Background: an optimization exercise with open tools, aiming at small area and a short achievable clock period. Do not read the settings as production practice.
The RTL was checked by simulation tests, not by an equivalence proof against the original design.
Some runs may be left out. An edit can pass the tests and still lose a function that they never use.

### Top view of the die, run 1

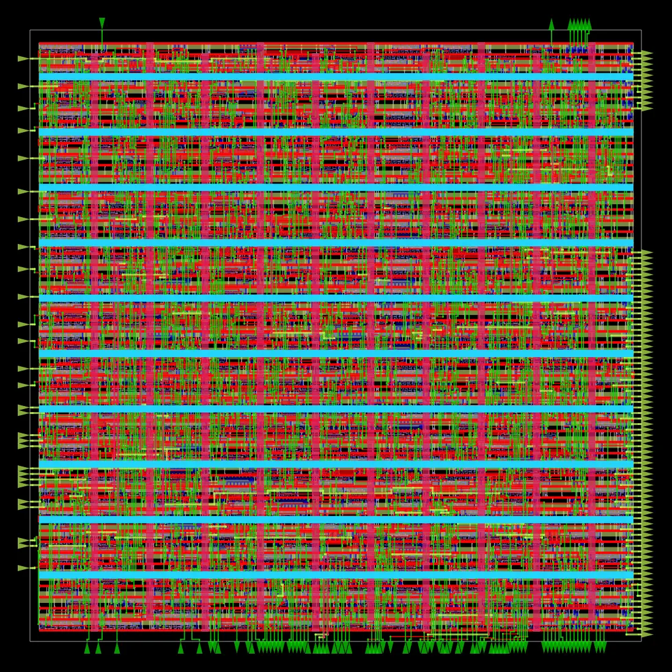
### Met1 routing, run 1

Bar = 50 µm. Supply wires on this layer in gray.
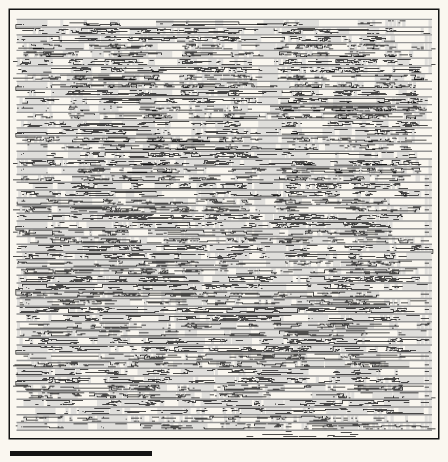
### Sequential cells colored by netlist name, run 1

Bar = 50 µm.
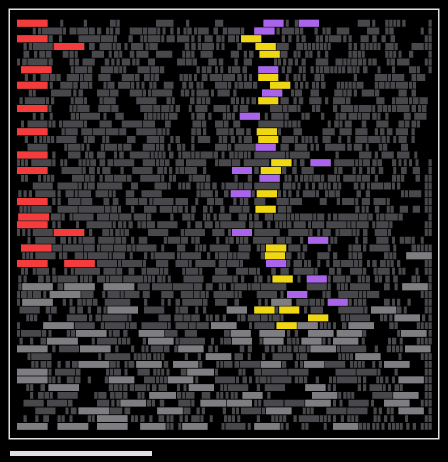
### Wire density map, run 1

The die is cut into 30 by 30 equal tiles; black is low, pale yellow is high, scaled to the fullest tile. Values are wire area over tile area, all layers added.
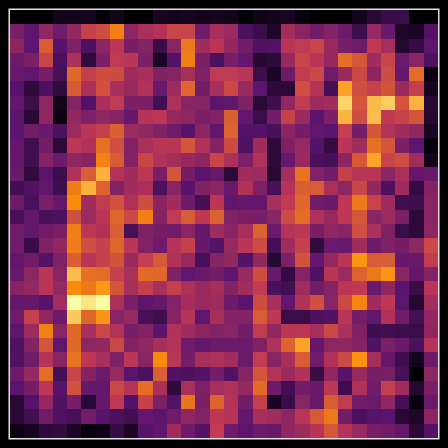
`flow/flow/run.sh`:
```
#!/bin/bash
# The standard layout, with the port buffers made from the smallest plain
# buffer (sky130_fd_sc_hd__buf_1) instead of the delay cell buffer_ports
# picks on its own. Every input and output port still gets its buffer.
set -euo pipefail
export BUFFER_PORTS_ARGS="-buffer_cell sky130_fd_sc_hd__buf_1"
bash standard.sh > standard_flow.log 2>&1
```
`flow/standard.sh`:
```
#!/bin/bash
# synth_recipe.tcl (not shown) runs the flow's synth.tcl, then flattens the netlist and writes it again
# the make line also repeats each setting of config.mk as NAME=value (left out here)
make -C /OpenROAD-flow-scripts/flow DESIGN_CONFIG=/design/flow/config.mk WORK_HOME=/design/flow/orfs CLKGATE_MAP_FILE= SYNTH_SCRIPT=/design/flow/synth_recipe.tcl "${@:-finish}"
```
`flow/config.mk`:
```
export PLATFORM = sky130hd
export DESIGN_NAME = advanced_hybrid_controller_fixed
export DESIGN_NICKNAME = advanced_hybrid_controller_fixed
export VERILOG_FILES = /design/flow/design.v
export SDC_FILE = /design/flow/constraint.sdc
export NUM_CORES = 4
export LEC_CHECK = 0
export ABC_AREA = 1
export CAP_MARGIN = 20
export CORE_MARGIN = 2
export CORE_UTILIZATION = 65
export SLEW_MARGIN = 20
```
`flow/constraint.sdc`:
```
create_clock -name core_clock -period 130.0 [get_ports {clk}]
set_input_delay 26.0000 -clock core_clock [delete_from_list [all_inputs] [get_ports {clk}]]
set_output_delay 26.0000 -clock core_clock [all_outputs]
set_load 0.01 [all_outputs]
```
`flow/design.v`:
```
module advanced_hybrid_controller_fixed (
    input wire clk,
    input wire rst_n,
    input wire start,
    output reg done,
    output reg tile_start,
    input wire tile_done,
    output reg imc_mode,
    output wire simultaneous_rows,
    output wire [63:0] row_mask,
    input wire [15:0] zero_ops_skipped,
    input wire [15:0] total_ops_executed,
    input wire [15:0] imc_energy_savings,
    input wire [7:0] computation_snr,
    output reg dram_cmd_valid,
    output wire [1:0] dram_cmd_type,
    output wire [15:0] dram_cmd_addr,
    output wire [15:0] dram_write_data,
    output wire dram_accumulate_en,
    output wire [3:0] dram_bank_activate,
    output wire dram_simultaneous_access,
    output reg [1:0] precision_mode,
    output wire sparsity_optimize_en,
    output reg adaptive_imc_en,
    output wire [7:0] system_efficiency,
    output reg [15:0] total_energy_saved,
    output reg snr_too_low
);
    localparam SNR_THRESHOLD_LOW = 40;
    localparam SNR_THRESHOLD_HIGH = 80;
    localparam [2:0] S_IDLE    = 3'b000,
                     S_LOAD    = 3'b001,
                     S_ANALYZE = 3'b011,
                     S_COMPUTE = 3'b010,
                     S_STORE   = 3'b110,
                     S_ADAPT   = 3'b111,
                     S_DONE    = 3'b101;
    reg [2:0] state;
    reg [3:0] cycle_count;
    reg [15:0] total_skipped;
    reg [15:0] total_executed;
    reg [6:0] average_snr;       
    reg start_prev;
    reg rows_hi, rows_lo;
    reg cmd_type0, bank_act, acc_en;
    reg [6:0] eff;
    assign simultaneous_rows = rows_hi;
    assign row_mask = {{32{rows_hi}}, {32{rows_lo}}};
    assign dram_cmd_type = {1'b0, cmd_type0};
    assign dram_cmd_addr = 16'd0;
    assign dram_write_data = 16'd0;
    assign dram_accumulate_en = acc_en;
    assign dram_simultaneous_access = acc_en;
    assign dram_bank_activate = {4{bank_act}};
    assign sparsity_optimize_en = 1'b1;
    wire in_compute = (state == S_COMPUTE);
    wire [15:0] div_a = in_compute ? zero_ops_skipped : total_skipped;
    wire [15:0] div_b = in_compute ? total_ops_executed : total_executed;
    wire div_nz = (|div_a) | (|div_b);
    wire [16:0] div_d;
    wire [23:0] div_rem;
    wire [2:0] div_qh;
    hic_div_a u_div_a (.a(div_a), .b(div_b), .d(div_d), .rem(div_rem), .qh(div_qh));
    reg [16:0] p_d;
    reg [20:2] p_rem;
    reg [2:0] p_qh;
    reg p_nz;
    always @(posedge clk) begin
        p_d <= div_d;
        p_rem <= div_rem[20:2];
        p_qh <= div_qh;
        p_nz <= div_nz;
    end
    wire [3:0] div_ql;
    hic_div_b u_div_b (.d(p_d), .rem({3'd0, p_rem, 2'b00}), .ql(div_ql));
    wire [6:0] q = {p_qh, div_ql};
    reg show_new;
    assign system_efficiency = {1'b0, show_new ? q : eff};
    wire ratio_gt60 = p_nz & (q > 7'd60);
    wire ratio_gt30 = p_nz & (q > 7'd30);
    function [15:0] radd16;
        input [15:0] x;
        input [15:0] y;
        integer k;
        reg c;
        begin
            c = 1'b0;
            for (k = 0; k < 16; k = k + 1) begin
                radd16[k] = x[k] ^ y[k] ^ c;
                c = (x[k] & y[k]) | (c & (x[k] ^ y[k]));
            end
        end
    endfunction
    function [7:0] radd8;
        input [7:0] x;
        input [7:0] y;
        integer k;
        reg c;
        begin
            c = 1'b0;
            for (k = 0; k < 8; k = k + 1) begin
                radd8[k] = x[k] ^ y[k] ^ c;
                c = (x[k] & y[k]) | (c & (x[k] ^ y[k]));
            end
        end
    endfunction
    wire [7:0] snr_sum = radd8({1'b0, average_snr}, computation_snr);
    always @(posedge clk) begin
        if (state == S_IDLE) begin
            cycle_count <= 0;
            total_skipped <= 0;
            total_executed <= 0;
            average_snr <= 100;
        end
        if (in_compute && tile_done) begin
            total_skipped <= radd16(total_skipped, zero_ops_skipped);
            total_executed <= radd16(total_executed, total_ops_executed);
            if (imc_mode) average_snr <= snr_sum[7:1];
        end
        if (state == S_ADAPT) cycle_count <= cycle_count + 1;
    end
    always @(posedge clk or negedge rst_n) begin
        if (!rst_n) begin
            state <= S_IDLE;
            done <= 0;
            precision_mode <= 2'b10;
            adaptive_imc_en <= 1;
            total_energy_saved <= 0;
            eff <= 0;
            show_new <= 0;
            snr_too_low <= 0;
            start_prev <= 0;
            tile_start <= 0;
            imc_mode <= 0;
            rows_hi <= 0;
            rows_lo <= 0;
            dram_cmd_valid <= 0;
            cmd_type0 <= 0;
            bank_act <= 0;
            acc_en <= 0;
        end else begin
            start_prev <= start;
            show_new <= in_compute & tile_done & div_nz;
            if (show_new) eff <= q;
            tile_start <= 0;
            dram_cmd_valid <= 0;
            done <= 0;
            case (state)
                S_IDLE: begin
                    if (start) state <= S_LOAD;
                end
                S_LOAD: begin
                    dram_cmd_valid <= 1;
                    cmd_type0 <= 0;
                    bank_act <= 1;
                    state <= S_ANALYZE;
                end
                S_ANALYZE: begin
                    if (adaptive_imc_en) begin
                        if (ratio_gt60 && average_snr > SNR_THRESHOLD_LOW) begin
                            imc_mode <= 1;
                            rows_hi <= 1;
                            rows_lo <= 1;
                        end else if (ratio_gt30 && average_snr > SNR_THRESHOLD_HIGH) begin
                            imc_mode <= 1;
                            rows_hi <= 0;
                            rows_lo <= 1;
                        end else begin
                            imc_mode <= 0;
                        end
                    end else begin
                        imc_mode <= 1;
                    end
                    tile_start <= 1;
                    state <= S_COMPUTE;
                end
                S_COMPUTE: begin
                    if (tile_done) begin
                        if (imc_mode) begin
                            total_energy_saved <= radd16(total_energy_saved, imc_energy_savings);
                            snr_too_low <= (computation_snr < SNR_THRESHOLD_LOW);
                        end
                        state <= S_STORE;
                    end
                end
                S_STORE: begin
                    dram_cmd_valid <= 1;
                    cmd_type0 <= 1;
                    acc_en <= 1;
                    bank_act <= 1;
                    state <= S_ADAPT;
                end
                S_ADAPT: begin
                    if (snr_too_low) begin
                        if (precision_mode != 0)
                            precision_mode <= precision_mode - 1;
                        else
                            adaptive_imc_en <= 0;
                    end
                    if (cycle_count > 10) state <= S_DONE;
                    else state <= S_ANALYZE;
                end
                S_DONE: begin
                    if (!start && start_prev) state <= S_IDLE;
                    else done <= 1;
                end
                default: state <= S_IDLE;
            endcase
        end
    end
endmodule
module hic_div_a (input wire [15:0] a, input wire [15:0] b,
                  output wire [16:0] d, output wire [23:0] rem,
                  output wire [2:0] qh);
    wire [15:0] ag0 = a & b;
    wire [15:0] ap0 = a ^ b;
    wire AG0_0_1 = ag0[1] | (ap0[1] & ag0[0]);
    wire AP0_0_1 = ap0[1] & ap0[0];
    wire AG0_0_3 = ag0[3] | (ap0[3] & ag0[2]);
    wire AP0_0_3 = ap0[3] & ap0[2];
    wire AG0_0_5 = ag0[5] | (ap0[5] & ag0[4]);
    wire AP0_0_5 = ap0[5] & ap0[4];
    wire AG0_0_7 = ag0[7] | (ap0[7] & ag0[6]);
    wire AP0_0_7 = ap0[7] & ap0[6];
    wire AG0_0_9 = ag0[9] | (ap0[9] & ag0[8]);
    wire AP0_0_9 = ap0[9] & ap0[8];
    wire AG0_0_11 = ag0[11] | (ap0[11] & ag0[10]);
    wire AP0_0_11 = ap0[11] & ap0[10];
    wire AG0_0_13 = ag0[13] | (ap0[13] & ag0[12]);
    wire AP0_0_13 = ap0[13] & ap0[12];
    wire AG0_0_15 = ag0[15] | (ap0[15] & ag0[14]);
    wire AP0_0_15 = ap0[15] & ap0[14];
    wire AG0_1_2 = ag0[2] | (ap0[2] & AG0_0_1);
    wire AP0_1_2 = ap0[2] & AP0_0_1;
    wire AG0_1_3 = AG0_0_3 | (AP0_0_3 & AG0_0_1);
    wire AP0_1_3 = AP0_0_3 & AP0_0_1;
    wire AG0_1_6 = ag0[6] | (ap0[6] & AG0_0_5);
    wire AP0_1_6 = ap0[6] & AP0_0_5;
    wire AG0_1_7 = AG0_0_7 | (AP0_0_7 & AG0_0_5);
    wire AP0_1_7 = AP0_0_7 & AP0_0_5;
    wire AG0_1_10 = ag0[10] | (ap0[10] & AG0_0_9);
    wire AP0_1_10 = ap0[10] & AP0_0_9;
    wire AG0_1_11 = AG0_0_11 | (AP0_0_11 & AG0_0_9);
    wire AP0_1_11 = AP0_0_11 & AP0_0_9;
    wire AG0_1_14 = ag0[14] | (ap0[14] & AG0_0_13);
    wire AP0_1_14 = ap0[14] & AP0_0_13;
    wire AG0_1_15 = AG0_0_15 | (AP0_0_15 & AG0_0_13);
    wire AP0_1_15 = AP0_0_15 & AP0_0_13;
    wire AG0_2_4 = ag0[4] | (ap0[4] & AG0_1_3);
    wire AP0_2_4 = ap0[4] & AP0_1_3;
    wire AG0_2_5 = AG0_0_5 | (AP0_0_5 & AG0_1_3);
    wire AP0_2_5 = AP0_0_5 & AP0_1_3;
    wire AG0_2_6 = AG0_1_6 | (AP0_1_6 & AG0_1_3);
    wire AP0_2_6 = AP0_1_6 & AP0_1_3;
    wire AG0_2_7 = AG0_1_7 | (AP0_1_7 & AG0_1_3);
    wire AP0_2_7 = AP0_1_7 & AP0_1_3;
    wire AG0_2_12 = ag0[12] | (ap0[12] & AG0_1_11);
    wire AP0_2_12 = ap0[12] & AP0_1_11;
    wire AG0_2_13 = AG0_0_13 | (AP0_0_13 & AG0_1_11);
    wire AP0_2_13 = AP0_0_13 & AP0_1_11;
    wire AG0_2_14 = AG0_1_14 | (AP0_1_14 & AG0_1_11);
    wire AP0_2_14 = AP0_1_14 & AP0_1_11;
    wire AG0_2_15 = AG0_1_15 | (AP0_1_15 & AG0_1_11);
    wire AP0_2_15 = AP0_1_15 & AP0_1_11;
    wire AG0_3_8 = ag0[8] | (ap0[8] & AG0_2_7);
    wire AP0_3_8 = ap0[8] & AP0_2_7;
    wire AG0_3_9 = AG0_0_9 | (AP0_0_9 & AG0_2_7);
    wire AP0_3_9 = AP0_0_9 & AP0_2_7;
    wire AG0_3_10 = AG0_1_10 | (AP0_1_10 & AG0_2_7);
    wire AP0_3_10 = AP0_1_10 & AP0_2_7;
    wire AG0_3_11 = AG0_1_11 | (AP0_1_11 & AG0_2_7);
    wire AP0_3_11 = AP0_1_11 & AP0_2_7;
    wire AG0_3_12 = AG0_2_12 | (AP0_2_12 & AG0_2_7);
    wire AP0_3_12 = AP0_2_12 & AP0_2_7;
    wire AG0_3_13 = AG0_2_13 | (AP0_2_13 & AG0_2_7);
    wire AP0_3_13 = AP0_2_13 & AP0_2_7;
    wire AG0_3_14 = AG0_2_14 | (AP0_2_14 & AG0_2_7);
    wire AP0_3_14 = AP0_2_14 & AP0_2_7;
    wire AG0_3_15 = AG0_2_15 | (AP0_2_15 & AG0_2_7);
    wire AP0_3_15 = AP0_2_15 & AP0_2_7;
    wire [16:0] ac0;
    assign ac0[0] = 1'b0;
    assign ac0[1] = ag0[0];
    assign ac0[2] = AG0_0_1;
    assign ac0[3] = AG0_1_2;
    assign ac0[4] = AG0_1_3;
    assign ac0[5] = AG0_2_4;
    assign ac0[6] = AG0_2_5;
    assign ac0[7] = AG0_2_6;
    assign ac0[8] = AG0_2_7;
    assign ac0[9] = AG0_3_8;
    assign ac0[10] = AG0_3_9;
    assign ac0[11] = AG0_3_10;
    assign ac0[12] = AG0_3_11;
    assign ac0[13] = AG0_3_12;
    assign ac0[14] = AG0_3_13;
    assign ac0[15] = AG0_3_14;
    assign ac0[16] = AG0_3_15;
    assign d = {ac0[16], ap0 ^ ac0[15:0]};
    wire [20:0] m0 = {a, 4'd0};
    wire [20:0] m1 = {1'b0, a, 3'd0};
    wire [20:0] m2 = {5'd0, a};
    wire [20:0] ms = m0 ^ m1 ^ m2;
    wire [20:0] mc = {(m0[19:0] & m1[19:0]) | (m0[19:0] & m2[19:0]) | (m1[19:0] & m2[19:0]), 1'b0};
    wire [21:0] n25;
    wire [20:0] ag1 = ms & mc;
    wire [20:0] ap1 = ms ^ mc;
    wire AG1_0_1 = ag1[1] | (ap1[1] & ag1[0]);
    wire AP1_0_1 = ap1[1] & ap1[0];
    wire AG1_0_3 = ag1[3] | (ap1[3] & ag1[2]);
    wire AP1_0_3 = ap1[3] & ap1[2];
    wire AG1_0_5 = ag1[5] | (ap1[5] & ag1[4]);
    wire AP1_0_5 = ap1[5] & ap1[4];
    wire AG1_0_7 = ag1[7] | (ap1[7] & ag1[6]);
    wire AP1_0_7 = ap1[7] & ap1[6];
    wire AG1_0_9 = ag1[9] | (ap1[9] & ag1[8]);
    wire AP1_0_9 = ap1[9] & ap1[8];
    wire AG1_0_11 = ag1[11] | (ap1[11] & ag1[10]);
    wire AP1_0_11 = ap1[11] & ap1[10];
    wire AG1_0_13 = ag1[13] | (ap1[13] & ag1[12]);
    wire AP1_0_13 = ap1[13] & ap1[12];
    wire AG1_0_15 = ag1[15] | (ap1[15] & ag1[14]);
    wire AP1_0_15 = ap1[15] & ap1[14];
    wire AG1_0_17 = ag1[17] | (ap1[17] & ag1[16]);
    wire AP1_0_17 = ap1[17] & ap1[16];
    wire AG1_0_19 = ag1[19] | (ap1[19] & ag1[18]);
    wire AP1_0_19 = ap1[19] & ap1[18];
    wire AG1_1_2 = ag1[2] | (ap1[2] & AG1_0_1);
    wire AP1_1_2 = ap1[2] & AP1_0_1;
    wire AG1_1_3 = AG1_0_3 | (AP1_0_3 & AG1_0_1);
    wire AP1_1_3 = AP1_0_3 & AP1_0_1;
    wire AG1_1_6 = ag1[6] | (ap1[6] & AG1_0_5);
    wire AP1_1_6 = ap1[6] & AP1_0_5;
    wire AG1_1_7 = AG1_0_7 | (AP1_0_7 & AG1_0_5);
    wire AP1_1_7 = AP1_0_7 & AP1_0_5;
    wire AG1_1_10 = ag1[10] | (ap1[10] & AG1_0_9);
    wire AP1_1_10 = ap1[10] & AP1_0_9;
    wire AG1_1_11 = AG1_0_11 | (AP1_0_11 & AG1_0_9);
    wire AP1_1_11 = AP1_0_11 & AP1_0_9;
    wire AG1_1_14 = ag1[14] | (ap1[14] & AG1_0_13);
    wire AP1_1_14 = ap1[14] & AP1_0_13;
    wire AG1_1_15 = AG1_0_15 | (AP1_0_15 & AG1_0_13);
    wire AP1_1_15 = AP1_0_15 & AP1_0_13;
    wire AG1_1_18 = ag1[18] | (ap1[18] & AG1_0_17);
    wire AP1_1_18 = ap1[18] & AP1_0_17;
    wire AG1_1_19 = AG1_0_19 | (AP1_0_19 & AG1_0_17);
    wire AP1_1_19 = AP1_0_19 & AP1_0_17;
    wire AG1_2_4 = ag1[4] | (ap1[4] & AG1_1_3);
    wire AP1_2_4 = ap1[4] & AP1_1_3;
    wire AG1_2_5 = AG1_0_5 | (AP1_0_5 & AG1_1_3);
    wire AP1_2_5 = AP1_0_5 & AP1_1_3;
    wire AG1_2_6 = AG1_1_6 | (AP1_1_6 & AG1_1_3);
    wire AP1_2_6 = AP1_1_6 & AP1_1_3;
    wire AG1_2_7 = AG1_1_7 | (AP1_1_7 & AG1_1_3);
    wire AP1_2_7 = AP1_1_7 & AP1_1_3;
    wire AG1_2_12 = ag1[12] | (ap1[12] & AG1_1_11);
    wire AP1_2_12 = ap1[12] & AP1_1_11;
    wire AG1_2_13 = AG1_0_13 | (AP1_0_13 & AG1_1_11);
    wire AP1_2_13 = AP1_0_13 & AP1_1_11;
    wire AG1_2_14 = AG1_1_14 | (AP1_1_14 & AG1_1_11);
    wire AP1_2_14 = AP1_1_14 & AP1_1_11;
    wire AG1_2_15 = AG1_1_15 | (AP1_1_15 & AG1_1_11);
    wire AP1_2_15 = AP1_1_15 & AP1_1_11;
    wire AG1_2_20 = ag1[20] | (ap1[20] & AG1_1_19);
    wire AP1_2_20 = ap1[20] & AP1_1_19;
    wire AG1_3_8 = ag1[8] | (ap1[8] & AG1_2_7);
    wire AP1_3_8 = ap1[8] & AP1_2_7;
    wire AG1_3_9 = AG1_0_9 | (AP1_0_9 & AG1_2_7);
    wire AP1_3_9 = AP1_0_9 & AP1_2_7;
    wire AG1_3_10 = AG1_1_10 | (AP1_1_10 & AG1_2_7);
    wire AP1_3_10 = AP1_1_10 & AP1_2_7;
    wire AG1_3_11 = AG1_1_11 | (AP1_1_11 & AG1_2_7);
    wire AP1_3_11 = AP1_1_11 & AP1_2_7;
    wire AG1_3_12 = AG1_2_12 | (AP1_2_12 & AG1_2_7);
    wire AP1_3_12 = AP1_2_12 & AP1_2_7;
    wire AG1_3_13 = AG1_2_13 | (AP1_2_13 & AG1_2_7);
    wire AP1_3_13 = AP1_2_13 & AP1_2_7;
    wire AG1_3_14 = AG1_2_14 | (AP1_2_14 & AG1_2_7);
    wire AP1_3_14 = AP1_2_14 & AP1_2_7;
    wire AG1_3_15 = AG1_2_15 | (AP1_2_15 & AG1_2_7);
    wire AP1_3_15 = AP1_2_15 & AP1_2_7;
    wire AG1_4_16 = ag1[16] | (ap1[16] & AG1_3_15);
    wire AP1_4_16 = ap1[16] & AP1_3_15;
    wire AG1_4_17 = AG1_0_17 | (AP1_0_17 & AG1_3_15);
    wire AP1_4_17 = AP1_0_17 & AP1_3_15;
    wire AG1_4_18 = AG1_1_18 | (AP1_1_18 & AG1_3_15);
    wire AP1_4_18 = AP1_1_18 & AP1_3_15;
    wire AG1_4_19 = AG1_1_19 | (AP1_1_19 & AG1_3_15);
    wire AP1_4_19 = AP1_1_19 & AP1_3_15;
    wire AG1_4_20 = AG1_2_20 | (AP1_2_20 & AG1_3_15);
    wire AP1_4_20 = AP1_2_20 & AP1_3_15;
    wire [21:0] ac1;
    assign ac1[0] = 1'b0;
    assign ac1[1] = ag1[0];
    assign ac1[2] = AG1_0_1;
    assign ac1[3] = AG1_1_2;
    assign ac1[4] = AG1_1_3;
    assign ac1[5] = AG1_2_4;
    assign ac1[6] = AG1_2_5;
    assign ac1[7] = AG1_2_6;
    assign ac1[8] = AG1_2_7;
    assign ac1[9] = AG1_3_8;
    assign ac1[10] = AG1_3_9;
    assign ac1[11] = AG1_3_10;
    assign ac1[12] = AG1_3_11;
    assign ac1[13] = AG1_3_12;
    assign ac1[14] = AG1_3_13;
    assign ac1[15] = AG1_3_14;
    assign ac1[16] = AG1_3_15;
    assign ac1[17] = AG1_4_16;
    assign ac1[18] = AG1_4_17;
    assign ac1[19] = AG1_4_18;
    assign ac1[20] = AG1_4_19;
    assign ac1[21] = AG1_4_20;
    assign n25 = {ac1[21], ap1 ^ ac1[20:0]};
    wire [23:0] r7 = {n25[20:0], 2'b00};
    wire [26:0] t0 = {6'd0, a, 5'd0};
    wire [26:0] t1 = {9'd0, a, 2'd0};
    wire [26:0] t2 = ~{5'd0, b, 6'd0};
    wire [26:0] ts = t0 ^ t1 ^ t2;
    wire [26:0] tc = {(t0[25:0] & t1[25:0]) | (t0[25:0] & t2[25:0]) | (t1[25:0] & t2[25:0]), 1'b0};
    wire [27:0] t6;
    wire [26:0] ag2 = ts & tc;
    wire [26:0] ap2 = ts ^ tc;
    wire AG2_0_1 = ag2[1] | (ap2[1] & (ag2[0] | ap2[0]));
    wire AP2_0_1 = ap2[1] & ap2[0];
    wire AG2_0_3 = ag2[3] | (ap2[3] & ag2[2]);
    wire AP2_0_3 = ap2[3] & ap2[2];
    wire AG2_0_5 = ag2[5] | (ap2[5] & ag2[4]);
    wire AP2_0_5 = ap2[5] & ap2[4];
    wire AG2_0_7 = ag2[7] | (ap2[7] & ag2[6]);
    wire AP2_0_7 = ap2[7] & ap2[6];
    wire AG2_0_9 = ag2[9] | (ap2[9] & ag2[8]);
    wire AP2_0_9 = ap2[9] & ap2[8];
    wire AG2_0_11 = ag2[11] | (ap2[11] & ag2[10]);
    wire AP2_0_11 = ap2[11] & ap2[10];
    wire AG2_0_13 = ag2[13] | (ap2[13] & ag2[12]);
    wire AP2_0_13 = ap2[13] & ap2[12];
    wire AG2_0_15 = ag2[15] | (ap2[15] & ag2[14]);
    wire AP2_0_15 = ap2[15] & ap2[14];
    wire AG2_0_17 = ag2[17] | (ap2[17] & ag2[16]);
    wire AP2_0_17 = ap2[17] & ap2[16];
    wire AG2_0_19 = ag2[19] | (ap2[19] & ag2[18]);
    wire AP2_0_19 = ap2[19] & ap2[18];
    wire AG2_0_21 = ag2[21] | (ap2[21] & ag2[20]);
    wire AP2_0_21 = ap2[21] & ap2[20];
    wire AG2_0_23 = ag2[23] | (ap2[23] & ag2[22]);
    wire AP2_0_23 = ap2[23] & ap2[22];
    wire AG2_0_25 = ag2[25] | (ap2[25] & ag2[24]);
    wire AP2_0_25 = ap2[25] & ap2[24];
    wire AG2_1_2 = ag2[2] | (ap2[2] & AG2_0_1);
    wire AP2_1_2 = ap2[2] & AP2_0_1;
    wire AG2_1_3 = AG2_0_3 | (AP2_0_3 & AG2_0_1);
    wire AP2_1_3 = AP2_0_3 & AP2_0_1;
    wire AG2_1_6 = ag2[6] | (ap2[6] & AG2_0_5);
    wire AP2_1_6 = ap2[6] & AP2_0_5;
    wire AG2_1_7 = AG2_0_7 | (AP2_0_7 & AG2_0_5);
    wire AP2_1_7 = AP2_0_7 & AP2_0_5;
    wire AG2_1_10 = ag2[10] | (ap2[10] & AG2_0_9);
    wire AP2_1_10 = ap2[10] & AP2_0_9;
    wire AG2_1_11 = AG2_0_11 | (AP2_0_11 & AG2_0_9);
    wire AP2_1_11 = AP2_0_11 & AP2_0_9;
    wire AG2_1_14 = ag2[14] | (ap2[14] & AG2_0_13);
    wire AP2_1_14 = ap2[14] & AP2_0_13;
    wire AG2_1_15 = AG2_0_15 | (AP2_0_15 & AG2_0_13);
    wire AP2_1_15 = AP2_0_15 & AP2_0_13;
    wire AG2_1_18 = ag2[18] | (ap2[18] & AG2_0_17);
    wire AP2_1_18 = ap2[18] & AP2_0_17;
    wire AG2_1_19 = AG2_0_19 | (AP2_0_19 & AG2_0_17);
    wire AP2_1_19 = AP2_0_19 & AP2_0_17;
    wire AG2_1_22 = ag2[22] | (ap2[22] & AG2_0_21);
    wire AP2_1_22 = ap2[22] & AP2_0_21;
    wire AG2_1_23 = AG2_0_23 | (AP2_0_23 & AG2_0_21);
    wire AP2_1_23 = AP2_0_23 & AP2_0_21;
    wire AG2_1_26 = ag2[26] | (ap2[26] & AG2_0_25);
    wire AP2_1_26 = ap2[26] & AP2_0_25;
    wire AG2_2_4 = ag2[4] | (ap2[4] & AG2_1_3);
    wire AP2_2_4 = ap2[4] & AP2_1_3;
    wire AG2_2_5 = AG2_0_5 | (AP2_0_5 & AG2_1_3);
    wire AP2_2_5 = AP2_0_5 & AP2_1_3;
    wire AG2_2_6 = AG2_1_6 | (AP2_1_6 & AG2_1_3);
    wire AP2_2_6 = AP2_1_6 & AP2_1_3;
    wire AG2_2_7 = AG2_1_7 | (AP2_1_7 & AG2_1_3);
    wire AP2_2_7 = AP2_1_7 & AP2_1_3;
    wire AG2_2_12 = ag2[12] | (ap2[12] & AG2_1_11);
    wire AP2_2_12 = ap2[12] & AP2_1_11;
    wire AG2_2_13 = AG2_0_13 | (AP2_0_13 & AG2_1_11);
    wire AP2_2_13 = AP2_0_13 & AP2_1_11;
    wire AG2_2_14 = AG2_1_14 | (AP2_1_14 & AG2_1_11);
    wire AP2_2_14 = AP2_1_14 & AP2_1_11;
    wire AG2_2_15 = AG2_1_15 | (AP2_1_15 & AG2_1_11);
    wire AP2_2_15 = AP2_1_15 & AP2_1_11;
    wire AG2_2_20 = ag2[20] | (ap2[20] & AG2_1_19);
    wire AP2_2_20 = ap2[20] & AP2_1_19;
    wire AG2_2_21 = AG2_0_21 | (AP2_0_21 & AG2_1_19);
    wire AP2_2_21 = AP2_0_21 & AP2_1_19;
    wire AG2_2_22 = AG2_1_22 | (AP2_1_22 & AG2_1_19);
    wire AP2_2_22 = AP2_1_22 & AP2_1_19;
    wire AG2_2_23 = AG2_1_23 | (AP2_1_23 & AG2_1_19);
    wire AP2_2_23 = AP2_1_23 & AP2_1_19;
    wire AG2_3_8 = ag2[8] | (ap2[8] & AG2_2_7);
    wire AP2_3_8 = ap2[8] & AP2_2_7;
    wire AG2_3_9 = AG2_0_9 | (AP2_0_9 & AG2_2_7);
    wire AP2_3_9 = AP2_0_9 & AP2_2_7;
    wire AG2_3_10 = AG2_1_10 | (AP2_1_10 & AG2_2_7);
    wire AP2_3_10 = AP2_1_10 & AP2_2_7;
    wire AG2_3_11 = AG2_1_11 | (AP2_1_11 & AG2_2_7);
    wire AP2_3_11 = AP2_1_11 & AP2_2_7;
    wire AG2_3_12 = AG2_2_12 | (AP2_2_12 & AG2_2_7);
    wire AP2_3_12 = AP2_2_12 & AP2_2_7;
    wire AG2_3_13 = AG2_2_13 | (AP2_2_13 & AG2_2_7);
    wire AP2_3_13 = AP2_2_13 & AP2_2_7;
    wire AG2_3_14 = AG2_2_14 | (AP2_2_14 & AG2_2_7);
    wire AP2_3_14 = AP2_2_14 & AP2_2_7;
    wire AG2_3_15 = AG2_2_15 | (AP2_2_15 & AG2_2_7);
    wire AP2_3_15 = AP2_2_15 & AP2_2_7;
    wire AG2_3_24 = ag2[24] | (ap2[24] & AG2_2_23);
    wire AP2_3_24 = ap2[24] & AP2_2_23;
    wire AG2_3_25 = AG2_0_25 | (AP2_0_25 & AG2_2_23);
    wire AP2_3_25 = AP2_0_25 & AP2_2_23;
    wire AG2_3_26 = AG2_1_26 | (AP2_1_26 & AG2_2_23);
    wire AP2_3_26 = AP2_1_26 & AP2_2_23;
    wire AG2_4_16 = ag2[16] | (ap2[16] & AG2_3_15);
    wire AP2_4_16 = ap2[16] & AP2_3_15;
    wire AG2_4_17 = AG2_0_17 | (AP2_0_17 & AG2_3_15);
    wire AP2_4_17 = AP2_0_17 & AP2_3_15;
    wire AG2_4_18 = AG2_1_18 | (AP2_1_18 & AG2_3_15);
    wire AP2_4_18 = AP2_1_18 & AP2_3_15;
    wire AG2_4_19 = AG2_1_19 | (AP2_1_19 & AG2_3_15);
    wire AP2_4_19 = AP2_1_19 & AP2_3_15;
    wire AG2_4_20 = AG2_2_20 | (AP2_2_20 & AG2_3_15);
    wire AP2_4_20 = AP2_2_20 & AP2_3_15;
    wire AG2_4_21 = AG2_2_21 | (AP2_2_21 & AG2_3_15);
    wire AP2_4_21 = AP2_2_21 & AP2_3_15;
    wire AG2_4_22 = AG2_2_22 | (AP2_2_22 & AG2_3_15);
    wire AP2_4_22 = AP2_2_22 & AP2_3_15;
    wire AG2_4_23 = AG2_2_23 | (AP2_2_23 & AG2_3_15);
    wire AP2_4_23 = AP2_2_23 & AP2_3_15;
    wire AG2_4_24 = AG2_3_24 | (AP2_3_24 & AG2_3_15);
    wire AP2_4_24 = AP2_3_24 & AP2_3_15;
    wire AG2_4_25 = AG2_3_25 | (AP2_3_25 & AG2_3_15);
    wire AP2_4_25 = AP2_3_25 & AP2_3_15;
    wire AG2_4_26 = AG2_3_26 | (AP2_3_26 & AG2_3_15);
    wire AP2_4_26 = AP2_3_26 & AP2_3_15;
    wire [27:0] ac2;
    assign ac2[0] = 1'b1;
    assign ac2[1] = (ag2[0] | ap2[0]);
    assign ac2[2] = AG2_0_1;
    assign ac2[3] = AG2_1_2;
    assign ac2[4] = AG2_1_3;
    assign ac2[5] = AG2_2_4;
    assign ac2[6] = AG2_2_5;
    assign ac2[7] = AG2_2_6;
    assign ac2[8] = AG2_2_7;
    assign ac2[9] = AG2_3_8;
    assign ac2[10] = AG2_3_9;
    assign ac2[11] = AG2_3_10;
    assign ac2[12] = AG2_3_11;
    assign ac2[13] = AG2_3_12;
    assign ac2[14] = AG2_3_13;
    assign ac2[15] = AG2_3_14;
    assign ac2[16] = AG2_3_15;
    assign ac2[17] = AG2_4_16;
    assign ac2[18] = AG2_4_17;
    assign ac2[19] = AG2_4_18;
    assign ac2[20] = AG2_4_19;
    assign ac2[21] = AG2_4_20;
    assign ac2[22] = AG2_4_21;
    assign ac2[23] = AG2_4_22;
    assign ac2[24] = AG2_4_23;
    assign ac2[25] = AG2_4_24;
    assign ac2[26] = AG2_4_25;
    assign ac2[27] = AG2_4_26;
    assign t6 = {ac2[27], ap2 ^ ac2[26:0]};
    assign qh[2] = ~t6[26];
    wire [23:0] r6 = qh[2] ? t6[23:0] : r7;
    wire [17:0] x5 = r6[22:5];
    wire [17:0] y5 = {1'b0, d};
    wire [17:0] g5 = x5 & ~y5;
    wire [17:0] p5 = ~(x5 ^ y5);
    wire G5_0_1 = g5[1] | (p5[1] & (g5[0] | p5[0]));
    wire G5_0_3 = g5[3] | (p5[3] & g5[2]);
    wire P5_0_3 = p5[3] & p5[2];
    wire G5_0_5 = g5[5] | (p5[5] & g5[4]);
    wire P5_0_5 = p5[5] & p5[4];
    wire G5_0_7 = g5[7] | (p5[7] & g5[6]);
    wire P5_0_7 = p5[7] & p5[6];
    wire G5_0_9 = g5[9] | (p5[9] & g5[8]);
    wire P5_0_9 = p5[9] & p5[8];
    wire G5_0_11 = g5[11] | (p5[11] & g5[10]);
    wire P5_0_11 = p5[11] & p5[10];
    wire G5_0_13 = g5[13] | (p5[13] & g5[12]);
    wire P5_0_13 = p5[13] & p5[12];
    wire G5_0_15 = g5[15] | (p5[15] & g5[14]);
    wire P5_0_15 = p5[15] & p5[14];
    wire G5_0_17 = g5[17] | (p5[17] & g5[16]);
    wire P5_0_17 = p5[17] & p5[16];
    wire G5_1_2 = g5[2] | (p5[2] & G5_0_1);
    wire G5_1_3 = G5_0_3 | (P5_0_3 & G5_0_1);
    wire G5_1_6 = g5[6] | (p5[6] & G5_0_5);
    wire P5_1_6 = p5[6] & P5_0_5;
    wire G5_1_7 = G5_0_7 | (P5_0_7 & G5_0_5);
    wire P5_1_7 = P5_0_7 & P5_0_5;
    wire G5_1_10 = g5[10] | (p5[10] & G5_0_9);
    wire P5_1_10 = p5[10] & P5_0_9;
    wire G5_1_11 = G5_0_11 | (P5_0_11 & G5_0_9);
    wire P5_1_11 = P5_0_11 & P5_0_9;
    wire G5_1_14 = g5[14] | (p5[14] & G5_0_13);
    wire P5_1_14 = p5[14] & P5_0_13;
    wire G5_1_15 = G5_0_15 | (P5_0_15 & G5_0_13);
    wire P5_1_15 = P5_0_15 & P5_0_13;
    wire G5_2_4 = g5[4] | (p5[4] & G5_1_3);
    wire G5_2_5 = G5_0_5 | (P5_0_5 & G5_1_3);
    wire G5_2_6 = G5_1_6 | (P5_1_6 & G5_1_3);
    wire G5_2_7 = G5_1_7 | (P5_1_7 & G5_1_3);
    wire G5_2_12 = g5[12] | (p5[12] & G5_1_11);
    wire P5_2_12 = p5[12] & P5_1_11;
    wire G5_2_13 = G5_0_13 | (P5_0_13 & G5_1_11);
    wire P5_2_13 = P5_0_13 & P5_1_11;
    wire G5_2_14 = G5_1_14 | (P5_1_14 & G5_1_11);
    wire P5_2_14 = P5_1_14 & P5_1_11;
    wire G5_2_15 = G5_1_15 | (P5_1_15 & G5_1_11);
    wire P5_2_15 = P5_1_15 & P5_1_11;
    wire G5_3_8 = g5[8] | (p5[8] & G5_2_7);
    wire G5_3_9 = G5_0_9 | (P5_0_9 & G5_2_7);
    wire G5_3_10 = G5_1_10 | (P5_1_10 & G5_2_7);
    wire G5_3_11 = G5_1_11 | (P5_1_11 & G5_2_7);
    wire G5_3_12 = G5_2_12 | (P5_2_12 & G5_2_7);
    wire G5_3_13 = G5_2_13 | (P5_2_13 & G5_2_7);
    wire G5_3_14 = G5_2_14 | (P5_2_14 & G5_2_7);
    wire G5_3_15 = G5_2_15 | (P5_2_15 & G5_2_7);
    wire G5_4_16 = g5[16] | (p5[16] & G5_3_15);
    wire G5_4_17 = G5_0_17 | (P5_0_17 & G5_3_15);
    wire [18:0] c5;
    assign c5[0] = 1'b1;
    assign c5[1] = (g5[0] | p5[0]);
    assign c5[2] = G5_0_1;
    assign c5[3] = G5_1_2;
    assign c5[4] = G5_1_3;
    assign c5[5] = G5_2_4;
    assign c5[6] = G5_2_5;
    assign c5[7] = G5_2_6;
    assign c5[8] = G5_2_7;
    assign c5[9] = G5_3_8;
    assign c5[10] = G5_3_9;
    assign c5[11] = G5_3_10;
    assign c5[12] = G5_3_11;
    assign c5[13] = G5_3_12;
    assign c5[14] = G5_3_13;
    assign c5[15] = G5_3_14;
    assign c5[16] = G5_3_15;
    assign c5[17] = G5_4_16;
    assign c5[18] = G5_4_17;
    assign qh[1] = c5[18];
    wire [17:0] s5 = p5 ^ c5[17:0];
    wire [23:0] r5 = {r6[23:23], (qh[1] ? s5 : x5), r6[4:0]};
    wire [17:0] x4 = r5[21:4];
    wire [17:0] y4 = {1'b0, d};
    wire [17:0] g4 = x4 & ~y4;
    wire [17:0] p4 = ~(x4 ^ y4);
    wire G4_0_1 = g4[1] | (p4[1] & (g4[0] | p4[0]));
    wire G4_0_3 = g4[3] | (p4[3] & g4[2]);
    wire P4_0_3 = p4[3] & p4[2];
    wire G4_0_5 = g4[5] | (p4[5] & g4[4]);
    wire P4_0_5 = p4[5] & p4[4];
    wire G4_0_7 = g4[7] | (p4[7] & g4[6]);
    wire P4_0_7 = p4[7] & p4[6];
    wire G4_0_9 = g4[9] | (p4[9] & g4[8]);
    wire P4_0_9 = p4[9] & p4[8];
    wire G4_0_11 = g4[11] | (p4[11] & g4[10]);
    wire P4_0_11 = p4[11] & p4[10];
    wire G4_0_13 = g4[13] | (p4[13] & g4[12]);
    wire P4_0_13 = p4[13] & p4[12];
    wire G4_0_15 = g4[15] | (p4[15] & g4[14]);
    wire P4_0_15 = p4[15] & p4[14];
    wire G4_0_17 = g4[17] | (p4[17] & g4[16]);
    wire P4_0_17 = p4[17] & p4[16];
    wire G4_1_2 = g4[2] | (p4[2] & G4_0_1);
    wire G4_1_3 = G4_0_3 | (P4_0_3 & G4_0_1);
    wire G4_1_6 = g4[6] | (p4[6] & G4_0_5);
    wire P4_1_6 = p4[6] & P4_0_5;
    wire G4_1_7 = G4_0_7 | (P4_0_7 & G4_0_5);
    wire P4_1_7 = P4_0_7 & P4_0_5;
    wire G4_1_10 = g4[10] | (p4[10] & G4_0_9);
    wire P4_1_10 = p4[10] & P4_0_9;
    wire G4_1_11 = G4_0_11 | (P4_0_11 & G4_0_9);
    wire P4_1_11 = P4_0_11 & P4_0_9;
    wire G4_1_14 = g4[14] | (p4[14] & G4_0_13);
    wire P4_1_14 = p4[14] & P4_0_13;
    wire G4_1_15 = G4_0_15 | (P4_0_15 & G4_0_13);
    wire P4_1_15 = P4_0_15 & P4_0_13;
    wire G4_2_4 = g4[4] | (p4[4] & G4_1_3);
    wire G4_2_5 = G4_0_5 | (P4_0_5 & G4_1_3);
    wire G4_2_6 = G4_1_6 | (P4_1_6 & G4_1_3);
    wire G4_2_7 = G4_1_7 | (P4_1_7 & G4_1_3);
    wire G4_2_12 = g4[12] | (p4[12] & G4_1_11);
    wire P4_2_12 = p4[12] & P4_1_11;
    wire G4_2_13 = G4_0_13 | (P4_0_13 & G4_1_11);
    wire P4_2_13 = P4_0_13 & P4_1_11;
    wire G4_2_14 = G4_1_14 | (P4_1_14 & G4_1_11);
    wire P4_2_14 = P4_1_14 & P4_1_11;
    wire G4_2_15 = G4_1_15 | (P4_1_15 & G4_1_11);
    wire P4_2_15 = P4_1_15 & P4_1_11;
    wire G4_3_8 = g4[8] | (p4[8] & G4_2_7);
    wire G4_3_9 = G4_0_9 | (P4_0_9 & G4_2_7);
    wire G4_3_10 = G4_1_10 | (P4_1_10 & G4_2_7);
    wire G4_3_11 = G4_1_11 | (P4_1_11 & G4_2_7);
    wire G4_3_12 = G4_2_12 | (P4_2_12 & G4_2_7);
    wire G4_3_13 = G4_2_13 | (P4_2_13 & G4_2_7);
    wire G4_3_14 = G4_2_14 | (P4_2_14 & G4_2_7);
    wire G4_3_15 = G4_2_15 | (P4_2_15 & G4_2_7);
    wire G4_4_16 = g4[16] | (p4[16] & G4_3_15);
    wire G4_4_17 = G4_0_17 | (P4_0_17 & G4_3_15);
    wire [18:0] c4;
    assign c4[0] = 1'b1;
    assign c4[1] = (g4[0] | p4[0]);
    assign c4[2] = G4_0_1;
    assign c4[3] = G4_1_2;
    assign c4[4] = G4_1_3;
    assign c4[5] = G4_2_4;
    assign c4[6] = G4_2_5;
    assign c4[7] = G4_2_6;
    assign c4[8] = G4_2_7;
    assign c4[9] = G4_3_8;
    assign c4[10] = G4_3_9;
    assign c4[11] = G4_3_10;
    assign c4[12] = G4_3_11;
    assign c4[13] = G4_3_12;
    assign c4[14] = G4_3_13;
    assign c4[15] = G4_3_14;
    assign c4[16] = G4_3_15;
    assign c4[17] = G4_4_16;
    assign c4[18] = G4_4_17;
    assign qh[0] = c4[18];
    wire [17:0] s4 = p4 ^ c4[17:0];
    wire [23:0] r4 = {r5[23:22], (qh[0] ? s4 : x4), r5[3:0]};
    assign rem = r4;
endmodule
module hic_div_b (input wire [16:0] d, input wire [23:0] rem,
                  output wire [3:0] ql);
    wire [23:0] r4 = rem;
    wire [17:0] x3 = r4[20:3];
    wire [17:0] y3 = {1'b0, d};
    wire [17:0] g3 = x3 & ~y3;
    wire [17:0] p3 = ~(x3 ^ y3);
    wire G3_0_1 = g3[1] | (p3[1] & (g3[0] | p3[0]));
    wire G3_0_3 = g3[3] | (p3[3] & g3[2]);
    wire P3_0_3 = p3[3] & p3[2];
    wire G3_0_5 = g3[5] | (p3[5] & g3[4]);
    wire P3_0_5 = p3[5] & p3[4];
    wire G3_0_7 = g3[7] | (p3[7] & g3[6]);
    wire P3_0_7 = p3[7] & p3[6];
    wire G3_0_9 = g3[9] | (p3[9] & g3[8]);
    wire P3_0_9 = p3[9] & p3[8];
    wire G3_0_11 = g3[11] | (p3[11] & g3[10]);
    wire P3_0_11 = p3[11] & p3[10];
    wire G3_0_13 = g3[13] | (p3[13] & g3[12]);
    wire P3_0_13 = p3[13] & p3[12];
    wire G3_0_15 = g3[15] | (p3[15] & g3[14]);
    wire P3_0_15 = p3[15] & p3[14];
    wire G3_0_17 = g3[17] | (p3[17] & g3[16]);
    wire P3_0_17 = p3[17] & p3[16];
    wire G3_1_2 = g3[2] | (p3[2] & G3_0_1);
    wire G3_1_3 = G3_0_3 | (P3_0_3 & G3_0_1);
    wire G3_1_6 = g3[6] | (p3[6] & G3_0_5);
    wire P3_1_6 = p3[6] & P3_0_5;
    wire G3_1_7 = G3_0_7 | (P3_0_7 & G3_0_5);
    wire P3_1_7 = P3_0_7 & P3_0_5;
    wire G3_1_10 = g3[10] | (p3[10] & G3_0_9);
    wire P3_1_10 = p3[10] & P3_0_9;
    wire G3_1_11 = G3_0_11 | (P3_0_11 & G3_0_9);
    wire P3_1_11 = P3_0_11 & P3_0_9;
    wire G3_1_14 = g3[14] | (p3[14] & G3_0_13);
    wire P3_1_14 = p3[14] & P3_0_13;
    wire G3_1_15 = G3_0_15 | (P3_0_15 & G3_0_13);
    wire P3_1_15 = P3_0_15 & P3_0_13;
    wire G3_2_4 = g3[4] | (p3[4] & G3_1_3);
    wire G3_2_5 = G3_0_5 | (P3_0_5 & G3_1_3);
    wire G3_2_6 = G3_1_6 | (P3_1_6 & G3_1_3);
    wire G3_2_7 = G3_1_7 | (P3_1_7 & G3_1_3);
    wire G3_2_12 = g3[12] | (p3[12] & G3_1_11);
    wire P3_2_12 = p3[12] & P3_1_11;
    wire G3_2_13 = G3_0_13 | (P3_0_13 & G3_1_11);
    wire P3_2_13 = P3_0_13 & P3_1_11;
    wire G3_2_14 = G3_1_14 | (P3_1_14 & G3_1_11);
    wire P3_2_14 = P3_1_14 & P3_1_11;
    wire G3_2_15 = G3_1_15 | (P3_1_15 & G3_1_11);
    wire P3_2_15 = P3_1_15 & P3_1_11;
    wire G3_3_8 = g3[8] | (p3[8] & G3_2_7);
    wire G3_3_9 = G3_0_9 | (P3_0_9 & G3_2_7);
    wire G3_3_10 = G3_1_10 | (P3_1_10 & G3_2_7);
    wire G3_3_11 = G3_1_11 | (P3_1_11 & G3_2_7);
    wire G3_3_12 = G3_2_12 | (P3_2_12 & G3_2_7);
    wire G3_3_13 = G3_2_13 | (P3_2_13 & G3_2_7);
    wire G3_3_14 = G3_2_14 | (P3_2_14 & G3_2_7);
    wire G3_3_15 = G3_2_15 | (P3_2_15 & G3_2_7);
    wire G3_4_16 = g3[16] | (p3[16] & G3_3_15);
    wire G3_4_17 = G3_0_17 | (P3_0_17 & G3_3_15);
    wire [18:0] c3;
    assign c3[0] = 1'b1;
    assign c3[1] = (g3[0] | p3[0]);
    assign c3[2] = G3_0_1;
    assign c3[3] = G3_1_2;
    assign c3[4] = G3_1_3;
    assign c3[5] = G3_2_4;
    assign c3[6] = G3_2_5;
    assign c3[7] = G3_2_6;
    assign c3[8] = G3_2_7;
    assign c3[9] = G3_3_8;
    assign c3[10] = G3_3_9;
    assign c3[11] = G3_3_10;
    assign c3[12] = G3_3_11;
    assign c3[13] = G3_3_12;
    assign c3[14] = G3_3_13;
    assign c3[15] = G3_3_14;
    assign c3[16] = G3_3_15;
    assign c3[17] = G3_4_16;
    assign c3[18] = G3_4_17;
    assign ql[3] = c3[18];
    wire [17:0] s3 = p3 ^ c3[17:0];
    wire [23:0] r3 = {r4[23:21], (ql[3] ? s3 : x3), r4[2:0]};
    wire [17:0] x2 = r3[19:2];
    wire [17:0] y2 = {1'b0, d};
    wire [17:0] g2 = x2 & ~y2;
    wire [17:0] p2 = ~(x2 ^ y2);
    wire G2_0_1 = g2[1] | (p2[1] & (g2[0] | p2[0]));
    wire G2_0_3 = g2[3] | (p2[3] & g2[2]);
    wire P2_0_3 = p2[3] & p2[2];
    wire G2_0_5 = g2[5] | (p2[5] & g2[4]);
    wire P2_0_5 = p2[5] & p2[4];
    wire G2_0_7 = g2[7] | (p2[7] & g2[6]);
    wire P2_0_7 = p2[7] & p2[6];
    wire G2_0_9 = g2[9] | (p2[9] & g2[8]);
    wire P2_0_9 = p2[9] & p2[8];
    wire G2_0_11 = g2[11] | (p2[11] & g2[10]);
    wire P2_0_11 = p2[11] & p2[10];
    wire G2_0_13 = g2[13] | (p2[13] & g2[12]);
    wire P2_0_13 = p2[13] & p2[12];
    wire G2_0_15 = g2[15] | (p2[15] & g2[14]);
    wire P2_0_15 = p2[15] & p2[14];
    wire G2_0_17 = g2[17] | (p2[17] & g2[16]);
    wire P2_0_17 = p2[17] & p2[16];
    wire G2_1_2 = g2[2] | (p2[2] & G2_0_1);
    wire G2_1_3 = G2_0_3 | (P2_0_3 & G2_0_1);
    wire G2_1_6 = g2[6] | (p2[6] & G2_0_5);
    wire P2_1_6 = p2[6] & P2_0_5;
    wire G2_1_7 = G2_0_7 | (P2_0_7 & G2_0_5);
    wire P2_1_7 = P2_0_7 & P2_0_5;
    wire G2_1_10 = g2[10] | (p2[10] & G2_0_9);
    wire P2_1_10 = p2[10] & P2_0_9;
    wire G2_1_11 = G2_0_11 | (P2_0_11 & G2_0_9);
    wire P2_1_11 = P2_0_11 & P2_0_9;
    wire G2_1_14 = g2[14] | (p2[14] & G2_0_13);
    wire P2_1_14 = p2[14] & P2_0_13;
    wire G2_1_15 = G2_0_15 | (P2_0_15 & G2_0_13);
    wire P2_1_15 = P2_0_15 & P2_0_13;
    wire G2_2_4 = g2[4] | (p2[4] & G2_1_3);
    wire G2_2_5 = G2_0_5 | (P2_0_5 & G2_1_3);
    wire G2_2_6 = G2_1_6 | (P2_1_6 & G2_1_3);
    wire G2_2_7 = G2_1_7 | (P2_1_7 & G2_1_3);
    wire G2_2_12 = g2[12] | (p2[12] & G2_1_11);
    wire P2_2_12 = p2[12] & P2_1_11;
    wire G2_2_13 = G2_0_13 | (P2_0_13 & G2_1_11);
    wire P2_2_13 = P2_0_13 & P2_1_11;
    wire G2_2_14 = G2_1_14 | (P2_1_14 & G2_1_11);
    wire P2_2_14 = P2_1_14 & P2_1_11;
    wire G2_2_15 = G2_1_15 | (P2_1_15 & G2_1_11);
    wire P2_2_15 = P2_1_15 & P2_1_11;
    wire G2_3_8 = g2[8] | (p2[8] & G2_2_7);
    wire G2_3_9 = G2_0_9 | (P2_0_9 & G2_2_7);
    wire G2_3_10 = G2_1_10 | (P2_1_10 & G2_2_7);
    wire G2_3_11 = G2_1_11 | (P2_1_11 & G2_2_7);
    wire G2_3_12 = G2_2_12 | (P2_2_12 & G2_2_7);
    wire G2_3_13 = G2_2_13 | (P2_2_13 & G2_2_7);
    wire G2_3_14 = G2_2_14 | (P2_2_14 & G2_2_7);
    wire G2_3_15 = G2_2_15 | (P2_2_15 & G2_2_7);
    wire G2_4_16 = g2[16] | (p2[16] & G2_3_15);
    wire G2_4_17 = G2_0_17 | (P2_0_17 & G2_3_15);
    wire [18:0] c2;
    assign c2[0] = 1'b1;
    assign c2[1] = (g2[0] | p2[0]);
    assign c2[2] = G2_0_1;
    assign c2[3] = G2_1_2;
    assign c2[4] = G2_1_3;
    assign c2[5] = G2_2_4;
    assign c2[6] = G2_2_5;
    assign c2[7] = G2_2_6;
    assign c2[8] = G2_2_7;
    assign c2[9] = G2_3_8;
    assign c2[10] = G2_3_9;
    assign c2[11] = G2_3_10;
    assign c2[12] = G2_3_11;
    assign c2[13] = G2_3_12;
    assign c2[14] = G2_3_13;
    assign c2[15] = G2_3_14;
    assign c2[16] = G2_3_15;
    assign c2[17] = G2_4_16;
    assign c2[18] = G2_4_17;
    assign ql[2] = c2[18];
    wire [17:0] s2 = p2 ^ c2[17:0];
    wire [23:0] r2 = {r3[23:20], (ql[2] ? s2 : x2), r3[1:0]};
    wire [17:0] x1 = r2[18:1];
    wire [17:0] y1 = {1'b0, d};
    wire [17:0] g1 = x1 & ~y1;
    wire [17:0] p1 = ~(x1 ^ y1);
    wire G1_0_1 = g1[1] | (p1[1] & (g1[0] | p1[0]));
    wire G1_0_3 = g1[3] | (p1[3] & g1[2]);
    wire P1_0_3 = p1[3] & p1[2];
    wire G1_0_5 = g1[5] | (p1[5] & g1[4]);
    wire P1_0_5 = p1[5] & p1[4];
    wire G1_0_7 = g1[7] | (p1[7] & g1[6]);
    wire P1_0_7 = p1[7] & p1[6];
    wire G1_0_9 = g1[9] | (p1[9] & g1[8]);
    wire P1_0_9 = p1[9] & p1[8];
    wire G1_0_11 = g1[11] | (p1[11] & g1[10]);
    wire P1_0_11 = p1[11] & p1[10];
    wire G1_0_13 = g1[13] | (p1[13] & g1[12]);
    wire P1_0_13 = p1[13] & p1[12];
    wire G1_0_15 = g1[15] | (p1[15] & g1[14]);
    wire P1_0_15 = p1[15] & p1[14];
    wire G1_0_17 = g1[17] | (p1[17] & g1[16]);
    wire P1_0_17 = p1[17] & p1[16];
    wire G1_1_2 = g1[2] | (p1[2] & G1_0_1);
    wire G1_1_3 = G1_0_3 | (P1_0_3 & G1_0_1);
    wire G1_1_6 = g1[6] | (p1[6] & G1_0_5);
    wire P1_1_6 = p1[6] & P1_0_5;
    wire G1_1_7 = G1_0_7 | (P1_0_7 & G1_0_5);
    wire P1_1_7 = P1_0_7 & P1_0_5;
    wire G1_1_10 = g1[10] | (p1[10] & G1_0_9);
    wire P1_1_10 = p1[10] & P1_0_9;
    wire G1_1_11 = G1_0_11 | (P1_0_11 & G1_0_9);
    wire P1_1_11 = P1_0_11 & P1_0_9;
    wire G1_1_14 = g1[14] | (p1[14] & G1_0_13);
    wire P1_1_14 = p1[14] & P1_0_13;
    wire G1_1_15 = G1_0_15 | (P1_0_15 & G1_0_13);
    wire P1_1_15 = P1_0_15 & P1_0_13;
    wire G1_2_4 = g1[4] | (p1[4] & G1_1_3);
    wire G1_2_5 = G1_0_5 | (P1_0_5 & G1_1_3);
    wire G1_2_6 = G1_1_6 | (P1_1_6 & G1_1_3);
    wire G1_2_7 = G1_1_7 | (P1_1_7 & G1_1_3);
    wire G1_2_12 = g1[12] | (p1[12] & G1_1_11);
    wire P1_2_12 = p1[12] & P1_1_11;
    wire G1_2_13 = G1_0_13 | (P1_0_13 & G1_1_11);
    wire P1_2_13 = P1_0_13 & P1_1_11;
    wire G1_2_14 = G1_1_14 | (P1_1_14 & G1_1_11);
    wire P1_2_14 = P1_1_14 & P1_1_11;
    wire G1_2_15 = G1_1_15 | (P1_1_15 & G1_1_11);
    wire P1_2_15 = P1_1_15 & P1_1_11;
    wire G1_3_8 = g1[8] | (p1[8] & G1_2_7);
    wire G1_3_9 = G1_0_9 | (P1_0_9 & G1_2_7);
    wire G1_3_10 = G1_1_10 | (P1_1_10 & G1_2_7);
    wire G1_3_11 = G1_1_11 | (P1_1_11 & G1_2_7);
    wire G1_3_12 = G1_2_12 | (P1_2_12 & G1_2_7);
    wire G1_3_13 = G1_2_13 | (P1_2_13 & G1_2_7);
    wire G1_3_14 = G1_2_14 | (P1_2_14 & G1_2_7);
    wire G1_3_15 = G1_2_15 | (P1_2_15 & G1_2_7);
    wire G1_4_16 = g1[16] | (p1[16] & G1_3_15);
    wire G1_4_17 = G1_0_17 | (P1_0_17 & G1_3_15);
    wire [18:0] c1;
    assign c1[0] = 1'b1;
    assign c1[1] = (g1[0] | p1[0]);
    assign c1[2] = G1_0_1;
    assign c1[3] = G1_1_2;
    assign c1[4] = G1_1_3;
    assign c1[5] = G1_2_4;
    assign c1[6] = G1_2_5;
    assign c1[7] = G1_2_6;
    assign c1[8] = G1_2_7;
    assign c1[9] = G1_3_8;
    assign c1[10] = G1_3_9;
    assign c1[11] = G1_3_10;
    assign c1[12] = G1_3_11;
    assign c1[13] = G1_3_12;
    assign c1[14] = G1_3_13;
    assign c1[15] = G1_3_14;
    assign c1[16] = G1_3_15;
    assign c1[17] = G1_4_16;
    assign c1[18] = G1_4_17;
    assign ql[1] = c1[18];
    wire [17:0] s1 = p1 ^ c1[17:0];
    wire [23:0] r1 = {r2[23:19], (ql[1] ? s1 : x1), r2[0:0]};
    wire [17:0] x0 = r1[17:0];
    wire [17:0] y0 = {1'b0, d};
    wire [17:0] g0 = x0 & ~y0;
    wire [17:0] p0 = ~(x0 ^ y0);
    wire G0_0_1 = g0[1] | (p0[1] & (g0[0] | p0[0]));
    wire G0_0_3 = g0[3] | (p0[3] & g0[2]);
    wire P0_0_3 = p0[3] & p0[2];
    wire G0_0_5 = g0[5] | (p0[5] & g0[4]);
    wire P0_0_5 = p0[5] & p0[4];
    wire G0_0_7 = g0[7] | (p0[7] & g0[6]);
    wire P0_0_7 = p0[7] & p0[6];
    wire G0_0_9 = g0[9] | (p0[9] & g0[8]);
    wire P0_0_9 = p0[9] & p0[8];
    wire G0_0_11 = g0[11] | (p0[11] & g0[10]);
    wire P0_0_11 = p0[11] & p0[10];
    wire G0_0_13 = g0[13] | (p0[13] & g0[12]);
    wire P0_0_13 = p0[13] & p0[12];
    wire G0_0_15 = g0[15] | (p0[15] & g0[14]);
    wire P0_0_15 = p0[15] & p0[14];
    wire G0_0_17 = g0[17] | (p0[17] & g0[16]);
    wire P0_0_17 = p0[17] & p0[16];
    wire G0_1_2 = g0[2] | (p0[2] & G0_0_1);
    wire G0_1_3 = G0_0_3 | (P0_0_3 & G0_0_1);
    wire G0_1_6 = g0[6] | (p0[6] & G0_0_5);
    wire P0_1_6 = p0[6] & P0_0_5;
    wire G0_1_7 = G0_0_7 | (P0_0_7 & G0_0_5);
    wire P0_1_7 = P0_0_7 & P0_0_5;
    wire G0_1_10 = g0[10] | (p0[10] & G0_0_9);
    wire P0_1_10 = p0[10] & P0_0_9;
    wire G0_1_11 = G0_0_11 | (P0_0_11 & G0_0_9);
    wire P0_1_11 = P0_0_11 & P0_0_9;
    wire G0_1_14 = g0[14] | (p0[14] & G0_0_13);
    wire P0_1_14 = p0[14] & P0_0_13;
    wire G0_1_15 = G0_0_15 | (P0_0_15 & G0_0_13);
    wire P0_1_15 = P0_0_15 & P0_0_13;
    wire G0_2_4 = g0[4] | (p0[4] & G0_1_3);
    wire G0_2_5 = G0_0_5 | (P0_0_5 & G0_1_3);
    wire G0_2_6 = G0_1_6 | (P0_1_6 & G0_1_3);
    wire G0_2_7 = G0_1_7 | (P0_1_7 & G0_1_3);
    wire G0_2_12 = g0[12] | (p0[12] & G0_1_11);
    wire P0_2_12 = p0[12] & P0_1_11;
    wire G0_2_13 = G0_0_13 | (P0_0_13 & G0_1_11);
    wire P0_2_13 = P0_0_13 & P0_1_11;
    wire G0_2_14 = G0_1_14 | (P0_1_14 & G0_1_11);
    wire P0_2_14 = P0_1_14 & P0_1_11;
    wire G0_2_15 = G0_1_15 | (P0_1_15 & G0_1_11);
    wire P0_2_15 = P0_1_15 & P0_1_11;
    wire G0_3_8 = g0[8] | (p0[8] & G0_2_7);
    wire G0_3_9 = G0_0_9 | (P0_0_9 & G0_2_7);
    wire G0_3_10 = G0_1_10 | (P0_1_10 & G0_2_7);
    wire G0_3_11 = G0_1_11 | (P0_1_11 & G0_2_7);
    wire G0_3_12 = G0_2_12 | (P0_2_12 & G0_2_7);
    wire G0_3_13 = G0_2_13 | (P0_2_13 & G0_2_7);
    wire G0_3_14 = G0_2_14 | (P0_2_14 & G0_2_7);
    wire G0_3_15 = G0_2_15 | (P0_2_15 & G0_2_7);
    wire G0_4_16 = g0[16] | (p0[16] & G0_3_15);
    wire G0_4_17 = G0_0_17 | (P0_0_17 & G0_3_15);
    wire [18:0] c0;
    assign c0[0] = 1'b1;
    assign c0[1] = (g0[0] | p0[0]);
    assign c0[2] = G0_0_1;
    assign c0[3] = G0_1_2;
    assign c0[4] = G0_1_3;
    assign c0[5] = G0_2_4;
    assign c0[6] = G0_2_5;
    assign c0[7] = G0_2_6;
    assign c0[8] = G0_2_7;
    assign c0[9] = G0_3_8;
    assign c0[10] = G0_3_9;
    assign c0[11] = G0_3_10;
    assign c0[12] = G0_3_11;
    assign c0[13] = G0_3_12;
    assign c0[14] = G0_3_13;
    assign c0[15] = G0_3_14;
    assign c0[16] = G0_3_15;
    assign c0[17] = G0_4_16;
    assign c0[18] = G0_4_17;
    assign ql[0] = c0[18];
endmodule
```
==> flow_summary_export.csv, run 1 <==
group,metric,value,unit
route,routed.top_layer,"met4",
cells_and_area,inv_count,298,
route,firstDrtPassIters,6,
worst_setup_path,crit_buf_inv,8,
cts,htree_levels,4,
grt,antenna_found_initial,0,
synth,synth-main-ff-cell,"dfxtp_1",
worst_setup_path,slowest_stage,"inv_1",
cells_and_area,multi_input_area_share,0.6075,
synth,synth_compound_area_frac,0.1056,
synth,synth-async-reset-ratio,0.3306,
worst_setup_path,r2r_slack,119.81,ns
grt,grt_remaining_overflow,0,
outcome,outcome,"finished clean",
timing,timing_worst_slew_pin_value,1.117,ns
worst_setup_path,required,104.00,ns
timing,fin_hold_ws,0.4578,ns
synth,synth_top_family_by_area,"adder cells",
timing,setup_ws,94.34,ns
cells_and_area,insertedDiodeCount,0,
run,max_cap_violations,0,
cts,root_buffer,"clkbuf_16",
placed_design,globalplace.congestion,0.8689,
synth,yosysWarnings,1,
die,start_util,0.6608,
grt,grt_pass1_wl,49040,µm
worst_setup_path,r2r-start,"state[1]",
min_path,hold_depth,2,
cells_and_area,layout.nonclk_buf_frac,0.04411,
cells_and_area,syn_to_final_growth,5.575,%
synth,ys_seq_area_frac,0.2196,
cts,insertion_delay,0.43,ns
cells_and_area,seq_cells,124,
worst_setup_path,crit_start,"p_d[4]",
synth,synth_fa_ha_area_frac,0.2974,
worst_setup_path,start_kind,"flop",
placed_design,dpl_worst_slack,94.69,ns
cells_and_area,largest_cell_class,"multi-input gates",
placed_design,port_buffers,162,
worst_setup_path,crit_path_max_incr_delay,0.61,ns
timing,fin_crit,35.66,ns
cts,clk_path_buf_depth,2,
cts,cts.sinks,124,
synth,synth_area_per_cell,7.992,µm²
worst_setup_path,end_kind,"output port",
worst_setup_path,crit_top_cell,"nand2_1",
placed_design,place_area,0.01407,mm²
cells_and_area,comb.multi_input.count,1213,
grt,grt_pass1_vias,10655,
cells_and_area,drive_gt1_frac,0.05398,
timing,hold_violations,0,
placed_design,placed_cells,2077,
timing,fin_setup_tns,0,ns
worst_setup_path,r2r_end,"p_rem[5]",
cts,tritoncts,"yes",
grt,gr-usage-met2,0.4678,
route,dr.first_iter.drc_count,425,
synth,synthDistinctLibCells,51,
min_path,hp-start,"adaptive_imc_en",
cells_and_area,stdcell_area,0.01467,mm²
route,route.detailed.vias_per_inst,5.136,
timing,fmaxAchievable,0.02805,GHz
cells_and_area,clkbuf_count,18,
cells_and_area,clock_cell_area_share,0.04061,
route,wl_met2,13840,µm
die,coreArea,0.02102,mm²
cts,ctsResizeCount,0,
synth,ys_ff_latch,124,
cts,cts_hold_buf,0,
synth,synthCells,1738,
grt,grt_max_degree,42,
min_path,hold_end,"adaptive_imc_en",
synth,netlist_area,0.01389,mm²
timing,rsz0062_at_grt,"false",
grt,busiest_layer,"met2",
cts,clk_pin_slew,0.06,ns
timing,fin_worst_skew,0.01861,ns
cells_and_area,layout_commonest_cell,"nand2_1",
synth,synthXorXnorAreaFrac,0.05044,
cells_and_area,final_nets,2150,
route,post-route-drc-count,0,
worst_setup_path,path_max_fanout,32,
route,wl_met1,13250,µm
die,fp.dieW,150.2,µm
cells_and_area,fill_cells,1800,
route,postRouteAntennaNets,0,
worst_setup_path,crit_end,"system_efficiency[0]",
placed_design,dp_hpwl,23610,µm
timing,maxSlewHeadroom,0.2473,
synth,synth-edff-count,36,
cells_and_area,multi_input_area,0.008910,mm²
route,dr_wl_met3,904,µm
die,die_h,150.2,µm
grt,grt_util_met3,0.03182,
worst_setup_path,worstSetupPathType,"flop to output port",
cells_and_area,final_cell_mix,"nand2_1 (350), inv_1 (292), ha_1 (167)",
cts,cts_inserted_buffers,17,
timing,setup_viol,0,
timing,finalCritPeriodShare,0.2743,
cells_and_area,signal_buffers,167,
worst_setup_path,worstSetupPathDepth,49,
min_path,hp-class,"flop to flop",
worst_setup_path,crit_arrival,9.66,ns
worst_setup_path,r2r_cells,54,
timing,maxSlewViolCount,0,
worst_setup_path,critPathTopFamily,"simple AND/OR/NAND/NOR gates",
synth,synth_simple_gate_area_share,0.1764,
synth,synth_mux_area_frac,0.002162,
die,nWellTaps,275,
cts,cts_setup_buffers,0,
-- 'Top view of the die' (at the start) --
Non-Filler Instances: 2109
FP Rows: 53
Ports: 198
die area: 0.02256 mm²
final WL: 28600 µm

-- 'Met1 routing' (at the start) --
The wires run mostly horizontal. 1959 nets have wire on it. The longest straight run is 39.6 µm.
met1 global-route usage: 0.3557
DR vias: 10831

-- 'Sequential cells colored by netlist name' (at the start) --
p_d: shown in purple, flops 17. p_rem: shown in yellow, flops 19. total_executed: shown in red, flops 16.
Another 72 sequential cells are not colored.
Sequential cell area: 0.003050 mm²
sequential cell area share: 0.2080
Final Util: 0.6976

-- 'Wire density map' (at the start) --
1.6% of the tiles are nearly empty. The fullest tile reaches 0.53. The mean over all tiles is 0.20. 22% of the tiles are over half the peak. The densest ninth of the die: west.
routed length per placed instance: 13.56 µm
All-Layer GR Usage: 0.2697

-- run 1: state kept, by name, summed over array words and instances (netlist names), 4 cells and up --
name,flops
p_d,17
total_energy_saved,16
eff,7
p_rem,19
cycle_count,4
average_snr,7
total_executed,16
total_skipped,16
-- run 1: Yosys cell counts, drive strengths merged (3+ instances only) --
master  number  area share
a211oi       6      0.0032
and2         3      0.0014
nor3        17      0.0061
o21bai       9      0.0049
xor2        47       0.030
ha         167        0.15
buf        117       0.062
a21o        15      0.0081
nand3       49       0.019
clkbuf      19      0.0051
xnor2       33       0.021
nand3b       6      0.0032
o31ai        5      0.0027
dfrtp       39       0.070
inv        298       0.081
mux2i        3      0.0022
a31oi        4      0.0018
nand4       12      0.0065
or2         38       0.017
nor4         5      0.0023
dfxtp       47       0.068
o21a         5      0.0032
fa         102        0.15
o21ai      137       0.051
edfxtp      36       0.078
a21oi       71       0.026
nor2        79       0.022
nand2      355       0.098
-- run 1: worst register-to-register path, delay by kind of cell (launching register included) --
family                   cells  cell delay [ns]
buffers and inverters       11             1.82
flip-flops                   1             0.40
AO/OA/AOI/OAI               16             3.41
adder cells (fa/ha/maj)      4             1.53
AND/OR/NAND/NOR             23             2.91
### Signal wires by layer, run 1

Two of the layers only.
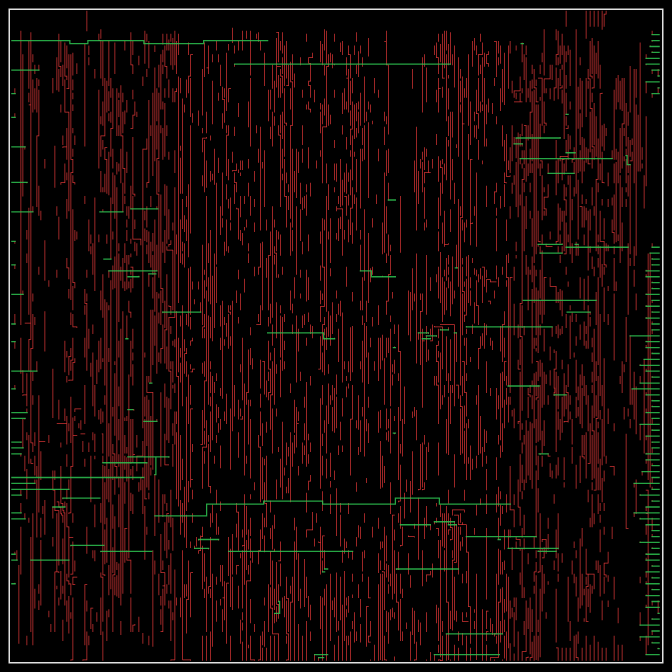

==> run 2: changes to the inputs <==
--- a/flow/config.mk
+++ b/flow/config.mk
@@ -10,3 +10,4 @@
 export CORE_MARGIN = 2
-export CORE_UTILIZATION = 65
+export CORE_UTILIZATION = 80
+export CTS_BUF_LIST = sky130_fd_sc_hd__clkbuf_8
 export SLEW_MARGIN = 20
### Signal wires by layer, run 2

Two of the layers only.
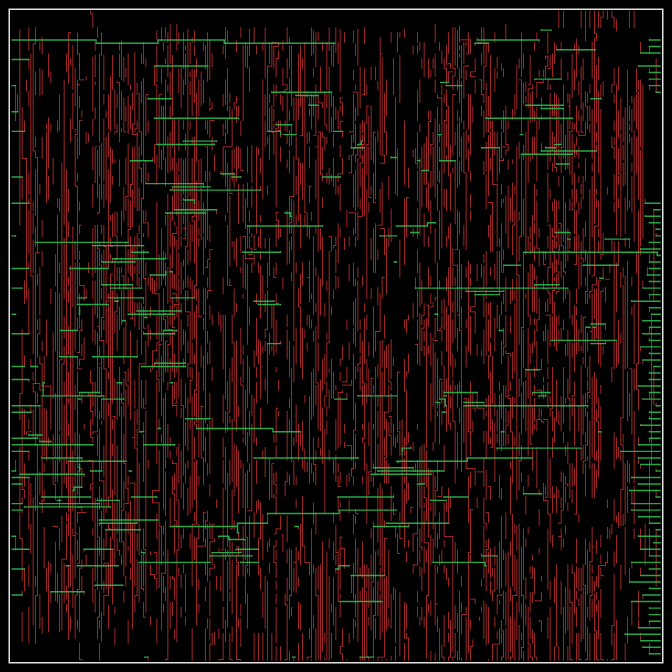
met2: shown in red, wire length 15700 µm. met3: shown in green, wire length 1550 µm.

### Met1 routing, run 2

Bar = 50 µm. Supply wires on this layer in gray.
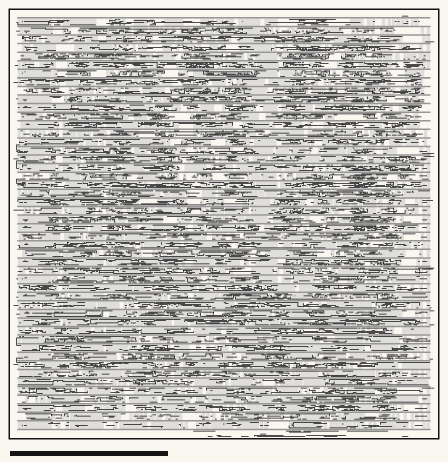
The layer holds 41% of the routed length. The longest straight run is 35.4 µm. The layer carries 12500 µm of wire. The wires run mostly horizontal. 1976 nets have wire on it.

==> run 2 against run 1 <==
Global-route usage increased by 7.8 points. Final cell count decreased by 2.4%. Count of clock-buffer cells in the layout fell by 1. Critical path depth grew 2. Area after synthesis unchanged. Routed wire length up 7.4%. Non-clock buffer count down 1. Still clean. Via count increased by 6.0%. Setup slack got worse by 0.13 ns. Critical endpoint unchanged.
==> flow_summary_export.csv, run 2 <==
group,metric,value,unit
synth,synth_compound_area_frac,0.1056,
worst_setup_path,r2r-start,"state[1]",
timing,fin_worst_skew,0.01805,ns
timing,finalCritPeriodShare,0.2753,
synth,synth_top_area_frac,0.1504,
cells_and_area,top_register,"p_rem",
worst_setup_path,worstSetupPathType,"flop to output port",
cells_and_area,final_cell_mix,"nand2_1 (350), inv_1 (292), ha_1 (167)",
min_path,hp-start,"adaptive_imc_en",
route,wl_per_cell,14.92,µm
synth,netlist_area,0.01389,mm²
timing,maxSlewViolCount,0,
cts,insertion_delay,0.45,ns
worst_setup_path,crit_path_max_incr_delay,0.63,ns
placed_design,globalplace.congestion,0.9071,
die,coreArea,0.01712,mm²
placed_design,place_area,0.01400,mm²
die,num_io_pins,198,
synth,synth_area_per_cell,7.992,µm²
worst_setup_path,crit_start,"p_d[2]",
die,rows,48,
timing,fin_setup_tns,0,ns
grt,grt_max_degree,42,
cts,cts_setup_buffers,0,
route,route.detailed.vias_per_inst,5.581,
timing,timing_worst_slew_pin_value,1.158,ns
worst_setup_path,r2r_end,"p_rem[5]",
synth,yosysMostFrequentCell,"nand2_1",
worst_setup_path,path_max_fanout,32,
worst_setup_path,required,104.00,ns
cts,cts_inserted_buffers,17,
route,post-route-drc-count,0,
cts,tritoncts,"yes",
worst_setup_path,r2r_cells,53,
synth,synthXorXnorAreaFrac,0.05044,
synth,synth-main-ff-cell,"dfxtp_1",
timing,setup_ws,94.21,ns
timing,maxSlewHeadroom,0.2200,
route,dr.first_iter.drc_count,736,
synth,ys_top_cells_by_count,"nand2_1 (350), inv_1 (292), ha_1 (167)",
run,max_cap_violations,0,
route,postRouteAntennaNets,0,
cts,root_buffer,"clkbuf_8",
timing,fmaxAchievable,0.02794,GHz
min_path,hold_depth,2,
synth,synth_simple_gate_area_share,0.1764,
cells_and_area,fin_cells,2058,
cts,ctsResizeCount,0,
synth,synth_fa_ha_area_frac,0.2974,
grt,grt_pass1_vias,11198,
worst_setup_path,crit_end,"system_efficiency[0]",
synth,yosysWarnings,1,
die,start_util,0.8115,
synth,synthCells,1738,
min_path,hold_end,"adaptive_imc_en",
placed_design,dpl_worst_slack,94.55,ns
die,fp.dieW,135.8,µm
worst_setup_path,r2r_slack,119.43,ns
worst_setup_path,end_kind,"output port",
cells_and_area,fill_cells,1078,
worst_setup_path,start_kind,"flop",
synth,synth-async-reset-ratio,0.3306,
grt,grt_pass1_wl,51010,µm
timing,fin_crit,35.79,ns
cts,clk_pin_slew,0.08,ns
cells_and_area,multi_input_area,0.008910,mm²
synth,synth_top_family_by_area,"adder cells",
grt,antenna_found_initial,0,
timing,hold_violations,0,
synth,synth_mux_area_frac,0.002162,
placed_design,dp_hpwl,24360,µm
outcome,outcome,"finished clean",
worst_setup_path,crit_top_cell,"nand2_1",
worst_setup_path,slowest_stage,"inv_1",
grt,grt_remaining_overflow,0,
route,firstDrtPassIters,5,
cells_and_area,stdcell_area,0.01441,mm²
synth,synth-edff-count,36,
cells_and_area,layout_commonest_cell,"nand2_1",
cts,cts.sinks,124,
timing,setup_viol,0,
synth,ys_seq_area_frac,0.2196,
route,num_vias,11486,
synth,ys_ff_latch,124,
cts,cts_hold_buf,0,
cells_and_area,top_regs,"p_rem: 19 flops, p_d: 17 flops",
min_path,hp-class,"flop to flop",
worst_setup_path,crit_arrival,9.79,ns
cells_and_area,drive_gt1_frac,0.05346,
placed_design,port_buffers,162,
cts,clk_path_buf_depth,2,
timing,fin_hold_ws,0.4553,ns
grt,grt_usage,0.3477,
cells_and_area,final_nets,2149,
cts,htree_levels,4,
synth,synth_largest_area_cell,"ha_1",
cells_and_area,largest_reg_flops,19,
placed_design,placed_cells,2026,
synth,synthTopCellsByArea,"ha_1 (15%), fa_1 (15%), nand2_1 (9.5%)",
cells_and_area,seq_area,0.003050,mm²
cells_and_area,insertedDiodeCount,0,
synth,synthDistinctLibCells,51,
die,dieArea,0.01843,mm²
timing,rsz0062_at_grt,"false",
cells_and_area,syn_to_final_growth,3.729,%
### Top view of the die, run 2

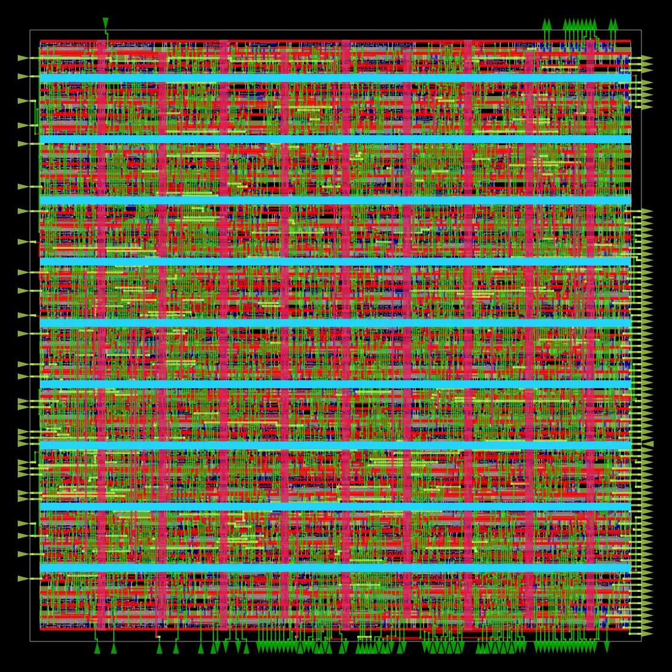
Final Util: 0.8418
final WL: 30700 µm
Die Y: 135.8 µm

### Sequential cells colored by netlist name, run 2

Bar = 50 µm.
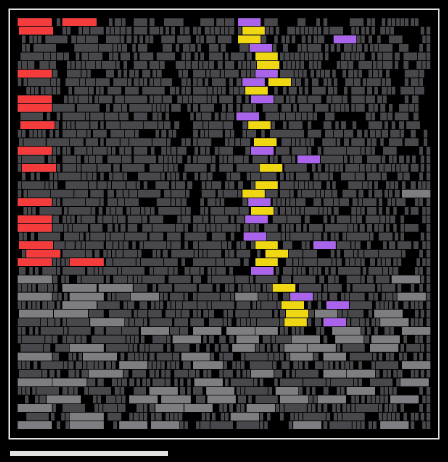
p_rem: shown in yellow, flops 19. p_d: shown in purple, flops 17. total_executed: shown in red, flops 16.
Another 72 sequential cells are not colored.
sequential cell area share: 0.2117

run 2: cell counts after synthesis:
No cell type changed its count.
run 2: worst max-delay path, delay by kind of cell (launching register included):
kind,cells,cell delay (ns)
AOI/OAI and AO/OA,9,1.56
buffers and inverters,9,2.10
DFF,1,0.42
and+or+nand+nor,29,3.69
adders and majority gates,4,1.53
run 2: cell type report:
cell class,count,share of cell area
flip-flops and latches,124,0.2117
clock buffers,17,0.01624
repair buffers,166,0.04437
multi-input cells,1213,0.6184
well taps,225,0.01954
inverters,298,0.07763
clock inverters,15,0.01216
run 2: kinds of logic after synthesis:
kind of cell | Yosys count
fa+ha+maj | 269
flops | 124
compound gates | 260
simple gates | 566
xor+xnor | 80
mux | 3
buf+inv | 434
other cells | 2
run 2: routing by layer:
layer / vias up / GRT usage / routed length (µm)
met3: 63 / 0.04040 / 1547
met1: 5451 / 0.4283 / 12540
met5: - / 0 / 0
li1: 5552 / - / -
met4: 0 / 0.1395 / 944
met2: 420 / 0.6226 / 15670
### Wire density map, run 2

The die is cut into 27 by 27 equal tiles; black is low, pale yellow is high, scaled to the fullest tile. Values are wire area over tile area, all layers added.
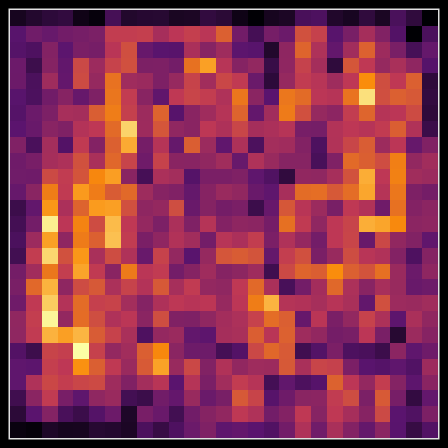

==> run 3: changes to the inputs <==
--- a/flow/design.v
+++ b/flow/design.v
@@ -4,3 +4,3 @@
     input wire start,
-    output reg done,
+    output wire done,
     output reg tile_start,
@@ -36,3 +36,4 @@
                      S_ADAPT   = 3'b111,
-                     S_DONE    = 3'b101;
+                     S_DONE0   = 3'b101,    
+                     S_DONE    = 3'b100;
     reg [2:0] state;
@@ -46,2 +47,3 @@
     reg [6:0] eff;
+    assign done = (state == S_DONE);
     assign simultaneous_rows = rows_hi;
@@ -124,3 +126,2 @@
             state <= S_IDLE;
-            done <= 0;
             precision_mode <= 2'b10;
@@ -146,3 +147,2 @@
             dram_cmd_valid <= 0;
-            done <= 0;
             case (state)
@@ -199,8 +199,8 @@
                     end
-                    if (cycle_count > 10) state <= S_DONE;
+                    if (cycle_count > 10) state <= S_DONE0;
                     else state <= S_ANALYZE;
                 end
-                S_DONE: begin
+                S_DONE0, S_DONE: begin
                     if (!start && start_prev) state <= S_IDLE;
-                    else done <= 1;
+                    else state <= S_DONE;
                 end
### Wire density map, run 3

The die is cut into 27 by 27 equal tiles; black is low, pale yellow is high, scaled to the fullest tile. Values are wire area over tile area, all layers added.
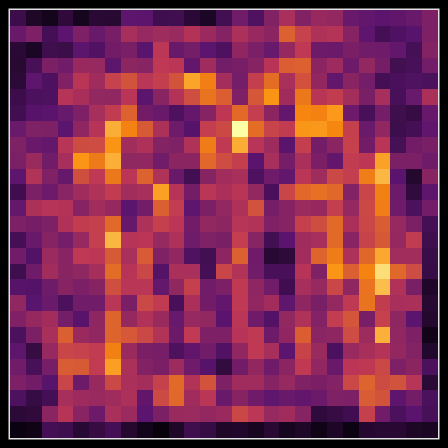
0.10% of the tiles are nearly empty. The mean over all tiles is 0.27. The fullest tile reaches 0.69. 23% of the tiles are over half the peak.
All-Layer GR Usage: 0.3419
routed length per placed instance: 14.79 µm
final WL: 30260 µm
DR vias: 11360

### Sequential cells colored by netlist name, run 3

Bar = 50 µm.
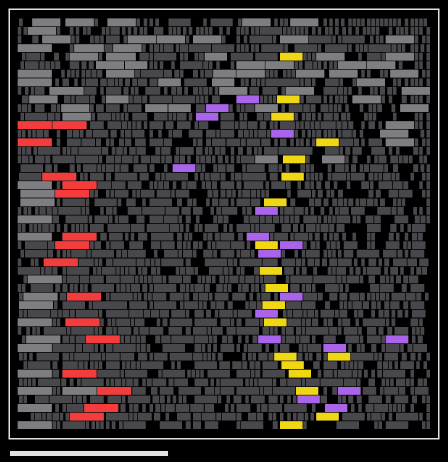
p_rem: shown in yellow, flops 19. total_executed: shown in red, flops 16. p_d: shown in purple, flops 17.

==> run 3 against run 2 <==
Still clean on timing, DRC and antenna. Cell area increased by 0.13%. Clock skew grew 0.0038 ns. Count of clock-buffer cells in the layout unchanged. Critical path type unchanged. Critical endpoint unchanged. Largest cell class unchanged.
==> flow_summary_export.csv, run 3 <==
group,metric,value,unit
cells_and_area,drive_gt1_frac,0.06590,
cts,clk_pin_slew,0.09,ns
synth,ys_seq_area_frac,0.2176,
cells_and_area,seq_area,0.003025,mm²
timing,finalCritPeriodShare,0.2682,
die,coreArea,0.01712,mm²
cells_and_area,top_regs,"p_rem: 19 flops, p_d: 17 flops",
timing,fin_hold_ws,0.4742,ns
timing,fin_setup_tns,0,ns
synth,synth_top_area_frac,0.1494,
route,post-route-drc-count,0,
min_path,hold_depth,2,
cells_and_area,stdcell_area,0.01443,mm²
worst_setup_path,crit_top_cell,"nand2_1",
synth,synthDistinctLibCells,62,
synth,synth_largest_area_cell,"ha_1",
cells_and_area,multi_input_area_share,0.6225,
cells_and_area,clock_cell_area_share,0.02931,
cells_and_area,syn_to_final_growth,3.780,%
synth,synthCells,1725,
cells_and_area,seq_share,0.2097,
route,dr.first_iter.drc_count,667,
route,firstDrtPassIters,6,
placed_design,place_area,0.01400,mm²
worst_setup_path,end_kind,"output port",
cts,tritoncts,"yes",
cells_and_area,final_cell_mix,"nand2_1 (339), inv_1 (283), ha_1 (166)",
grt,grt_pass1_wl,50530,µm
synth,synthTopCellsByArea,"ha_1 (15%), fa_1 (15%), nand2_1 (9.2%)",
synth,synth-main-ff-cell,"dfxtp_1",
placed_design,placed_cells,2013,
cells_and_area,multi_input_area,0.008981,mm²
cells_and_area,comb.multi_input.count,1212,
timing,setup_viol,0,
cells_and_area,largest_cell_class,"multi-input gates",
route,route.detailed.vias_per_inst,5.552,
worst_setup_path,crit_buf_inv,6,
worst_setup_path,slowest_stage,"inv_1",
placed_design,port_buffers,162,
cts,cts_inserted_buffers,17,
placed_design,globalplace.congestion,0.9275,
worst_setup_path,worstSetupPathDepth,45,
cells_and_area,insertedDiodeCount,0,
cts,insertion_delay,0.47,ns
cts,root_buffer,"clkbuf_8",
grt,grt_remaining_overflow,0,
cells_and_area,seq_cells,123,
die,num_io_pins,198,
cells_and_area,layout.nonclk_buf_frac,0.04362,
synth,synth-async-reset-ratio,0.3252,
timing,timing_worst_slew_pin_value,0.9489,ns
die,fp.dieW,135.8,µm
timing,rsz0062_at_grt,"false",
worst_setup_path,required,104.00,ns
cells_and_area,fill_cells,1098,
synth,synth-edff-count,36,
timing,hold_violations,0,
cells_and_area,signal_buffers,165,
cells_and_area,top_register,"p_rem",
cts,cts_setup_buffers,0,
cells_and_area,layout_commonest_cell,"nand2_1",
outcome,outcome,"finished clean",
timing,maxSlewHeadroom,0.3607,
worst_setup_path,crit_path_max_incr_delay,0.64,ns
worst_setup_path,critPathTopFamily,"simple AND/OR/NAND/NOR gates",
worst_setup_path,start_kind,"flop",
cts,cts_hold_buf,0,
synth,yosysWarnings,1,
die,rows,48,
route,postRouteAntennaNets,0,
grt,grt_pass1_vias,11216,
timing,fin_crit,34.87,ns
min_path,hp-class,"flop to flop",
timing,fin_worst_skew,0.02182,ns
worst_setup_path,path_max_fanout,33,
worst_setup_path,r2r_cells,48,
worst_setup_path,crit_arrival,8.87,ns
die,nWellTaps,225,
die,start_util,0.8122,
placed_design,dpl_worst_slack,95.14,ns
timing,maxSlewViolCount,0,
worst_setup_path,worstSetupPathType,"flop to output port",
timing,setup_ws,95.13,ns
cts,clk_path_buf_depth,2,
placed_design,dp_hpwl,24250,µm
cells_and_area,inv_count,289,
cts,ctsResizeCount,0,
timing,fmaxAchievable,0.02868,GHz
run,max_cap_violations,0,
cells_and_area,clkbuf_count,17,
grt,antenna_found_initial,0,
cts,cts.sinks,123,
cells_and_area,largest_reg_flops,19,
synth,synth_area_per_cell,8.059,µm²
grt,grt_max_degree,41,
cts,htree_levels,4,
synth,netlist_area,0.01390,mm²
die,dieArea,0.01845,mm²
synth,yosysMostFrequentCell,"nand2_1",
cells_and_area,final_nets,2136,
synth,ys_ff_latch,123,
synth,ys_top_cells_by_count,"nand2_1 (340), inv_1 (282), ha_1 (166)",
### Top view of the die, run 3

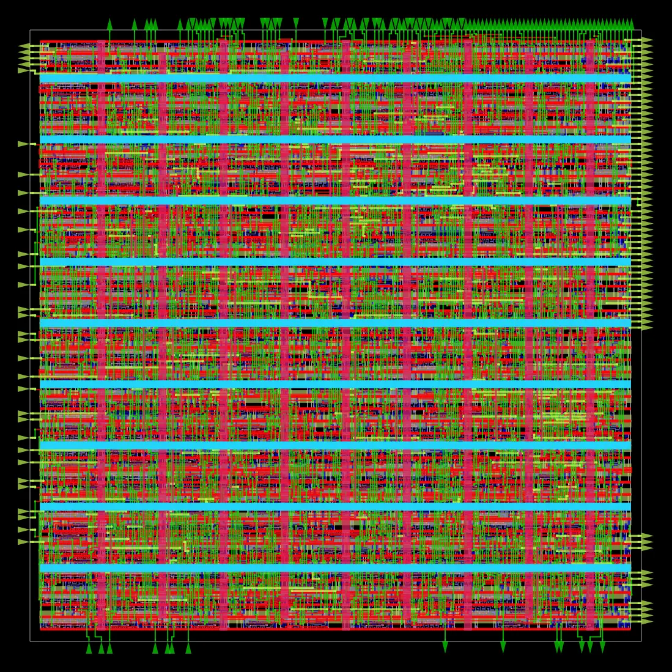
Die Y: 135.8 µm
Final Util: 0.8429
Non-Filler Instances: 2046

### Signal wires by layer, run 3

Two of the layers only.
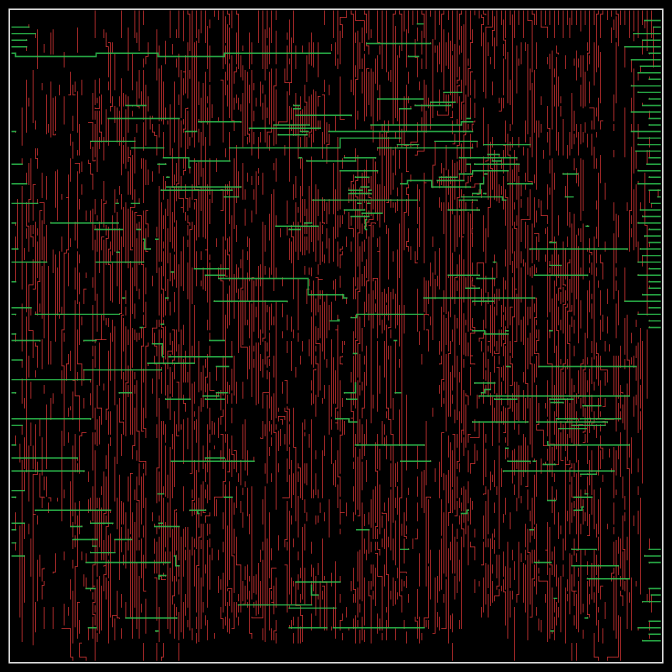
met2: shown in red, wire length 14900 µm. met3: shown in green, wire length 1600 µm.

run 3: cell count changes in the layout (fill, tap and decap cells not counted), sizes merged, moves of 3 or more:
cell / delta
o21ai: -21
a21oi: +15
inv: -10
nand2: +6
a31oi: +5
nor2: -5
o21bai: -5
nand4: -4
o31ai: +4
a21boi: +3
mux2: +3
run 3: final timing paths:
path / startpoint / end / slack, ns
max reg2reg: state[2] / p_rem[10] / 119.64
max in group asynchronous: rst_n / eff[0] / 103.79
max: p_d[0] / system_efficiency[0] / 95.13
min: adaptive_imc_en / adaptive_imc_en / 0.47
min in group asynchronous: rst_n / precision_mode[0] / 25.65
min reg2reg: adaptive_imc_en / adaptive_imc_en / 0.47
run 3: routing by layer:
layer	wire [µm]	track usage
met5	0	0
met4	913	0.1372
met3	1602	0.04773
met2	14910	0.5881
met1	12830	0.4377
run 3: cell families after synthesis:
logic type                 Yosys count  synth area share
buffers and inverters              423            0.1454
xor gates and xnor gates            78           0.04914
AOI/OAI and AO/OA                  261            0.1092
and+or+nand+nor                    563            0.1765
adders and majority gates          268            0.2963
DFF                                123            0.2176
muxes                                7          0.005310
other                                2         0.0005402
==> run 4: changes to the inputs <==
--- a/flow/config.mk
+++ b/flow/config.mk
@@ -10,3 +10,3 @@
 export CORE_MARGIN = 2
-export CORE_UTILIZATION = 80
+export CORE_UTILIZATION = 90
 export CTS_BUF_LIST = sky130_fd_sc_hd__clkbuf_8
==> run 4 against run 3 <==
The run now fails in 5_1_grt. Area after synthesis is the same. Synthesized cell count is the same.
==> flow_summary_export.csv, run 4 <==
group,metric,value,unit
synth,ys_top_cells_by_count,"nand2_1 (340), inv_1 (282), ha_1 (166)",
outcome,outcome,"stopped before the end",
placed_design,globalplace.congestion,0.9389,
synth,ys_seq_area_frac,0.2176,
placed_design,dpl_worst_slack,94.71,ns
cts,cts_hold_buf,0,
synth,synth-main-ff-cell,"dfxtp_1",
placed_design,port_buffers,162,
synth,synth_area_per_cell,8.059,µm²
grt,grt_max_degree,41,
die,rows,45,
synth,synthDistinctLibCells,62,
synth,yosysMostFrequentCell,"nand2_1",
placed_design,placed_cells,1976,
die,fp.dieW,128.3,µm
die,die_h,128.3,µm
synth,ys_ff_latch,123,
cts,cts.sinks,123,
die,start_util,0.9179,
grt,grt_remaining_overflow,22,
synth,synthTopCellsByArea,"ha_1 (15%), fa_1 (15%), nand2_1 (9.2%)",
cts,ctsResizeCount,0,
synth,synth_largest_area_cell,"ha_1",
die,num_io_pins,198,
placed_design,dp_hpwl,28090,µm
cts,root_buffer,"clkbuf_8",
outcome,stop_error,"[ERROR GRT-0232] Routing congestion too high. Check the congestion heatmap in the GUI.",
synth,synth_top_area_frac,0.1494,
synth,yosysWarnings,1,
cts,cts_setup_buffers,0,
synth,synthCells,1725,
outcome,lastStage,"5_1_grt",
synth,synth-async-reset-ratio,0.3252,
cts,htree_levels,4,
synth,netlist_area,0.01390,mm²
cts,cts_inserted_buffers,17,
cts,clk_path_buf_depth,2,
grt,grt_usage,0.7524,
synth,synth-edff-count,36,
[run 4: worst min path at each step]
| stage | to | cells past startpoint | slack, ns | from |
|---|---|---|---|---|
| after global placement | adaptive_imc_en | 2 | 0.44 | adaptive_imc_en |
| after detailed placement | eff[5] | 2 | 0.46 | eff[5] |
| after floorplan | cmd_type0 | 2 | 0.44 | cmd_type0 |
| after CTS | adaptive_imc_en | 2 | 0.48 | adaptive_imc_en |
[run 4: kinds of logic after synthesis]
logic type                 synth area share
adders and majority gates            0.2963
AOI/OAI and AO/OA                    0.1092
muxes                              0.005310
and+or+nand+nor                      0.1765
DFF                                  0.2176
buffers and inverters                0.1454
other                             0.0005402
xor gates and xnor gates            0.04914
[run 4: per-stage QoR]
| step | instance area (µm²) |
|---|---|
| after floorplan | 14030 |
| after global placement | 13950 |
| after detailed placement | 13950 |
| after CTS | 14360 |
[run 4: metal layers]
| metal | GRT overflow | global-route usage |
|---|---|---|
| met1 | 0 | 0.7483 |
| met2 | 14 | 0.9324 |
| met4 | 8 | 0.7835 |
| met3 | 0 | 0.5826 |
| met5 | 0 | 0.1269 |
==> run 5: changes to the inputs <==
--- a/flow/config.mk
+++ b/flow/config.mk
@@ -10,4 +10,5 @@
 export CORE_MARGIN = 2
-export CORE_UTILIZATION = 90
+export CORE_UTILIZATION = 85
 export CTS_BUF_LIST = sky130_fd_sc_hd__clkbuf_8
+export CTS_CLUSTER_SIZE = 30
 export SLEW_MARGIN = 20
### Wire density map, run 5

The die is cut into 26 by 26 equal tiles; black is low, pale yellow is high, scaled to the fullest tile. Values are wire area over tile area, all layers added.
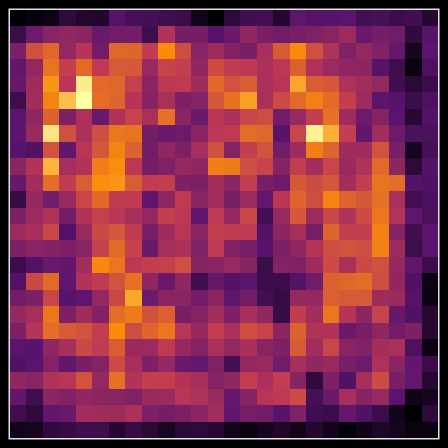
The mean over all tiles is 0.34. 0.60% of the tiles are nearly empty. The emptiest ninth of the die: south-east. 30% of the tiles are over half the peak. The fullest tile reaches 0.85.

### Met1 routing, run 5

Bar = 50 µm. Supply wires on this layer in gray.
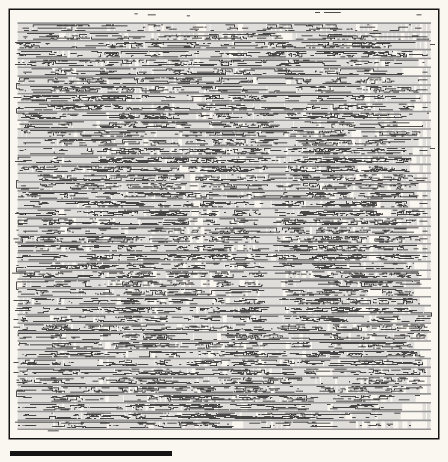
The layer holds 37% of the routed length. The layer carries 12900 µm of wire. The longest straight run is 51.1 µm. The wires run mostly horizontal.
met1 global-route usage: 0.4671
final WL: 34780 µm
DR vias: 12138

==> run 5 against run 4 <==
The run now finishes clean. Area after synthesis stayed put. Synthesized cell count stayed put.
==> flow_summary_export.csv, run 5 <==
group,metric,value,unit
synth,synth_largest_area_cell,"ha_1",
grt,antenna_found_initial,0,
synth,synth-main-ff-cell,"dfxtp_1",
placed_design,globalplace.congestion,0.9561,
cells_and_area,fin_cells,2036,
timing,maxSlewViolCount,0,
cells_and_area,clock_cell_area_share,0.02757,
cells_and_area,top_register,"p_rem",
min_path,hp-class,"flop to flop",
cells_and_area,top_regs,"p_rem: 19 flops, p_d: 17 flops",
worst_setup_path,end_kind,"output port",
grt,grt_max_degree,41,
timing,setup_ws,94.88,ns
cells_and_area,seq_cells,123,
timing,fin_hold_ws,0.4702,ns
timing,rsz0062_at_grt,"false",
timing,fmaxAchievable,0.02847,GHz
worst_setup_path,slowest_stage,"o21ai_0",
cells_and_area,largest_cell_class,"multi-input gates",
cts,cts_setup_buffers,0,
cells_and_area,drive_gt1_frac,0.06538,
timing,timing_worst_slew_pin_value,1.089,ns
cts,tritoncts,"yes",
placed_design,dp_hpwl,25580,µm
worst_setup_path,crit_arrival,9.12,ns
cells_and_area,insertedDiodeCount,0,
cells_and_area,syn_to_final_growth,3.474,%
worst_setup_path,path_max_fanout,33,
cells_and_area,fill_cells,761,
cts,cts.sinks,123,
synth,netlist_area,0.01390,mm²
cells_and_area,inv_count,289,
timing,finalCritPeriodShare,0.2702,
route,route.detailed.vias_per_inst,5.962,
synth,ys_ff_latch,123,
synth,yosysMostFrequentCell,"nand2_1",
cells_and_area,seq_area,0.003025,mm²
cells_and_area,seq_share,0.2103,
synth,ys_top_cells_by_count,"nand2_1 (340), inv_1 (282), ha_1 (166)",
cells_and_area,stdcell_area,0.01439,mm²
timing,hold_violations,0,
cts,clk_pin_slew,0.10,ns
worst_setup_path,r2r_slack,119.28,ns
placed_design,placed_cells,2004,
timing,setup_viol,0,
route,firstDrtPassIters,5,
worst_setup_path,required,104.00,ns
cells_and_area,largest_reg_flops,19,
cts,cts_hold_buf,0,
outcome,outcome,"finished clean",
grt,grt_remaining_overflow,0,
cts,htree_levels,4,
synth,synth-edff-count,36,
cts,ctsResizeCount,0,
worst_setup_path,critPathTopFamily,"compound AO/OA/AOI/OAI gates",
cells_and_area,clkbuf_count,17,
cells_and_area,comb.multi_input.count,1212,
min_path,hp-start,"adaptive_imc_en",
timing,fin_setup_tns,0,ns
die,nWellTaps,216,
synth,yosysWarnings,1,
min_path,hold_depth,2,
cts,root_buffer,"clkbuf_8",
worst_setup_path,r2r_cells,48,
timing,fin_worst_skew,0.02054,ns
synth,synthTopCellsByArea,"ha_1 (15%), fa_1 (15%), nand2_1 (9.2%)",
grt,grt_pass1_vias,12345,
cells_and_area,multi_input_area,0.008981,mm²
die,fp.dieW,131.9,µm
die,start_util,0.8720,
synth,synthCells,1725,
worst_setup_path,crit_buf_inv,8,
worst_setup_path,r2r-start,"state[2]",
die,coreArea,0.01594,mm²
cells_and_area,layout.nonclk_buf_frac,0.04340,
cts,cts_inserted_buffers,17,
route,postRouteAntennaNets,0,
synth,synth-async-reset-ratio,0.3252,
placed_design,place_area,0.01399,mm²
worst_setup_path,start_kind,"flop",
cells_and_area,multi_input_area_share,0.6243,
die,num_io_pins,198,
cells_and_area,final_cell_mix,"nand2_1 (339), inv_1 (283), ha_1 (166)",
cells_and_area,layout_commonest_cell,"nand2_1",
worst_setup_path,crit_top_cell,"nand2_1",
worst_setup_path,r2r_end,"p_rem[17]",
min_path,hold_end,"adaptive_imc_en",
placed_design,dpl_worst_slack,95.04,ns
grt,grt_pass1_wl,57020,µm
timing,maxSlewHeadroom,0.2661,
synth,synth_area_per_cell,8.059,µm²
cts,clk_path_buf_depth,2,
timing,fin_crit,35.12,ns
### Top view of the die, run 5

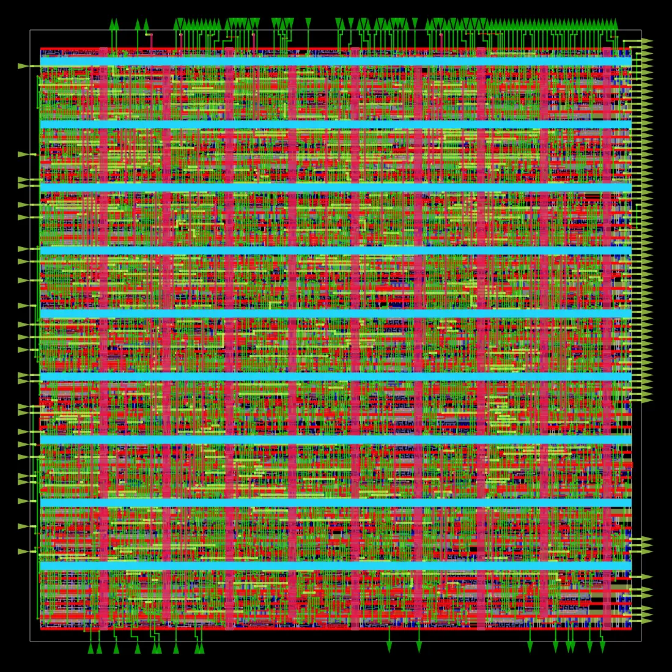
Final Util: 0.9023
die area: 0.01740 mm²

### Signal wires by layer, run 5

Two of the layers only.
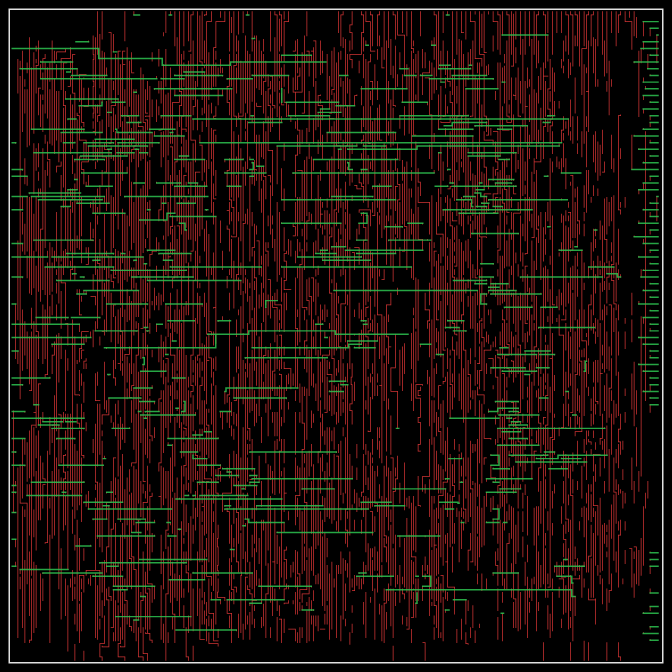
met2: shown in red, wire length 17400 µm. met3: shown in green, wire length 2760 µm.
routed length per placed instance: 17.08 µm
All-Layer GR Usage: 0.4034

## run 5: worst max path at each step
stage / slack [ns] / startpoint / endpoint / depth (start not counted)
2_1_floorplan: 96.97 / zero_ops_skipped[4] / p_rem[14] / 45
4_1_cts: 95.15 / p_d[0] / system_efficiency[0] / 46
5_1_grt: 94.11 / p_d[8] / system_efficiency[0] / 43
6_report: 94.88 / p_d[0] / system_efficiency[0] / 44
3_5_place_dp: 95.04 / zero_ops_skipped[4] / p_rem[19] / 45
3_3_place_gp: 95.37 / zero_ops_skipped[4] / p_rem[10] / 45
## run 5: cell families (layout without fill, tap and decap cells)
kind of cell,Yosys count,count (layout),share of synthesized area
flops,123,123,0.2176
fa+ha+maj,268,268,0.2963
mux,7,7,0.005310
compound gates,261,261,0.1092
simple gates,563,563,0.1765
buf+inv,423,485,0.1454
other cells,2,35,0.0005402
xor+xnor,78,78,0.04914
## run 5: per-layer routing
metal	GRT usage	vias up	share of wire
met4	0.2174	0	0.050
met5	0	-	0
met3	0.07036	163	0.079
met1	0.4671	5698	0.37
li1	-	5533	-
met2	0.7130	744	0.50
### Sequential cells colored by netlist name, run 5

Bar = 50 µm.
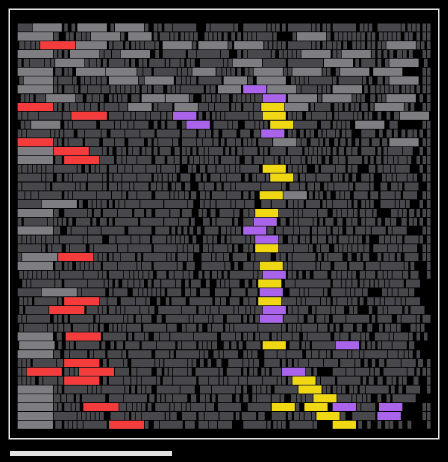

==> run 6: changes to the inputs <==
==> flow/flow/run.sh (replaced) <==
#!/bin/bash
# The standard layout, with two changes: the port buffers are made from the
# smallest plain buffer (sky130_fd_sc_hd__buf_1) instead of the delay cell
# buffer_ports picks on its own (every input and output port still gets its
# buffer), and the constant outputs share synthesis's single tie cell of
# each kind instead of getting one tie cell each.
set -euo pipefail
export BUFFER_PORTS_ARGS="-buffer_cell sky130_fd_sc_hd__buf_1"
export SKIP_REPAIR_TIE_FANOUT=1
bash standard.sh > standard_flow.log 2>&1
--- a/flow/config.mk
+++ b/flow/config.mk
@@ -10,5 +10,4 @@
 export CORE_MARGIN = 2
-export CORE_UTILIZATION = 85
+export CORE_UTILIZATION = 80
 export CTS_BUF_LIST = sky130_fd_sc_hd__clkbuf_8
-export CTS_CLUSTER_SIZE = 30
 export SLEW_MARGIN = 20
### Sequential cells colored by netlist name, run 6

Bar = 50 µm.
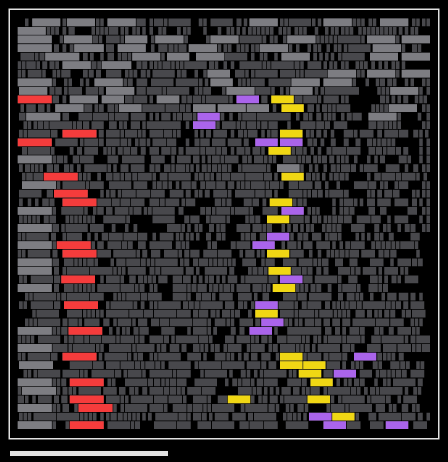
p_d: shown in purple, flops 17. p_rem: shown in yellow, flops 19. total_executed: shown in red, flops 16.
Final Util: 0.8365
sequential cell area share: 0.2113
Sequential cell area: 0.003025 mm²

### Met1 routing, run 6

Bar = 50 µm. Supply wires on this layer in gray.
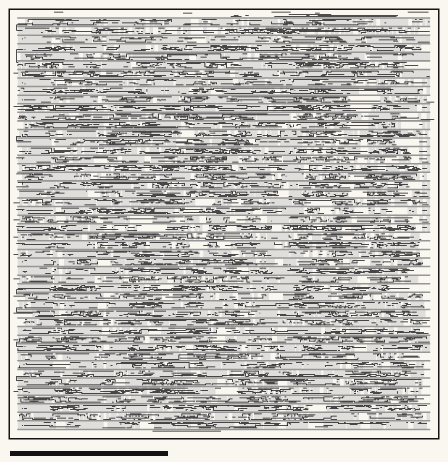
The longest straight run is 56.1 µm. The wires run mostly horizontal. The layer holds 42% of the routed length. The layer carries 12700 µm of wire. 1950 nets have wire on it.
DR vias: 11291
final WL: 30410 µm
met1 global-route usage: 0.4292

==> run 6 against run 5 <==
Still clean. Global-route usage decreased by 5.9 points. Worst hold slack got worse by 0.019 ns. Largest cell class unchanged. Highest routed layer unchanged.
==> flow_summary_export.csv, run 6 <==
group,metric,value,unit
outcome,outcome,"finished clean",
synth,synthCells,1725,
cts,insertion_delay,0.47,ns
cells_and_area,clock_cell_area_share,0.03085,
synth,synth_mux_area_frac,0.005310,
cells_and_area,largest_cell_class,"multi-input gates",
synth,synthTopCellsByArea,"ha_1 (15%), fa_1 (15%), nand2_1 (9.2%)",
synth,ys_ff_latch,123,
synth,synth_fa_ha_area_frac,0.2963,
cells_and_area,top_register,"p_rem",
synth,netlist_area,0.01390,mm²
cts,cts_setup_buffers,0,
die,start_util,0.8122,
cells_and_area,layout.nonclk_buf_frac,0.04361,
die,rows,48,
synth,synth_largest_area_cell,"ha_1",
timing,rsz0062_at_grt,"false",
cells_and_area,inv_count,289,
worst_setup_path,critPathTopFamily,"simple AND/OR/NAND/NOR gates",
worst_setup_path,r2r_slack,119.66,ns
synth,synthXorXnorAreaFrac,0.04914,
placed_design,placed_cells,1980,
synth,synthDistinctLibCells,62,
placed_design,globalplace.congestion,0.9278,
cells_and_area,top_regs,"p_rem: 19 flops, p_d: 17 flops",
timing,maxSlewViolCount,0,
cells_and_area,largest_reg_flops,19,
die,num_io_pins,198,
timing,timing_worst_slew_pin_value,1.018,ns
placed_design,dpl_worst_slack,95.20,ns
timing,setup_ws,94.94,ns
cells_and_area,fin_cells,2012,
grt,grt_pass1_vias,11335,
timing,fmaxAchievable,0.02852,GHz
placed_design,port_buffers,162,
worst_setup_path,worstSetupPathDepth,46,
route,postRouteAntennaNets,0,
worst_setup_path,r2r_cells,49,
min_path,hp-class,"flop to flop",
route,post-route-drc-count,0,
cells_and_area,comb.multi_input.count,1179,
synth,synth-edff-count,36,
synth,synth-main-ff-cell,"dfxtp_1",
worst_setup_path,slowest_stage,"inv_1",
timing,setup_viol,0,
worst_setup_path,crit_end,"system_efficiency[0]",
synth,synth-async-reset-ratio,0.3252,
cells_and_area,seq_cells,123,
cells_and_area,final_cell_mix,"nand2_1 (339), inv_1 (283), ha_1 (166)",
cts,cts_hold_buf,0,
timing,finalCritPeriodShare,0.2697,
worst_setup_path,start_kind,"flop",
worst_setup_path,crit_arrival,9.06,ns
worst_setup_path,worstSetupPathType,"flop to output port",
grt,grt_pass1_wl,50800,µm
cts,cts_inserted_buffers,17,
cells_and_area,insertedDiodeCount,0,
grt,grt_max_degree,41,
cells_and_area,clkbuf_count,17,
worst_setup_path,crit_start,"p_d[0]",
worst_setup_path,path_max_fanout,33,
placed_design,place_area,0.01387,mm²
worst_setup_path,crit_top_cell,"nand2_1",
worst_setup_path,r2r_end,"p_rem[18]",
route,firstDrtPassIters,8,
timing,fin_hold_ws,0.4510,ns
worst_setup_path,crit_path_max_incr_delay,0.63,ns
synth,yosysWarnings,1,
timing,fin_setup_tns,0,ns
timing,hold_violations,0,
synth,synth_simple_gate_area_share,0.1765,
cells_and_area,drive_gt1_frac,0.06659,
route,dr.first_iter.drc_count,757,
route,route.detailed.vias_per_inst,5.612,
run,max_cap_violations,0,
synth,synth_area_per_cell,8.059,µm²
cells_and_area,multi_input_area,0.008857,mm²
worst_setup_path,end_kind,"output port",
synth,synth_top_area_frac,0.1494,
cts,clk_path_buf_depth,2,
cts,ctsResizeCount,0,
worst_setup_path,required,104.00,ns
die,coreArea,0.01712,mm²
cts,clk_pin_slew,0.09,ns
cells_and_area,multi_input_area_share,0.6186,
grt,antenna_found_initial,0,
cts,tritoncts,"yes",
synth,ys_seq_area_frac,0.2176,
cts,root_buffer,"clkbuf_8",
cts,cts.sinks,123,
synth,synth_top_family_by_area,"adder cells",
timing,fin_worst_skew,0.03004,ns
cells_and_area,signal_buffers,164,
cts,htree_levels,4,
die,nWellTaps,225,
synth,ys_top_cells_by_count,"nand2_1 (340), inv_1 (282), ha_1 (166)",
grt,grt_remaining_overflow,0,
cells_and_area,syn_to_final_growth,2.988,%
cells_and_area,fill_cells,1089,
synth,yosysMostFrequentCell,"nand2_1",
timing,fin_crit,35.06,ns
placed_design,dp_hpwl,24070,µm
cells_and_area,layout_commonest_cell,"nand2_1",
worst_setup_path,r2r-start,"state[2]",
die,die_h,135.8,µm
timing,maxSlewHeadroom,0.3140,
worst_setup_path,crit_buf_inv,7,
die,fp.dieW,135.8,µm
synth,synth_compound_area_frac,0.1092,
cells_and_area,final_nets,2102,
### Top view of the die, run 6

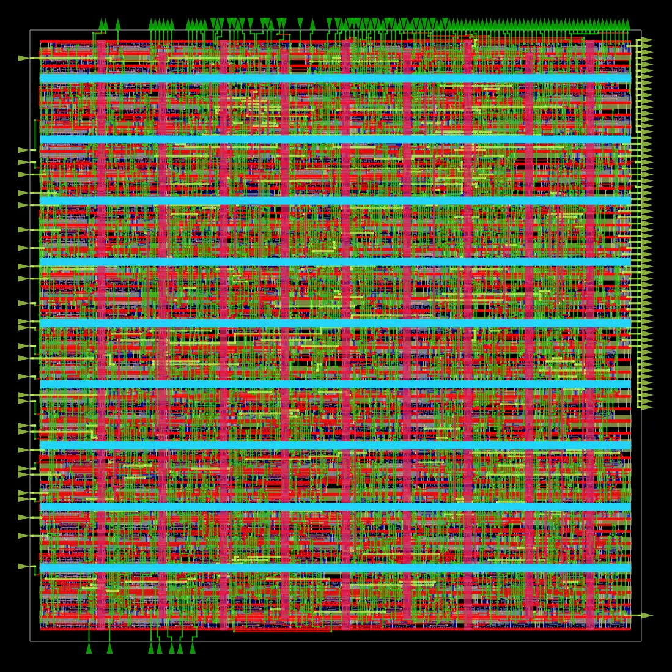
cell area after layout: 0.01432 mm²
die area: 0.01845 mm²

### Signal wires by layer, run 6

Two of the layers only.
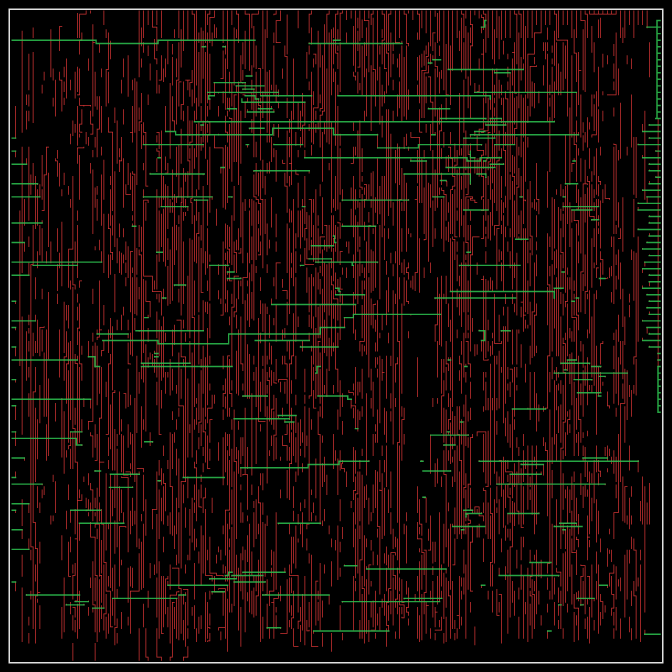
met3: shown in green, wire length 1620 µm. met2: shown in red, wire length 15300 µm.
routed length per placed instance: 15.12 µm
All-Layer GR Usage: 0.3447

-- run 6: cell counts after synthesis --
No cell type changed its count.
-- run 6: per-layer routing --
metal / GRT usage / vias up / routed length [µm]
met5: 0 / - / 0
met4: 0.1267 / 0 / 849
met3: 0.06450 / 83 / 1622
met2: 0.5996 / 381 / 15270
met1: 0.4292 / 5345 / 12670
li1: - / 5482 / -
-- run 6: worst min path at each step --
stage,from,endpoint,depth (start not counted)
after floorplan,cmd_type0,cmd_type0,2
after global placement,adaptive_imc_en,adaptive_imc_en,2
after detailed placement,adaptive_imc_en,adaptive_imc_en,2
after CTS,adaptive_imc_en,adaptive_imc_en,2
after global routing,adaptive_imc_en,adaptive_imc_en,2
final,adaptive_imc_en,adaptive_imc_en,2
-- run 6: kinds of logic after synthesis --
logic type / Yosys count
fa+ha+maj: 268
compound gates: 261
mux: 7
flops: 123
xor+xnor: 78
other cells: 2
buf+inv: 423
simple gates: 563
### Wire density map, run 6

The die is cut into 27 by 27 equal tiles; black is low, pale yellow is high, scaled to the fullest tile. Values are wire area over tile area, all layers added.
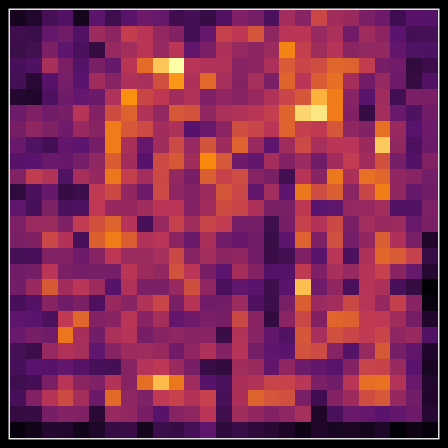

==> run 7: changes to the inputs <==
==> flow/flow/run.sh (replaced) <==
#!/bin/bash
# The standard layout, with three changes:
#  - the port buffers are made from the smallest plain buffer
#    (sky130_fd_sc_hd__buf_1) instead of the delay cell buffer_ports picks on
#    its own; every input and output port still gets its buffer;
#  - the constant outputs share synthesis's single tie cell of each kind
#    instead of getting one tie cell each;
#  - clock tree synthesis adds no dummy loads (the tree is otherwise the
#    standard one: same clustering, clkbuf_8 buffers from config.mk).
set -euo pipefail
export BUFFER_PORTS_ARGS="-buffer_cell sky130_fd_sc_hd__buf_1"
export SKIP_REPAIR_TIE_FANOUT=1
export CTS_ARGS="-sink_clustering_enable -repair_clock_nets -dont_use_dummy_load -buf_list sky130_fd_sc_hd__clkbuf_8"
bash standard.sh > standard_flow.log 2>&1
### Wire density map, run 7

The die is cut into 27 by 27 equal tiles; black is low, pale yellow is high, scaled to the fullest tile. Values are wire area over tile area, all layers added.
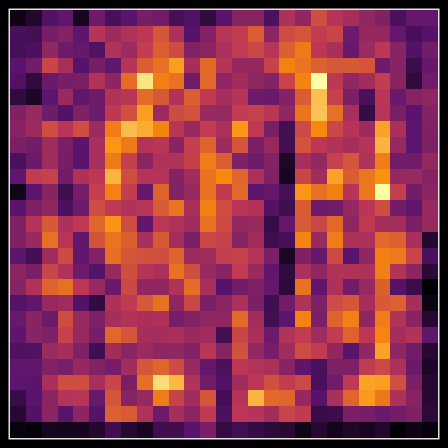
The mean over all tiles is 0.26. 30% of the tiles are over half the peak. 0.40% of the tiles are nearly empty. The fullest tile reaches 0.61.

### Sequential cells colored by netlist name, run 7

Bar = 50 µm.
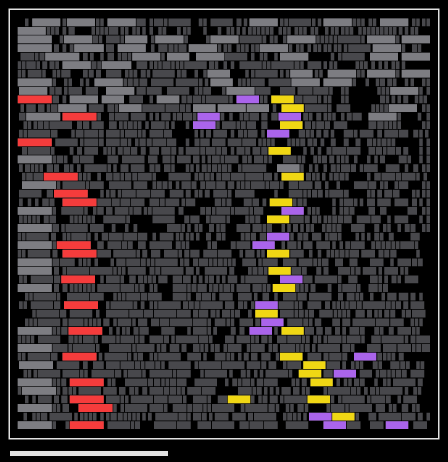
p_d: shown in purple, flops 17. p_rem: shown in yellow, flops 19. total_executed: shown in red, flops 16.
Another 71 sequential cells are not colored.
sequential cell area share: 0.2144
Final Util: 0.8243

==> run 7 against run 6 <==
Still clean. Area after synthesis is the same. Synthesized cell count is the same. Die area is the same. Routed wire length shrank 3.0%.
==> flow_summary_export.csv, run 7 <==
group,metric,value,unit
grt,grt_util_met3,0.05295,
cells_and_area,clkbuf_count,17,
synth,yosysWarnings,1,
cells_and_area,final_nets,2102,
synth,ys_ff_latch,123,
grt,grt_pass1_wl,49190,µm
grt,grt_usage,0.3324,
cells_and_area,inv_count,289,
route,route.detailed.vias_per_inst,5.598,
worst_setup_path,end_kind,"output port",
cells_and_area,fill_cells,1135,
min_path,hp-class,"flop to flop",
cts,cts_hold_buf,0,
timing,fin_worst_skew,0.03736,ns
grt,grt_pass1_vias,11048,
grt,antenna_found_initial,0,
worst_setup_path,start_kind,"flop",
synth,synth-main-ff-cell,"dfxtp_1",
synth,yosysMostFrequentCell,"nand2_1",
grt,grt_max_degree,41,
cells_and_area,top_regs,"p_rem: 19 flops, p_d: 17 flops",
die,dieArea,0.01845,mm²
worst_setup_path,worstSetupPathType,"flop to output port",
worst_setup_path,crit_arrival,8.96,ns
worst_setup_path,r2r_slack,119.71,ns
cells_and_area,clock_cell_area_share,0.01658,
timing,setup_viol,0,
timing,maxSlewViolCount,0,
timing,fin_crit,34.96,ns
outcome,outcome,"finished clean",
route,firstDrtPassIters,5,
cells_and_area,syn_to_final_growth,1.494,%
min_path,hold_end,"adaptive_imc_en",
synth,synth_largest_area_cell,"ha_1",
placed_design,dp_hpwl,24070,µm
worst_setup_path,r2r_cells,49,
timing,finalCritPeriodShare,0.2689,
route,post-route-drc-count,0,
timing,hold_violations,0,
worst_setup_path,crit_top_cell,"nand2_1",
synth,ys_seq_area_frac,0.2176,
timing,rsz0062_at_grt,"false",
worst_setup_path,path_max_fanout,33,
cts,clk_pin_slew,0.08,ns
cts,ctsResizeCount,0,
die,start_util,0.8122,
cts,cts_setup_buffers,0,
synth,synth-async-reset-ratio,0.3252,
worst_setup_path,crit_buf_inv,7,
cells_and_area,insertedDiodeCount,0,
synth,netlist_area,0.01390,mm²
route,postRouteAntennaNets,0,
min_path,hold_depth,2,
worst_setup_path,r2r-start,"state[1]",
worst_setup_path,worstSetupPathDepth,46,
min_path,hp-start,"adaptive_imc_en",
cts,root_buffer,"clkbuf_8",
worst_setup_path,slowest_stage,"inv_1",
route,route.final.wire_length,29490,µm
timing,fmaxAchievable,0.02860,GHz
cts,tritoncts,"yes",
synth,synthDistinctLibCells,62,
placed_design,globalplace.congestion,0.9278,
cells_and_area,comb.multi_input.count,1179,
cells_and_area,top_register,"p_rem",
die,nWellTaps,225,
placed_design,dpl_worst_slack,95.20,ns
cells_and_area,drive_gt1_frac,0.05926,
cells_and_area,seq_area,0.003025,mm²
cts,clk_path_buf_depth,2,
route,dr.first_iter.drc_count,625,
grt,busiest_layer,"met2",
timing,fin_setup_tns,0,ns
cells_and_area,largest_reg_flops,19,
cells_and_area,layout.nonclk_buf_frac,0.04425,
worst_setup_path,crit_start,"p_d[0]",
synth,synthTopCellsByArea,"ha_1 (15%), fa_1 (15%), nand2_1 (9.2%)",
route,num_vias,11179,
die,num_io_pins,198,
die,rows,48,
cells_and_area,multi_input_area,0.008857,mm²
cts,insertion_delay,0.45,ns
grt,grt_remaining_overflow,0,
cts,cts_inserted_buffers,17,
timing,maxSlewHeadroom,0.3123,
synth,synth-edff-count,36,
run,max_cap_violations,0,
worst_setup_path,critPathTopFamily,"simple AND/OR/NAND/NOR gates",
cells_and_area,seq_cells,123,
worst_setup_path,required,104.00,ns
synth,synthCells,1725,
placed_design,port_buffers,162,
cells_and_area,multi_input_area_share,0.6277,
cells_and_area,layout_commonest_cell,"nand2_1",
worst_setup_path,r2r_end,"p_rem[10]",
timing,timing_worst_slew_pin_value,1.021,ns
cells_and_area,final_cell_mix,"nand2_1 (339), inv_1 (282), ha_1 (166)",
route,wl_per_cell,14.77,µm
die,coreArea,0.01712,mm²
cells_and_area,signal_buffers,164,
cts,cts.sinks,123,
grt,use_met1,0.4191,
synth,ys_top_cells_by_count,"nand2_1 (340), inv_1 (282), ha_1 (166)",
synth,synth_area_per_cell,8.059,µm²
grt,gr-usage-met2,0.5805,
cells_and_area,largest_cell_class,"multi-input gates",
worst_setup_path,crit_end,"system_efficiency[0]",
synth,synth_top_area_frac,0.1494,
cts,htree_levels,4,
timing,setup_ws,95.04,ns
worst_setup_path,crit_path_max_incr_delay,0.63,ns
### Signal wires by layer, run 7

Two of the layers only.
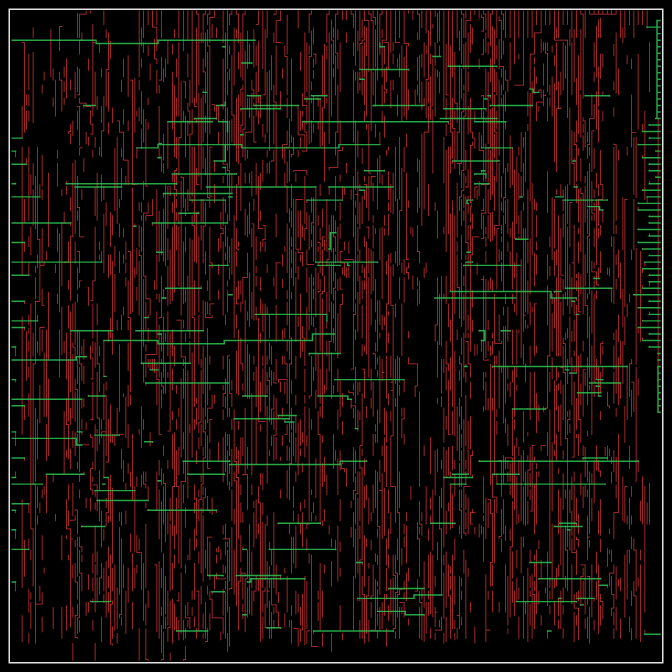
met2: shown in red, wire length 14800 µm. met3: shown in green, wire length 1430 µm.

### Top view of the die, run 7

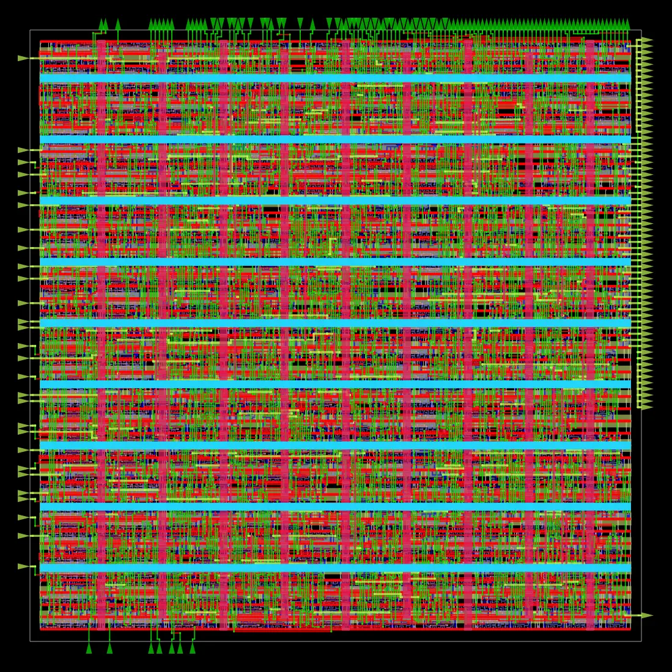
Die X: 135.8 µm
cell area after layout: 0.01411 mm²

## run 7: cell types whose count changed in the layout (fill, tap and decap cells not counted), sizes merged
cell / previous run / this run
bufinv: 4 / 0
clkinv: 3 / 1
inv: 297 / 288
## run 7: kinds of logic after synthesis
| kind of cell | count (synthesis) | synth area share |
|---|---|---|
| AND/OR/NAND/NOR | 563 | 0.1765 |
| buffers and inverters | 423 | 0.1454 |
| XOR/XNOR | 78 | 0.04914 |
| multiplexers | 7 | 0.005310 |
| AO/OA/AOI/OAI | 261 | 0.1092 |
| other | 2 | 0.0005402 |
| adder cells (fa/ha/maj) | 268 | 0.2963 |
| flip-flops | 123 | 0.2176 |
## run 7: per-layer routing
metal | vias up | part of all wire
li1 | 5467 | -
met1 | 5309 | 0.42
met2 | 335 | 0.50
met3 | 68 | 0.048
met4 | 0 | 0.026
met5 | - | 0
## run 7: stage by stage
step	hold WS (ns)	area [µm²]	cells	util
after floorplan	0.4431	13900	1725	-
final	0.4473	14110	1997	0.8243
after CTS	0.4482	14110	1997	0.8242
after global placement	0.4445	13870	1980	0.8105
after detailed placement	0.4399	13870	1980	0.8105
after global routing	0.4685	14110	1997	0.8243
### Met1 routing, run 7

Bar = 50 µm. Supply wires on this layer in gray.
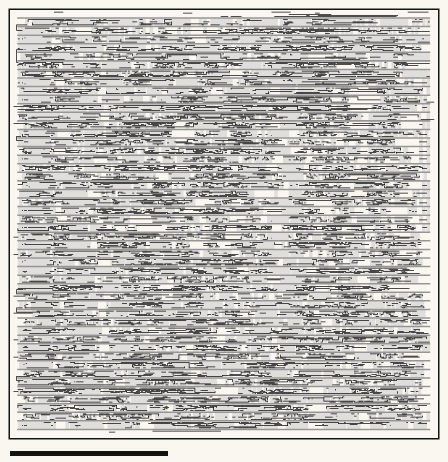

==> run 8: changes to the inputs <==
--- a/flow/config.mk
+++ b/flow/config.mk
@@ -10,3 +10,3 @@
 export CORE_MARGIN = 2
-export CORE_UTILIZATION = 80
+export CORE_UTILIZATION = 85
 export CTS_BUF_LIST = sky130_fd_sc_hd__clkbuf_8
### Met1 routing, run 8

Bar = 50 µm. Supply wires on this layer in gray.
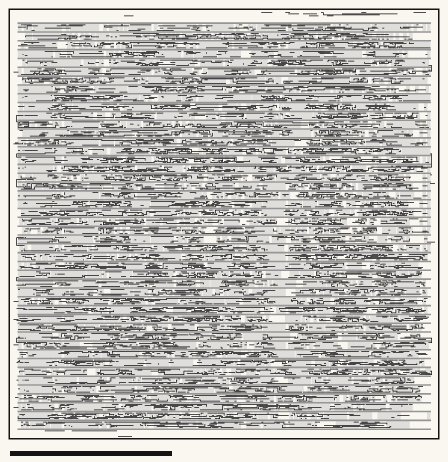
The layer holds 39% of the routed length. The layer carries 12400 µm of wire. 1974 nets have wire on it.
DR vias: 11699
final WL: 31940 µm
met1 global-route usage: 0.4466

### Top view of the die, run 8

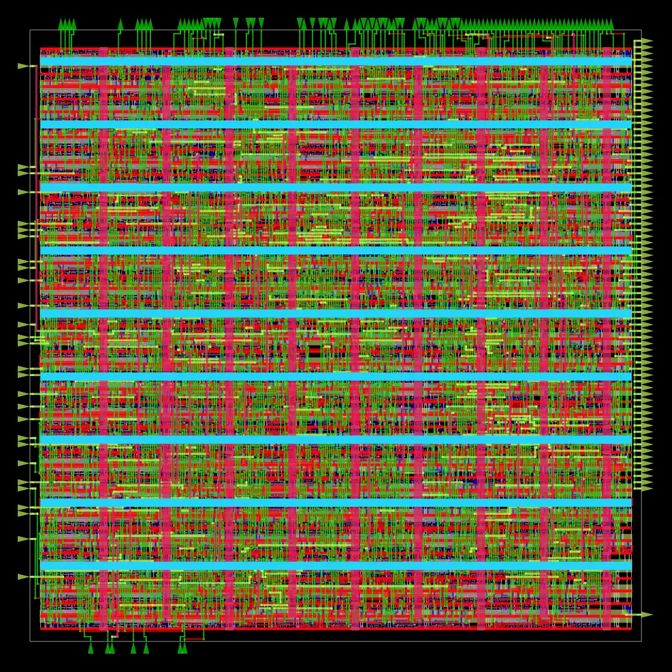
die area: 0.01740 mm²
cell area after layout: 0.01411 mm²
Die Y: 131.9 µm

==> run 8 against run 7 <==
Critical endpoint unchanged. Still clean. Critical path depth decreased by 3. Synthesized cell count unchanged. Utilization up 6.0 points.
==> flow_summary_export.csv, run 8 <==
group,metric,value,unit
route,firstDrtPassIters,6,
cts,root_buffer,"clkbuf_8",
route,postRouteAntennaNets,0,
worst_setup_path,start_kind,"flop",
die,coreArea,0.01594,mm²
cts,cts.sinks,123,
grt,grt_remaining_overflow,0,
cts,clk_path_buf_depth,2,
synth,synth_compound_area_frac,0.1092,
synth,synthXorXnorAreaFrac,0.04914,
worst_setup_path,path_max_fanout,33,
grt,grt_pass1_wl,54140,µm
worst_setup_path,required,104.00,ns
worst_setup_path,critPathTopFamily,"simple AND/OR/NAND/NOR gates",
die,num_io_pins,198,
synth,synth_area_per_cell,8.059,µm²
cells_and_area,multi_input_area_share,0.6279,
cts,cts_hold_buf,0,
cells_and_area,inv_count,289,
cells_and_area,largest_reg_flops,19,
worst_setup_path,end_kind,"output port",
cells_and_area,multi_input_area,0.008857,mm²
placed_design,dp_hpwl,25460,µm
timing,fin_setup_tns,0,ns
cells_and_area,clkbuf_count,17,
timing,timing_worst_slew_pin_value,0.9622,ns
synth,synth-edff-count,36,
cts,clk_pin_slew,0.06,ns
synth,synthTopCellsByArea,"ha_1 (15%), fa_1 (15%), nand2_1 (9.2%)",
run,max_cap_violations,0,
placed_design,port_buffers,162,
timing,setup_viol,0,
cells_and_area,final_cell_mix,"nand2_1 (339), inv_1 (282), ha_1 (166)",
synth,ys_top_cells_by_count,"nand2_1 (340), inv_1 (282), ha_1 (166)",
cells_and_area,seq_area,0.003025,mm²
worst_setup_path,r2r-start,"state[2]",
cells_and_area,comb.multi_input.count,1179,
route,dr_wl_met3,2107,µm
route,wl_met2,16340,µm
synth,synth_simple_gate_area_share,0.1765,
synth,synthDistinctLibCells,62,
cts,insertion_delay,0.46,ns
cells_and_area,largest_cell_class,"multi-input gates",
cells_and_area,layout_commonest_cell,"nand2_1",
worst_setup_path,crit_arrival,9.09,ns
worst_setup_path,slowest_stage,"inv_1",
cts,cts_inserted_buffers,17,
timing,fin_crit,35.09,ns
die,fp.dieW,131.9,µm
timing,maxSlewViolCount,0,
die,start_util,0.8720,
worst_setup_path,crit_start,"p_d[4]",
cells_and_area,final_nets,2103,
synth,synth-async-reset-ratio,0.3252,
cells_and_area,seq_share,0.2145,
worst_setup_path,worstSetupPathDepth,43,
route,post-route-drc-count,0,
cells_and_area,final_util,0.8848,
grt,antenna_found_initial,0,
cells_and_area,top_register,"p_rem",
placed_design,globalplace.congestion,0.9516,
cells_and_area,clock_cell_area_share,0.01659,
synth,synth_top_family_by_area,"adder cells",
placed_design,placed_cells,1972,
grt,grt_max_degree,41,
route,wl_met1,12370,µm
synth,ys_ff_latch,123,
worst_setup_path,crit_end,"system_efficiency[0]",
route,route.detailed.vias_per_inst,5.882,
worst_setup_path,crit_path_max_incr_delay,0.65,ns
timing,setup_ws,94.91,ns
timing,fmaxAchievable,0.02850,GHz
timing,finalCritPeriodShare,0.2699,
synth,synth_top_area_frac,0.1494,
cells_and_area,drive_gt1_frac,0.05979,
grt,grt_pass1_vias,12063,
cells_and_area,fill_cells,850,
die,rows,46,
cells_and_area,insertedDiodeCount,0,
cells_and_area,fin_cells,1989,
worst_setup_path,r2r_end,"p_rem[10]",
cells_and_area,top_regs,"p_rem: 19 flops, p_d: 17 flops",
synth,ys_seq_area_frac,0.2176,
die,nWellTaps,216,
cts,htree_levels,4,
placed_design,place_area,0.01387,mm²
cells_and_area,seq_cells,123,
synth,yosysWarnings,1,
worst_setup_path,r2r_cells,49,
placed_design,dpl_worst_slack,95.11,ns
cts,tritoncts,"yes",
timing,rsz0062_at_grt,"false",
synth,synth_mux_area_frac,0.005310,
synth,synth_fa_ha_area_frac,0.2963,
timing,fin_hold_ws,0.4564,ns
route,routed.top_layer,"met4",
synth,yosysMostFrequentCell,"nand2_1",
timing,fin_worst_skew,0.03885,ns
worst_setup_path,crit_top_cell,"nand2_1",
worst_setup_path,worstSetupPathType,"flop to output port",
cells_and_area,signal_buffers,165,
cells_and_area,layout.nonclk_buf_frac,0.04479,
worst_setup_path,crit_buf_inv,5,
cells_and_area,syn_to_final_growth,1.467,%
min_path,hp-class,"flop to flop",
synth,synthCells,1725,
route,dr.first_iter.drc_count,946,
outcome,outcome,"finished clean",
cts,ctsResizeCount,0,
synth,synth_largest_area_cell,"ha_1",
timing,hold_violations,0,
worst_setup_path,r2r_slack,119.78,ns
cts,cts_setup_buffers,0,
synth,netlist_area,0.01390,mm²
synth,synth-main-ff-cell,"dfxtp_1",
timing,maxSlewHeadroom,0.3518,
### Wire density map, run 8

The die is cut into 26 by 26 equal tiles; black is low, pale yellow is high, scaled to the fullest tile. Values are wire area over tile area, all layers added.
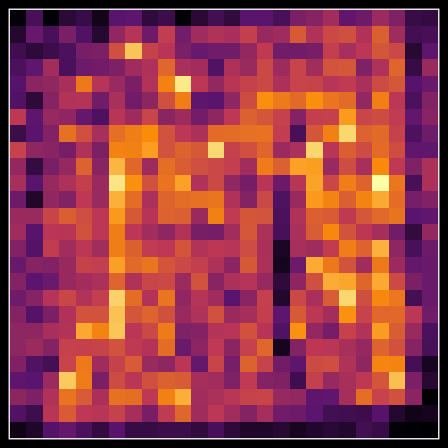
1.0% of the tiles are nearly empty. The mean over all tiles is 0.30. The densest ninth of the die: east.

### Signal wires by layer, run 8

Two of the layers only.
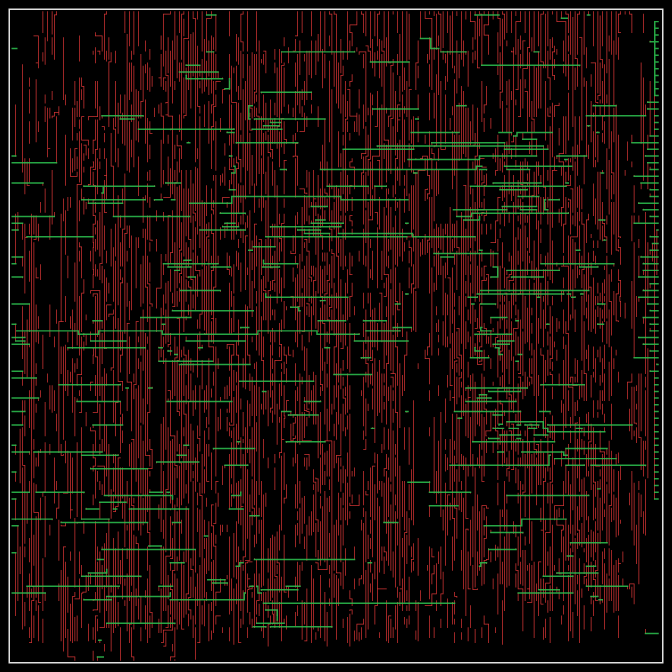
met2: shown in red, wire length 16300 µm. met3: shown in green, wire length 2110 µm.
routed length per placed instance: 16.06 µm
All-Layer GR Usage: 0.3787

==> run 8: cell count changes in the layout (fill, tap and decap cells not counted), sizes merged <==
cell / change
buf: +1
==> run 8: worst min path at each step <==
stage                                 end             from  cells past startpoint
final                     adaptive_imc_en  adaptive_imc_en                      2
after detailed placement  adaptive_imc_en  adaptive_imc_en                      2
after CTS                 adaptive_imc_en  adaptive_imc_en                      2
after global placement    adaptive_imc_en  adaptive_imc_en                      2
after floorplan                 cmd_type0        cmd_type0                      2
after global routing      adaptive_imc_en  adaptive_imc_en                      2
==> run 8: tightest hold or removal path, stage by stage (launching register included) <==
cell and delay (ns):
dfstp_2 0.37, inv_1 0.05, a31oi_1 0.04
==> run 8: routing by layer <==
layer	up-vias	track usage
met2	570	0.6806
met5	-	0
li1	5475	-
met3	111	0.05959
met4	0	0.1721
met1	5543	0.4466
### Sequential cells colored by netlist name, run 8

Bar = 50 µm.
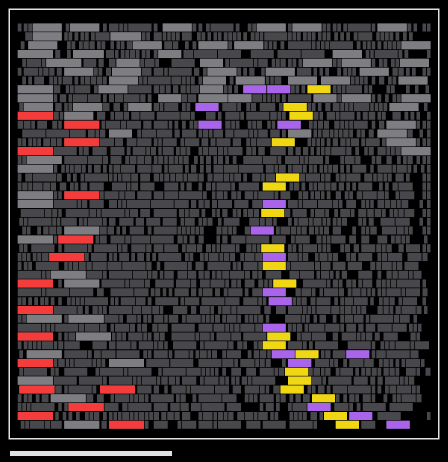

==> run 9: changes to the inputs <==
--- a/flow/config.mk
+++ b/flow/config.mk
@@ -7,6 +7,6 @@
 export LEC_CHECK = 0
-export ABC_AREA = 1
+export ABC_AREA = 0
 export CAP_MARGIN = 20
 export CORE_MARGIN = 2
-export CORE_UTILIZATION = 85
+export CORE_UTILIZATION = 80
 export CTS_BUF_LIST = sky130_fd_sc_hd__clkbuf_8
### Sequential cells colored by netlist name, run 9

Bar = 50 µm.
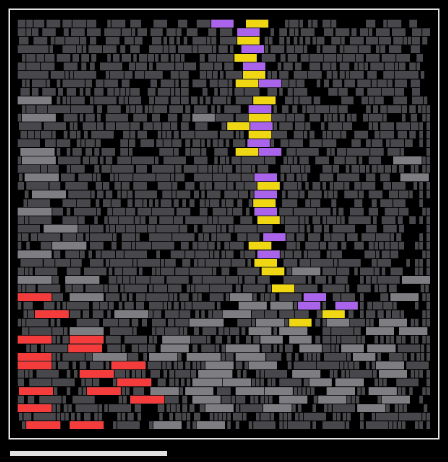
p_d: shown in purple, flops 17. total_executed: shown in red, flops 16, where south-west. p_rem: shown in yellow, flops 19.
Another 71 sequential cells are not colored.

### Wire density map, run 9

The die is cut into 27 by 27 equal tiles; black is low, pale yellow is high, scaled to the fullest tile. Values are wire area over tile area, all layers added.
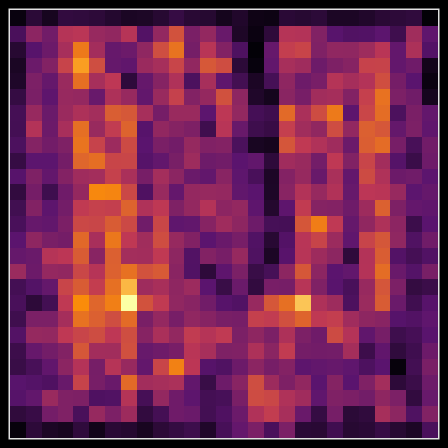
The fullest tile reaches 0.79. 18% of the tiles are over half the peak. The densest ninth of the die: west.
routed length per placed instance: 17.34 µm
All-Layer GR Usage: 0.3471
final WL: 30760 µm

==> run 9 against run 8 <==
Global-route usage down 3.2 points. Die area rose by 6.7%. Critical path type unchanged. Count of clock-buffer cells in the layout unchanged. Largest cell class unchanged.
==> flow_summary_export.csv, run 9 <==
group,metric,value,unit
cells_and_area,clock_cell_area_share,0.01643,
route,route.detailed.vias_per_inst,6.096,
cells_and_area,seq_cells,123,
cts,root_buffer,"clkbuf_8",
cells_and_area,multi_input_area_share,0.6628,
grt,grt_max_degree,41,
timing,rsz0062_at_grt,"false",
synth,synth-edff-count,36,
synth,synth_area_per_cell,9.334,µm²
route,postRouteAntennaNets,0,
cts,htree_levels,4,
worst_setup_path,critPathTopFamily,"compound AO/OA/AOI/OAI gates",
cells_and_area,final_nets,1879,
timing,timing_worst_slew_pin_value,0.9240,ns
worst_setup_path,worstSetupPathType,"flop to output port",
cts,cts_setup_buffers,0,
timing,hold_violations,0,
cells_and_area,layout_commonest_cell,"ha_1",
cts,cts.sinks,123,
grt,antenna_found_initial,0,
grt,grt_remaining_overflow,0,
outcome,outcome,"finished clean",
synth,synth_simple_gate_area_share,0.1189,
die,start_util,0.8145,
die,fp.dieW,136.2,µm
die,num_io_pins,198,
cells_and_area,final_cell_mix,"ha_1 (166), buf_1 (161), inv_1 (155)",
route,wl_met1,12430,µm
cts,cts_hold_buf,0,
cells_and_area,top_register,"p_rem",
synth,synth-async-reset-ratio,0.3252,
timing,fin_worst_skew,0.02855,ns
placed_design,place_area,0.01400,mm²
grt,grt_pass1_vias,10686,
synth,yosysMostFrequentCell,"ha_1",
cells_and_area,largest_cell_class,"multi-input gates",
synth,synthDistinctLibCells,84,
cells_and_area,syn_to_final_growth,1.797,%
cts,clk_pin_slew,0.07,ns
cells_and_area,signal_buffers,170,
timing,setup_viol,0,
grt,grt_util_met3,0.04586,
placed_design,globalplace.congestion,0.9619,
cells_and_area,top_regs,"p_rem: 19 flops, p_d: 17 flops",
cts,cts_inserted_buffers,17,
route,dr.first_iter.drc_count,606,
worst_setup_path,start_kind,"flop",
cells_and_area,comb.multi_input.count,1082,
worst_setup_path,crit_buf_inv,5,
synth,synth_fa_ha_area_frac,0.2944,
synth,synthXorXnorAreaFrac,0.05634,
synth,netlist_area,0.01399,mm²
synth,synth_largest_area_cell,"ha_1",
cells_and_area,clkbuf_count,17,
cts,clk_path_buf_depth,2,
timing,fmaxAchievable,0.02744,GHz
run,max_cap_violations,0,
grt,grt_pass1_wl,50290,µm
die,nWellTaps,225,
synth,yosysWarnings,1,
cells_and_area,layout.nonclk_buf_frac,0.04700,
worst_setup_path,end_kind,"output port",
cells_and_area,inv_count,157,
worst_setup_path,crit_arrival,10.44,ns
route,routed.top_layer,"met4",
min_path,hp-class,"flop to flop",
die,dieArea,0.01856,mm²
cells_and_area,seq_area,0.003025,mm²
route,firstDrtPassIters,7,
cts,ctsResizeCount,0,
timing,maxSlewViolCount,0,
worst_setup_path,required,104.00,ns
timing,fin_crit,36.44,ns
synth,synthTopCellsByArea,"ha_1 (15%), fa_1 (15%), edfxtp_1 (7.7%)",
worst_setup_path,path_max_fanout,26,
synth,synthCells,1499,
cts,tritoncts,"yes",
route,wl_met2,14900,µm
synth,synth_mux_area_frac,0.06448,
placed_design,dp_hpwl,24820,µm
synth,synth_compound_area_frac,0.1392,
grt,busiest_layer,"met2",
synth,synth_top_family_by_area,"adder cells",
grt,gr-usage-met2,0.5902,
grt,use_met1,0.4236,
die,coreArea,0.01718,mm²
cts,insertion_delay,0.45,ns
timing,finalCritPeriodShare,0.2803,
cells_and_area,stdcell_area,0.01424,mm²
worst_setup_path,crit_path_max_incr_delay,0.43,ns
timing,maxSlewHeadroom,0.3823,
placed_design,port_buffers,162,
### Top view of the die, run 9

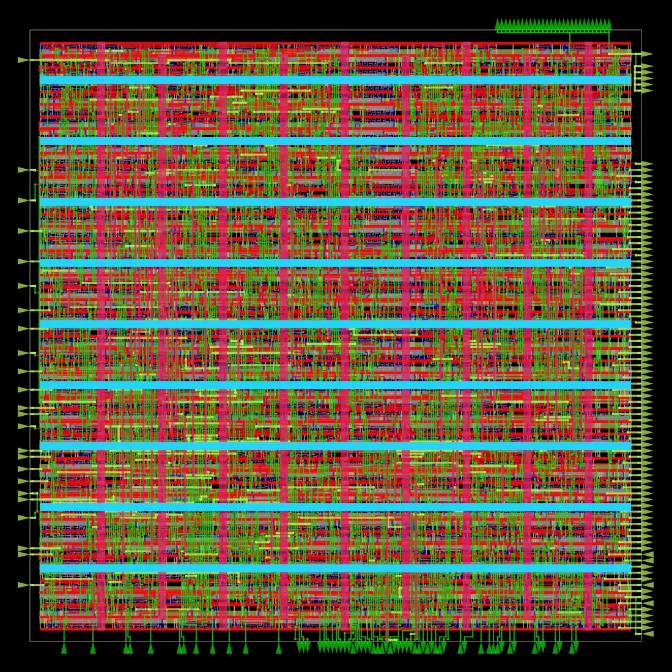
Die Y: 136.2 µm
Final Util: 0.8292
FP Rows: 48

### Signal wires by layer, run 9

Two of the layers only.
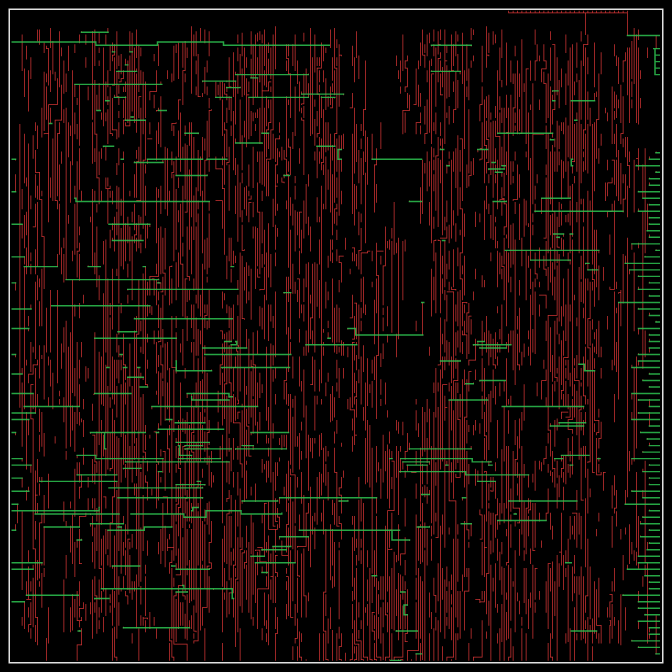
met3: shown in green, wire length 1640 µm. met2: shown in red, wire length 14900 µm.
DR vias: 10815

[run 9: cell count changes in the layout (fill, tap and decap cells not counted), sizes merged, moves of 37 or more]
cell	delta
inv	-131
mux2i	+37
nand2	-237
mux2	+39
o21ai	-56
[run 9: worst paths after layout]
check / slack (ns) / start / to / cells after the start
worst min register to register: 0.47 / adaptive_imc_en / adaptive_imc_en / 2
min in group asynchronous: 25.67 / rst_n / total_energy_saved[11] / 1
worst max register to register: 118.90 / state[1] / p_rem[7] / 37
max in group asynchronous: 103.75 / rst_n / eff[1] / 1
worst max-delay path: 93.56 / p_d[0] / system_efficiency[0] / 40
worst min-delay path: 0.47 / adaptive_imc_en / adaptive_imc_en / 2
[run 9: metrics by stage]
step,setup WS [ns],hold slack (ns),std cells
6_report,93.56,0.4712,1774
4_1_cts,93.36,0.4673,1774
3_3_place_gp,94.17,0.4596,1757
3_5_place_dp,93.84,0.4565,1757
2_1_floorplan,94.81,0.4530,1499
5_1_grt,92.71,0.4836,1774
### Met1 routing, run 9

Bar = 50 µm. Supply wires on this layer in gray.
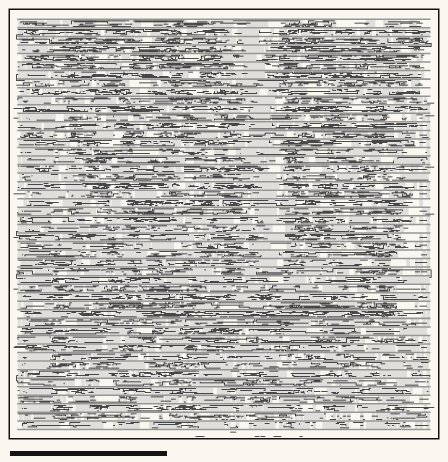

==> run 10: changes to the inputs <==
--- a/flow/design.v
+++ b/flow/design.v
@@ -14,3 +14,3 @@
     input wire [7:0] computation_snr,
-    output reg dram_cmd_valid,
+    output wire dram_cmd_valid,
     output wire [1:0] dram_cmd_type,
@@ -45,3 +45,3 @@
     reg rows_hi, rows_lo;
-    reg cmd_type0, bank_act, acc_en;
+    reg cmd_type0, acc_en;
     reg [6:0] eff;
@@ -55,3 +55,4 @@
     assign dram_simultaneous_access = acc_en;
-    assign dram_bank_activate = {4{bank_act}};
+    assign dram_cmd_valid = ((state == S_ANALYZE) & ~cmd_type0) | (state == S_ADAPT);
+    assign dram_bank_activate = {4{acc_en | state[2] | state[1]}};
     assign sparsity_optimize_en = 1'b1;
@@ -137,5 +138,3 @@
             rows_lo <= 0;
-            dram_cmd_valid <= 0;
             cmd_type0 <= 0;
-            bank_act <= 0;
             acc_en <= 0;
@@ -146,3 +145,2 @@
             tile_start <= 0;
-            dram_cmd_valid <= 0;
             case (state)
@@ -152,5 +150,3 @@
                 S_LOAD: begin
-                    dram_cmd_valid <= 1;
                     cmd_type0 <= 0;
-                    bank_act <= 1;
                     state <= S_ANALYZE;
@@ -186,6 +182,4 @@
                 S_STORE: begin
-                    dram_cmd_valid <= 1;
                     cmd_type0 <= 1;
                     acc_en <= 1;
-                    bank_act <= 1;
                     state <= S_ADAPT;
--- a/flow/config.mk
+++ b/flow/config.mk
@@ -7,3 +7,3 @@
 export LEC_CHECK = 0
-export ABC_AREA = 0
+export ABC_AREA = 1
 export CAP_MARGIN = 20
### Met1 routing, run 10

Bar = 50 µm. Supply wires on this layer in gray.
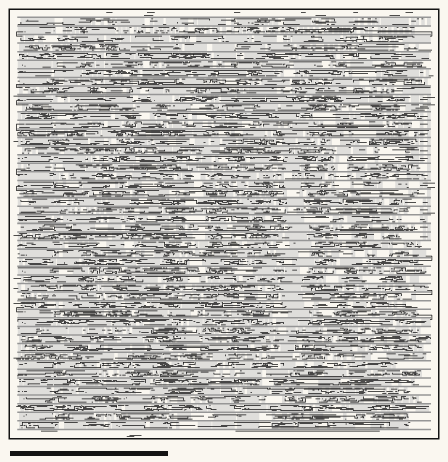
1958 nets have wire on it. The layer carries 13000 µm of wire. The layer holds 42% of the routed length. The longest straight run is 46.0 µm.
met1 global-route usage: 0.4229
DR vias: 11262
final WL: 30810 µm

### Wire density map, run 10

The die is cut into 27 by 27 equal tiles; black is low, pale yellow is high, scaled to the fullest tile. Values are wire area over tile area, all layers added.
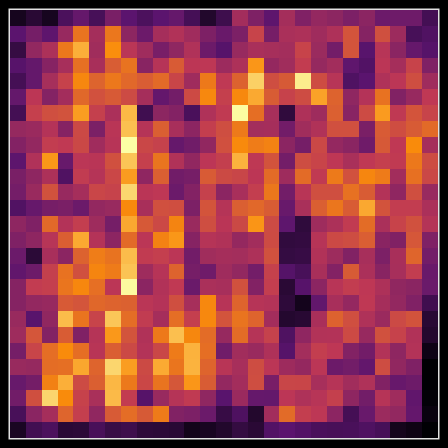
0.50% of the tiles are nearly empty. The emptiest ninth of the die: south-east. The mean over all tiles is 0.27. 41% of the tiles are over half the peak. The fullest tile reaches 0.58.

### Signal wires by layer, run 10

Two of the layers only.
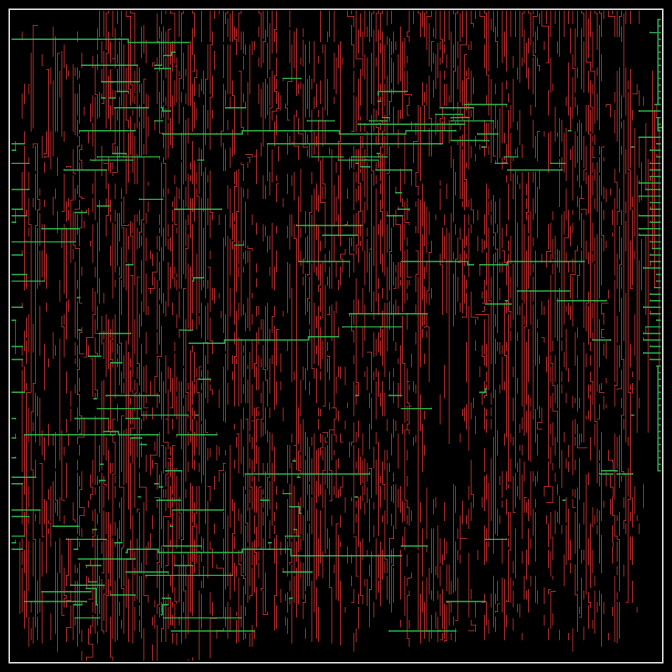
met2: shown in red, wire length 15800 µm. met3: shown in green, wire length 1230 µm.
All-Layer GR Usage: 0.3434
routed length per placed instance: 15.25 µm

### Top view of the die, run 10

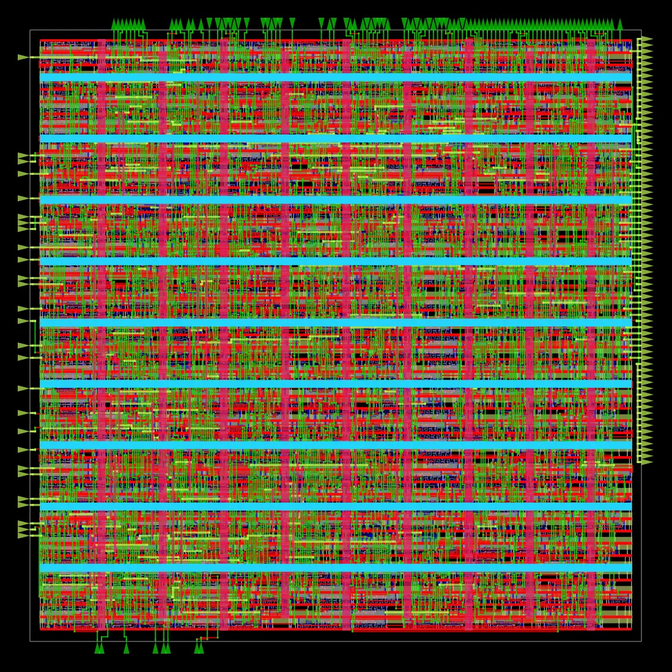
Final Util: 0.8210
Die Y: 135.6 µm
Die X: 135.6 µm

==> run 10 against run 9 <==
Critical endpoint unchanged. Final cell count is 14% higher. Register-to-register slack improved by 0.86 ns. Critical path type unchanged. Clock skew increased by 0.011 ns. Still clean.
==> flow_summary_export.csv, run 10 <==
group,metric,value,unit
outcome,outcome,"finished clean",
min_path,hold_end,"adaptive_imc_en",
worst_setup_path,end_kind,"output port",
run,max_cap_violations,0,
cells_and_area,final_cell_mix,"nand2_1 (382), inv_1 (283), ha_1 (166)",
die,dieArea,0.01839,mm²
timing,maxSlewHeadroom,0.3353,
worst_setup_path,required,104.00,ns
synth,synth_largest_area_cell,"ha_1",
grt,antenna_found_initial,0,
synth,yosysMostFrequentCell,"nand2_1",
route,postRouteAntennaNets,0,
cells_and_area,syn_to_final_growth,1.418,%
worst_setup_path,crit_top_cell,"nand2_1",
timing,fin_worst_skew,0.04003,ns
cells_and_area,layout_commonest_cell,"nand2_1",
placed_design,port_buffers,162,
die,rows,48,
timing,fmaxAchievable,0.02776,GHz
timing,setup_viol,0,
timing,hold_violations,0,
worst_setup_path,start_kind,"flop",
timing,fin_setup_tns,0,ns
timing,maxSlewViolCount,0,
synth,ys_ff_latch,121,
route,route.detailed.vias_per_inst,5.575,
route,post-route-drc-count,0,
cells_and_area,largest_reg_flops,19,
min_path,hold_depth,2,
worst_setup_path,r2r_slack,119.76,ns
timing,fin_crit,36.03,ns
route,dr.first_iter.drc_count,649,
synth,netlist_area,0.01386,mm²
placed_design,place_area,0.01382,mm²
cts,clk_path_buf_depth,2,
placed_design,globalplace.congestion,0.9081,
synth,synth-edff-count,36,
timing,rsz0062_at_grt,"false",
worst_setup_path,path_max_fanout,31,
timing,finalCritPeriodShare,0.2771,
synth,ys_seq_area_frac,0.2147,
route,firstDrtPassIters,5,
cts,clk_pin_slew,0.05,ns
cells_and_area,top_regs,"p_rem: 19 flops, p_d: 17 flops",
worst_setup_path,worstSetupPathType,"flop to output port",
cells_and_area,drive_gt1_frac,0.04958,
min_path,hp-class,"flop to flop",
placed_design,dp_hpwl,25210,µm
cts,cts.sinks,121,
synth,synth_top_area_frac,0.1499,
cts,root_buffer,"clkbuf_8",
grt,grt_remaining_overflow,0,
min_path,hp-start,"adaptive_imc_en",
synth,synthDistinctLibCells,56,
worst_setup_path,slowest_stage,"inv_1",
worst_setup_path,crit_path_max_incr_delay,0.73,ns
cells_and_area,insertedDiodeCount,0,
synth,synthCells,1749,
worst_setup_path,crit_arrival,10.03,ns
grt,grt_pass1_vias,10947,
timing,setup_ws,93.97,ns
synth,yosysWarnings,1,
cts,htree_levels,4,
worst_setup_path,r2r_cells,50,
==> run 10: worst max-delay path, delay by kind of cell (launching register included) <==
kind	cells	cell delay [ns]
compound gates	9	1.52
fa+ha+maj	4	1.55
buf+inv	9	2.30
flops	1	0.43
simple gates	28	3.74
==> run 10: cell families after synthesis <==
group | count (synthesis) | share of synthesized area
XOR/XNOR | 75 | 0.04741
flip-flops | 121 | 0.2147
multiplexers | 2 | 0.001445
AO/OA/AOI/OAI | 254 | 0.1058
adder cells (fa/ha/maj) | 268 | 0.2973
AND/OR/NAND/NOR | 603 | 0.1858
other | 2 | 0.0005420
buffers and inverters | 424 | 0.1469
==> run 10: layout make-up <==
class                   instances  area, µm²
multi-input cells            1204       8847
fillers                      1177       3064
flip-flops and latches        121       2975
inverters                     289       1090
repair buffers                164      624.3
well taps                     225      281.5
clock buffers                  17      234.0
==> run 10: per-layer routing <==
metal / part of all wire / GRT usage / vias to the layer above / wire length [µm]
li1: - / - / 5531 / -
met1: 0.42 / 0.4229 / 5345 / 12970
met2: 0.51 / 0.6162 / 310 / 15760
met3: 0.040 / 0.04676 / 76 / 1225
met4: 0.028 / 0.1238 / 0 / 862
met5: 0 / 0 / - / 0
### Sequential cells colored by netlist name, run 10

Bar = 50 µm.
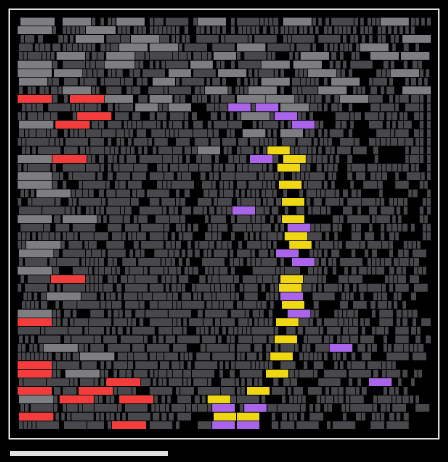

==> run 11: changes to the inputs <==
--- a/flow/design.v
+++ b/flow/design.v
@@ -79,3 +79,3 @@
     wire [6:0] q = {p_qh, div_ql};
-    reg show_new;
+    wire show_new = (state == S_STORE) & p_nz;
     assign system_efficiency = {1'b0, show_new ? q : eff};
@@ -131,3 +131,2 @@
             eff <= 0;
-            show_new <= 0;
             snr_too_low <= 0;
@@ -142,3 +141,2 @@
             start_prev <= start;
-            show_new <= in_compute & tile_done & div_nz;
             if (show_new) eff <= q;
### Sequential cells colored by netlist name, run 11

Bar = 50 µm.
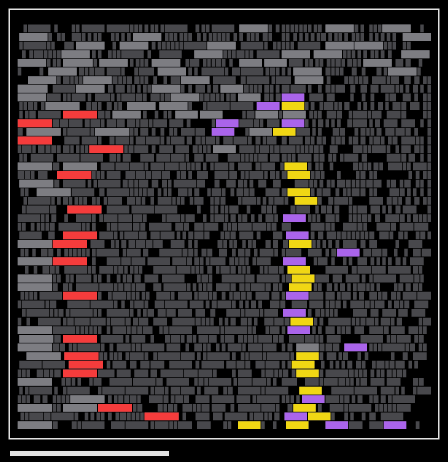
p_rem: shown in yellow, flops 19. total_executed: shown in red, flops 16. p_d: shown in purple, flops 17.
Another 68 sequential cells are not colored.
Final Util: 0.8346
sequential cell area share: 0.2117
Sequential cell area: 0.002950 mm²

### Signal wires by layer, run 11

Two of the layers only.
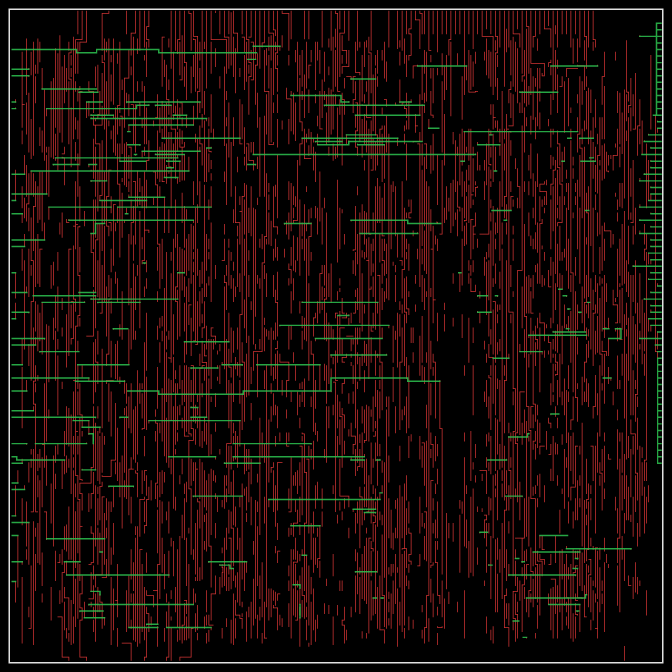
met2: shown in red, wire length 15300 µm. met3: shown in green, wire length 1560 µm.

==> run 11 against run 10 <==
Still clean on timing, DRC and antenna. Routed wire length down 3.3%. Die area fell by 0.89%. Setup slack improved by 0.92 ns. Register-to-register slack worse by 0.49 ns. Highest routed layer unchanged.
==> flow_summary_export.csv, run 11 <==
group,metric,value,unit
cells_and_area,stdcell_area,0.01394,mm²
cts,htree_levels,4,
cts,cts_setup_buffers,0,
route,dr.first_iter.drc_count,586,
synth,ys_ff_latch,120,
synth,netlist_area,0.01373,mm²
die,num_io_pins,198,
worst_setup_path,critPathTopFamily,"simple AND/OR/NAND/NOR gates",
worst_setup_path,r2r_cells,53,
placed_design,globalplace.congestion,0.9427,
synth,ys_top_cells_by_count,"nand2_1 (376), inv_1 (284), ha_1 (167)",
outcome,outcome,"finished clean",
synth,synthCells,1729,
worst_setup_path,crit_end,"system_efficiency[0]",
route,route.detailed.vias_per_inst,5.552,
worst_setup_path,worstSetupPathDepth,46,
worst_setup_path,crit_path_max_incr_delay,0.65,ns
timing,timing_worst_slew_pin_value,1.075,ns
synth,synth-main-ff-cell,"dfxtp_1",
synth,synthTopCellsByArea,"ha_1 (15%), fa_1 (15%), nand2_1 (10%)",
cells_and_area,final_cell_mix,"nand2_1 (376), inv_1 (284), ha_1 (167)",
cells_and_area,layout_commonest_cell,"nand2_1",
timing,fin_crit,35.11,ns
placed_design,place_area,0.01370,mm²
worst_setup_path,worstSetupPathType,"flop to output port",
timing,fin_setup_tns,0,ns
synth,ys_seq_area_frac,0.2149,
worst_setup_path,r2r_slack,119.27,ns
synth,synth_simple_gate_area_share,0.1737,
cts,ctsResizeCount,0,
synth,synth_largest_area_cell,"ha_1",
timing,finalCritPeriodShare,0.2701,
grt,grt_max_degree,39,
timing,rsz0062_at_grt,"false",
worst_setup_path,r2r_end,"p_rem[5]",
timing,maxSlewHeadroom,0.2826,
synth,synth_top_area_frac,0.1522,
synth,synth-async-reset-ratio,0.3083,
cells_and_area,syn_to_final_growth,1.522,%
placed_design,placed_cells,1980,
worst_setup_path,slowest_stage,"inv_1",
synth,synth_top_family_by_area,"adder cells",
grt,grt_pass1_wl,49620,µm
worst_setup_path,crit_buf_inv,8,
timing,fin_worst_skew,0.04251,ns
timing,fin_hold_ws,0.4767,ns
die,rows,47,
die,die_h,135,µm
route,post-route-drc-count,0,
grt,grt_pass1_vias,11238,
die,fp.dieW,135,µm
cells_and_area,top_register,"p_rem",
cts,tritoncts,"yes",
cts,root_buffer,"clkbuf_8",
synth,yosysWarnings,1,
placed_design,dpl_worst_slack,94.81,ns
worst_setup_path,crit_top_cell,"nand2_1",
worst_setup_path,end_kind,"output port",
min_path,hold_end,"adaptive_imc_en",
synth,synth_area_per_cell,7.941,µm²
cts,clk_pin_slew,0.08,ns
synth,synth_fa_ha_area_frac,0.3009,
placed_design,dp_hpwl,24480,µm
cts,cts_hold_buf,0,
synth,yosysMostFrequentCell,"nand2_1",
timing,maxSlewViolCount,0,
worst_setup_path,crit_start,"p_d[4]",
timing,hold_violations,0,
cts,insertion_delay,0.45,ns
synth,synth-edff-count,36,
worst_setup_path,r2r-start,"state[1]",
worst_setup_path,required,104.00,ns
timing,setup_ws,94.89,ns
route,firstDrtPassIters,7,
worst_setup_path,start_kind,"flop",
placed_design,port_buffers,162,
cts,cts_inserted_buffers,17,
cells_and_area,largest_reg_flops,19,
timing,setup_viol,0,
synth,synth_compound_area_frac,0.1095,
min_path,hp-start,"adaptive_imc_en",
min_path,hp-class,"flop to flop",
synth,synthDistinctLibCells,52,
synth,synthXorXnorAreaFrac,0.05295,
cells_and_area,fin_cells,1997,
cells_and_area,top_regs,"p_rem: 19 flops, p_d: 17 flops",
worst_setup_path,path_max_fanout,33,
cells_and_area,final_nets,2108,
die,dieArea,0.01823,mm²
grt,antenna_found_initial,0,
synth,synth_mux_area_frac,0,
worst_setup_path,crit_arrival,9.11,ns
grt,grt_remaining_overflow,0,
cts,clk_path_buf_depth,2,
cts,cts.sinks,120,
run,max_cap_violations,0,
die,start_util,0.8221,
die,coreArea,0.01670,mm²
route,postRouteAntennaNets,0,
cells_and_area,insertedDiodeCount,0,
cells_and_area,drive_gt1_frac,0.04727,
min_path,hold_depth,2,
timing,fmaxAchievable,0.02848,GHz
### Wire density map, run 11

The die is cut into 27 by 27 equal tiles; black is low, pale yellow is high, scaled to the fullest tile. Values are wire area over tile area, all layers added.
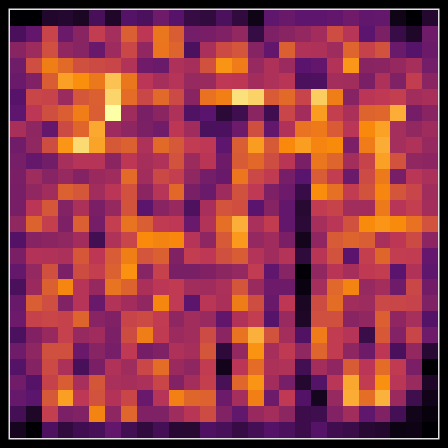
37% of the tiles are over half the peak. 1.0% of the tiles are nearly empty. The mean over all tiles is 0.26. The emptiest ninth of the die: south-east.
final WL: 29790 µm
routed length per placed instance: 14.92 µm
All-Layer GR Usage: 0.3390

### Met1 routing, run 11

Bar = 50 µm. Supply wires on this layer in gray.
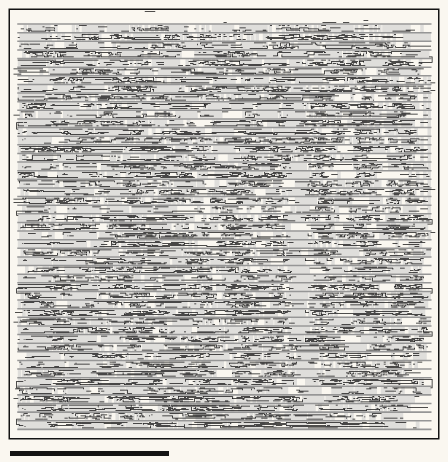
The longest straight run is 35.4 µm. The layer holds 41% of the routed length. The wires run mostly horizontal. 1946 nets have wire on it.
DR vias: 11087
met1 global-route usage: 0.4138

-- run 11: cell count changes in the layout (fill, tap and decap cells not counted), moves of 6 or more --
| cell | previous run | this run |
|---|---|---|
| nand2_1 | 382 | 376 |
| nor2_1 | 77 | 70 |
| xnor2_1 | 30 | 38 |
| o21ai_1 | 13 | 28 |
| or2_2 | 39 | 33 |
| a21oi_1 | 77 | 70 |
-- run 11: final cells by class --
type,count,area (µm²)
clock buffers,17,234.0
fillers,1117,2763
inverters,289,1085
multi-input cells,1185,8755
flip-flops and latches,120,2950
well taps,220,275.3
repair buffers,166,639.4
-- run 11: layer usage --
metal,part of all wire,vias to the layer above,GRT usage
met1,0.41,5188,0.4138
li1,-,5477,-
met2,0.51,355,0.6058
met4,0.029,0,0.1447
met3,0.052,67,0.04279
met5,0,-,0
### Top view of the die, run 11

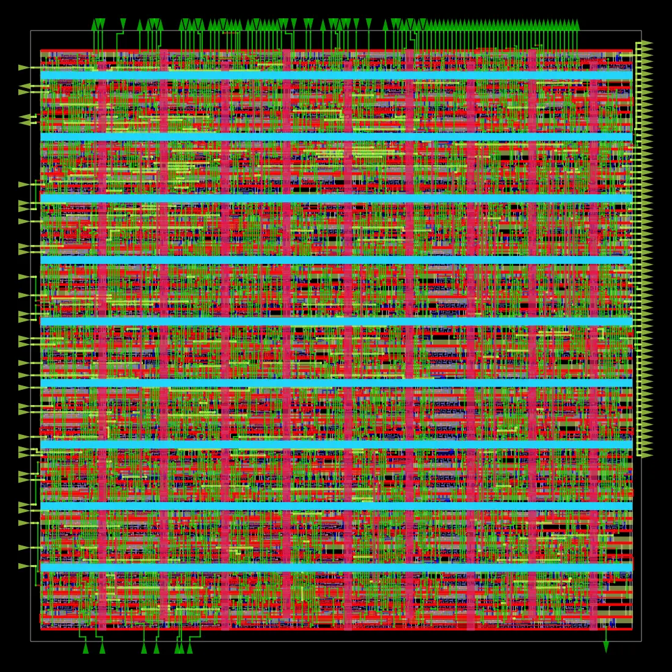

==> run 12: changes to the inputs <==
--- a/flow/config.mk
+++ b/flow/config.mk
@@ -8,3 +8,3 @@
 export ABC_AREA = 1
-export CAP_MARGIN = 20
+export CAP_MARGIN = 60
 export CORE_MARGIN = 2
### Top view of the die, run 12

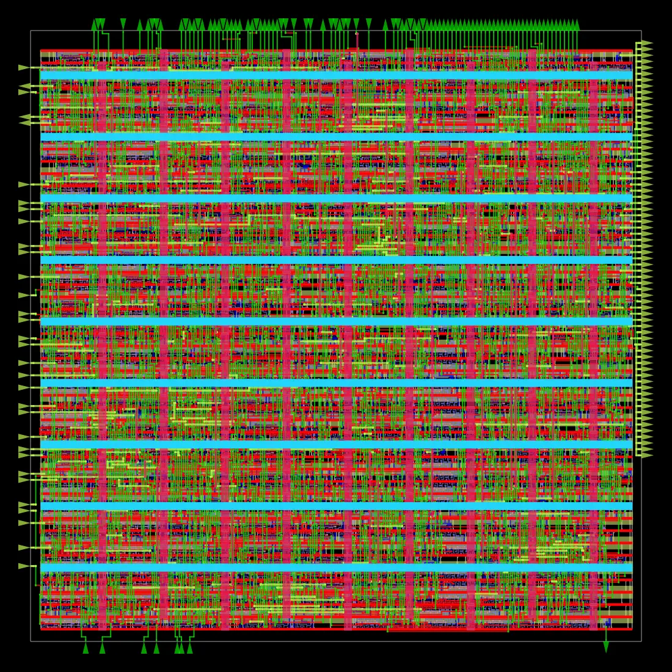
final WL: 30600 µm
die area: 0.01823 mm²
Die Y: 135 µm
Non-Filler Instances: 2020
cell area after layout: 0.01416 mm²

### Met1 routing, run 12

Bar = 50 µm. Supply wires on this layer in gray.
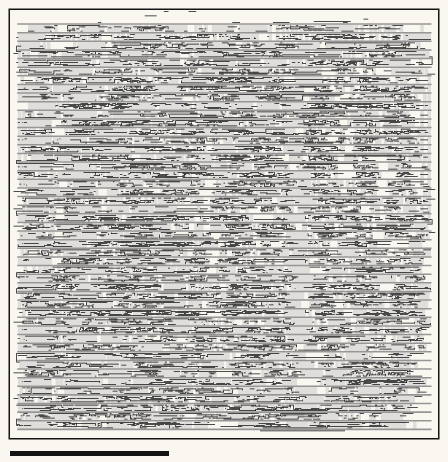
1974 nets have wire on it. The longest straight run is 35.4 µm. The layer holds 40% of the routed length. The wires run mostly horizontal.

### Signal wires by layer, run 12

Two of the layers only.
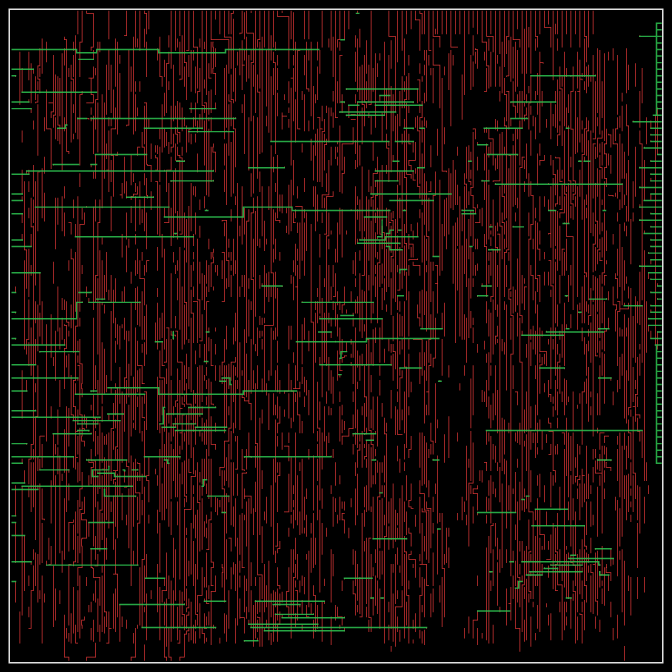
met3: shown in green, wire length 1600 µm. met2: shown in red, wire length 15700 µm.

### Sequential cells colored by netlist name, run 12

Bar = 50 µm.
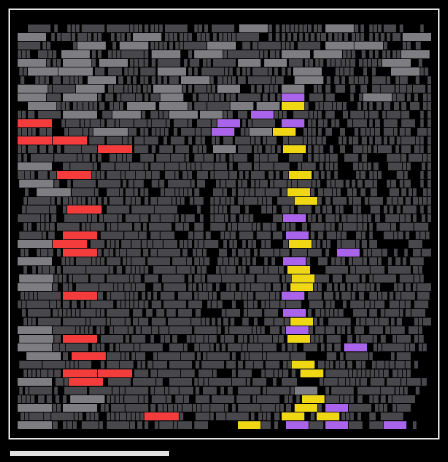
p_rem: shown in yellow, flops 19. p_d: shown in purple, flops 17. total_executed: shown in red, flops 16.

==> run 12 against run 11 <==
Highest routed layer unchanged. Via count is 0.98% higher. Still clean on timing, DRC and antenna. Clock skew is 0.0018 ns higher. Register-to-register slack better by 0.54 ns. Critical path type unchanged. Global-route usage is 0.74 points higher. Critical endpoint unchanged. Final cell count is 1.2% higher.
==> flow_summary_export.csv, run 12 <==
group,metric,value,unit
outcome,outcome,"finished clean",
die,fp.dieW,135,µm
die,coreArea,0.01670,mm²
min_path,hold_end,"adaptive_imc_en",
synth,synth-main-ff-cell,"dfxtp_1",
worst_setup_path,path_max_fanout,24,
worst_setup_path,r2r_slack,119.81,ns
die,rows,47,
synth,yosysMostFrequentCell,"nand2_1",
grt,grt_pass1_vias,11248,
route,dr_wl_met3,1602,µm
synth,synth_compound_area_frac,0.1095,
cts,cts_inserted_buffers,17,
timing,maxSlewHeadroom,0.6214,
grt,grt_remaining_overflow,0,
worst_setup_path,r2r-start,"state[2]",
die,start_util,0.8221,
grt,grt_usage,0.3464,
timing,hold_violations,0,
timing,fin_worst_skew,0.04434,ns
cts,ctsResizeCount,0,
synth,synth_largest_area_cell,"ha_1",
synth,synth_simple_gate_area_share,0.1737,
synth,yosysWarnings,1,
route,wl_met1,12360,µm
worst_setup_path,critPathTopFamily,"simple AND/OR/NAND/NOR gates",
timing,rsz0062_at_grt,"false",
cts,clk_path_buf_depth,2,
grt,grt_util_met3,0.05255,
cells_and_area,top_regs,"p_rem: 19 flops, p_d: 17 flops",
synth,synth-edff-count,36,
min_path,hold_depth,2,
route,wl_per_cell,15.15,µm
route,route.detailed.vias_per_inst,5.543,
cts,cts_setup_buffers,0,
timing,fin_hold_ws,0.4724,ns
grt,busiest_layer,"met2",
timing,setup_viol,0,
placed_design,dp_hpwl,24720,µm
route,wl_met2,15660,µm
cts,cts_hold_buf,0,
cells_and_area,drive_gt1_frac,0.05833,
cells_and_area,final_util,0.8476,
worst_setup_path,required,104.00,ns
synth,synthXorXnorAreaFrac,0.05295,
route,routed.top_layer,"met4",
worst_setup_path,crit_arrival,8.69,ns
grt,antenna_found_initial,0,
cts,insertion_delay,0.46,ns
placed_design,dpl_worst_slack,95.29,ns
placed_design,placed_cells,2002,
synth,synthTopCellsByArea,"ha_1 (15%), fa_1 (15%), nand2_1 (10%)",
grt,grt_max_degree,39,
synth,synth_top_area_frac,0.1522,
worst_setup_path,crit_top_cell,"nand2_1",
cts,htree_levels,4,
worst_setup_path,crit_path_max_incr_delay,0.44,ns
synth,synth_area_per_cell,7.941,µm²
synth,synthDistinctLibCells,52,
min_path,hp-start,"adaptive_imc_en",
synth,ys_ff_latch,120,
synth,ys_top_cells_by_count,"nand2_1 (376), inv_1 (284), ha_1 (167)",
synth,ys_seq_area_frac,0.2149,
synth,synth-async-reset-ratio,0.3083,
placed_design,port_buffers,162,
## run 12: cell counts after synthesis
No cell type changed its count.
## run 12: worst max-delay path by stage
stage | slack [ns] | endpoint | startpoint | depth (start not counted)
after floorplan | 96.28 | p_rem[10] | zero_ops_skipped[2] | 46
after global placement | 95.06 | p_rem[5] | zero_ops_skipped[3] | 45
after detailed placement | 95.29 | p_rem[9] | zero_ops_skipped[4] | 49
after CTS | 95.40 | system_efficiency[0] | p_d[4] | 51
after global routing | 94.58 | system_efficiency[0] | p_d[4] | 51
final | 95.31 | system_efficiency[0] | p_d[4] | 49
## run 12: logic make-up (layout without fill, tap and decap cells)
kind of cell	after synthesis	count (layout)
AND/OR/NAND/NOR	568	568
buffers and inverters	424	495
adder cells (fa/ha/maj)	269	269
AO/OA/AOI/OAI	263	263
flip-flops	120	120
XOR/XNOR	83	83
other	2	2
## run 12: area by class of cell
cell class	count	area, µm²
Multi-Input combinational cell	1185	8755
Timing Repair Buffer	189	857.1
Fill cell	1033	2545
Tap cell	220	275.3
Clock buffer	17	234.0
Sequential cell	120	2950
Inverter	289	1085
### Wire density map, run 12

The die is cut into 27 by 27 equal tiles; black is low, pale yellow is high, scaled to the fullest tile. Values are wire area over tile area, all layers added.
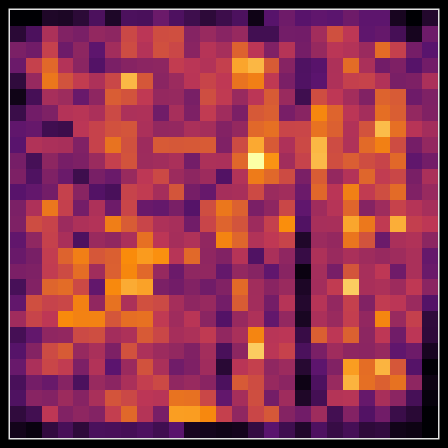

==> run 13: changes to the inputs <==
--- a/flow/config.mk
+++ b/flow/config.mk
@@ -8,3 +8,3 @@
 export ABC_AREA = 1
-export CAP_MARGIN = 60
+export CAP_MARGIN = 20
 export CORE_MARGIN = 2
@@ -12,2 +12,2 @@
 export CTS_BUF_LIST = sky130_fd_sc_hd__clkbuf_8
-export SLEW_MARGIN = 20
+export SLEW_MARGIN = 75
### Wire density map, run 13

The die is cut into 27 by 27 equal tiles; black is low, pale yellow is high, scaled to the fullest tile. Values are wire area over tile area, all layers added.
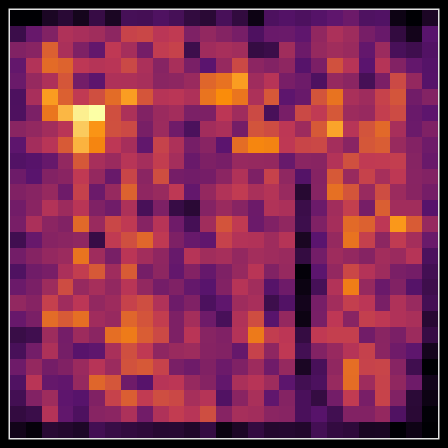
The emptiest ninth of the die: south-east. The fullest tile reaches 0.73. 1.2% of the tiles are nearly empty.
All-Layer GR Usage: 0.3502
DR vias: 11337
final WL: 31270 µm
routed length per placed instance: 15.63 µm

### Sequential cells colored by netlist name, run 13

Bar = 50 µm.
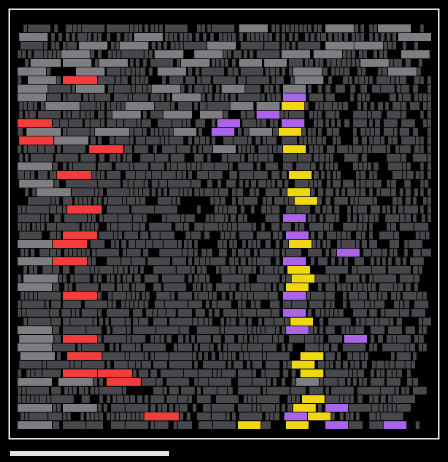
p_d: shown in purple, flops 17. p_rem: shown in yellow, flops 19. total_executed: shown in red, flops 16.
Sequential cell area: 0.002958 mm²
sequential cell area share: 0.2088
Final Util: 0.8484

### Met1 routing, run 13

Bar = 50 µm. Supply wires on this layer in gray.
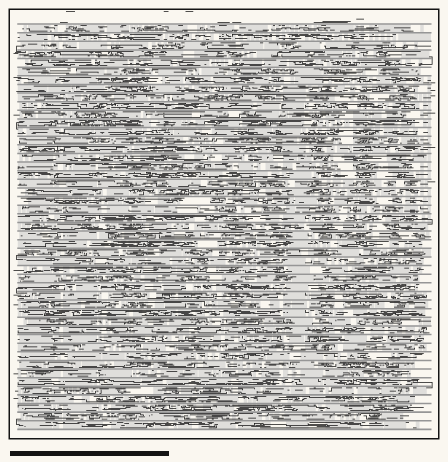
The layer holds 40% of the routed length. The wires run mostly horizontal. 1953 nets have wire on it. The layer carries 12500 µm of wire. The longest straight run is 35.9 µm.
met1 global-route usage: 0.4218

### Signal wires by layer, run 13

Two of the layers only.
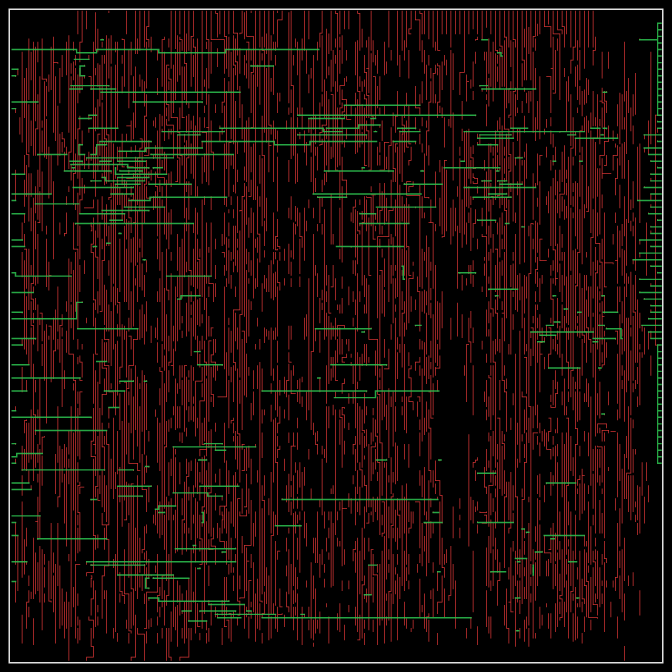
met2: shown in red, wire length 15900 µm. met3: shown in green, wire length 1650 µm.

==> run 13 against run 12 <==
Cell area about the same. Non-clock buffer count fell by 20. Routed wire length rose by 2.2%. Setup slack improved by 0.58 ns. First-iteration DRC count up 23%. Highest routed layer unchanged. Fmax grew 1.7%. Worst hold slack better by 0.0011 ns. Critical path depth is 2 higher.
==> flow_summary_export.csv, run 13 <==
group,metric,value,unit
die,num_io_pins,198,
cells_and_area,layout_commonest_cell,"nand2_1",
cells_and_area,drive_gt1_frac,0.07022,
die,start_util,0.8221,
grt,antenna_found_initial,0,
synth,synth-async-reset-ratio,0.3083,
min_path,hp-class,"flop to flop",
synth,synthTopCellsByArea,"ha_1 (15%), fa_1 (15%), nand2_1 (10%)",
synth,synth_largest_area_cell,"ha_1",
route,postRouteAntennaNets,0,
cells_and_area,final_nets,2111,
cells_and_area,fill_cells,1027,
synth,ys_ff_latch,120,
grt,grt_max_degree,39,
worst_setup_path,crit_start,"zero_ops_skipped[2]",
synth,synth_top_area_frac,0.1522,
synth,synth-main-ff-cell,"dfxtp_1",
cts,cts.sinks,120,
cts,cts_hold_buf,0,
synth,synthXorXnorAreaFrac,0.05295,
cts,cts_inserted_buffers,17,
worst_setup_path,crit_arrival,34.46,ns
cells_and_area,top_register,"p_rem",
worst_setup_path,crit_path_max_incr_delay,0.61,ns
cts,htree_levels,4,
timing,fin_worst_skew,0.04437,ns
synth,synthCells,1729,
cts,clk_path_buf_depth,2,
placed_design,dp_hpwl,24920,µm
placed_design,port_buffers,162,
synth,netlist_area,0.01373,mm²
grt,grt_pass1_vias,11353,
synth,ys_seq_area_frac,0.2149,
worst_setup_path,slowest_stage,"fa_1",
cells_and_area,stdcell_area,0.01417,mm²
worst_setup_path,worstSetupPathType,"primary input to flop",
synth,synth_fa_ha_area_frac,0.3009,
cells_and_area,top_regs,"p_rem: 19 flops, p_d: 17 flops",
cts,cts_setup_buffers,0,
timing,maxSlewViolCount,0,
route,firstDrtPassIters,6,
cts,root_buffer,"clkbuf_8",
synth,synth_simple_gate_area_share,0.1737,
timing,hold_violations,0,
worst_setup_path,end_kind,"flop",
synth,synth-edff-count,36,
timing,finalCritPeriodShare,0.2624,
placed_design,globalplace.congestion,0.9427,
placed_design,dpl_worst_slack,95.19,ns
run,max_cap_violations,0,
cts,ctsResizeCount,0,
synth,yosysWarnings,1,
cells_and_area,insertedDiodeCount,0,
outcome,outcome,"finished clean",
worst_setup_path,r2r-start,"state[1]",
cells_and_area,largest_reg_flops,19,
worst_setup_path,r2r_slack,120.16,ns
worst_setup_path,critPathTopFamily,"compound AO/OA/AOI/OAI gates",
synth,synth_compound_area_frac,0.1095,
synth,synthDistinctLibCells,52,
min_path,hold_end,"total_energy_saved[15]",
cts,tritoncts,"yes",
die,fp.dieW,135,µm
synth,ys_top_cells_by_count,"nand2_1 (376), inv_1 (284), ha_1 (167)",
-- run 13: cell types whose count changed in the layout (fill, tap and decap cells not counted), moves of 3 or more --
cell / delta
a211oi_1: -3
o21ai_1: +18
inv_1: -7
a21oi_1: -4
inv_4: +4
o21ai_4: +3
o21ai_2: +11
buf_6: -7
a211oi_2: +3
a21oi_2: +4
o21ai_0: -32
buf_2: -7
-- run 13: worst max-delay path by stage --
stage	to	slack, ns	depth (start not counted)
floorplan	p_rem[10]	96.28	46
global placement	p_rem[5]	95.06	45
detailed placement	p_rem[9]	95.19	49
CTS	p_rem[9]	95.66	49
global route	p_rem[9]	94.94	51
finish	p_rem[9]	95.89	51
-- run 13: final cells by class --
cell class                      count  area (µm²)  share of cell area
Timing Repair Buffer              169       700.7             0.04945
Tap cell                          220       275.3             0.01943
Sequential cell                   120        2958              0.2088
Multi-Input combinational cell   1185        8901              0.6282
Inverter                          289        1100             0.07762
Clock buffer                       17       234.0             0.01651
-- run 13: per-layer routing --
metal  global-route usage  vias up  share of wire
li1                     -     5478              -
met1               0.4218     5362           0.40
met2               0.6258      407           0.51
met3              0.04429       90          0.053
met4               0.1632        0          0.037
met5                    0        -              0
==> run 14: changes to the inputs <==
--- a/flow/config.mk
+++ b/flow/config.mk
@@ -12,2 +12,2 @@
 export CTS_BUF_LIST = sky130_fd_sc_hd__clkbuf_8
-export SLEW_MARGIN = 75
+export SLEW_MARGIN = 88
==> run 14 against run 13 <==
The run now fails in 3_5_place_dp. Area after synthesis did not move. Synthesized cell count is the same.
==> flow_summary_export.csv, run 14 <==
group,metric,value,unit
placed_design,globalplace.congestion,0.9427,
die,fp.dieW,135,µm
synth,synthDistinctLibCells,52,
die,die_h,135,µm
synth,synth_area_per_cell,7.941,µm²
synth,synth-main-ff-cell,"dfxtp_1",
placed_design,dp_hpwl,49380,µm
synth,ys_top_cells_by_count,"nand2_1 (376), inv_1 (284), ha_1 (167)",
synth,ys_seq_area_frac,0.2149,
die,rows,47,
synth,yosysMostFrequentCell,"nand2_1",
outcome,stop_error,"[ERROR DPL-0033] detailed placement checks failed during check placement.",
synth,synthTopCellsByArea,"ha_1 (15%), fa_1 (15%), nand2_1 (10%)",
synth,yosysWarnings,1,
synth,synth-async-reset-ratio,0.3083,
synth,synth-edff-count,36,
synth,synthCells,1729,
outcome,lastStage,"3_5_place_dp",
die,start_util,0.8221,
synth,synth_top_area_frac,0.1522,
synth,ys_ff_latch,120,
synth,synth_largest_area_cell,"ha_1",
synth,netlist_area,0.01373,mm²
die,num_io_pins,198,
outcome,outcome,"stopped before the end",
placed_design,port_buffers,162,
-- run 14: logic make-up after synthesis --
group / count (synthesis) / synth area share
flip-flops: 120 / 0.2149
AO/OA/AOI/OAI: 263 / 0.1095
buffers and inverters: 424 / 0.1475
adder cells (fa/ha/maj): 269 / 0.3009
other: 2 / 0.0005470
AND/OR/NAND/NOR: 568 / 0.1737
XOR/XNOR: 83 / 0.05295
-- run 14: per-stage QoR --
stage                   hold WS, ns  cells  area [µm²]
after floorplan              0.4529   1729       13730
after global placement       0.4495   1980       13700
-- run 14: worst min path at each step --
stage / from / cells past startpoint / endpoint / slack [ns]
floorplan: adaptive_imc_en / 2 / adaptive_imc_en / 0.45
global placement: adaptive_imc_en / 2 / adaptive_imc_en / 0.45
==> run 15: changes to the inputs <==
--- a/flow/config.mk
+++ b/flow/config.mk
@@ -12,2 +12,2 @@
 export CTS_BUF_LIST = sky130_fd_sc_hd__clkbuf_8
-export SLEW_MARGIN = 88
+export SLEW_MARGIN = 65
### Wire density map, run 15

The die is cut into 27 by 27 equal tiles; black is low, pale yellow is high, scaled to the fullest tile. Values are wire area over tile area, all layers added.
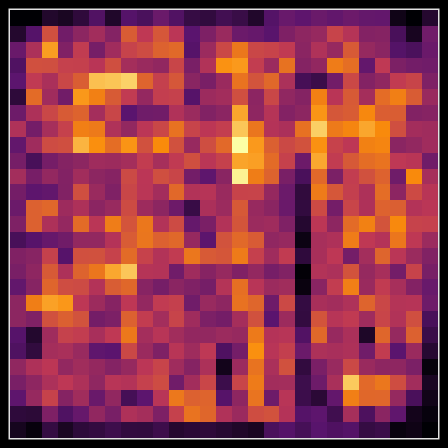
The fullest tile reaches 0.60. The mean over all tiles is 0.26. 36% of the tiles are over half the peak.

### Sequential cells colored by netlist name, run 15

Bar = 50 µm.
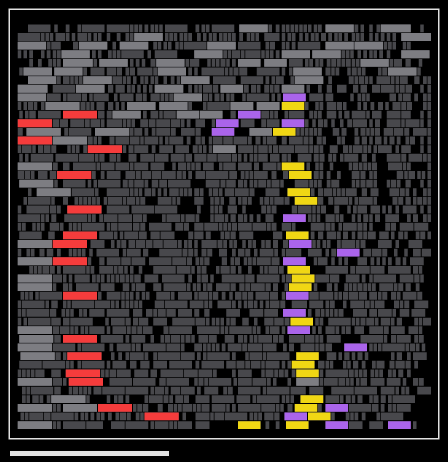
p_d: shown in purple, flops 17. total_executed: shown in red, flops 16. p_rem: shown in yellow, flops 19.
Another 68 sequential cells are not colored.

==> run 15 against run 14 <==
Now clean on timing, DRC and antenna. Area after synthesis unchanged. Synthesized cell count unchanged.
==> flow_summary_export.csv, run 15 <==
group,metric,value,unit
outcome,outcome,"finished clean",
cells_and_area,insertedDiodeCount,0,
worst_setup_path,r2r_cells,54,
worst_setup_path,required,104.00,ns
cells_and_area,clock_cell_area_share,0.01671,
cts,ctsResizeCount,0,
worst_setup_path,slowest_stage,"fa_1",
route,postRouteAntennaNets,0,
cells_and_area,signal_buffers,167,
cts,cts_inserted_buffers,17,
timing,fin_hold_ws,0.4730,ns
grt,busiest_layer,"met2",
cells_and_area,largest_cell_class,"multi-input gates",
grt,antenna_found_initial,0,
worst_setup_path,critPathTopFamily,"simple AND/OR/NAND/NOR gates",
synth,synth-edff-count,36,
timing,maxSlewViolCount,0,
synth,synthDistinctLibCells,52,
cts,clk_path_buf_depth,2,
die,nWellTaps,220,
placed_design,placed_cells,1981,
die,dieArea,0.01823,mm²
timing,finalCritPeriodShare,0.2646,
synth,synthCells,1729,
timing,fin_worst_skew,0.04215,ns
timing,fin_crit,34.39,ns
cells_and_area,layout.nonclk_buf_frac,0.04682,
min_path,hold_depth,1,
worst_setup_path,crit_arrival,8.39,ns
timing,fin_setup_tns,0,ns
synth,synthTopCellsByArea,"ha_1 (15%), fa_1 (15%), nand2_1 (10%)",
cells_and_area,top_register,"p_rem",
worst_setup_path,worstSetupPathDepth,47,
placed_design,dp_hpwl,24440,µm
cts,clk_pin_slew,0.08,ns
worst_setup_path,path_max_fanout,33,
synth,synth_area_per_cell,7.941,µm²
die,fp.dieW,135,µm
route,wl_per_cell,15.09,µm
cells_and_area,top_regs,"p_rem: 19 flops, p_d: 17 flops",
cells_and_area,multi_input_area,0.008797,mm²
die,num_io_pins,198,
grt,grt_pass1_wl,50210,µm
synth,synth-async-reset-ratio,0.3083,
route,route.detailed.vias_per_inst,5.534,
die,rows,47,
worst_setup_path,crit_top_cell,"nand2_1",
worst_setup_path,start_kind,"flop",
route,dr_wl_met3,1368,µm
timing,rsz0062_at_grt,"false",
worst_setup_path,crit_buf_inv,8,
synth,ys_ff_latch,120,
route,post-route-drc-count,0,
synth,yosysMostFrequentCell,"nand2_1",
worst_setup_path,crit_path_max_incr_delay,0.45,ns
cts,cts_hold_buf,0,
run,max_cap_violations,0,
cells_and_area,seq_cells,120,
placed_design,port_buffers,162,
grt,grt_remaining_overflow,0,
timing,setup_ws,95.61,ns
grt,grt_usage,0.3435,
synth,netlist_area,0.01373,mm²
cells_and_area,seq_share,0.2109,
route,dr.first_iter.drc_count,726,
grt,use_met1,0.4294,
route,wl_met1,12550,µm
cells_and_area,final_util,0.8384,
grt,grt_max_degree,39,
cts,cts.sinks,120,
synth,ys_top_cells_by_count,"nand2_1 (376), inv_1 (284), ha_1 (167)",
synth,yosysWarnings,1,
cts,cts_setup_buffers,0,
placed_design,globalplace.congestion,0.9427,
min_path,hp-class,"flop to flop",
cells_and_area,final_nets,2109,
cells_and_area,largest_reg_flops,19,
grt,grt_pass1_vias,11090,
worst_setup_path,worstSetupPathType,"flop to output port",
cells_and_area,syn_to_final_growth,1.987,%
die,start_util,0.8221,
grt,grt_util_met3,0.03754,
synth,synth_top_area_frac,0.1522,
grt,gr-usage-met2,0.6153,
cells_and_area,inv_count,289,
cells_and_area,fin_cells,1998,
synth,ys_seq_area_frac,0.2149,
route,wl_met2,15430,µm
worst_setup_path,end_kind,"output port",
cells_and_area,drive_gt1_frac,0.05737,
cells_and_area,stdcell_area,0.01400,mm²
cells_and_area,comb.multi_input.count,1185,
placed_design,dpl_worst_slack,95.12,ns
cells_and_area,multi_input_area_share,0.6283,
cells_and_area,seq_area,0.002953,mm²
cells_and_area,clkbuf_count,17,
cells_and_area,final_cell_mix,"nand2_1 (375), inv_1 (279), ha_1 (167)",
timing,setup_viol,0,
cts,tritoncts,"yes",
cts,root_buffer,"clkbuf_8",
synth,synth_largest_area_cell,"ha_1",
route,routed.top_layer,"met4",
timing,hold_violations,0,
cells_and_area,layout_commonest_cell,"nand2_1",
die,die_h,135,µm
cells_and_area,fill_cells,1065,
placed_design,place_area,0.01374,mm²
cts,htree_levels,4,
die,coreArea,0.01670,mm²
timing,fmaxAchievable,0.02908,GHz
cts,insertion_delay,0.46,ns
synth,synth-main-ff-cell,"dfxtp_1",
route,firstDrtPassIters,5,
### Signal wires by layer, run 15

Two of the layers only.
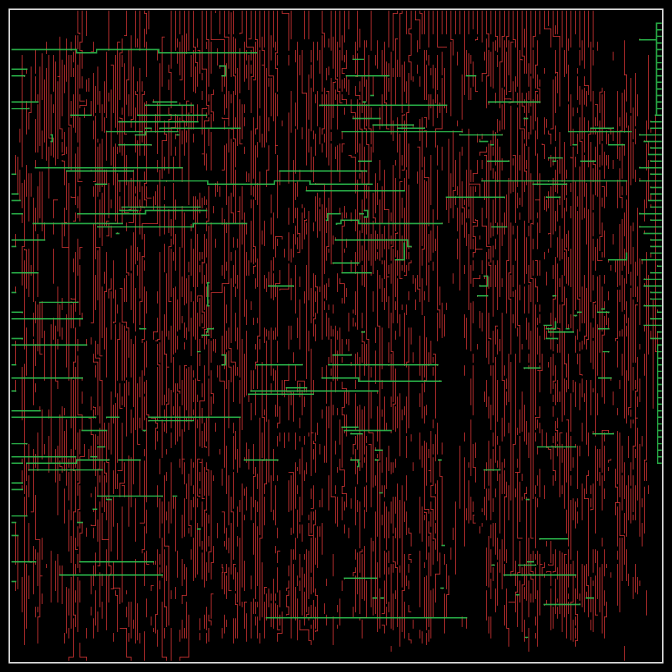
met2: shown in red, wire length 15400 µm. met3: shown in green, wire length 1370 µm.
final WL: 30140 µm
DR vias: 11056

### Met1 routing, run 15

Bar = 50 µm. Supply wires on this layer in gray.
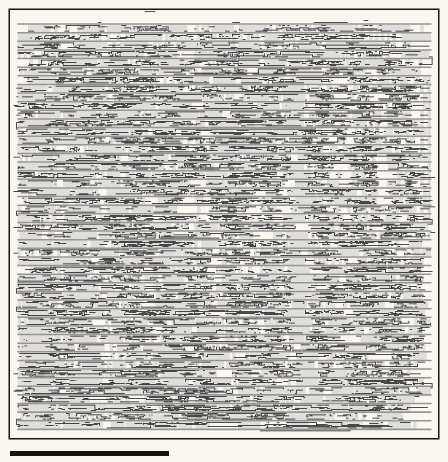
The wires run mostly horizontal. The layer carries 12500 µm of wire.

-- run 15: cell counts after synthesis --
Identical to the previous run, type by type.
-- run 15: path summary, 6_finish.rpt --
check	startpoint	to	slack [ns]
max	p_d[4]	system_efficiency[0]	95.61
min	total_energy_saved[15]	total_energy_saved[15]	0.47
max reg2reg	state[1]	p_rem[5]	119.78
min reg2reg	total_energy_saved[15]	total_energy_saved[15]	0.47
max in group asynchronous	rst_n	precision_mode[1]	104.28
min in group asynchronous	rst_n	eff[3]	25.43
-- run 15: cells by family (layout without fill, tap and decap cells) --
group | count (synthesis) | in the layout | share of synthesized area
AND/OR/NAND/NOR | 568 | 568 | 0.1737
buffers and inverters | 424 | 473 | 0.1475
adder cells (fa/ha/maj) | 269 | 269 | 0.3009
AO/OA/AOI/OAI | 263 | 263 | 0.1095
flip-flops | 120 | 120 | 0.2149
XOR/XNOR | 83 | 83 | 0.05295
other | 2 | 2 | 0.0005470
### Top view of the die, run 15

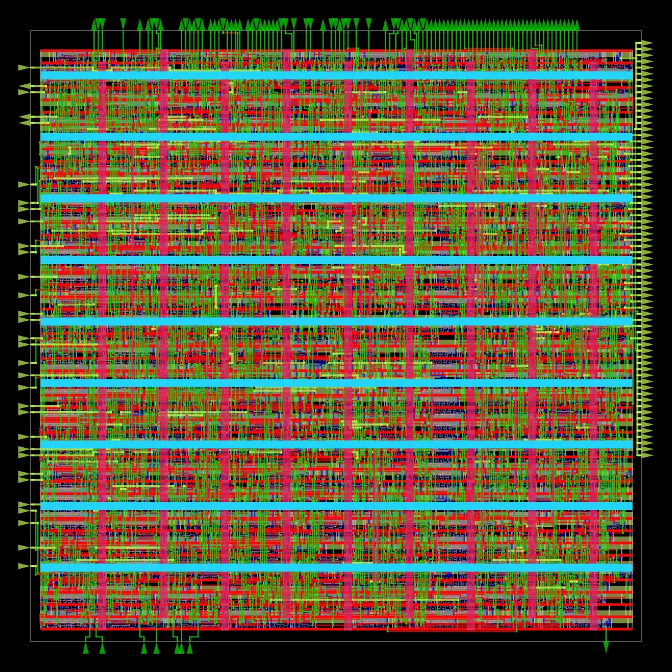

==> run 16: changes to the inputs <==
--- a/flow/config.mk
+++ b/flow/config.mk
@@ -12,2 +12,2 @@
 export CTS_BUF_LIST = sky130_fd_sc_hd__clkbuf_8
-export SLEW_MARGIN = 65
+export SLEW_MARGIN = 80
### Top view of the die, run 16

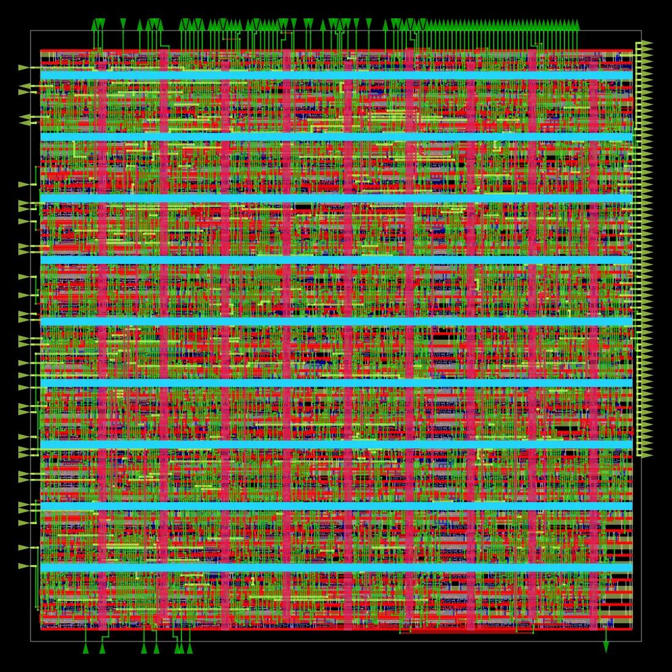
FP Rows: 47
Non-Filler Instances: 2007
Die X: 135 µm
Final Util: 0.8678
final WL: 31730 µm

### Signal wires by layer, run 16

Two of the layers only.
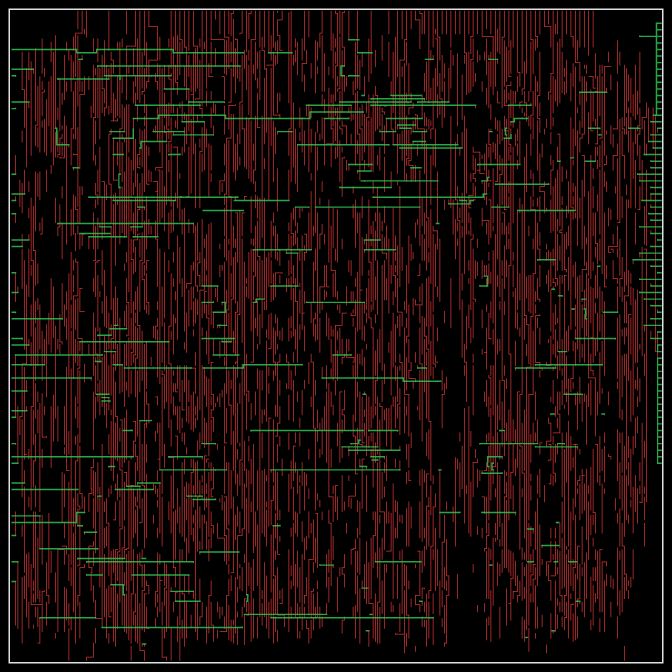
met3: shown in green, wire length 1590 µm. met2: shown in red, wire length 16600 µm.
All-Layer GR Usage: 0.3524
DR vias: 11288
routed length per placed instance: 15.81 µm

==> run 16 against run 15 <==
Clock skew decreased by 0.0081 ns. Critical path depth increased by 5. Via count increased by 2.1%. Final cell count increased by 0.45%. Die area unchanged. Still clean on timing, DRC and antenna. Setup slack improved by 0.24 ns. Worst hold slack got worse by 0.0053 ns. Critical endpoint is now p_rem[9]. Highest routed layer unchanged.
==> flow_summary_export.csv, run 16 <==
group,metric,value,unit
outcome,outcome,"finished clean",
timing,maxSlewViolCount,0,
timing,setup_ws,95.84,ns
synth,ys_seq_area_frac,0.2149,
placed_design,dpl_worst_slack,95.24,ns
min_path,hp-class,"flop to flop",
cells_and_area,final_nets,2118,
cts,htree_levels,4,
grt,grt_pass1_wl,51240,µm
cts,cts.sinks,120,
cells_and_area,final_cell_mix,"nand2_1 (375), inv_1 (274), ha_1 (167)",
worst_setup_path,required,130.34,ns
synth,synthCells,1729,
grt,antenna_found_initial,0,
route,wl_met1,12520,µm
die,dieArea,0.01823,mm²
synth,ys_ff_latch,120,
route,postRouteAntennaNets,0,
synth,yosysWarnings,1,
cts,cts_hold_buf,0,
placed_design,port_buffers,162,
cells_and_area,top_regs,"p_rem: 19 flops, p_d: 17 flops",
worst_setup_path,r2r_slack,120.09,ns
cells_and_area,drive_gt1_frac,0.09010,
worst_setup_path,path_max_fanout,25,
timing,hold_violations,0,
synth,synth_largest_area_cell,"ha_1",
route,dr_wl_met3,1587,µm
grt,grt_pass1_vias,11331,
min_path,hold_depth,2,
cells_and_area,fill_cells,946,
synth,synthDistinctLibCells,52,
synth,synth_area_per_cell,7.941,µm²
cells_and_area,seq_area,0.002958,mm²
synth,synth_top_area_frac,0.1522,
cells_and_area,insertedDiodeCount,0,
die,num_io_pins,198,
min_path,hold_end,"adaptive_imc_en",
synth,ys_top_cells_by_count,"nand2_1 (376), inv_1 (284), ha_1 (167)",
route,dr.first_iter.drc_count,635,
synth,synth-main-ff-cell,"dfxtp_1",
cells_and_area,top_register,"p_rem",
synth,synth-edff-count,36,
timing,fin_worst_skew,0.03410,ns
route,route.detailed.vias_per_inst,5.624,
die,coreArea,0.01670,mm²
placed_design,place_area,0.01410,mm²
grt,gr-usage-met2,0.6362,
grt,busiest_layer,"met2",
worst_setup_path,r2r-start,"state[1]",
route,firstDrtPassIters,5,
timing,setup_viol,0,
worst_setup_path,slowest_stage,"fa_1",
timing,fin_hold_ws,0.4677,ns
cells_and_area,syn_to_final_growth,5.559,%
cts,clk_path_buf_depth,2,
cts,clk_pin_slew,0.08,ns
timing,fin_crit,34.16,ns
worst_setup_path,critPathTopFamily,"compound AO/OA/AOI/OAI gates",
cts,tritoncts,"yes",
cells_and_area,layout_commonest_cell,"nand2_1",
worst_setup_path,crit_path_max_incr_delay,0.54,ns
route,routed.top_layer,"met4",
worst_setup_path,crit_top_cell,"nand2_1",
cells_and_area,largest_reg_flops,19,
route,post-route-drc-count,0,
min_path,hp-start,"adaptive_imc_en",
worst_setup_path,worstSetupPathType,"primary input to flop",
cts,insertion_delay,0.46,ns
cells_and_area,multi_input_area,0.009119,mm²
placed_design,placed_cells,1987,
synth,yosysMostFrequentCell,"nand2_1",
cts,cts_setup_buffers,0,
worst_setup_path,crit_buf_inv,10,
cts,ctsResizeCount,0,
worst_setup_path,worstSetupPathDepth,52,
cts,root_buffer,"clkbuf_8",
route,wl_met2,16620,µm
worst_setup_path,start_kind,"primary input",
grt,grt_max_degree,35,
worst_setup_path,end_kind,"flop",
timing,finalCritPeriodShare,0.2627,
worst_setup_path,r2r_cells,58,
run,max_cap_violations,0,
timing,rsz0062_at_grt,"false",
cells_and_area,stdcell_area,0.01449,mm²
synth,synth-async-reset-ratio,0.3083,
grt,grt_remaining_overflow,0,
worst_setup_path,r2r_end,"p_rem[9]",
placed_design,dp_hpwl,25150,µm
synth,netlist_area,0.01373,mm²
placed_design,globalplace.congestion,0.9427,
synth,synthTopCellsByArea,"ha_1 (15%), fa_1 (15%), nand2_1 (10%)",
worst_setup_path,crit_arrival,34.50,ns
timing,fmaxAchievable,0.02928,GHz
grt,grt_util_met3,0.04955,
cts,cts_inserted_buffers,17,
timing,fin_setup_tns,0,ns
die,start_util,0.8221,
### Met1 routing, run 16

Bar = 50 µm. Supply wires on this layer in gray.
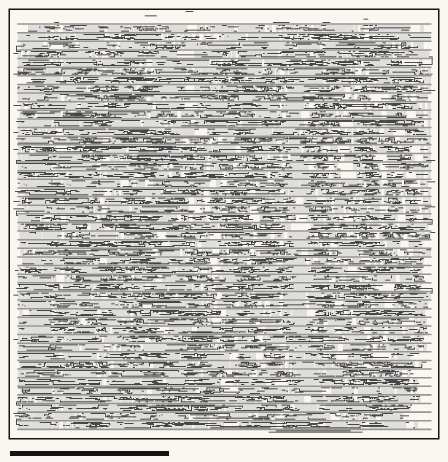
The layer carries 12500 µm of wire. 1967 nets have wire on it. The wires run mostly horizontal. The layer holds 39% of the routed length.
met1 global-route usage: 0.4214

### Wire density map, run 16

The die is cut into 27 by 27 equal tiles; black is low, pale yellow is high, scaled to the fullest tile. Values are wire area over tile area, all layers added.
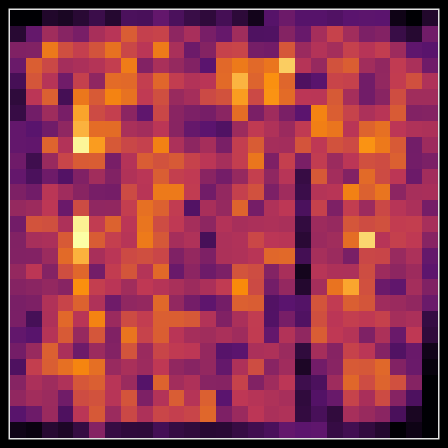
34% of the tiles are over half the peak. The emptiest ninth of the die: south-east. The mean over all tiles is 0.28. The fullest tile reaches 0.65.

[run 16: logic make-up after synthesis]
group,count (synthesis),synth area share
flops,120,0.2149
xor+xnor,83,0.05295
other cells,2,0.0005470
compound gates,263,0.1095
buf+inv,424,0.1475
fa+ha+maj,269,0.3009
simple gates,568,0.1737
[run 16: worst max path at each step]
| stage | from | to | slack [ns] |
|---|---|---|---|
| global placement | zero_ops_skipped[3] | p_rem[5] | 95.06 |
| CTS | zero_ops_skipped[2] | p_rem[9] | 95.64 |
| detailed placement | zero_ops_skipped[2] | p_rem[5] | 95.24 |
| floorplan | zero_ops_skipped[2] | p_rem[10] | 96.28 |
| finish | zero_ops_skipped[1] | p_rem[9] | 95.84 |
| global route | zero_ops_skipped[1] | p_rem[9] | 95.02 |
[run 16: layout make-up]
class,count,share of cell area
multi-input cells,1185,0.6292
flip-flops and latches,120,0.2041
inverters,289,0.07641
repair buffers,176,0.05517
well taps,220,0.01899
clock buffers,17,0.01614
==> run 17: changes to the inputs <==
--- a/flow/config.mk
+++ b/flow/config.mk
@@ -8,3 +8,3 @@
 export ABC_AREA = 1
-export CAP_MARGIN = 20
+export CAP_MARGIN = 40
 export CORE_MARGIN = 2
### Sequential cells colored by netlist name, run 17

Bar = 50 µm.
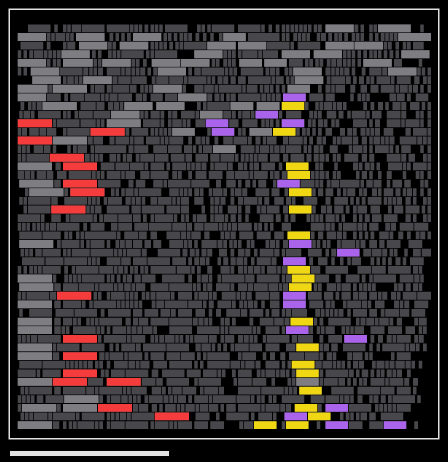
p_rem: shown in yellow, flops 19. p_d: shown in purple, flops 17. total_executed: shown in red, flops 16.
sequential cell area share: 0.2041

==> run 17 against run 16 <==
Still clean. First-iteration DRC count unchanged. Die area stayed put. Critical path depth unchanged. Register-to-register slack is essentially flat. Flip-flop and latch count did not move. Synthesized cell count did not move. Highest routed layer unchanged.
==> flow_summary_export.csv, run 17 <==
group,metric,value,unit
die,nWellTaps,220,
synth,ys_ff_latch,120,
worst_setup_path,crit_path_max_incr_delay,0.54,ns
timing,fin_crit,34.16,ns
placed_design,port_buffers,162,
synth,synth_simple_gate_area_share,0.1737,
cts,ctsResizeCount,0,
placed_design,placed_cells,1987,
cells_and_area,inv_count,289,
cells_and_area,comb.multi_input.count,1185,
grt,grt_remaining_overflow,0,
grt,grt_usage,0.3524,
worst_setup_path,start_kind,"primary input",
cells_and_area,multi_input_area,0.009119,mm²
worst_setup_path,r2r_slack,120.09,ns
grt,grt_pass1_wl,51240,µm
cells_and_area,insertedDiodeCount,0,
route,post-route-drc-count,0,
synth,netlist_area,0.01373,mm²
die,die_h,135,µm
cells_and_area,final_cell_mix,"nand2_1 (375), inv_1 (274), ha_1 (167)",
synth,synthTopCellsByArea,"ha_1 (15%), fa_1 (15%), nand2_1 (10%)",
cells_and_area,fill_cells,946,
cells_and_area,multi_input_area_share,0.6292,
worst_setup_path,crit_arrival,34.50,ns
min_path,hold_end,"adaptive_imc_en",
cts,cts_setup_buffers,0,
placed_design,globalplace.congestion,0.9427,
timing,fin_hold_ws,0.4677,ns
cts,root_buffer,"clkbuf_8",
route,postRouteAntennaNets,0,
synth,synthCells,1729,
route,firstDrtPassIters,5,
die,start_util,0.8221,
cells_and_area,seq_cells,120,
synth,synth-edff-count,36,
synth,yosysWarnings,1,
route,wl_per_cell,15.81,µm
cells_and_area,clkbuf_count,17,
cts,cts_hold_buf,0,
worst_setup_path,end_kind,"flop",
synth,synth_top_area_frac,0.1522,
grt,antenna_found_initial,0,
cells_and_area,top_regs,"p_rem: 19 flops, p_d: 17 flops",
die,coreArea,0.01670,mm²
placed_design,place_area,0.01410,mm²
cells_and_area,final_nets,2118,
worst_setup_path,slowest_stage,"fa_1",
cells_and_area,top_register,"p_rem",
cts,htree_levels,4,
worst_setup_path,crit_buf_inv,10,
cts,insertion_delay,0.46,ns
timing,rsz0062_at_grt,"false",
timing,maxSlewViolCount,0,
route,route.detailed.vias_per_inst,5.624,
outcome,outcome,"finished clean",
route,route.final.wire_length,31730,µm
grt,grt_pass1_vias,11331,
synth,synth-async-reset-ratio,0.3083,
timing,finalCritPeriodShare,0.2627,
timing,fin_worst_skew,0.03410,ns
cells_and_area,syn_to_final_growth,5.559,%
cells_and_area,drive_gt1_frac,0.09010,
cells_and_area,layout_commonest_cell,"nand2_1",
route,dr.first_iter.drc_count,635,
min_path,hold_depth,2,
timing,fin_setup_tns,0,ns
timing,setup_ws,95.84,ns
cts,tritoncts,"yes",
synth,synth_fa_ha_area_frac,0.3009,
synth,synth_area_per_cell,7.941,µm²
run,max_cap_violations,0,
worst_setup_path,required,130.34,ns
synth,synth_largest_area_cell,"ha_1",
-- run 17: cell counts in the layout (fill, tap and decap cells not counted) --
No cell type changed its count.
-- run 17: worst max-delay path by stage --
stage / start / to / slack (ns) / cells after the start
after detailed placement: zero_ops_skipped[2] / p_rem[5] / 95.24 / 51
after global placement: zero_ops_skipped[3] / p_rem[5] / 95.06 / 45
final: zero_ops_skipped[1] / p_rem[9] / 95.84 / 52
after CTS: zero_ops_skipped[2] / p_rem[9] / 95.64 / 51
after global routing: zero_ops_skipped[1] / p_rem[9] / 95.02 / 52
after floorplan: zero_ops_skipped[2] / p_rem[10] / 96.28 / 46
-- run 17: per-layer routing --
| layer | track usage | vias to the layer above | share of wire | wire length (µm) |
|---|---|---|---|---|
| met3 | 0.04955 | 76 | 0.050 | 1587 |
| met2 | 0.6362 | 408 | 0.52 | 16620 |
| li1 | - | 5490 | - | - |
| met4 | 0.1499 | 0 | 0.032 | 1002 |
| met5 | 0 | - | 0 | 0 |
| met1 | 0.4214 | 5314 | 0.39 | 12520 |
==> run 18: changes to the inputs <==
--- a/flow/config.mk
+++ b/flow/config.mk
@@ -8,3 +8,3 @@
 export ABC_AREA = 1
-export CAP_MARGIN = 40
+export CAP_MARGIN = 20
 export CORE_MARGIN = 2
@@ -12,2 +12,2 @@
 export CTS_BUF_LIST = sky130_fd_sc_hd__clkbuf_8
-export SLEW_MARGIN = 80
+export SLEW_MARGIN = 55
### Sequential cells colored by netlist name, run 18

Bar = 50 µm.
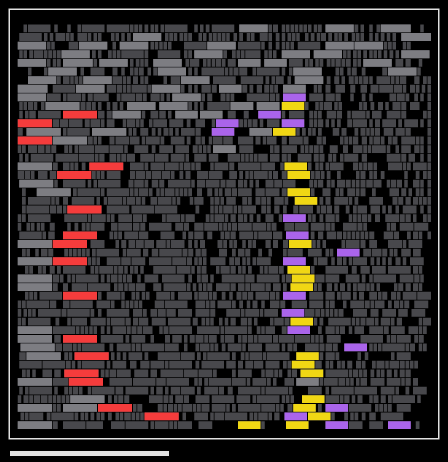
p_d: shown in purple, flops 17. total_executed: shown in red, flops 16. p_rem: shown in yellow, flops 19.
Another 68 sequential cells are not colored.

### Signal wires by layer, run 18

Two of the layers only.
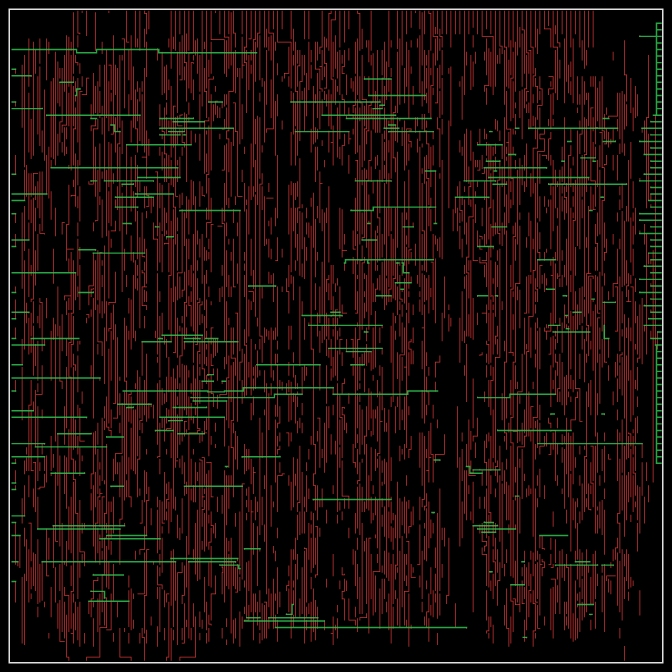
met2: shown in red, wire length 15700 µm. met3: shown in green, wire length 1450 µm.
All-Layer GR Usage: 0.3456
final WL: 30590 µm
routed length per placed instance: 15.31 µm
DR vias: 11246

==> run 18 against run 17 <==
Flip-flop and latch count is the same. Setup slack got worse by 0.48 ns. Synthesized cell count unchanged. Sequential share of layout area grew 0.74 points. Die area did not move. Register-to-register slack worse by 0.48 ns. Count of clock-buffer cells in the layout stayed put. Global-route usage decreased by 0.68 points.
==> flow_summary_export.csv, run 18 <==
group,metric,value,unit
cells_and_area,layout_commonest_cell,"nand2_1",
grt,grt_remaining_overflow,0,
synth,synth_area_per_cell,7.941,µm²
cts,cts_setup_buffers,0,
timing,timing_worst_slew_pin_value,0.6014,ns
cells_and_area,final_cell_mix,"nand2_1 (375), inv_1 (279), ha_1 (167)",
timing,fin_setup_tns,0,ns
cells_and_area,syn_to_final_growth,1.713,%
grt,grt_pass1_vias,11227,
grt,grt_pass1_wl,50360,µm
worst_setup_path,crit_arrival,8.63,ns
synth,synth-edff-count,36,
die,start_util,0.8221,
die,rows,47,
timing,fin_crit,34.63,ns
worst_setup_path,start_kind,"flop",
cts,clk_pin_slew,0.08,ns
timing,finalCritPeriodShare,0.2664,
grt,grt_util_met3,0.04279,
synth,synth_largest_area_cell,"ha_1",
route,wl_met2,15680,µm
synth,synth_top_area_frac,0.1522,
placed_design,dpl_worst_slack,95.05,ns
worst_setup_path,required,104.00,ns
cts,cts_hold_buf,0,
placed_design,globalplace.congestion,0.9427,
route,firstDrtPassIters,5,
grt,busiest_layer,"met2",
timing,maxSlewHeadroom,0.5985,
cts,ctsResizeCount,0,
route,wl_met1,12590,µm
cts,cts_inserted_buffers,17,
outcome,outcome,"finished clean",
cts,clk_path_buf_depth,2,
timing,setup_ws,95.37,ns
synth,synthDistinctLibCells,52,
synth,ys_ff_latch,120,
timing,setup_viol,0,
worst_setup_path,slowest_stage,"fa_1",
cells_and_area,final_nets,2109,
cells_and_area,insertedDiodeCount,0,
synth,synth_mux_area_frac,0,
worst_setup_path,crit_path_max_incr_delay,0.47,ns
cells_and_area,fill_cells,1105,
synth,synthXorXnorAreaFrac,0.05295,
synth,yosysWarnings,1,
run,max_cap_violations,0,
timing,fin_worst_skew,0.04489,ns
grt,grt_max_degree,39,
worst_setup_path,critPathTopFamily,"simple AND/OR/NAND/NOR gates",
synth,synthCells,1729,
route,post-route-drc-count,0,
cells_and_area,top_regs,"p_rem: 19 flops, p_d: 17 flops",
min_path,hp-class,"flop to flop",
worst_setup_path,crit_buf_inv,8,
cells_and_area,seq_area,0.002953,mm²
route,dr_wl_met3,1449,µm
placed_design,port_buffers,162,
synth,ys_top_cells_by_count,"nand2_1 (376), inv_1 (284), ha_1 (167)",
die,num_io_pins,198,
die,die_h,135,µm
synth,synthTopCellsByArea,"ha_1 (15%), fa_1 (15%), nand2_1 (10%)",
cells_and_area,largest_reg_flops,19,
synth,netlist_area,0.01373,mm²
synth,ys_seq_area_frac,0.2149,
die,fp.dieW,135,µm
timing,maxSlewViolCount,0,
synth,synth-main-ff-cell,"dfxtp_1",
cts,cts.sinks,120,
worst_setup_path,r2r_slack,119.61,ns
cells_and_area,multi_input_area,0.008765,mm²
worst_setup_path,crit_top_cell,"nand2_1",
route,postRouteAntennaNets,0,
cts,tritoncts,"yes",
placed_design,place_area,0.01371,mm²
cells_and_area,top_register,"p_rem",
timing,hold_violations,0,
timing,fmaxAchievable,0.02887,GHz
grt,use_met1,0.4251,
worst_setup_path,worstSetupPathType,"flop to output port",
cts,root_buffer,"clkbuf_8",
cells_and_area,drive_gt1_frac,0.05343,
cts,htree_levels,4,
worst_setup_path,path_max_fanout,33,
synth,yosysMostFrequentCell,"nand2_1",
timing,rsz0062_at_grt,"false",
route,route.detailed.vias_per_inst,5.629,
die,dieArea,0.01823,mm²
grt,antenna_found_initial,0,
grt,gr-usage-met2,0.6199,
synth,synth-async-reset-ratio,0.3083,
route,dr.first_iter.drc_count,550,
### Met1 routing, run 18

Bar = 50 µm. Supply wires on this layer in gray.
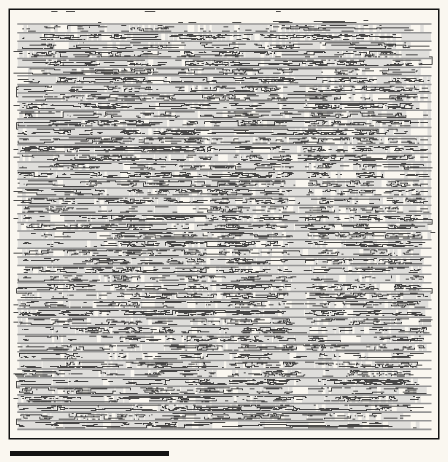
The layer carries 12600 µm of wire. The layer holds 41% of the routed length. 1951 nets have wire on it. The wires run mostly horizontal.

### Top view of the die, run 18

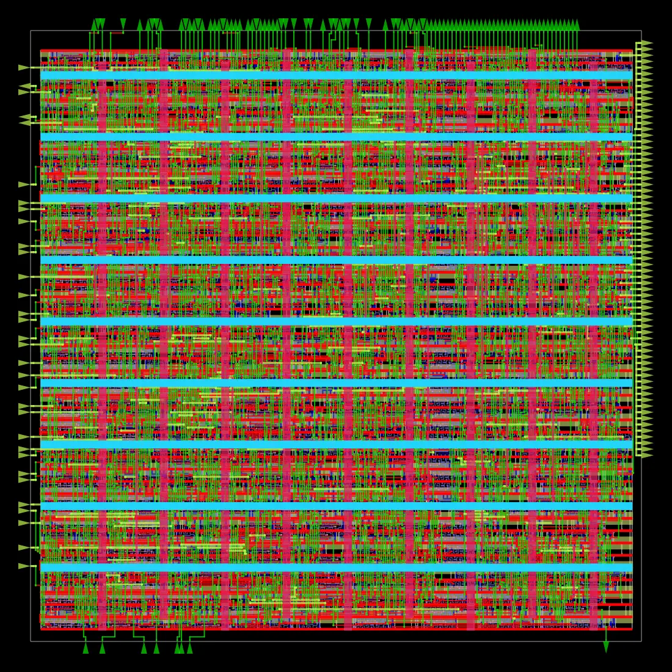
Final Util: 0.8362
cell area after layout: 0.01396 mm²
Non-Filler Instances: 1998

[run 18: cell counts after synthesis]
Identical to the previous run, type by type.
[run 18: cell type report]
cell class / count / share of cell area
multi-input combinational: 1185 / 0.6276
sequential: 120 / 0.2115
inverter: 289 / 0.07768
timing repair buffer: 167 / 0.04677
tap: 220 / 0.01971
clock buffer: 17 / 0.01675
[run 18: final timing paths]
check | start | end | cells past startpoint
worst max-delay path | p_d[4] | system_efficiency[0] | 50
worst min-delay path | adaptive_imc_en | adaptive_imc_en | 2
worst max register to register | state[2] | p_rem[5] | 53
worst min register to register | adaptive_imc_en | adaptive_imc_en | 2
max in group asynchronous | rst_n | state[0] | 1
min in group asynchronous | rst_n | total_energy_saved[2] | 1
[run 18: per-stage QoR]
| stage | util | std cells |
|---|---|---|
| finish | 0.8362 | 1998 |
| global route | 0.8362 | 1998 |
| CTS | 0.8350 | 1997 |
| detailed placement | 0.8210 | 1980 |
| global placement | 0.8206 | 1980 |
| floorplan | - | 1729 |
[run 18: tightest hold or removal path, delay by kind of cell (launching register included)]
family | cells | cell delay (ns)
compound gates | 1 | 0.04
flops | 1 | 0.39
buf+inv | 1 | 0.05
### Wire density map, run 18

The die is cut into 27 by 27 equal tiles; black is low, pale yellow is high, scaled to the fullest tile. Values are wire area over tile area, all layers added.
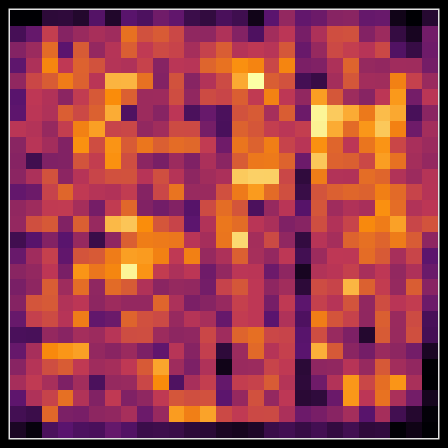

==> run 19: changes to the inputs <==
--- a/flow/config.mk
+++ b/flow/config.mk
@@ -12,2 +12,2 @@
 export CTS_BUF_LIST = sky130_fd_sc_hd__clkbuf_8
-export SLEW_MARGIN = 55
+export SLEW_MARGIN = 70
### Wire density map, run 19

The die is cut into 27 by 27 equal tiles; black is low, pale yellow is high, scaled to the fullest tile. Values are wire area over tile area, all layers added.
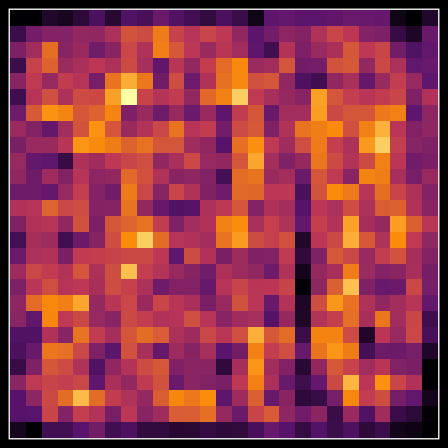
The mean over all tiles is 0.27. 37% of the tiles are over half the peak. The fullest tile reaches 0.61. 1.2% of the tiles are nearly empty. The emptiest ninth of the die: south-east.

### Sequential cells colored by netlist name, run 19

Bar = 50 µm.
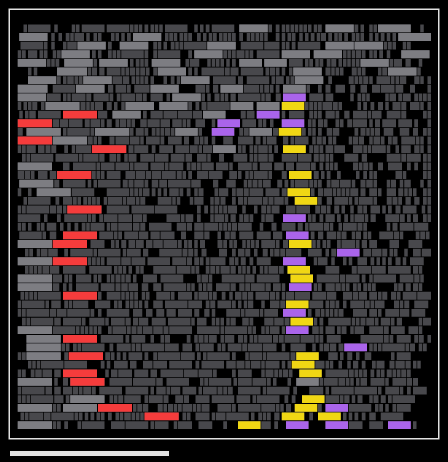
p_d: shown in purple, flops 17. total_executed: shown in red, flops 16. p_rem: shown in yellow, flops 19.
Another 68 sequential cells are not colored.

==> run 19 against run 18 <==
Still clean. Area after synthesis unchanged. Worst hold slack worse by 0.0031 ns. Non-clock buffer count up 1. Sequential share of layout area down 0.12 points. Global-route usage down 0.40 points. First-iteration DRC count up 11%. Register-to-register slack better by 0.08 ns. Critical path depth unchanged. Final cell count about the same. Clock skew about the same. Largest cell class unchanged.
==> flow_summary_export.csv, run 19 <==
group,metric,value,unit
timing,setup_viol,0,
synth,synth-async-reset-ratio,0.3083,
timing,fin_setup_tns,0,ns
grt,grt_usage,0.3416,
min_path,hp-class,"flop to flop",
timing,fmaxAchievable,0.02905,GHz
timing,fin_worst_skew,0.04478,ns
cells_and_area,seq_share,0.2103,
cells_and_area,top_register,"p_rem",
synth,synth_fa_ha_area_frac,0.3009,
outcome,outcome,"finished clean",
synth,ys_ff_latch,120,
timing,maxSlewViolCount,0,
die,rows,47,
grt,gr-usage-met2,0.6069,
synth,synth_simple_gate_area_share,0.1737,
cts,cts_hold_buf,0,
min_path,hp-start,"adaptive_imc_en",
cells_and_area,largest_cell_class,"multi-input gates",
grt,grt_pass1_wl,50130,µm
grt,grt_pass1_vias,11247,
cts,tritoncts,"yes",
grt,use_met1,0.4204,
worst_setup_path,r2r_cells,54,
synth,synth_area_per_cell,7.941,µm²
run,max_cap_violations,0,
grt,antenna_found_initial,0,
synth,synthTopCellsByArea,"ha_1 (15%), fa_1 (15%), nand2_1 (10%)",
worst_setup_path,crit_arrival,34.76,ns
worst_setup_path,slowest_stage,"fa_1",
cells_and_area,layout.nonclk_buf_frac,0.04768,
worst_setup_path,crit_path_max_incr_delay,0.62,ns
cells_and_area,final_nets,2110,
cells_and_area,stdcell_area,0.01407,mm²
synth,yosysMostFrequentCell,"nand2_1",
die,die_h,135,µm
timing,rsz0062_at_grt,"false",
cells_and_area,top_regs,"p_rem: 19 flops, p_d: 17 flops",
route,num_vias,11217,
route,firstDrtPassIters,7,
synth,synth_top_family_by_area,"adder cells",
worst_setup_path,r2r_slack,119.69,ns
route,postRouteAntennaNets,0,
cts,cts_inserted_buffers,17,
cts,ctsResizeCount,0,
route,wl_met2,15300,µm
cts,cts.sinks,120,
min_path,hold_end,"adaptive_imc_en",
placed_design,place_area,0.01379,mm²
die,nWellTaps,220,
timing,hold_violations,0,
cts,cts_setup_buffers,0,
synth,yosysWarnings,1,
worst_setup_path,start_kind,"primary input",
synth,synth-edff-count,36,
route,route.detailed.vias_per_inst,5.611,
timing,fin_crit,34.42,ns
timing,setup_ws,95.58,ns
cts,htree_levels,4,
cells_and_area,seq_cells,120,
cells_and_area,multi_input_area,0.008837,mm²
die,coreArea,0.01670,mm²
### Top view of the die, run 19

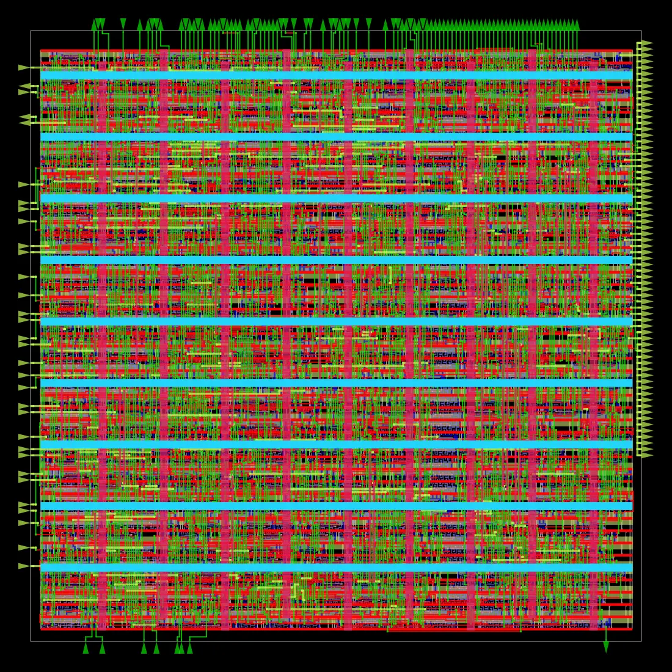
Final Util: 0.8422
Non-Filler Instances: 1999
final WL: 30390 µm

### Signal wires by layer, run 19

Two of the layers only.
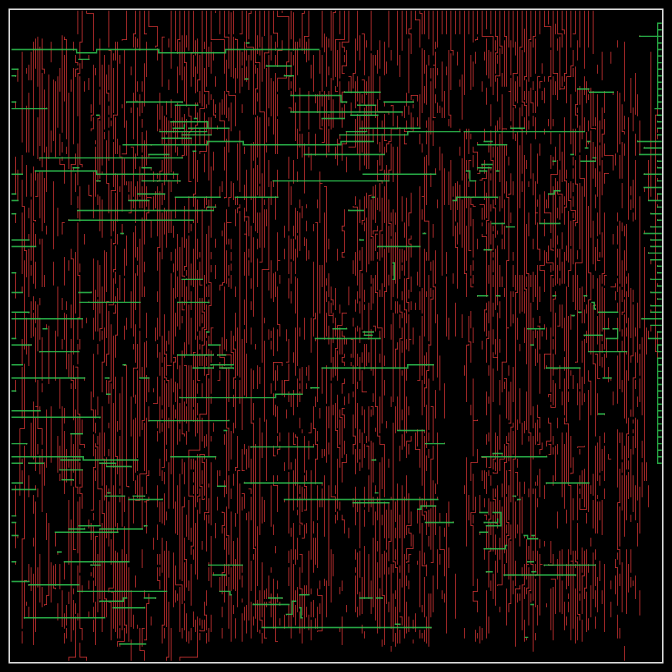
met3: shown in green, wire length 1450 µm. met2: shown in red, wire length 15300 µm.

## run 19: cell types whose count changed in the layout (fill, tap and decap cells not counted), moves of 2 or more
cell,delta
a21oi_1,-2
a21oi_2,+2
dfrtp_2,-2
dfrtp_4,+2
inv_2,-2
inv_4,+2
o21ai_0,-10
o21ai_2,+8
## run 19: worst max path at each step
| stage | start | endpoint | slack, ns | cells past startpoint |
|---|---|---|---|---|
| after floorplan | zero_ops_skipped[2] | p_rem[10] | 96.28 | 46 |
| after global placement | zero_ops_skipped[3] | p_rem[5] | 95.06 | 45 |
| after detailed placement | zero_ops_skipped[2] | p_rem[9] | 95.21 | 50 |
| after CTS | zero_ops_skipped[2] | p_rem[9] | 95.66 | 50 |
| after global routing | zero_ops_skipped[2] | p_rem[9] | 94.70 | 50 |
| final | zero_ops_skipped[2] | p_rem[9] | 95.58 | 50 |
## run 19: worst max-delay path: cells and delay by family
| kind | cells | cell delay [ns] |
|---|---|---|
| AOI/OAI and AO/OA | 18 | 3.66 |
| buffers and inverters | 12 | 1.69 |
| and+or+nand+nor | 14 | 1.22 |
| adders and majority gates | 5 | 2.03 |
| xor gates and xnor gates | 1 | 0.15 |
==> run 20: changes to the inputs <==
--- a/flow/design.v
+++ b/flow/design.v
@@ -14,3 +14,3 @@
     input wire [7:0] computation_snr,
-    output wire dram_cmd_valid,
+    output reg dram_cmd_valid,
     output wire [1:0] dram_cmd_type,
@@ -45,3 +45,3 @@
     reg rows_hi, rows_lo;
-    reg cmd_type0, acc_en;
+    reg cmd_type0, bank_act, acc_en;
     reg [6:0] eff;
@@ -55,4 +55,3 @@
     assign dram_simultaneous_access = acc_en;
-    assign dram_cmd_valid = ((state == S_ANALYZE) & ~cmd_type0) | (state == S_ADAPT);
-    assign dram_bank_activate = {4{acc_en | state[2] | state[1]}};
+    assign dram_bank_activate = {4{bank_act}};
     assign sparsity_optimize_en = 1'b1;
@@ -79,3 +78,3 @@
     wire [6:0] q = {p_qh, div_ql};
-    wire show_new = (state == S_STORE) & p_nz;
+    reg show_new;
     assign system_efficiency = {1'b0, show_new ? q : eff};
@@ -131,2 +130,3 @@
             eff <= 0;
+            show_new <= 0;
             snr_too_low <= 0;
@@ -137,3 +137,5 @@
             rows_lo <= 0;
+            dram_cmd_valid <= 0;
             cmd_type0 <= 0;
+            bank_act <= 0;
             acc_en <= 0;
@@ -141,4 +143,6 @@
             start_prev <= start;
+            show_new <= in_compute & tile_done & div_nz;
             if (show_new) eff <= q;
             tile_start <= 0;
+            dram_cmd_valid <= 0;
             case (state)
@@ -148,3 +152,5 @@
                 S_LOAD: begin
+                    dram_cmd_valid <= 1;
                     cmd_type0 <= 0;
+                    bank_act <= 1;
                     state <= S_ANALYZE;
@@ -180,4 +186,6 @@
                 S_STORE: begin
+                    dram_cmd_valid <= 1;
                     cmd_type0 <= 1;
                     acc_en <= 1;
+                    bank_act <= 1;
                     state <= S_ADAPT;
--- a/flow/flow/run.sh
+++ b/flow/flow/run.sh
@@ -7,4 +7,4 @@
 #    instead of getting one tie cell each;
-#  - clock tree synthesis adds no dummy loads (the tree is otherwise the
-#    standard one: same clustering, clkbuf_8 buffers from config.mk).
+#  - clock tree synthesis adds no dummy loads and clusters the flip-flops
+#    into larger groups (up to 40, 400 um across), with clkbuf_8 buffers.
 set -euo pipefail
@@ -12,3 +12,3 @@
 export SKIP_REPAIR_TIE_FANOUT=1
-export CTS_ARGS="-sink_clustering_enable -repair_clock_nets -dont_use_dummy_load -buf_list sky130_fd_sc_hd__clkbuf_8"
+export CTS_ARGS="-sink_clustering_enable -repair_clock_nets -dont_use_dummy_load -buf_list sky130_fd_sc_hd__clkbuf_8 -sink_clustering_size 40 -sink_clustering_max_diameter 400"
 bash standard.sh > standard_flow.log 2>&1
--- a/flow/config.mk
+++ b/flow/config.mk
@@ -12,2 +12,2 @@
 export CTS_BUF_LIST = sky130_fd_sc_hd__clkbuf_8
-export SLEW_MARGIN = 70
+export SLEW_MARGIN = 20
==> run 20 against run 19 <==
Flip-flop and latch count increased by 3. Utilization shrank 1.8 points. Synthesized cell count down 0.23%. Critical path depth fell by 4. Worst hold slack lost 0.022 ns. Sequential share of layout area increased by 0.41 points. Routed wire length is 3.0% lower. Global-route usage decreased by 0.91 points. Largest cell class unchanged. Highest routed layer unchanged.
==> flow_summary_export.csv, run 20 <==
group,metric,value,unit
outcome,outcome,"finished clean",
synth,synth_area_per_cell,8.059,µm²
cts,cts.sinks,123,
timing,fin_setup_tns,0,ns
cts,cts_setup_buffers,0,
cts,clk_pin_slew,0.08,ns
synth,synthCells,1725,
synth,netlist_area,0.01390,mm²
die,die_h,135.8,µm
worst_setup_path,crit_end,"system_efficiency[0]",
synth,synthXorXnorAreaFrac,0.04914,
worst_setup_path,path_max_fanout,33,
synth,ys_top_cells_by_count,"nand2_1 (340), inv_1 (282), ha_1 (166)",
route,route.final.wire_length,29490,µm
worst_setup_path,critPathTopFamily,"simple AND/OR/NAND/NOR gates",
grt,grt_pass1_vias,11048,
route,wl_per_cell,14.77,µm
worst_setup_path,crit_buf_inv,7,
timing,setup_viol,0,
cells_and_area,seq_area,0.003025,mm²
cells_and_area,layout_commonest_cell,"nand2_1",
timing,rsz0062_at_grt,"false",
cts,root_buffer,"clkbuf_8",
grt,grt_usage,0.3324,
route,dr.first_iter.drc_count,625,
synth,synth-main-ff-cell,"dfxtp_1",
die,coreArea,0.01712,mm²
synth,synth_mux_area_frac,0.005310,
min_path,hold_end,"adaptive_imc_en",
timing,maxSlewHeadroom,0.3123,
timing,fin_crit,34.96,ns
route,postRouteAntennaNets,0,
synth,synth_simple_gate_area_share,0.1765,
synth,synth_top_area_frac,0.1494,
placed_design,globalplace.congestion,0.9278,
cells_and_area,multi_input_area,0.008857,mm²
timing,fmaxAchievable,0.02860,GHz
worst_setup_path,worstSetupPathType,"flop to output port",
die,rows,48,
run,max_cap_violations,0,
cells_and_area,final_util,0.8243,
route,firstDrtPassIters,5,
cts,tritoncts,"yes",
timing,maxSlewViolCount,0,
cells_and_area,top_regs,"p_rem: 19 flops, p_d: 17 flops",
timing,timing_worst_slew_pin_value,1.021,ns
synth,synthDistinctLibCells,62,
synth,ys_ff_latch,123,
min_path,hold_depth,2,
grt,grt_remaining_overflow,0,
placed_design,port_buffers,162,
cts,clk_path_buf_depth,2,
cts,cts_inserted_buffers,17,
route,num_vias,11179,
cts,ctsResizeCount,0,
cts,cts_hold_buf,0,
synth,synth_compound_area_frac,0.1092,
cells_and_area,insertedDiodeCount,0,
synth,synth_largest_area_cell,"ha_1",
min_path,hp-class,"flop to flop",
synth,synth_fa_ha_area_frac,0.2963,
die,start_util,0.8122,
cts,htree_levels,4,
timing,fin_hold_ws,0.4473,ns
worst_setup_path,r2r_end,"p_rem[10]",
synth,yosysWarnings,1,
cells_and_area,syn_to_final_growth,1.494,%
worst_setup_path,crit_arrival,8.96,ns
placed_design,place_area,0.01387,mm²
cells_and_area,top_register,"p_rem",
cts,insertion_delay,0.45,ns
die,dieArea,0.01845,mm²
cells_and_area,largest_reg_flops,19,
min_path,hp-start,"adaptive_imc_en",
cells_and_area,fill_cells,1135,
cells_and_area,final_cell_mix,"nand2_1 (339), inv_1 (282), ha_1 (166)",
timing,hold_violations,0,
synth,synth-edff-count,36,
die,fp.dieW,135.8,µm
worst_setup_path,crit_start,"p_d[0]",
worst_setup_path,r2r-start,"state[1]",
worst_setup_path,crit_path_max_incr_delay,0.63,ns
cells_and_area,final_nets,2102,
worst_setup_path,slowest_stage,"inv_1",
route,route.detailed.vias_per_inst,5.598,
grt,antenna_found_initial,0,
worst_setup_path,r2r_cells,49,
cells_and_area,stdcell_area,0.01411,mm²
worst_setup_path,crit_top_cell,"nand2_1",
worst_setup_path,required,104.00,ns
grt,grt_pass1_wl,49190,µm
grt,grt_max_degree,41,
cells_and_area,drive_gt1_frac,0.05926,
synth,ys_seq_area_frac,0.2176,
worst_setup_path,end_kind,"output port",
synth,synthTopCellsByArea,"ha_1 (15%), fa_1 (15%), nand2_1 (9.2%)",
synth,yosysMostFrequentCell,"nand2_1",
worst_setup_path,r2r_slack,119.71,ns
synth,synth_top_family_by_area,"adder cells",
worst_setup_path,start_kind,"flop",
worst_setup_path,worstSetupPathDepth,46,
timing,finalCritPeriodShare,0.2689,
synth,synth-async-reset-ratio,0.3252,
placed_design,dp_hpwl,24070,µm
route,post-route-drc-count,0,
die,num_io_pins,198,
timing,fin_worst_skew,0.03736,ns
==> run 20: layout make-up <==
class | instances | share of cell area
Clock buffer | 17 | 0.01658
Inverter | 289 | 0.07706
Multi-Input combinational cell | 1179 | 0.6277
Sequential cell | 123 | 0.2144
Tap cell | 225 | 0.01995
Timing Repair Buffer | 164 | 0.04425
==> run 20: logic make-up (layout without fill, tap and decap cells) <==
family	count (synthesis)	after routing
compound gates	261	261
xor+xnor	78	78
fa+ha+maj	268	268
buf+inv	423	470
flops	123	123
mux	7	7
other cells	2	2
simple gates	563	563
==> run 20: metrics by stage <==
step	setup slack [ns]	cells
CTS	95.10	1997
finish	95.04	1997
floorplan	96.97	1725
global placement	95.36	1980
detailed placement	95.20	1980
global route	94.01	1997
==> run 20: layer usage <==
metal  vias up  share of wire  track usage
met4         0          0.026       0.1198
met1      5309           0.42       0.4191
met3        68          0.048      0.05295
met2       335           0.50       0.5805
met5         -              0            0
li1       5467              -            -

## port drivers added, routing unchanged
The flow's constraints put no driver on any port. The routed layouts listed below were extracted and timed again, unchanged, in two steps.
Step 1: set_driving_cell puts a clkbuf_16 on clk and a buf_2 on each other input, an assumption about the parent block.
Step 2 moves the port delays by t, midway between the first and last clock arrival at a register: inputs arrive t later, outputs are due t later. That takes back most of the time a late clock gives input paths.
Slacks: ideal ports / drivers / drivers and shift; pairs: ideal ports / drivers.
| run | shift t [ns] | setup slack, ns | worst setup path at the end | latest minus earliest clock arrival (ns) | worst slew at a driven data input, ns |
|---|---|---|---|---|---|
| run 1 | 0.468 | 94.344 / 94.294 / 94.748 | input to register | 0.019 / 0.019 | 0.06 |
| run 2 | 0.486 | 94.210 / 94.164 / 94.407 | input to register | 0.023 / 0.023 | 0.05 |
| run 3 | 0.497 | 95.130 / 95.089 / 94.958 | input to register | 0.022 / 0.022 | 0.05 |
| run 5 | 0.504 | 94.880 / 94.836 / 94.757 | input to register | 0.023 / 0.023 | 0.05 |
| run 6 | 0.503 | 94.942 / 94.899 / 95.025 | input to register | 0.030 / 0.030 | 0.04 |
| run 7 | 0.472 | 95.038 / 94.996 / 95.078 | input to register | 0.037 / 0.038 | 0.04 |
| run 8 | 0.480 | 94.915 / 94.873 / 94.879 | input to register | 0.039 / 0.039 | 0.05 |
| run 9 | 0.483 | 93.562 / 93.517 / 94.000 | register to output | 0.037 / 0.037 | 0.05 |
| run 10 | 0.493 | 93.971 / 93.925 / 94.418 | register to output | 0.040 / 0.040 | 0.04 |
| run 11 | 0.476 | 94.893 / 94.849 / 94.680 | input to register | 0.043 / 0.042 | 0.04 |
| run 12 | 0.483 | 95.307 / 95.263 / 95.175 | input to register | 0.045 / 0.044 | 0.04 |
| run 13 | 0.478 | 95.886 / 95.900 / 95.429 | input to register | 0.044 / 0.045 | 0.04 |
| run 15 | 0.487 | 95.607 / 95.565 / 95.155 | input to register | 0.042 / 0.043 | 0.04 |
| run 16 | 0.494 | 95.845 / 95.869 / 95.375 | input to register | 0.037 / 0.036 | 0.05 |
| run 17 | 0.494 | 95.845 / 95.869 / 95.375 | input to register | 0.037 / 0.036 | 0.05 |
| run 18 | 0.484 | 95.368 / 95.323 / 95.021 | input to register | 0.045 / 0.045 | 0.04 |
| run 19 | 0.477 | 95.577 / 95.599 / 95.122 | input to register | 0.045 / 0.045 | 0.05 |
| run 20 | 0.472 | 95.038 / 94.996 / 95.078 | input to register | 0.037 / 0.038 | 0.04 |
After both steps setup and hold are still met in every run listed.
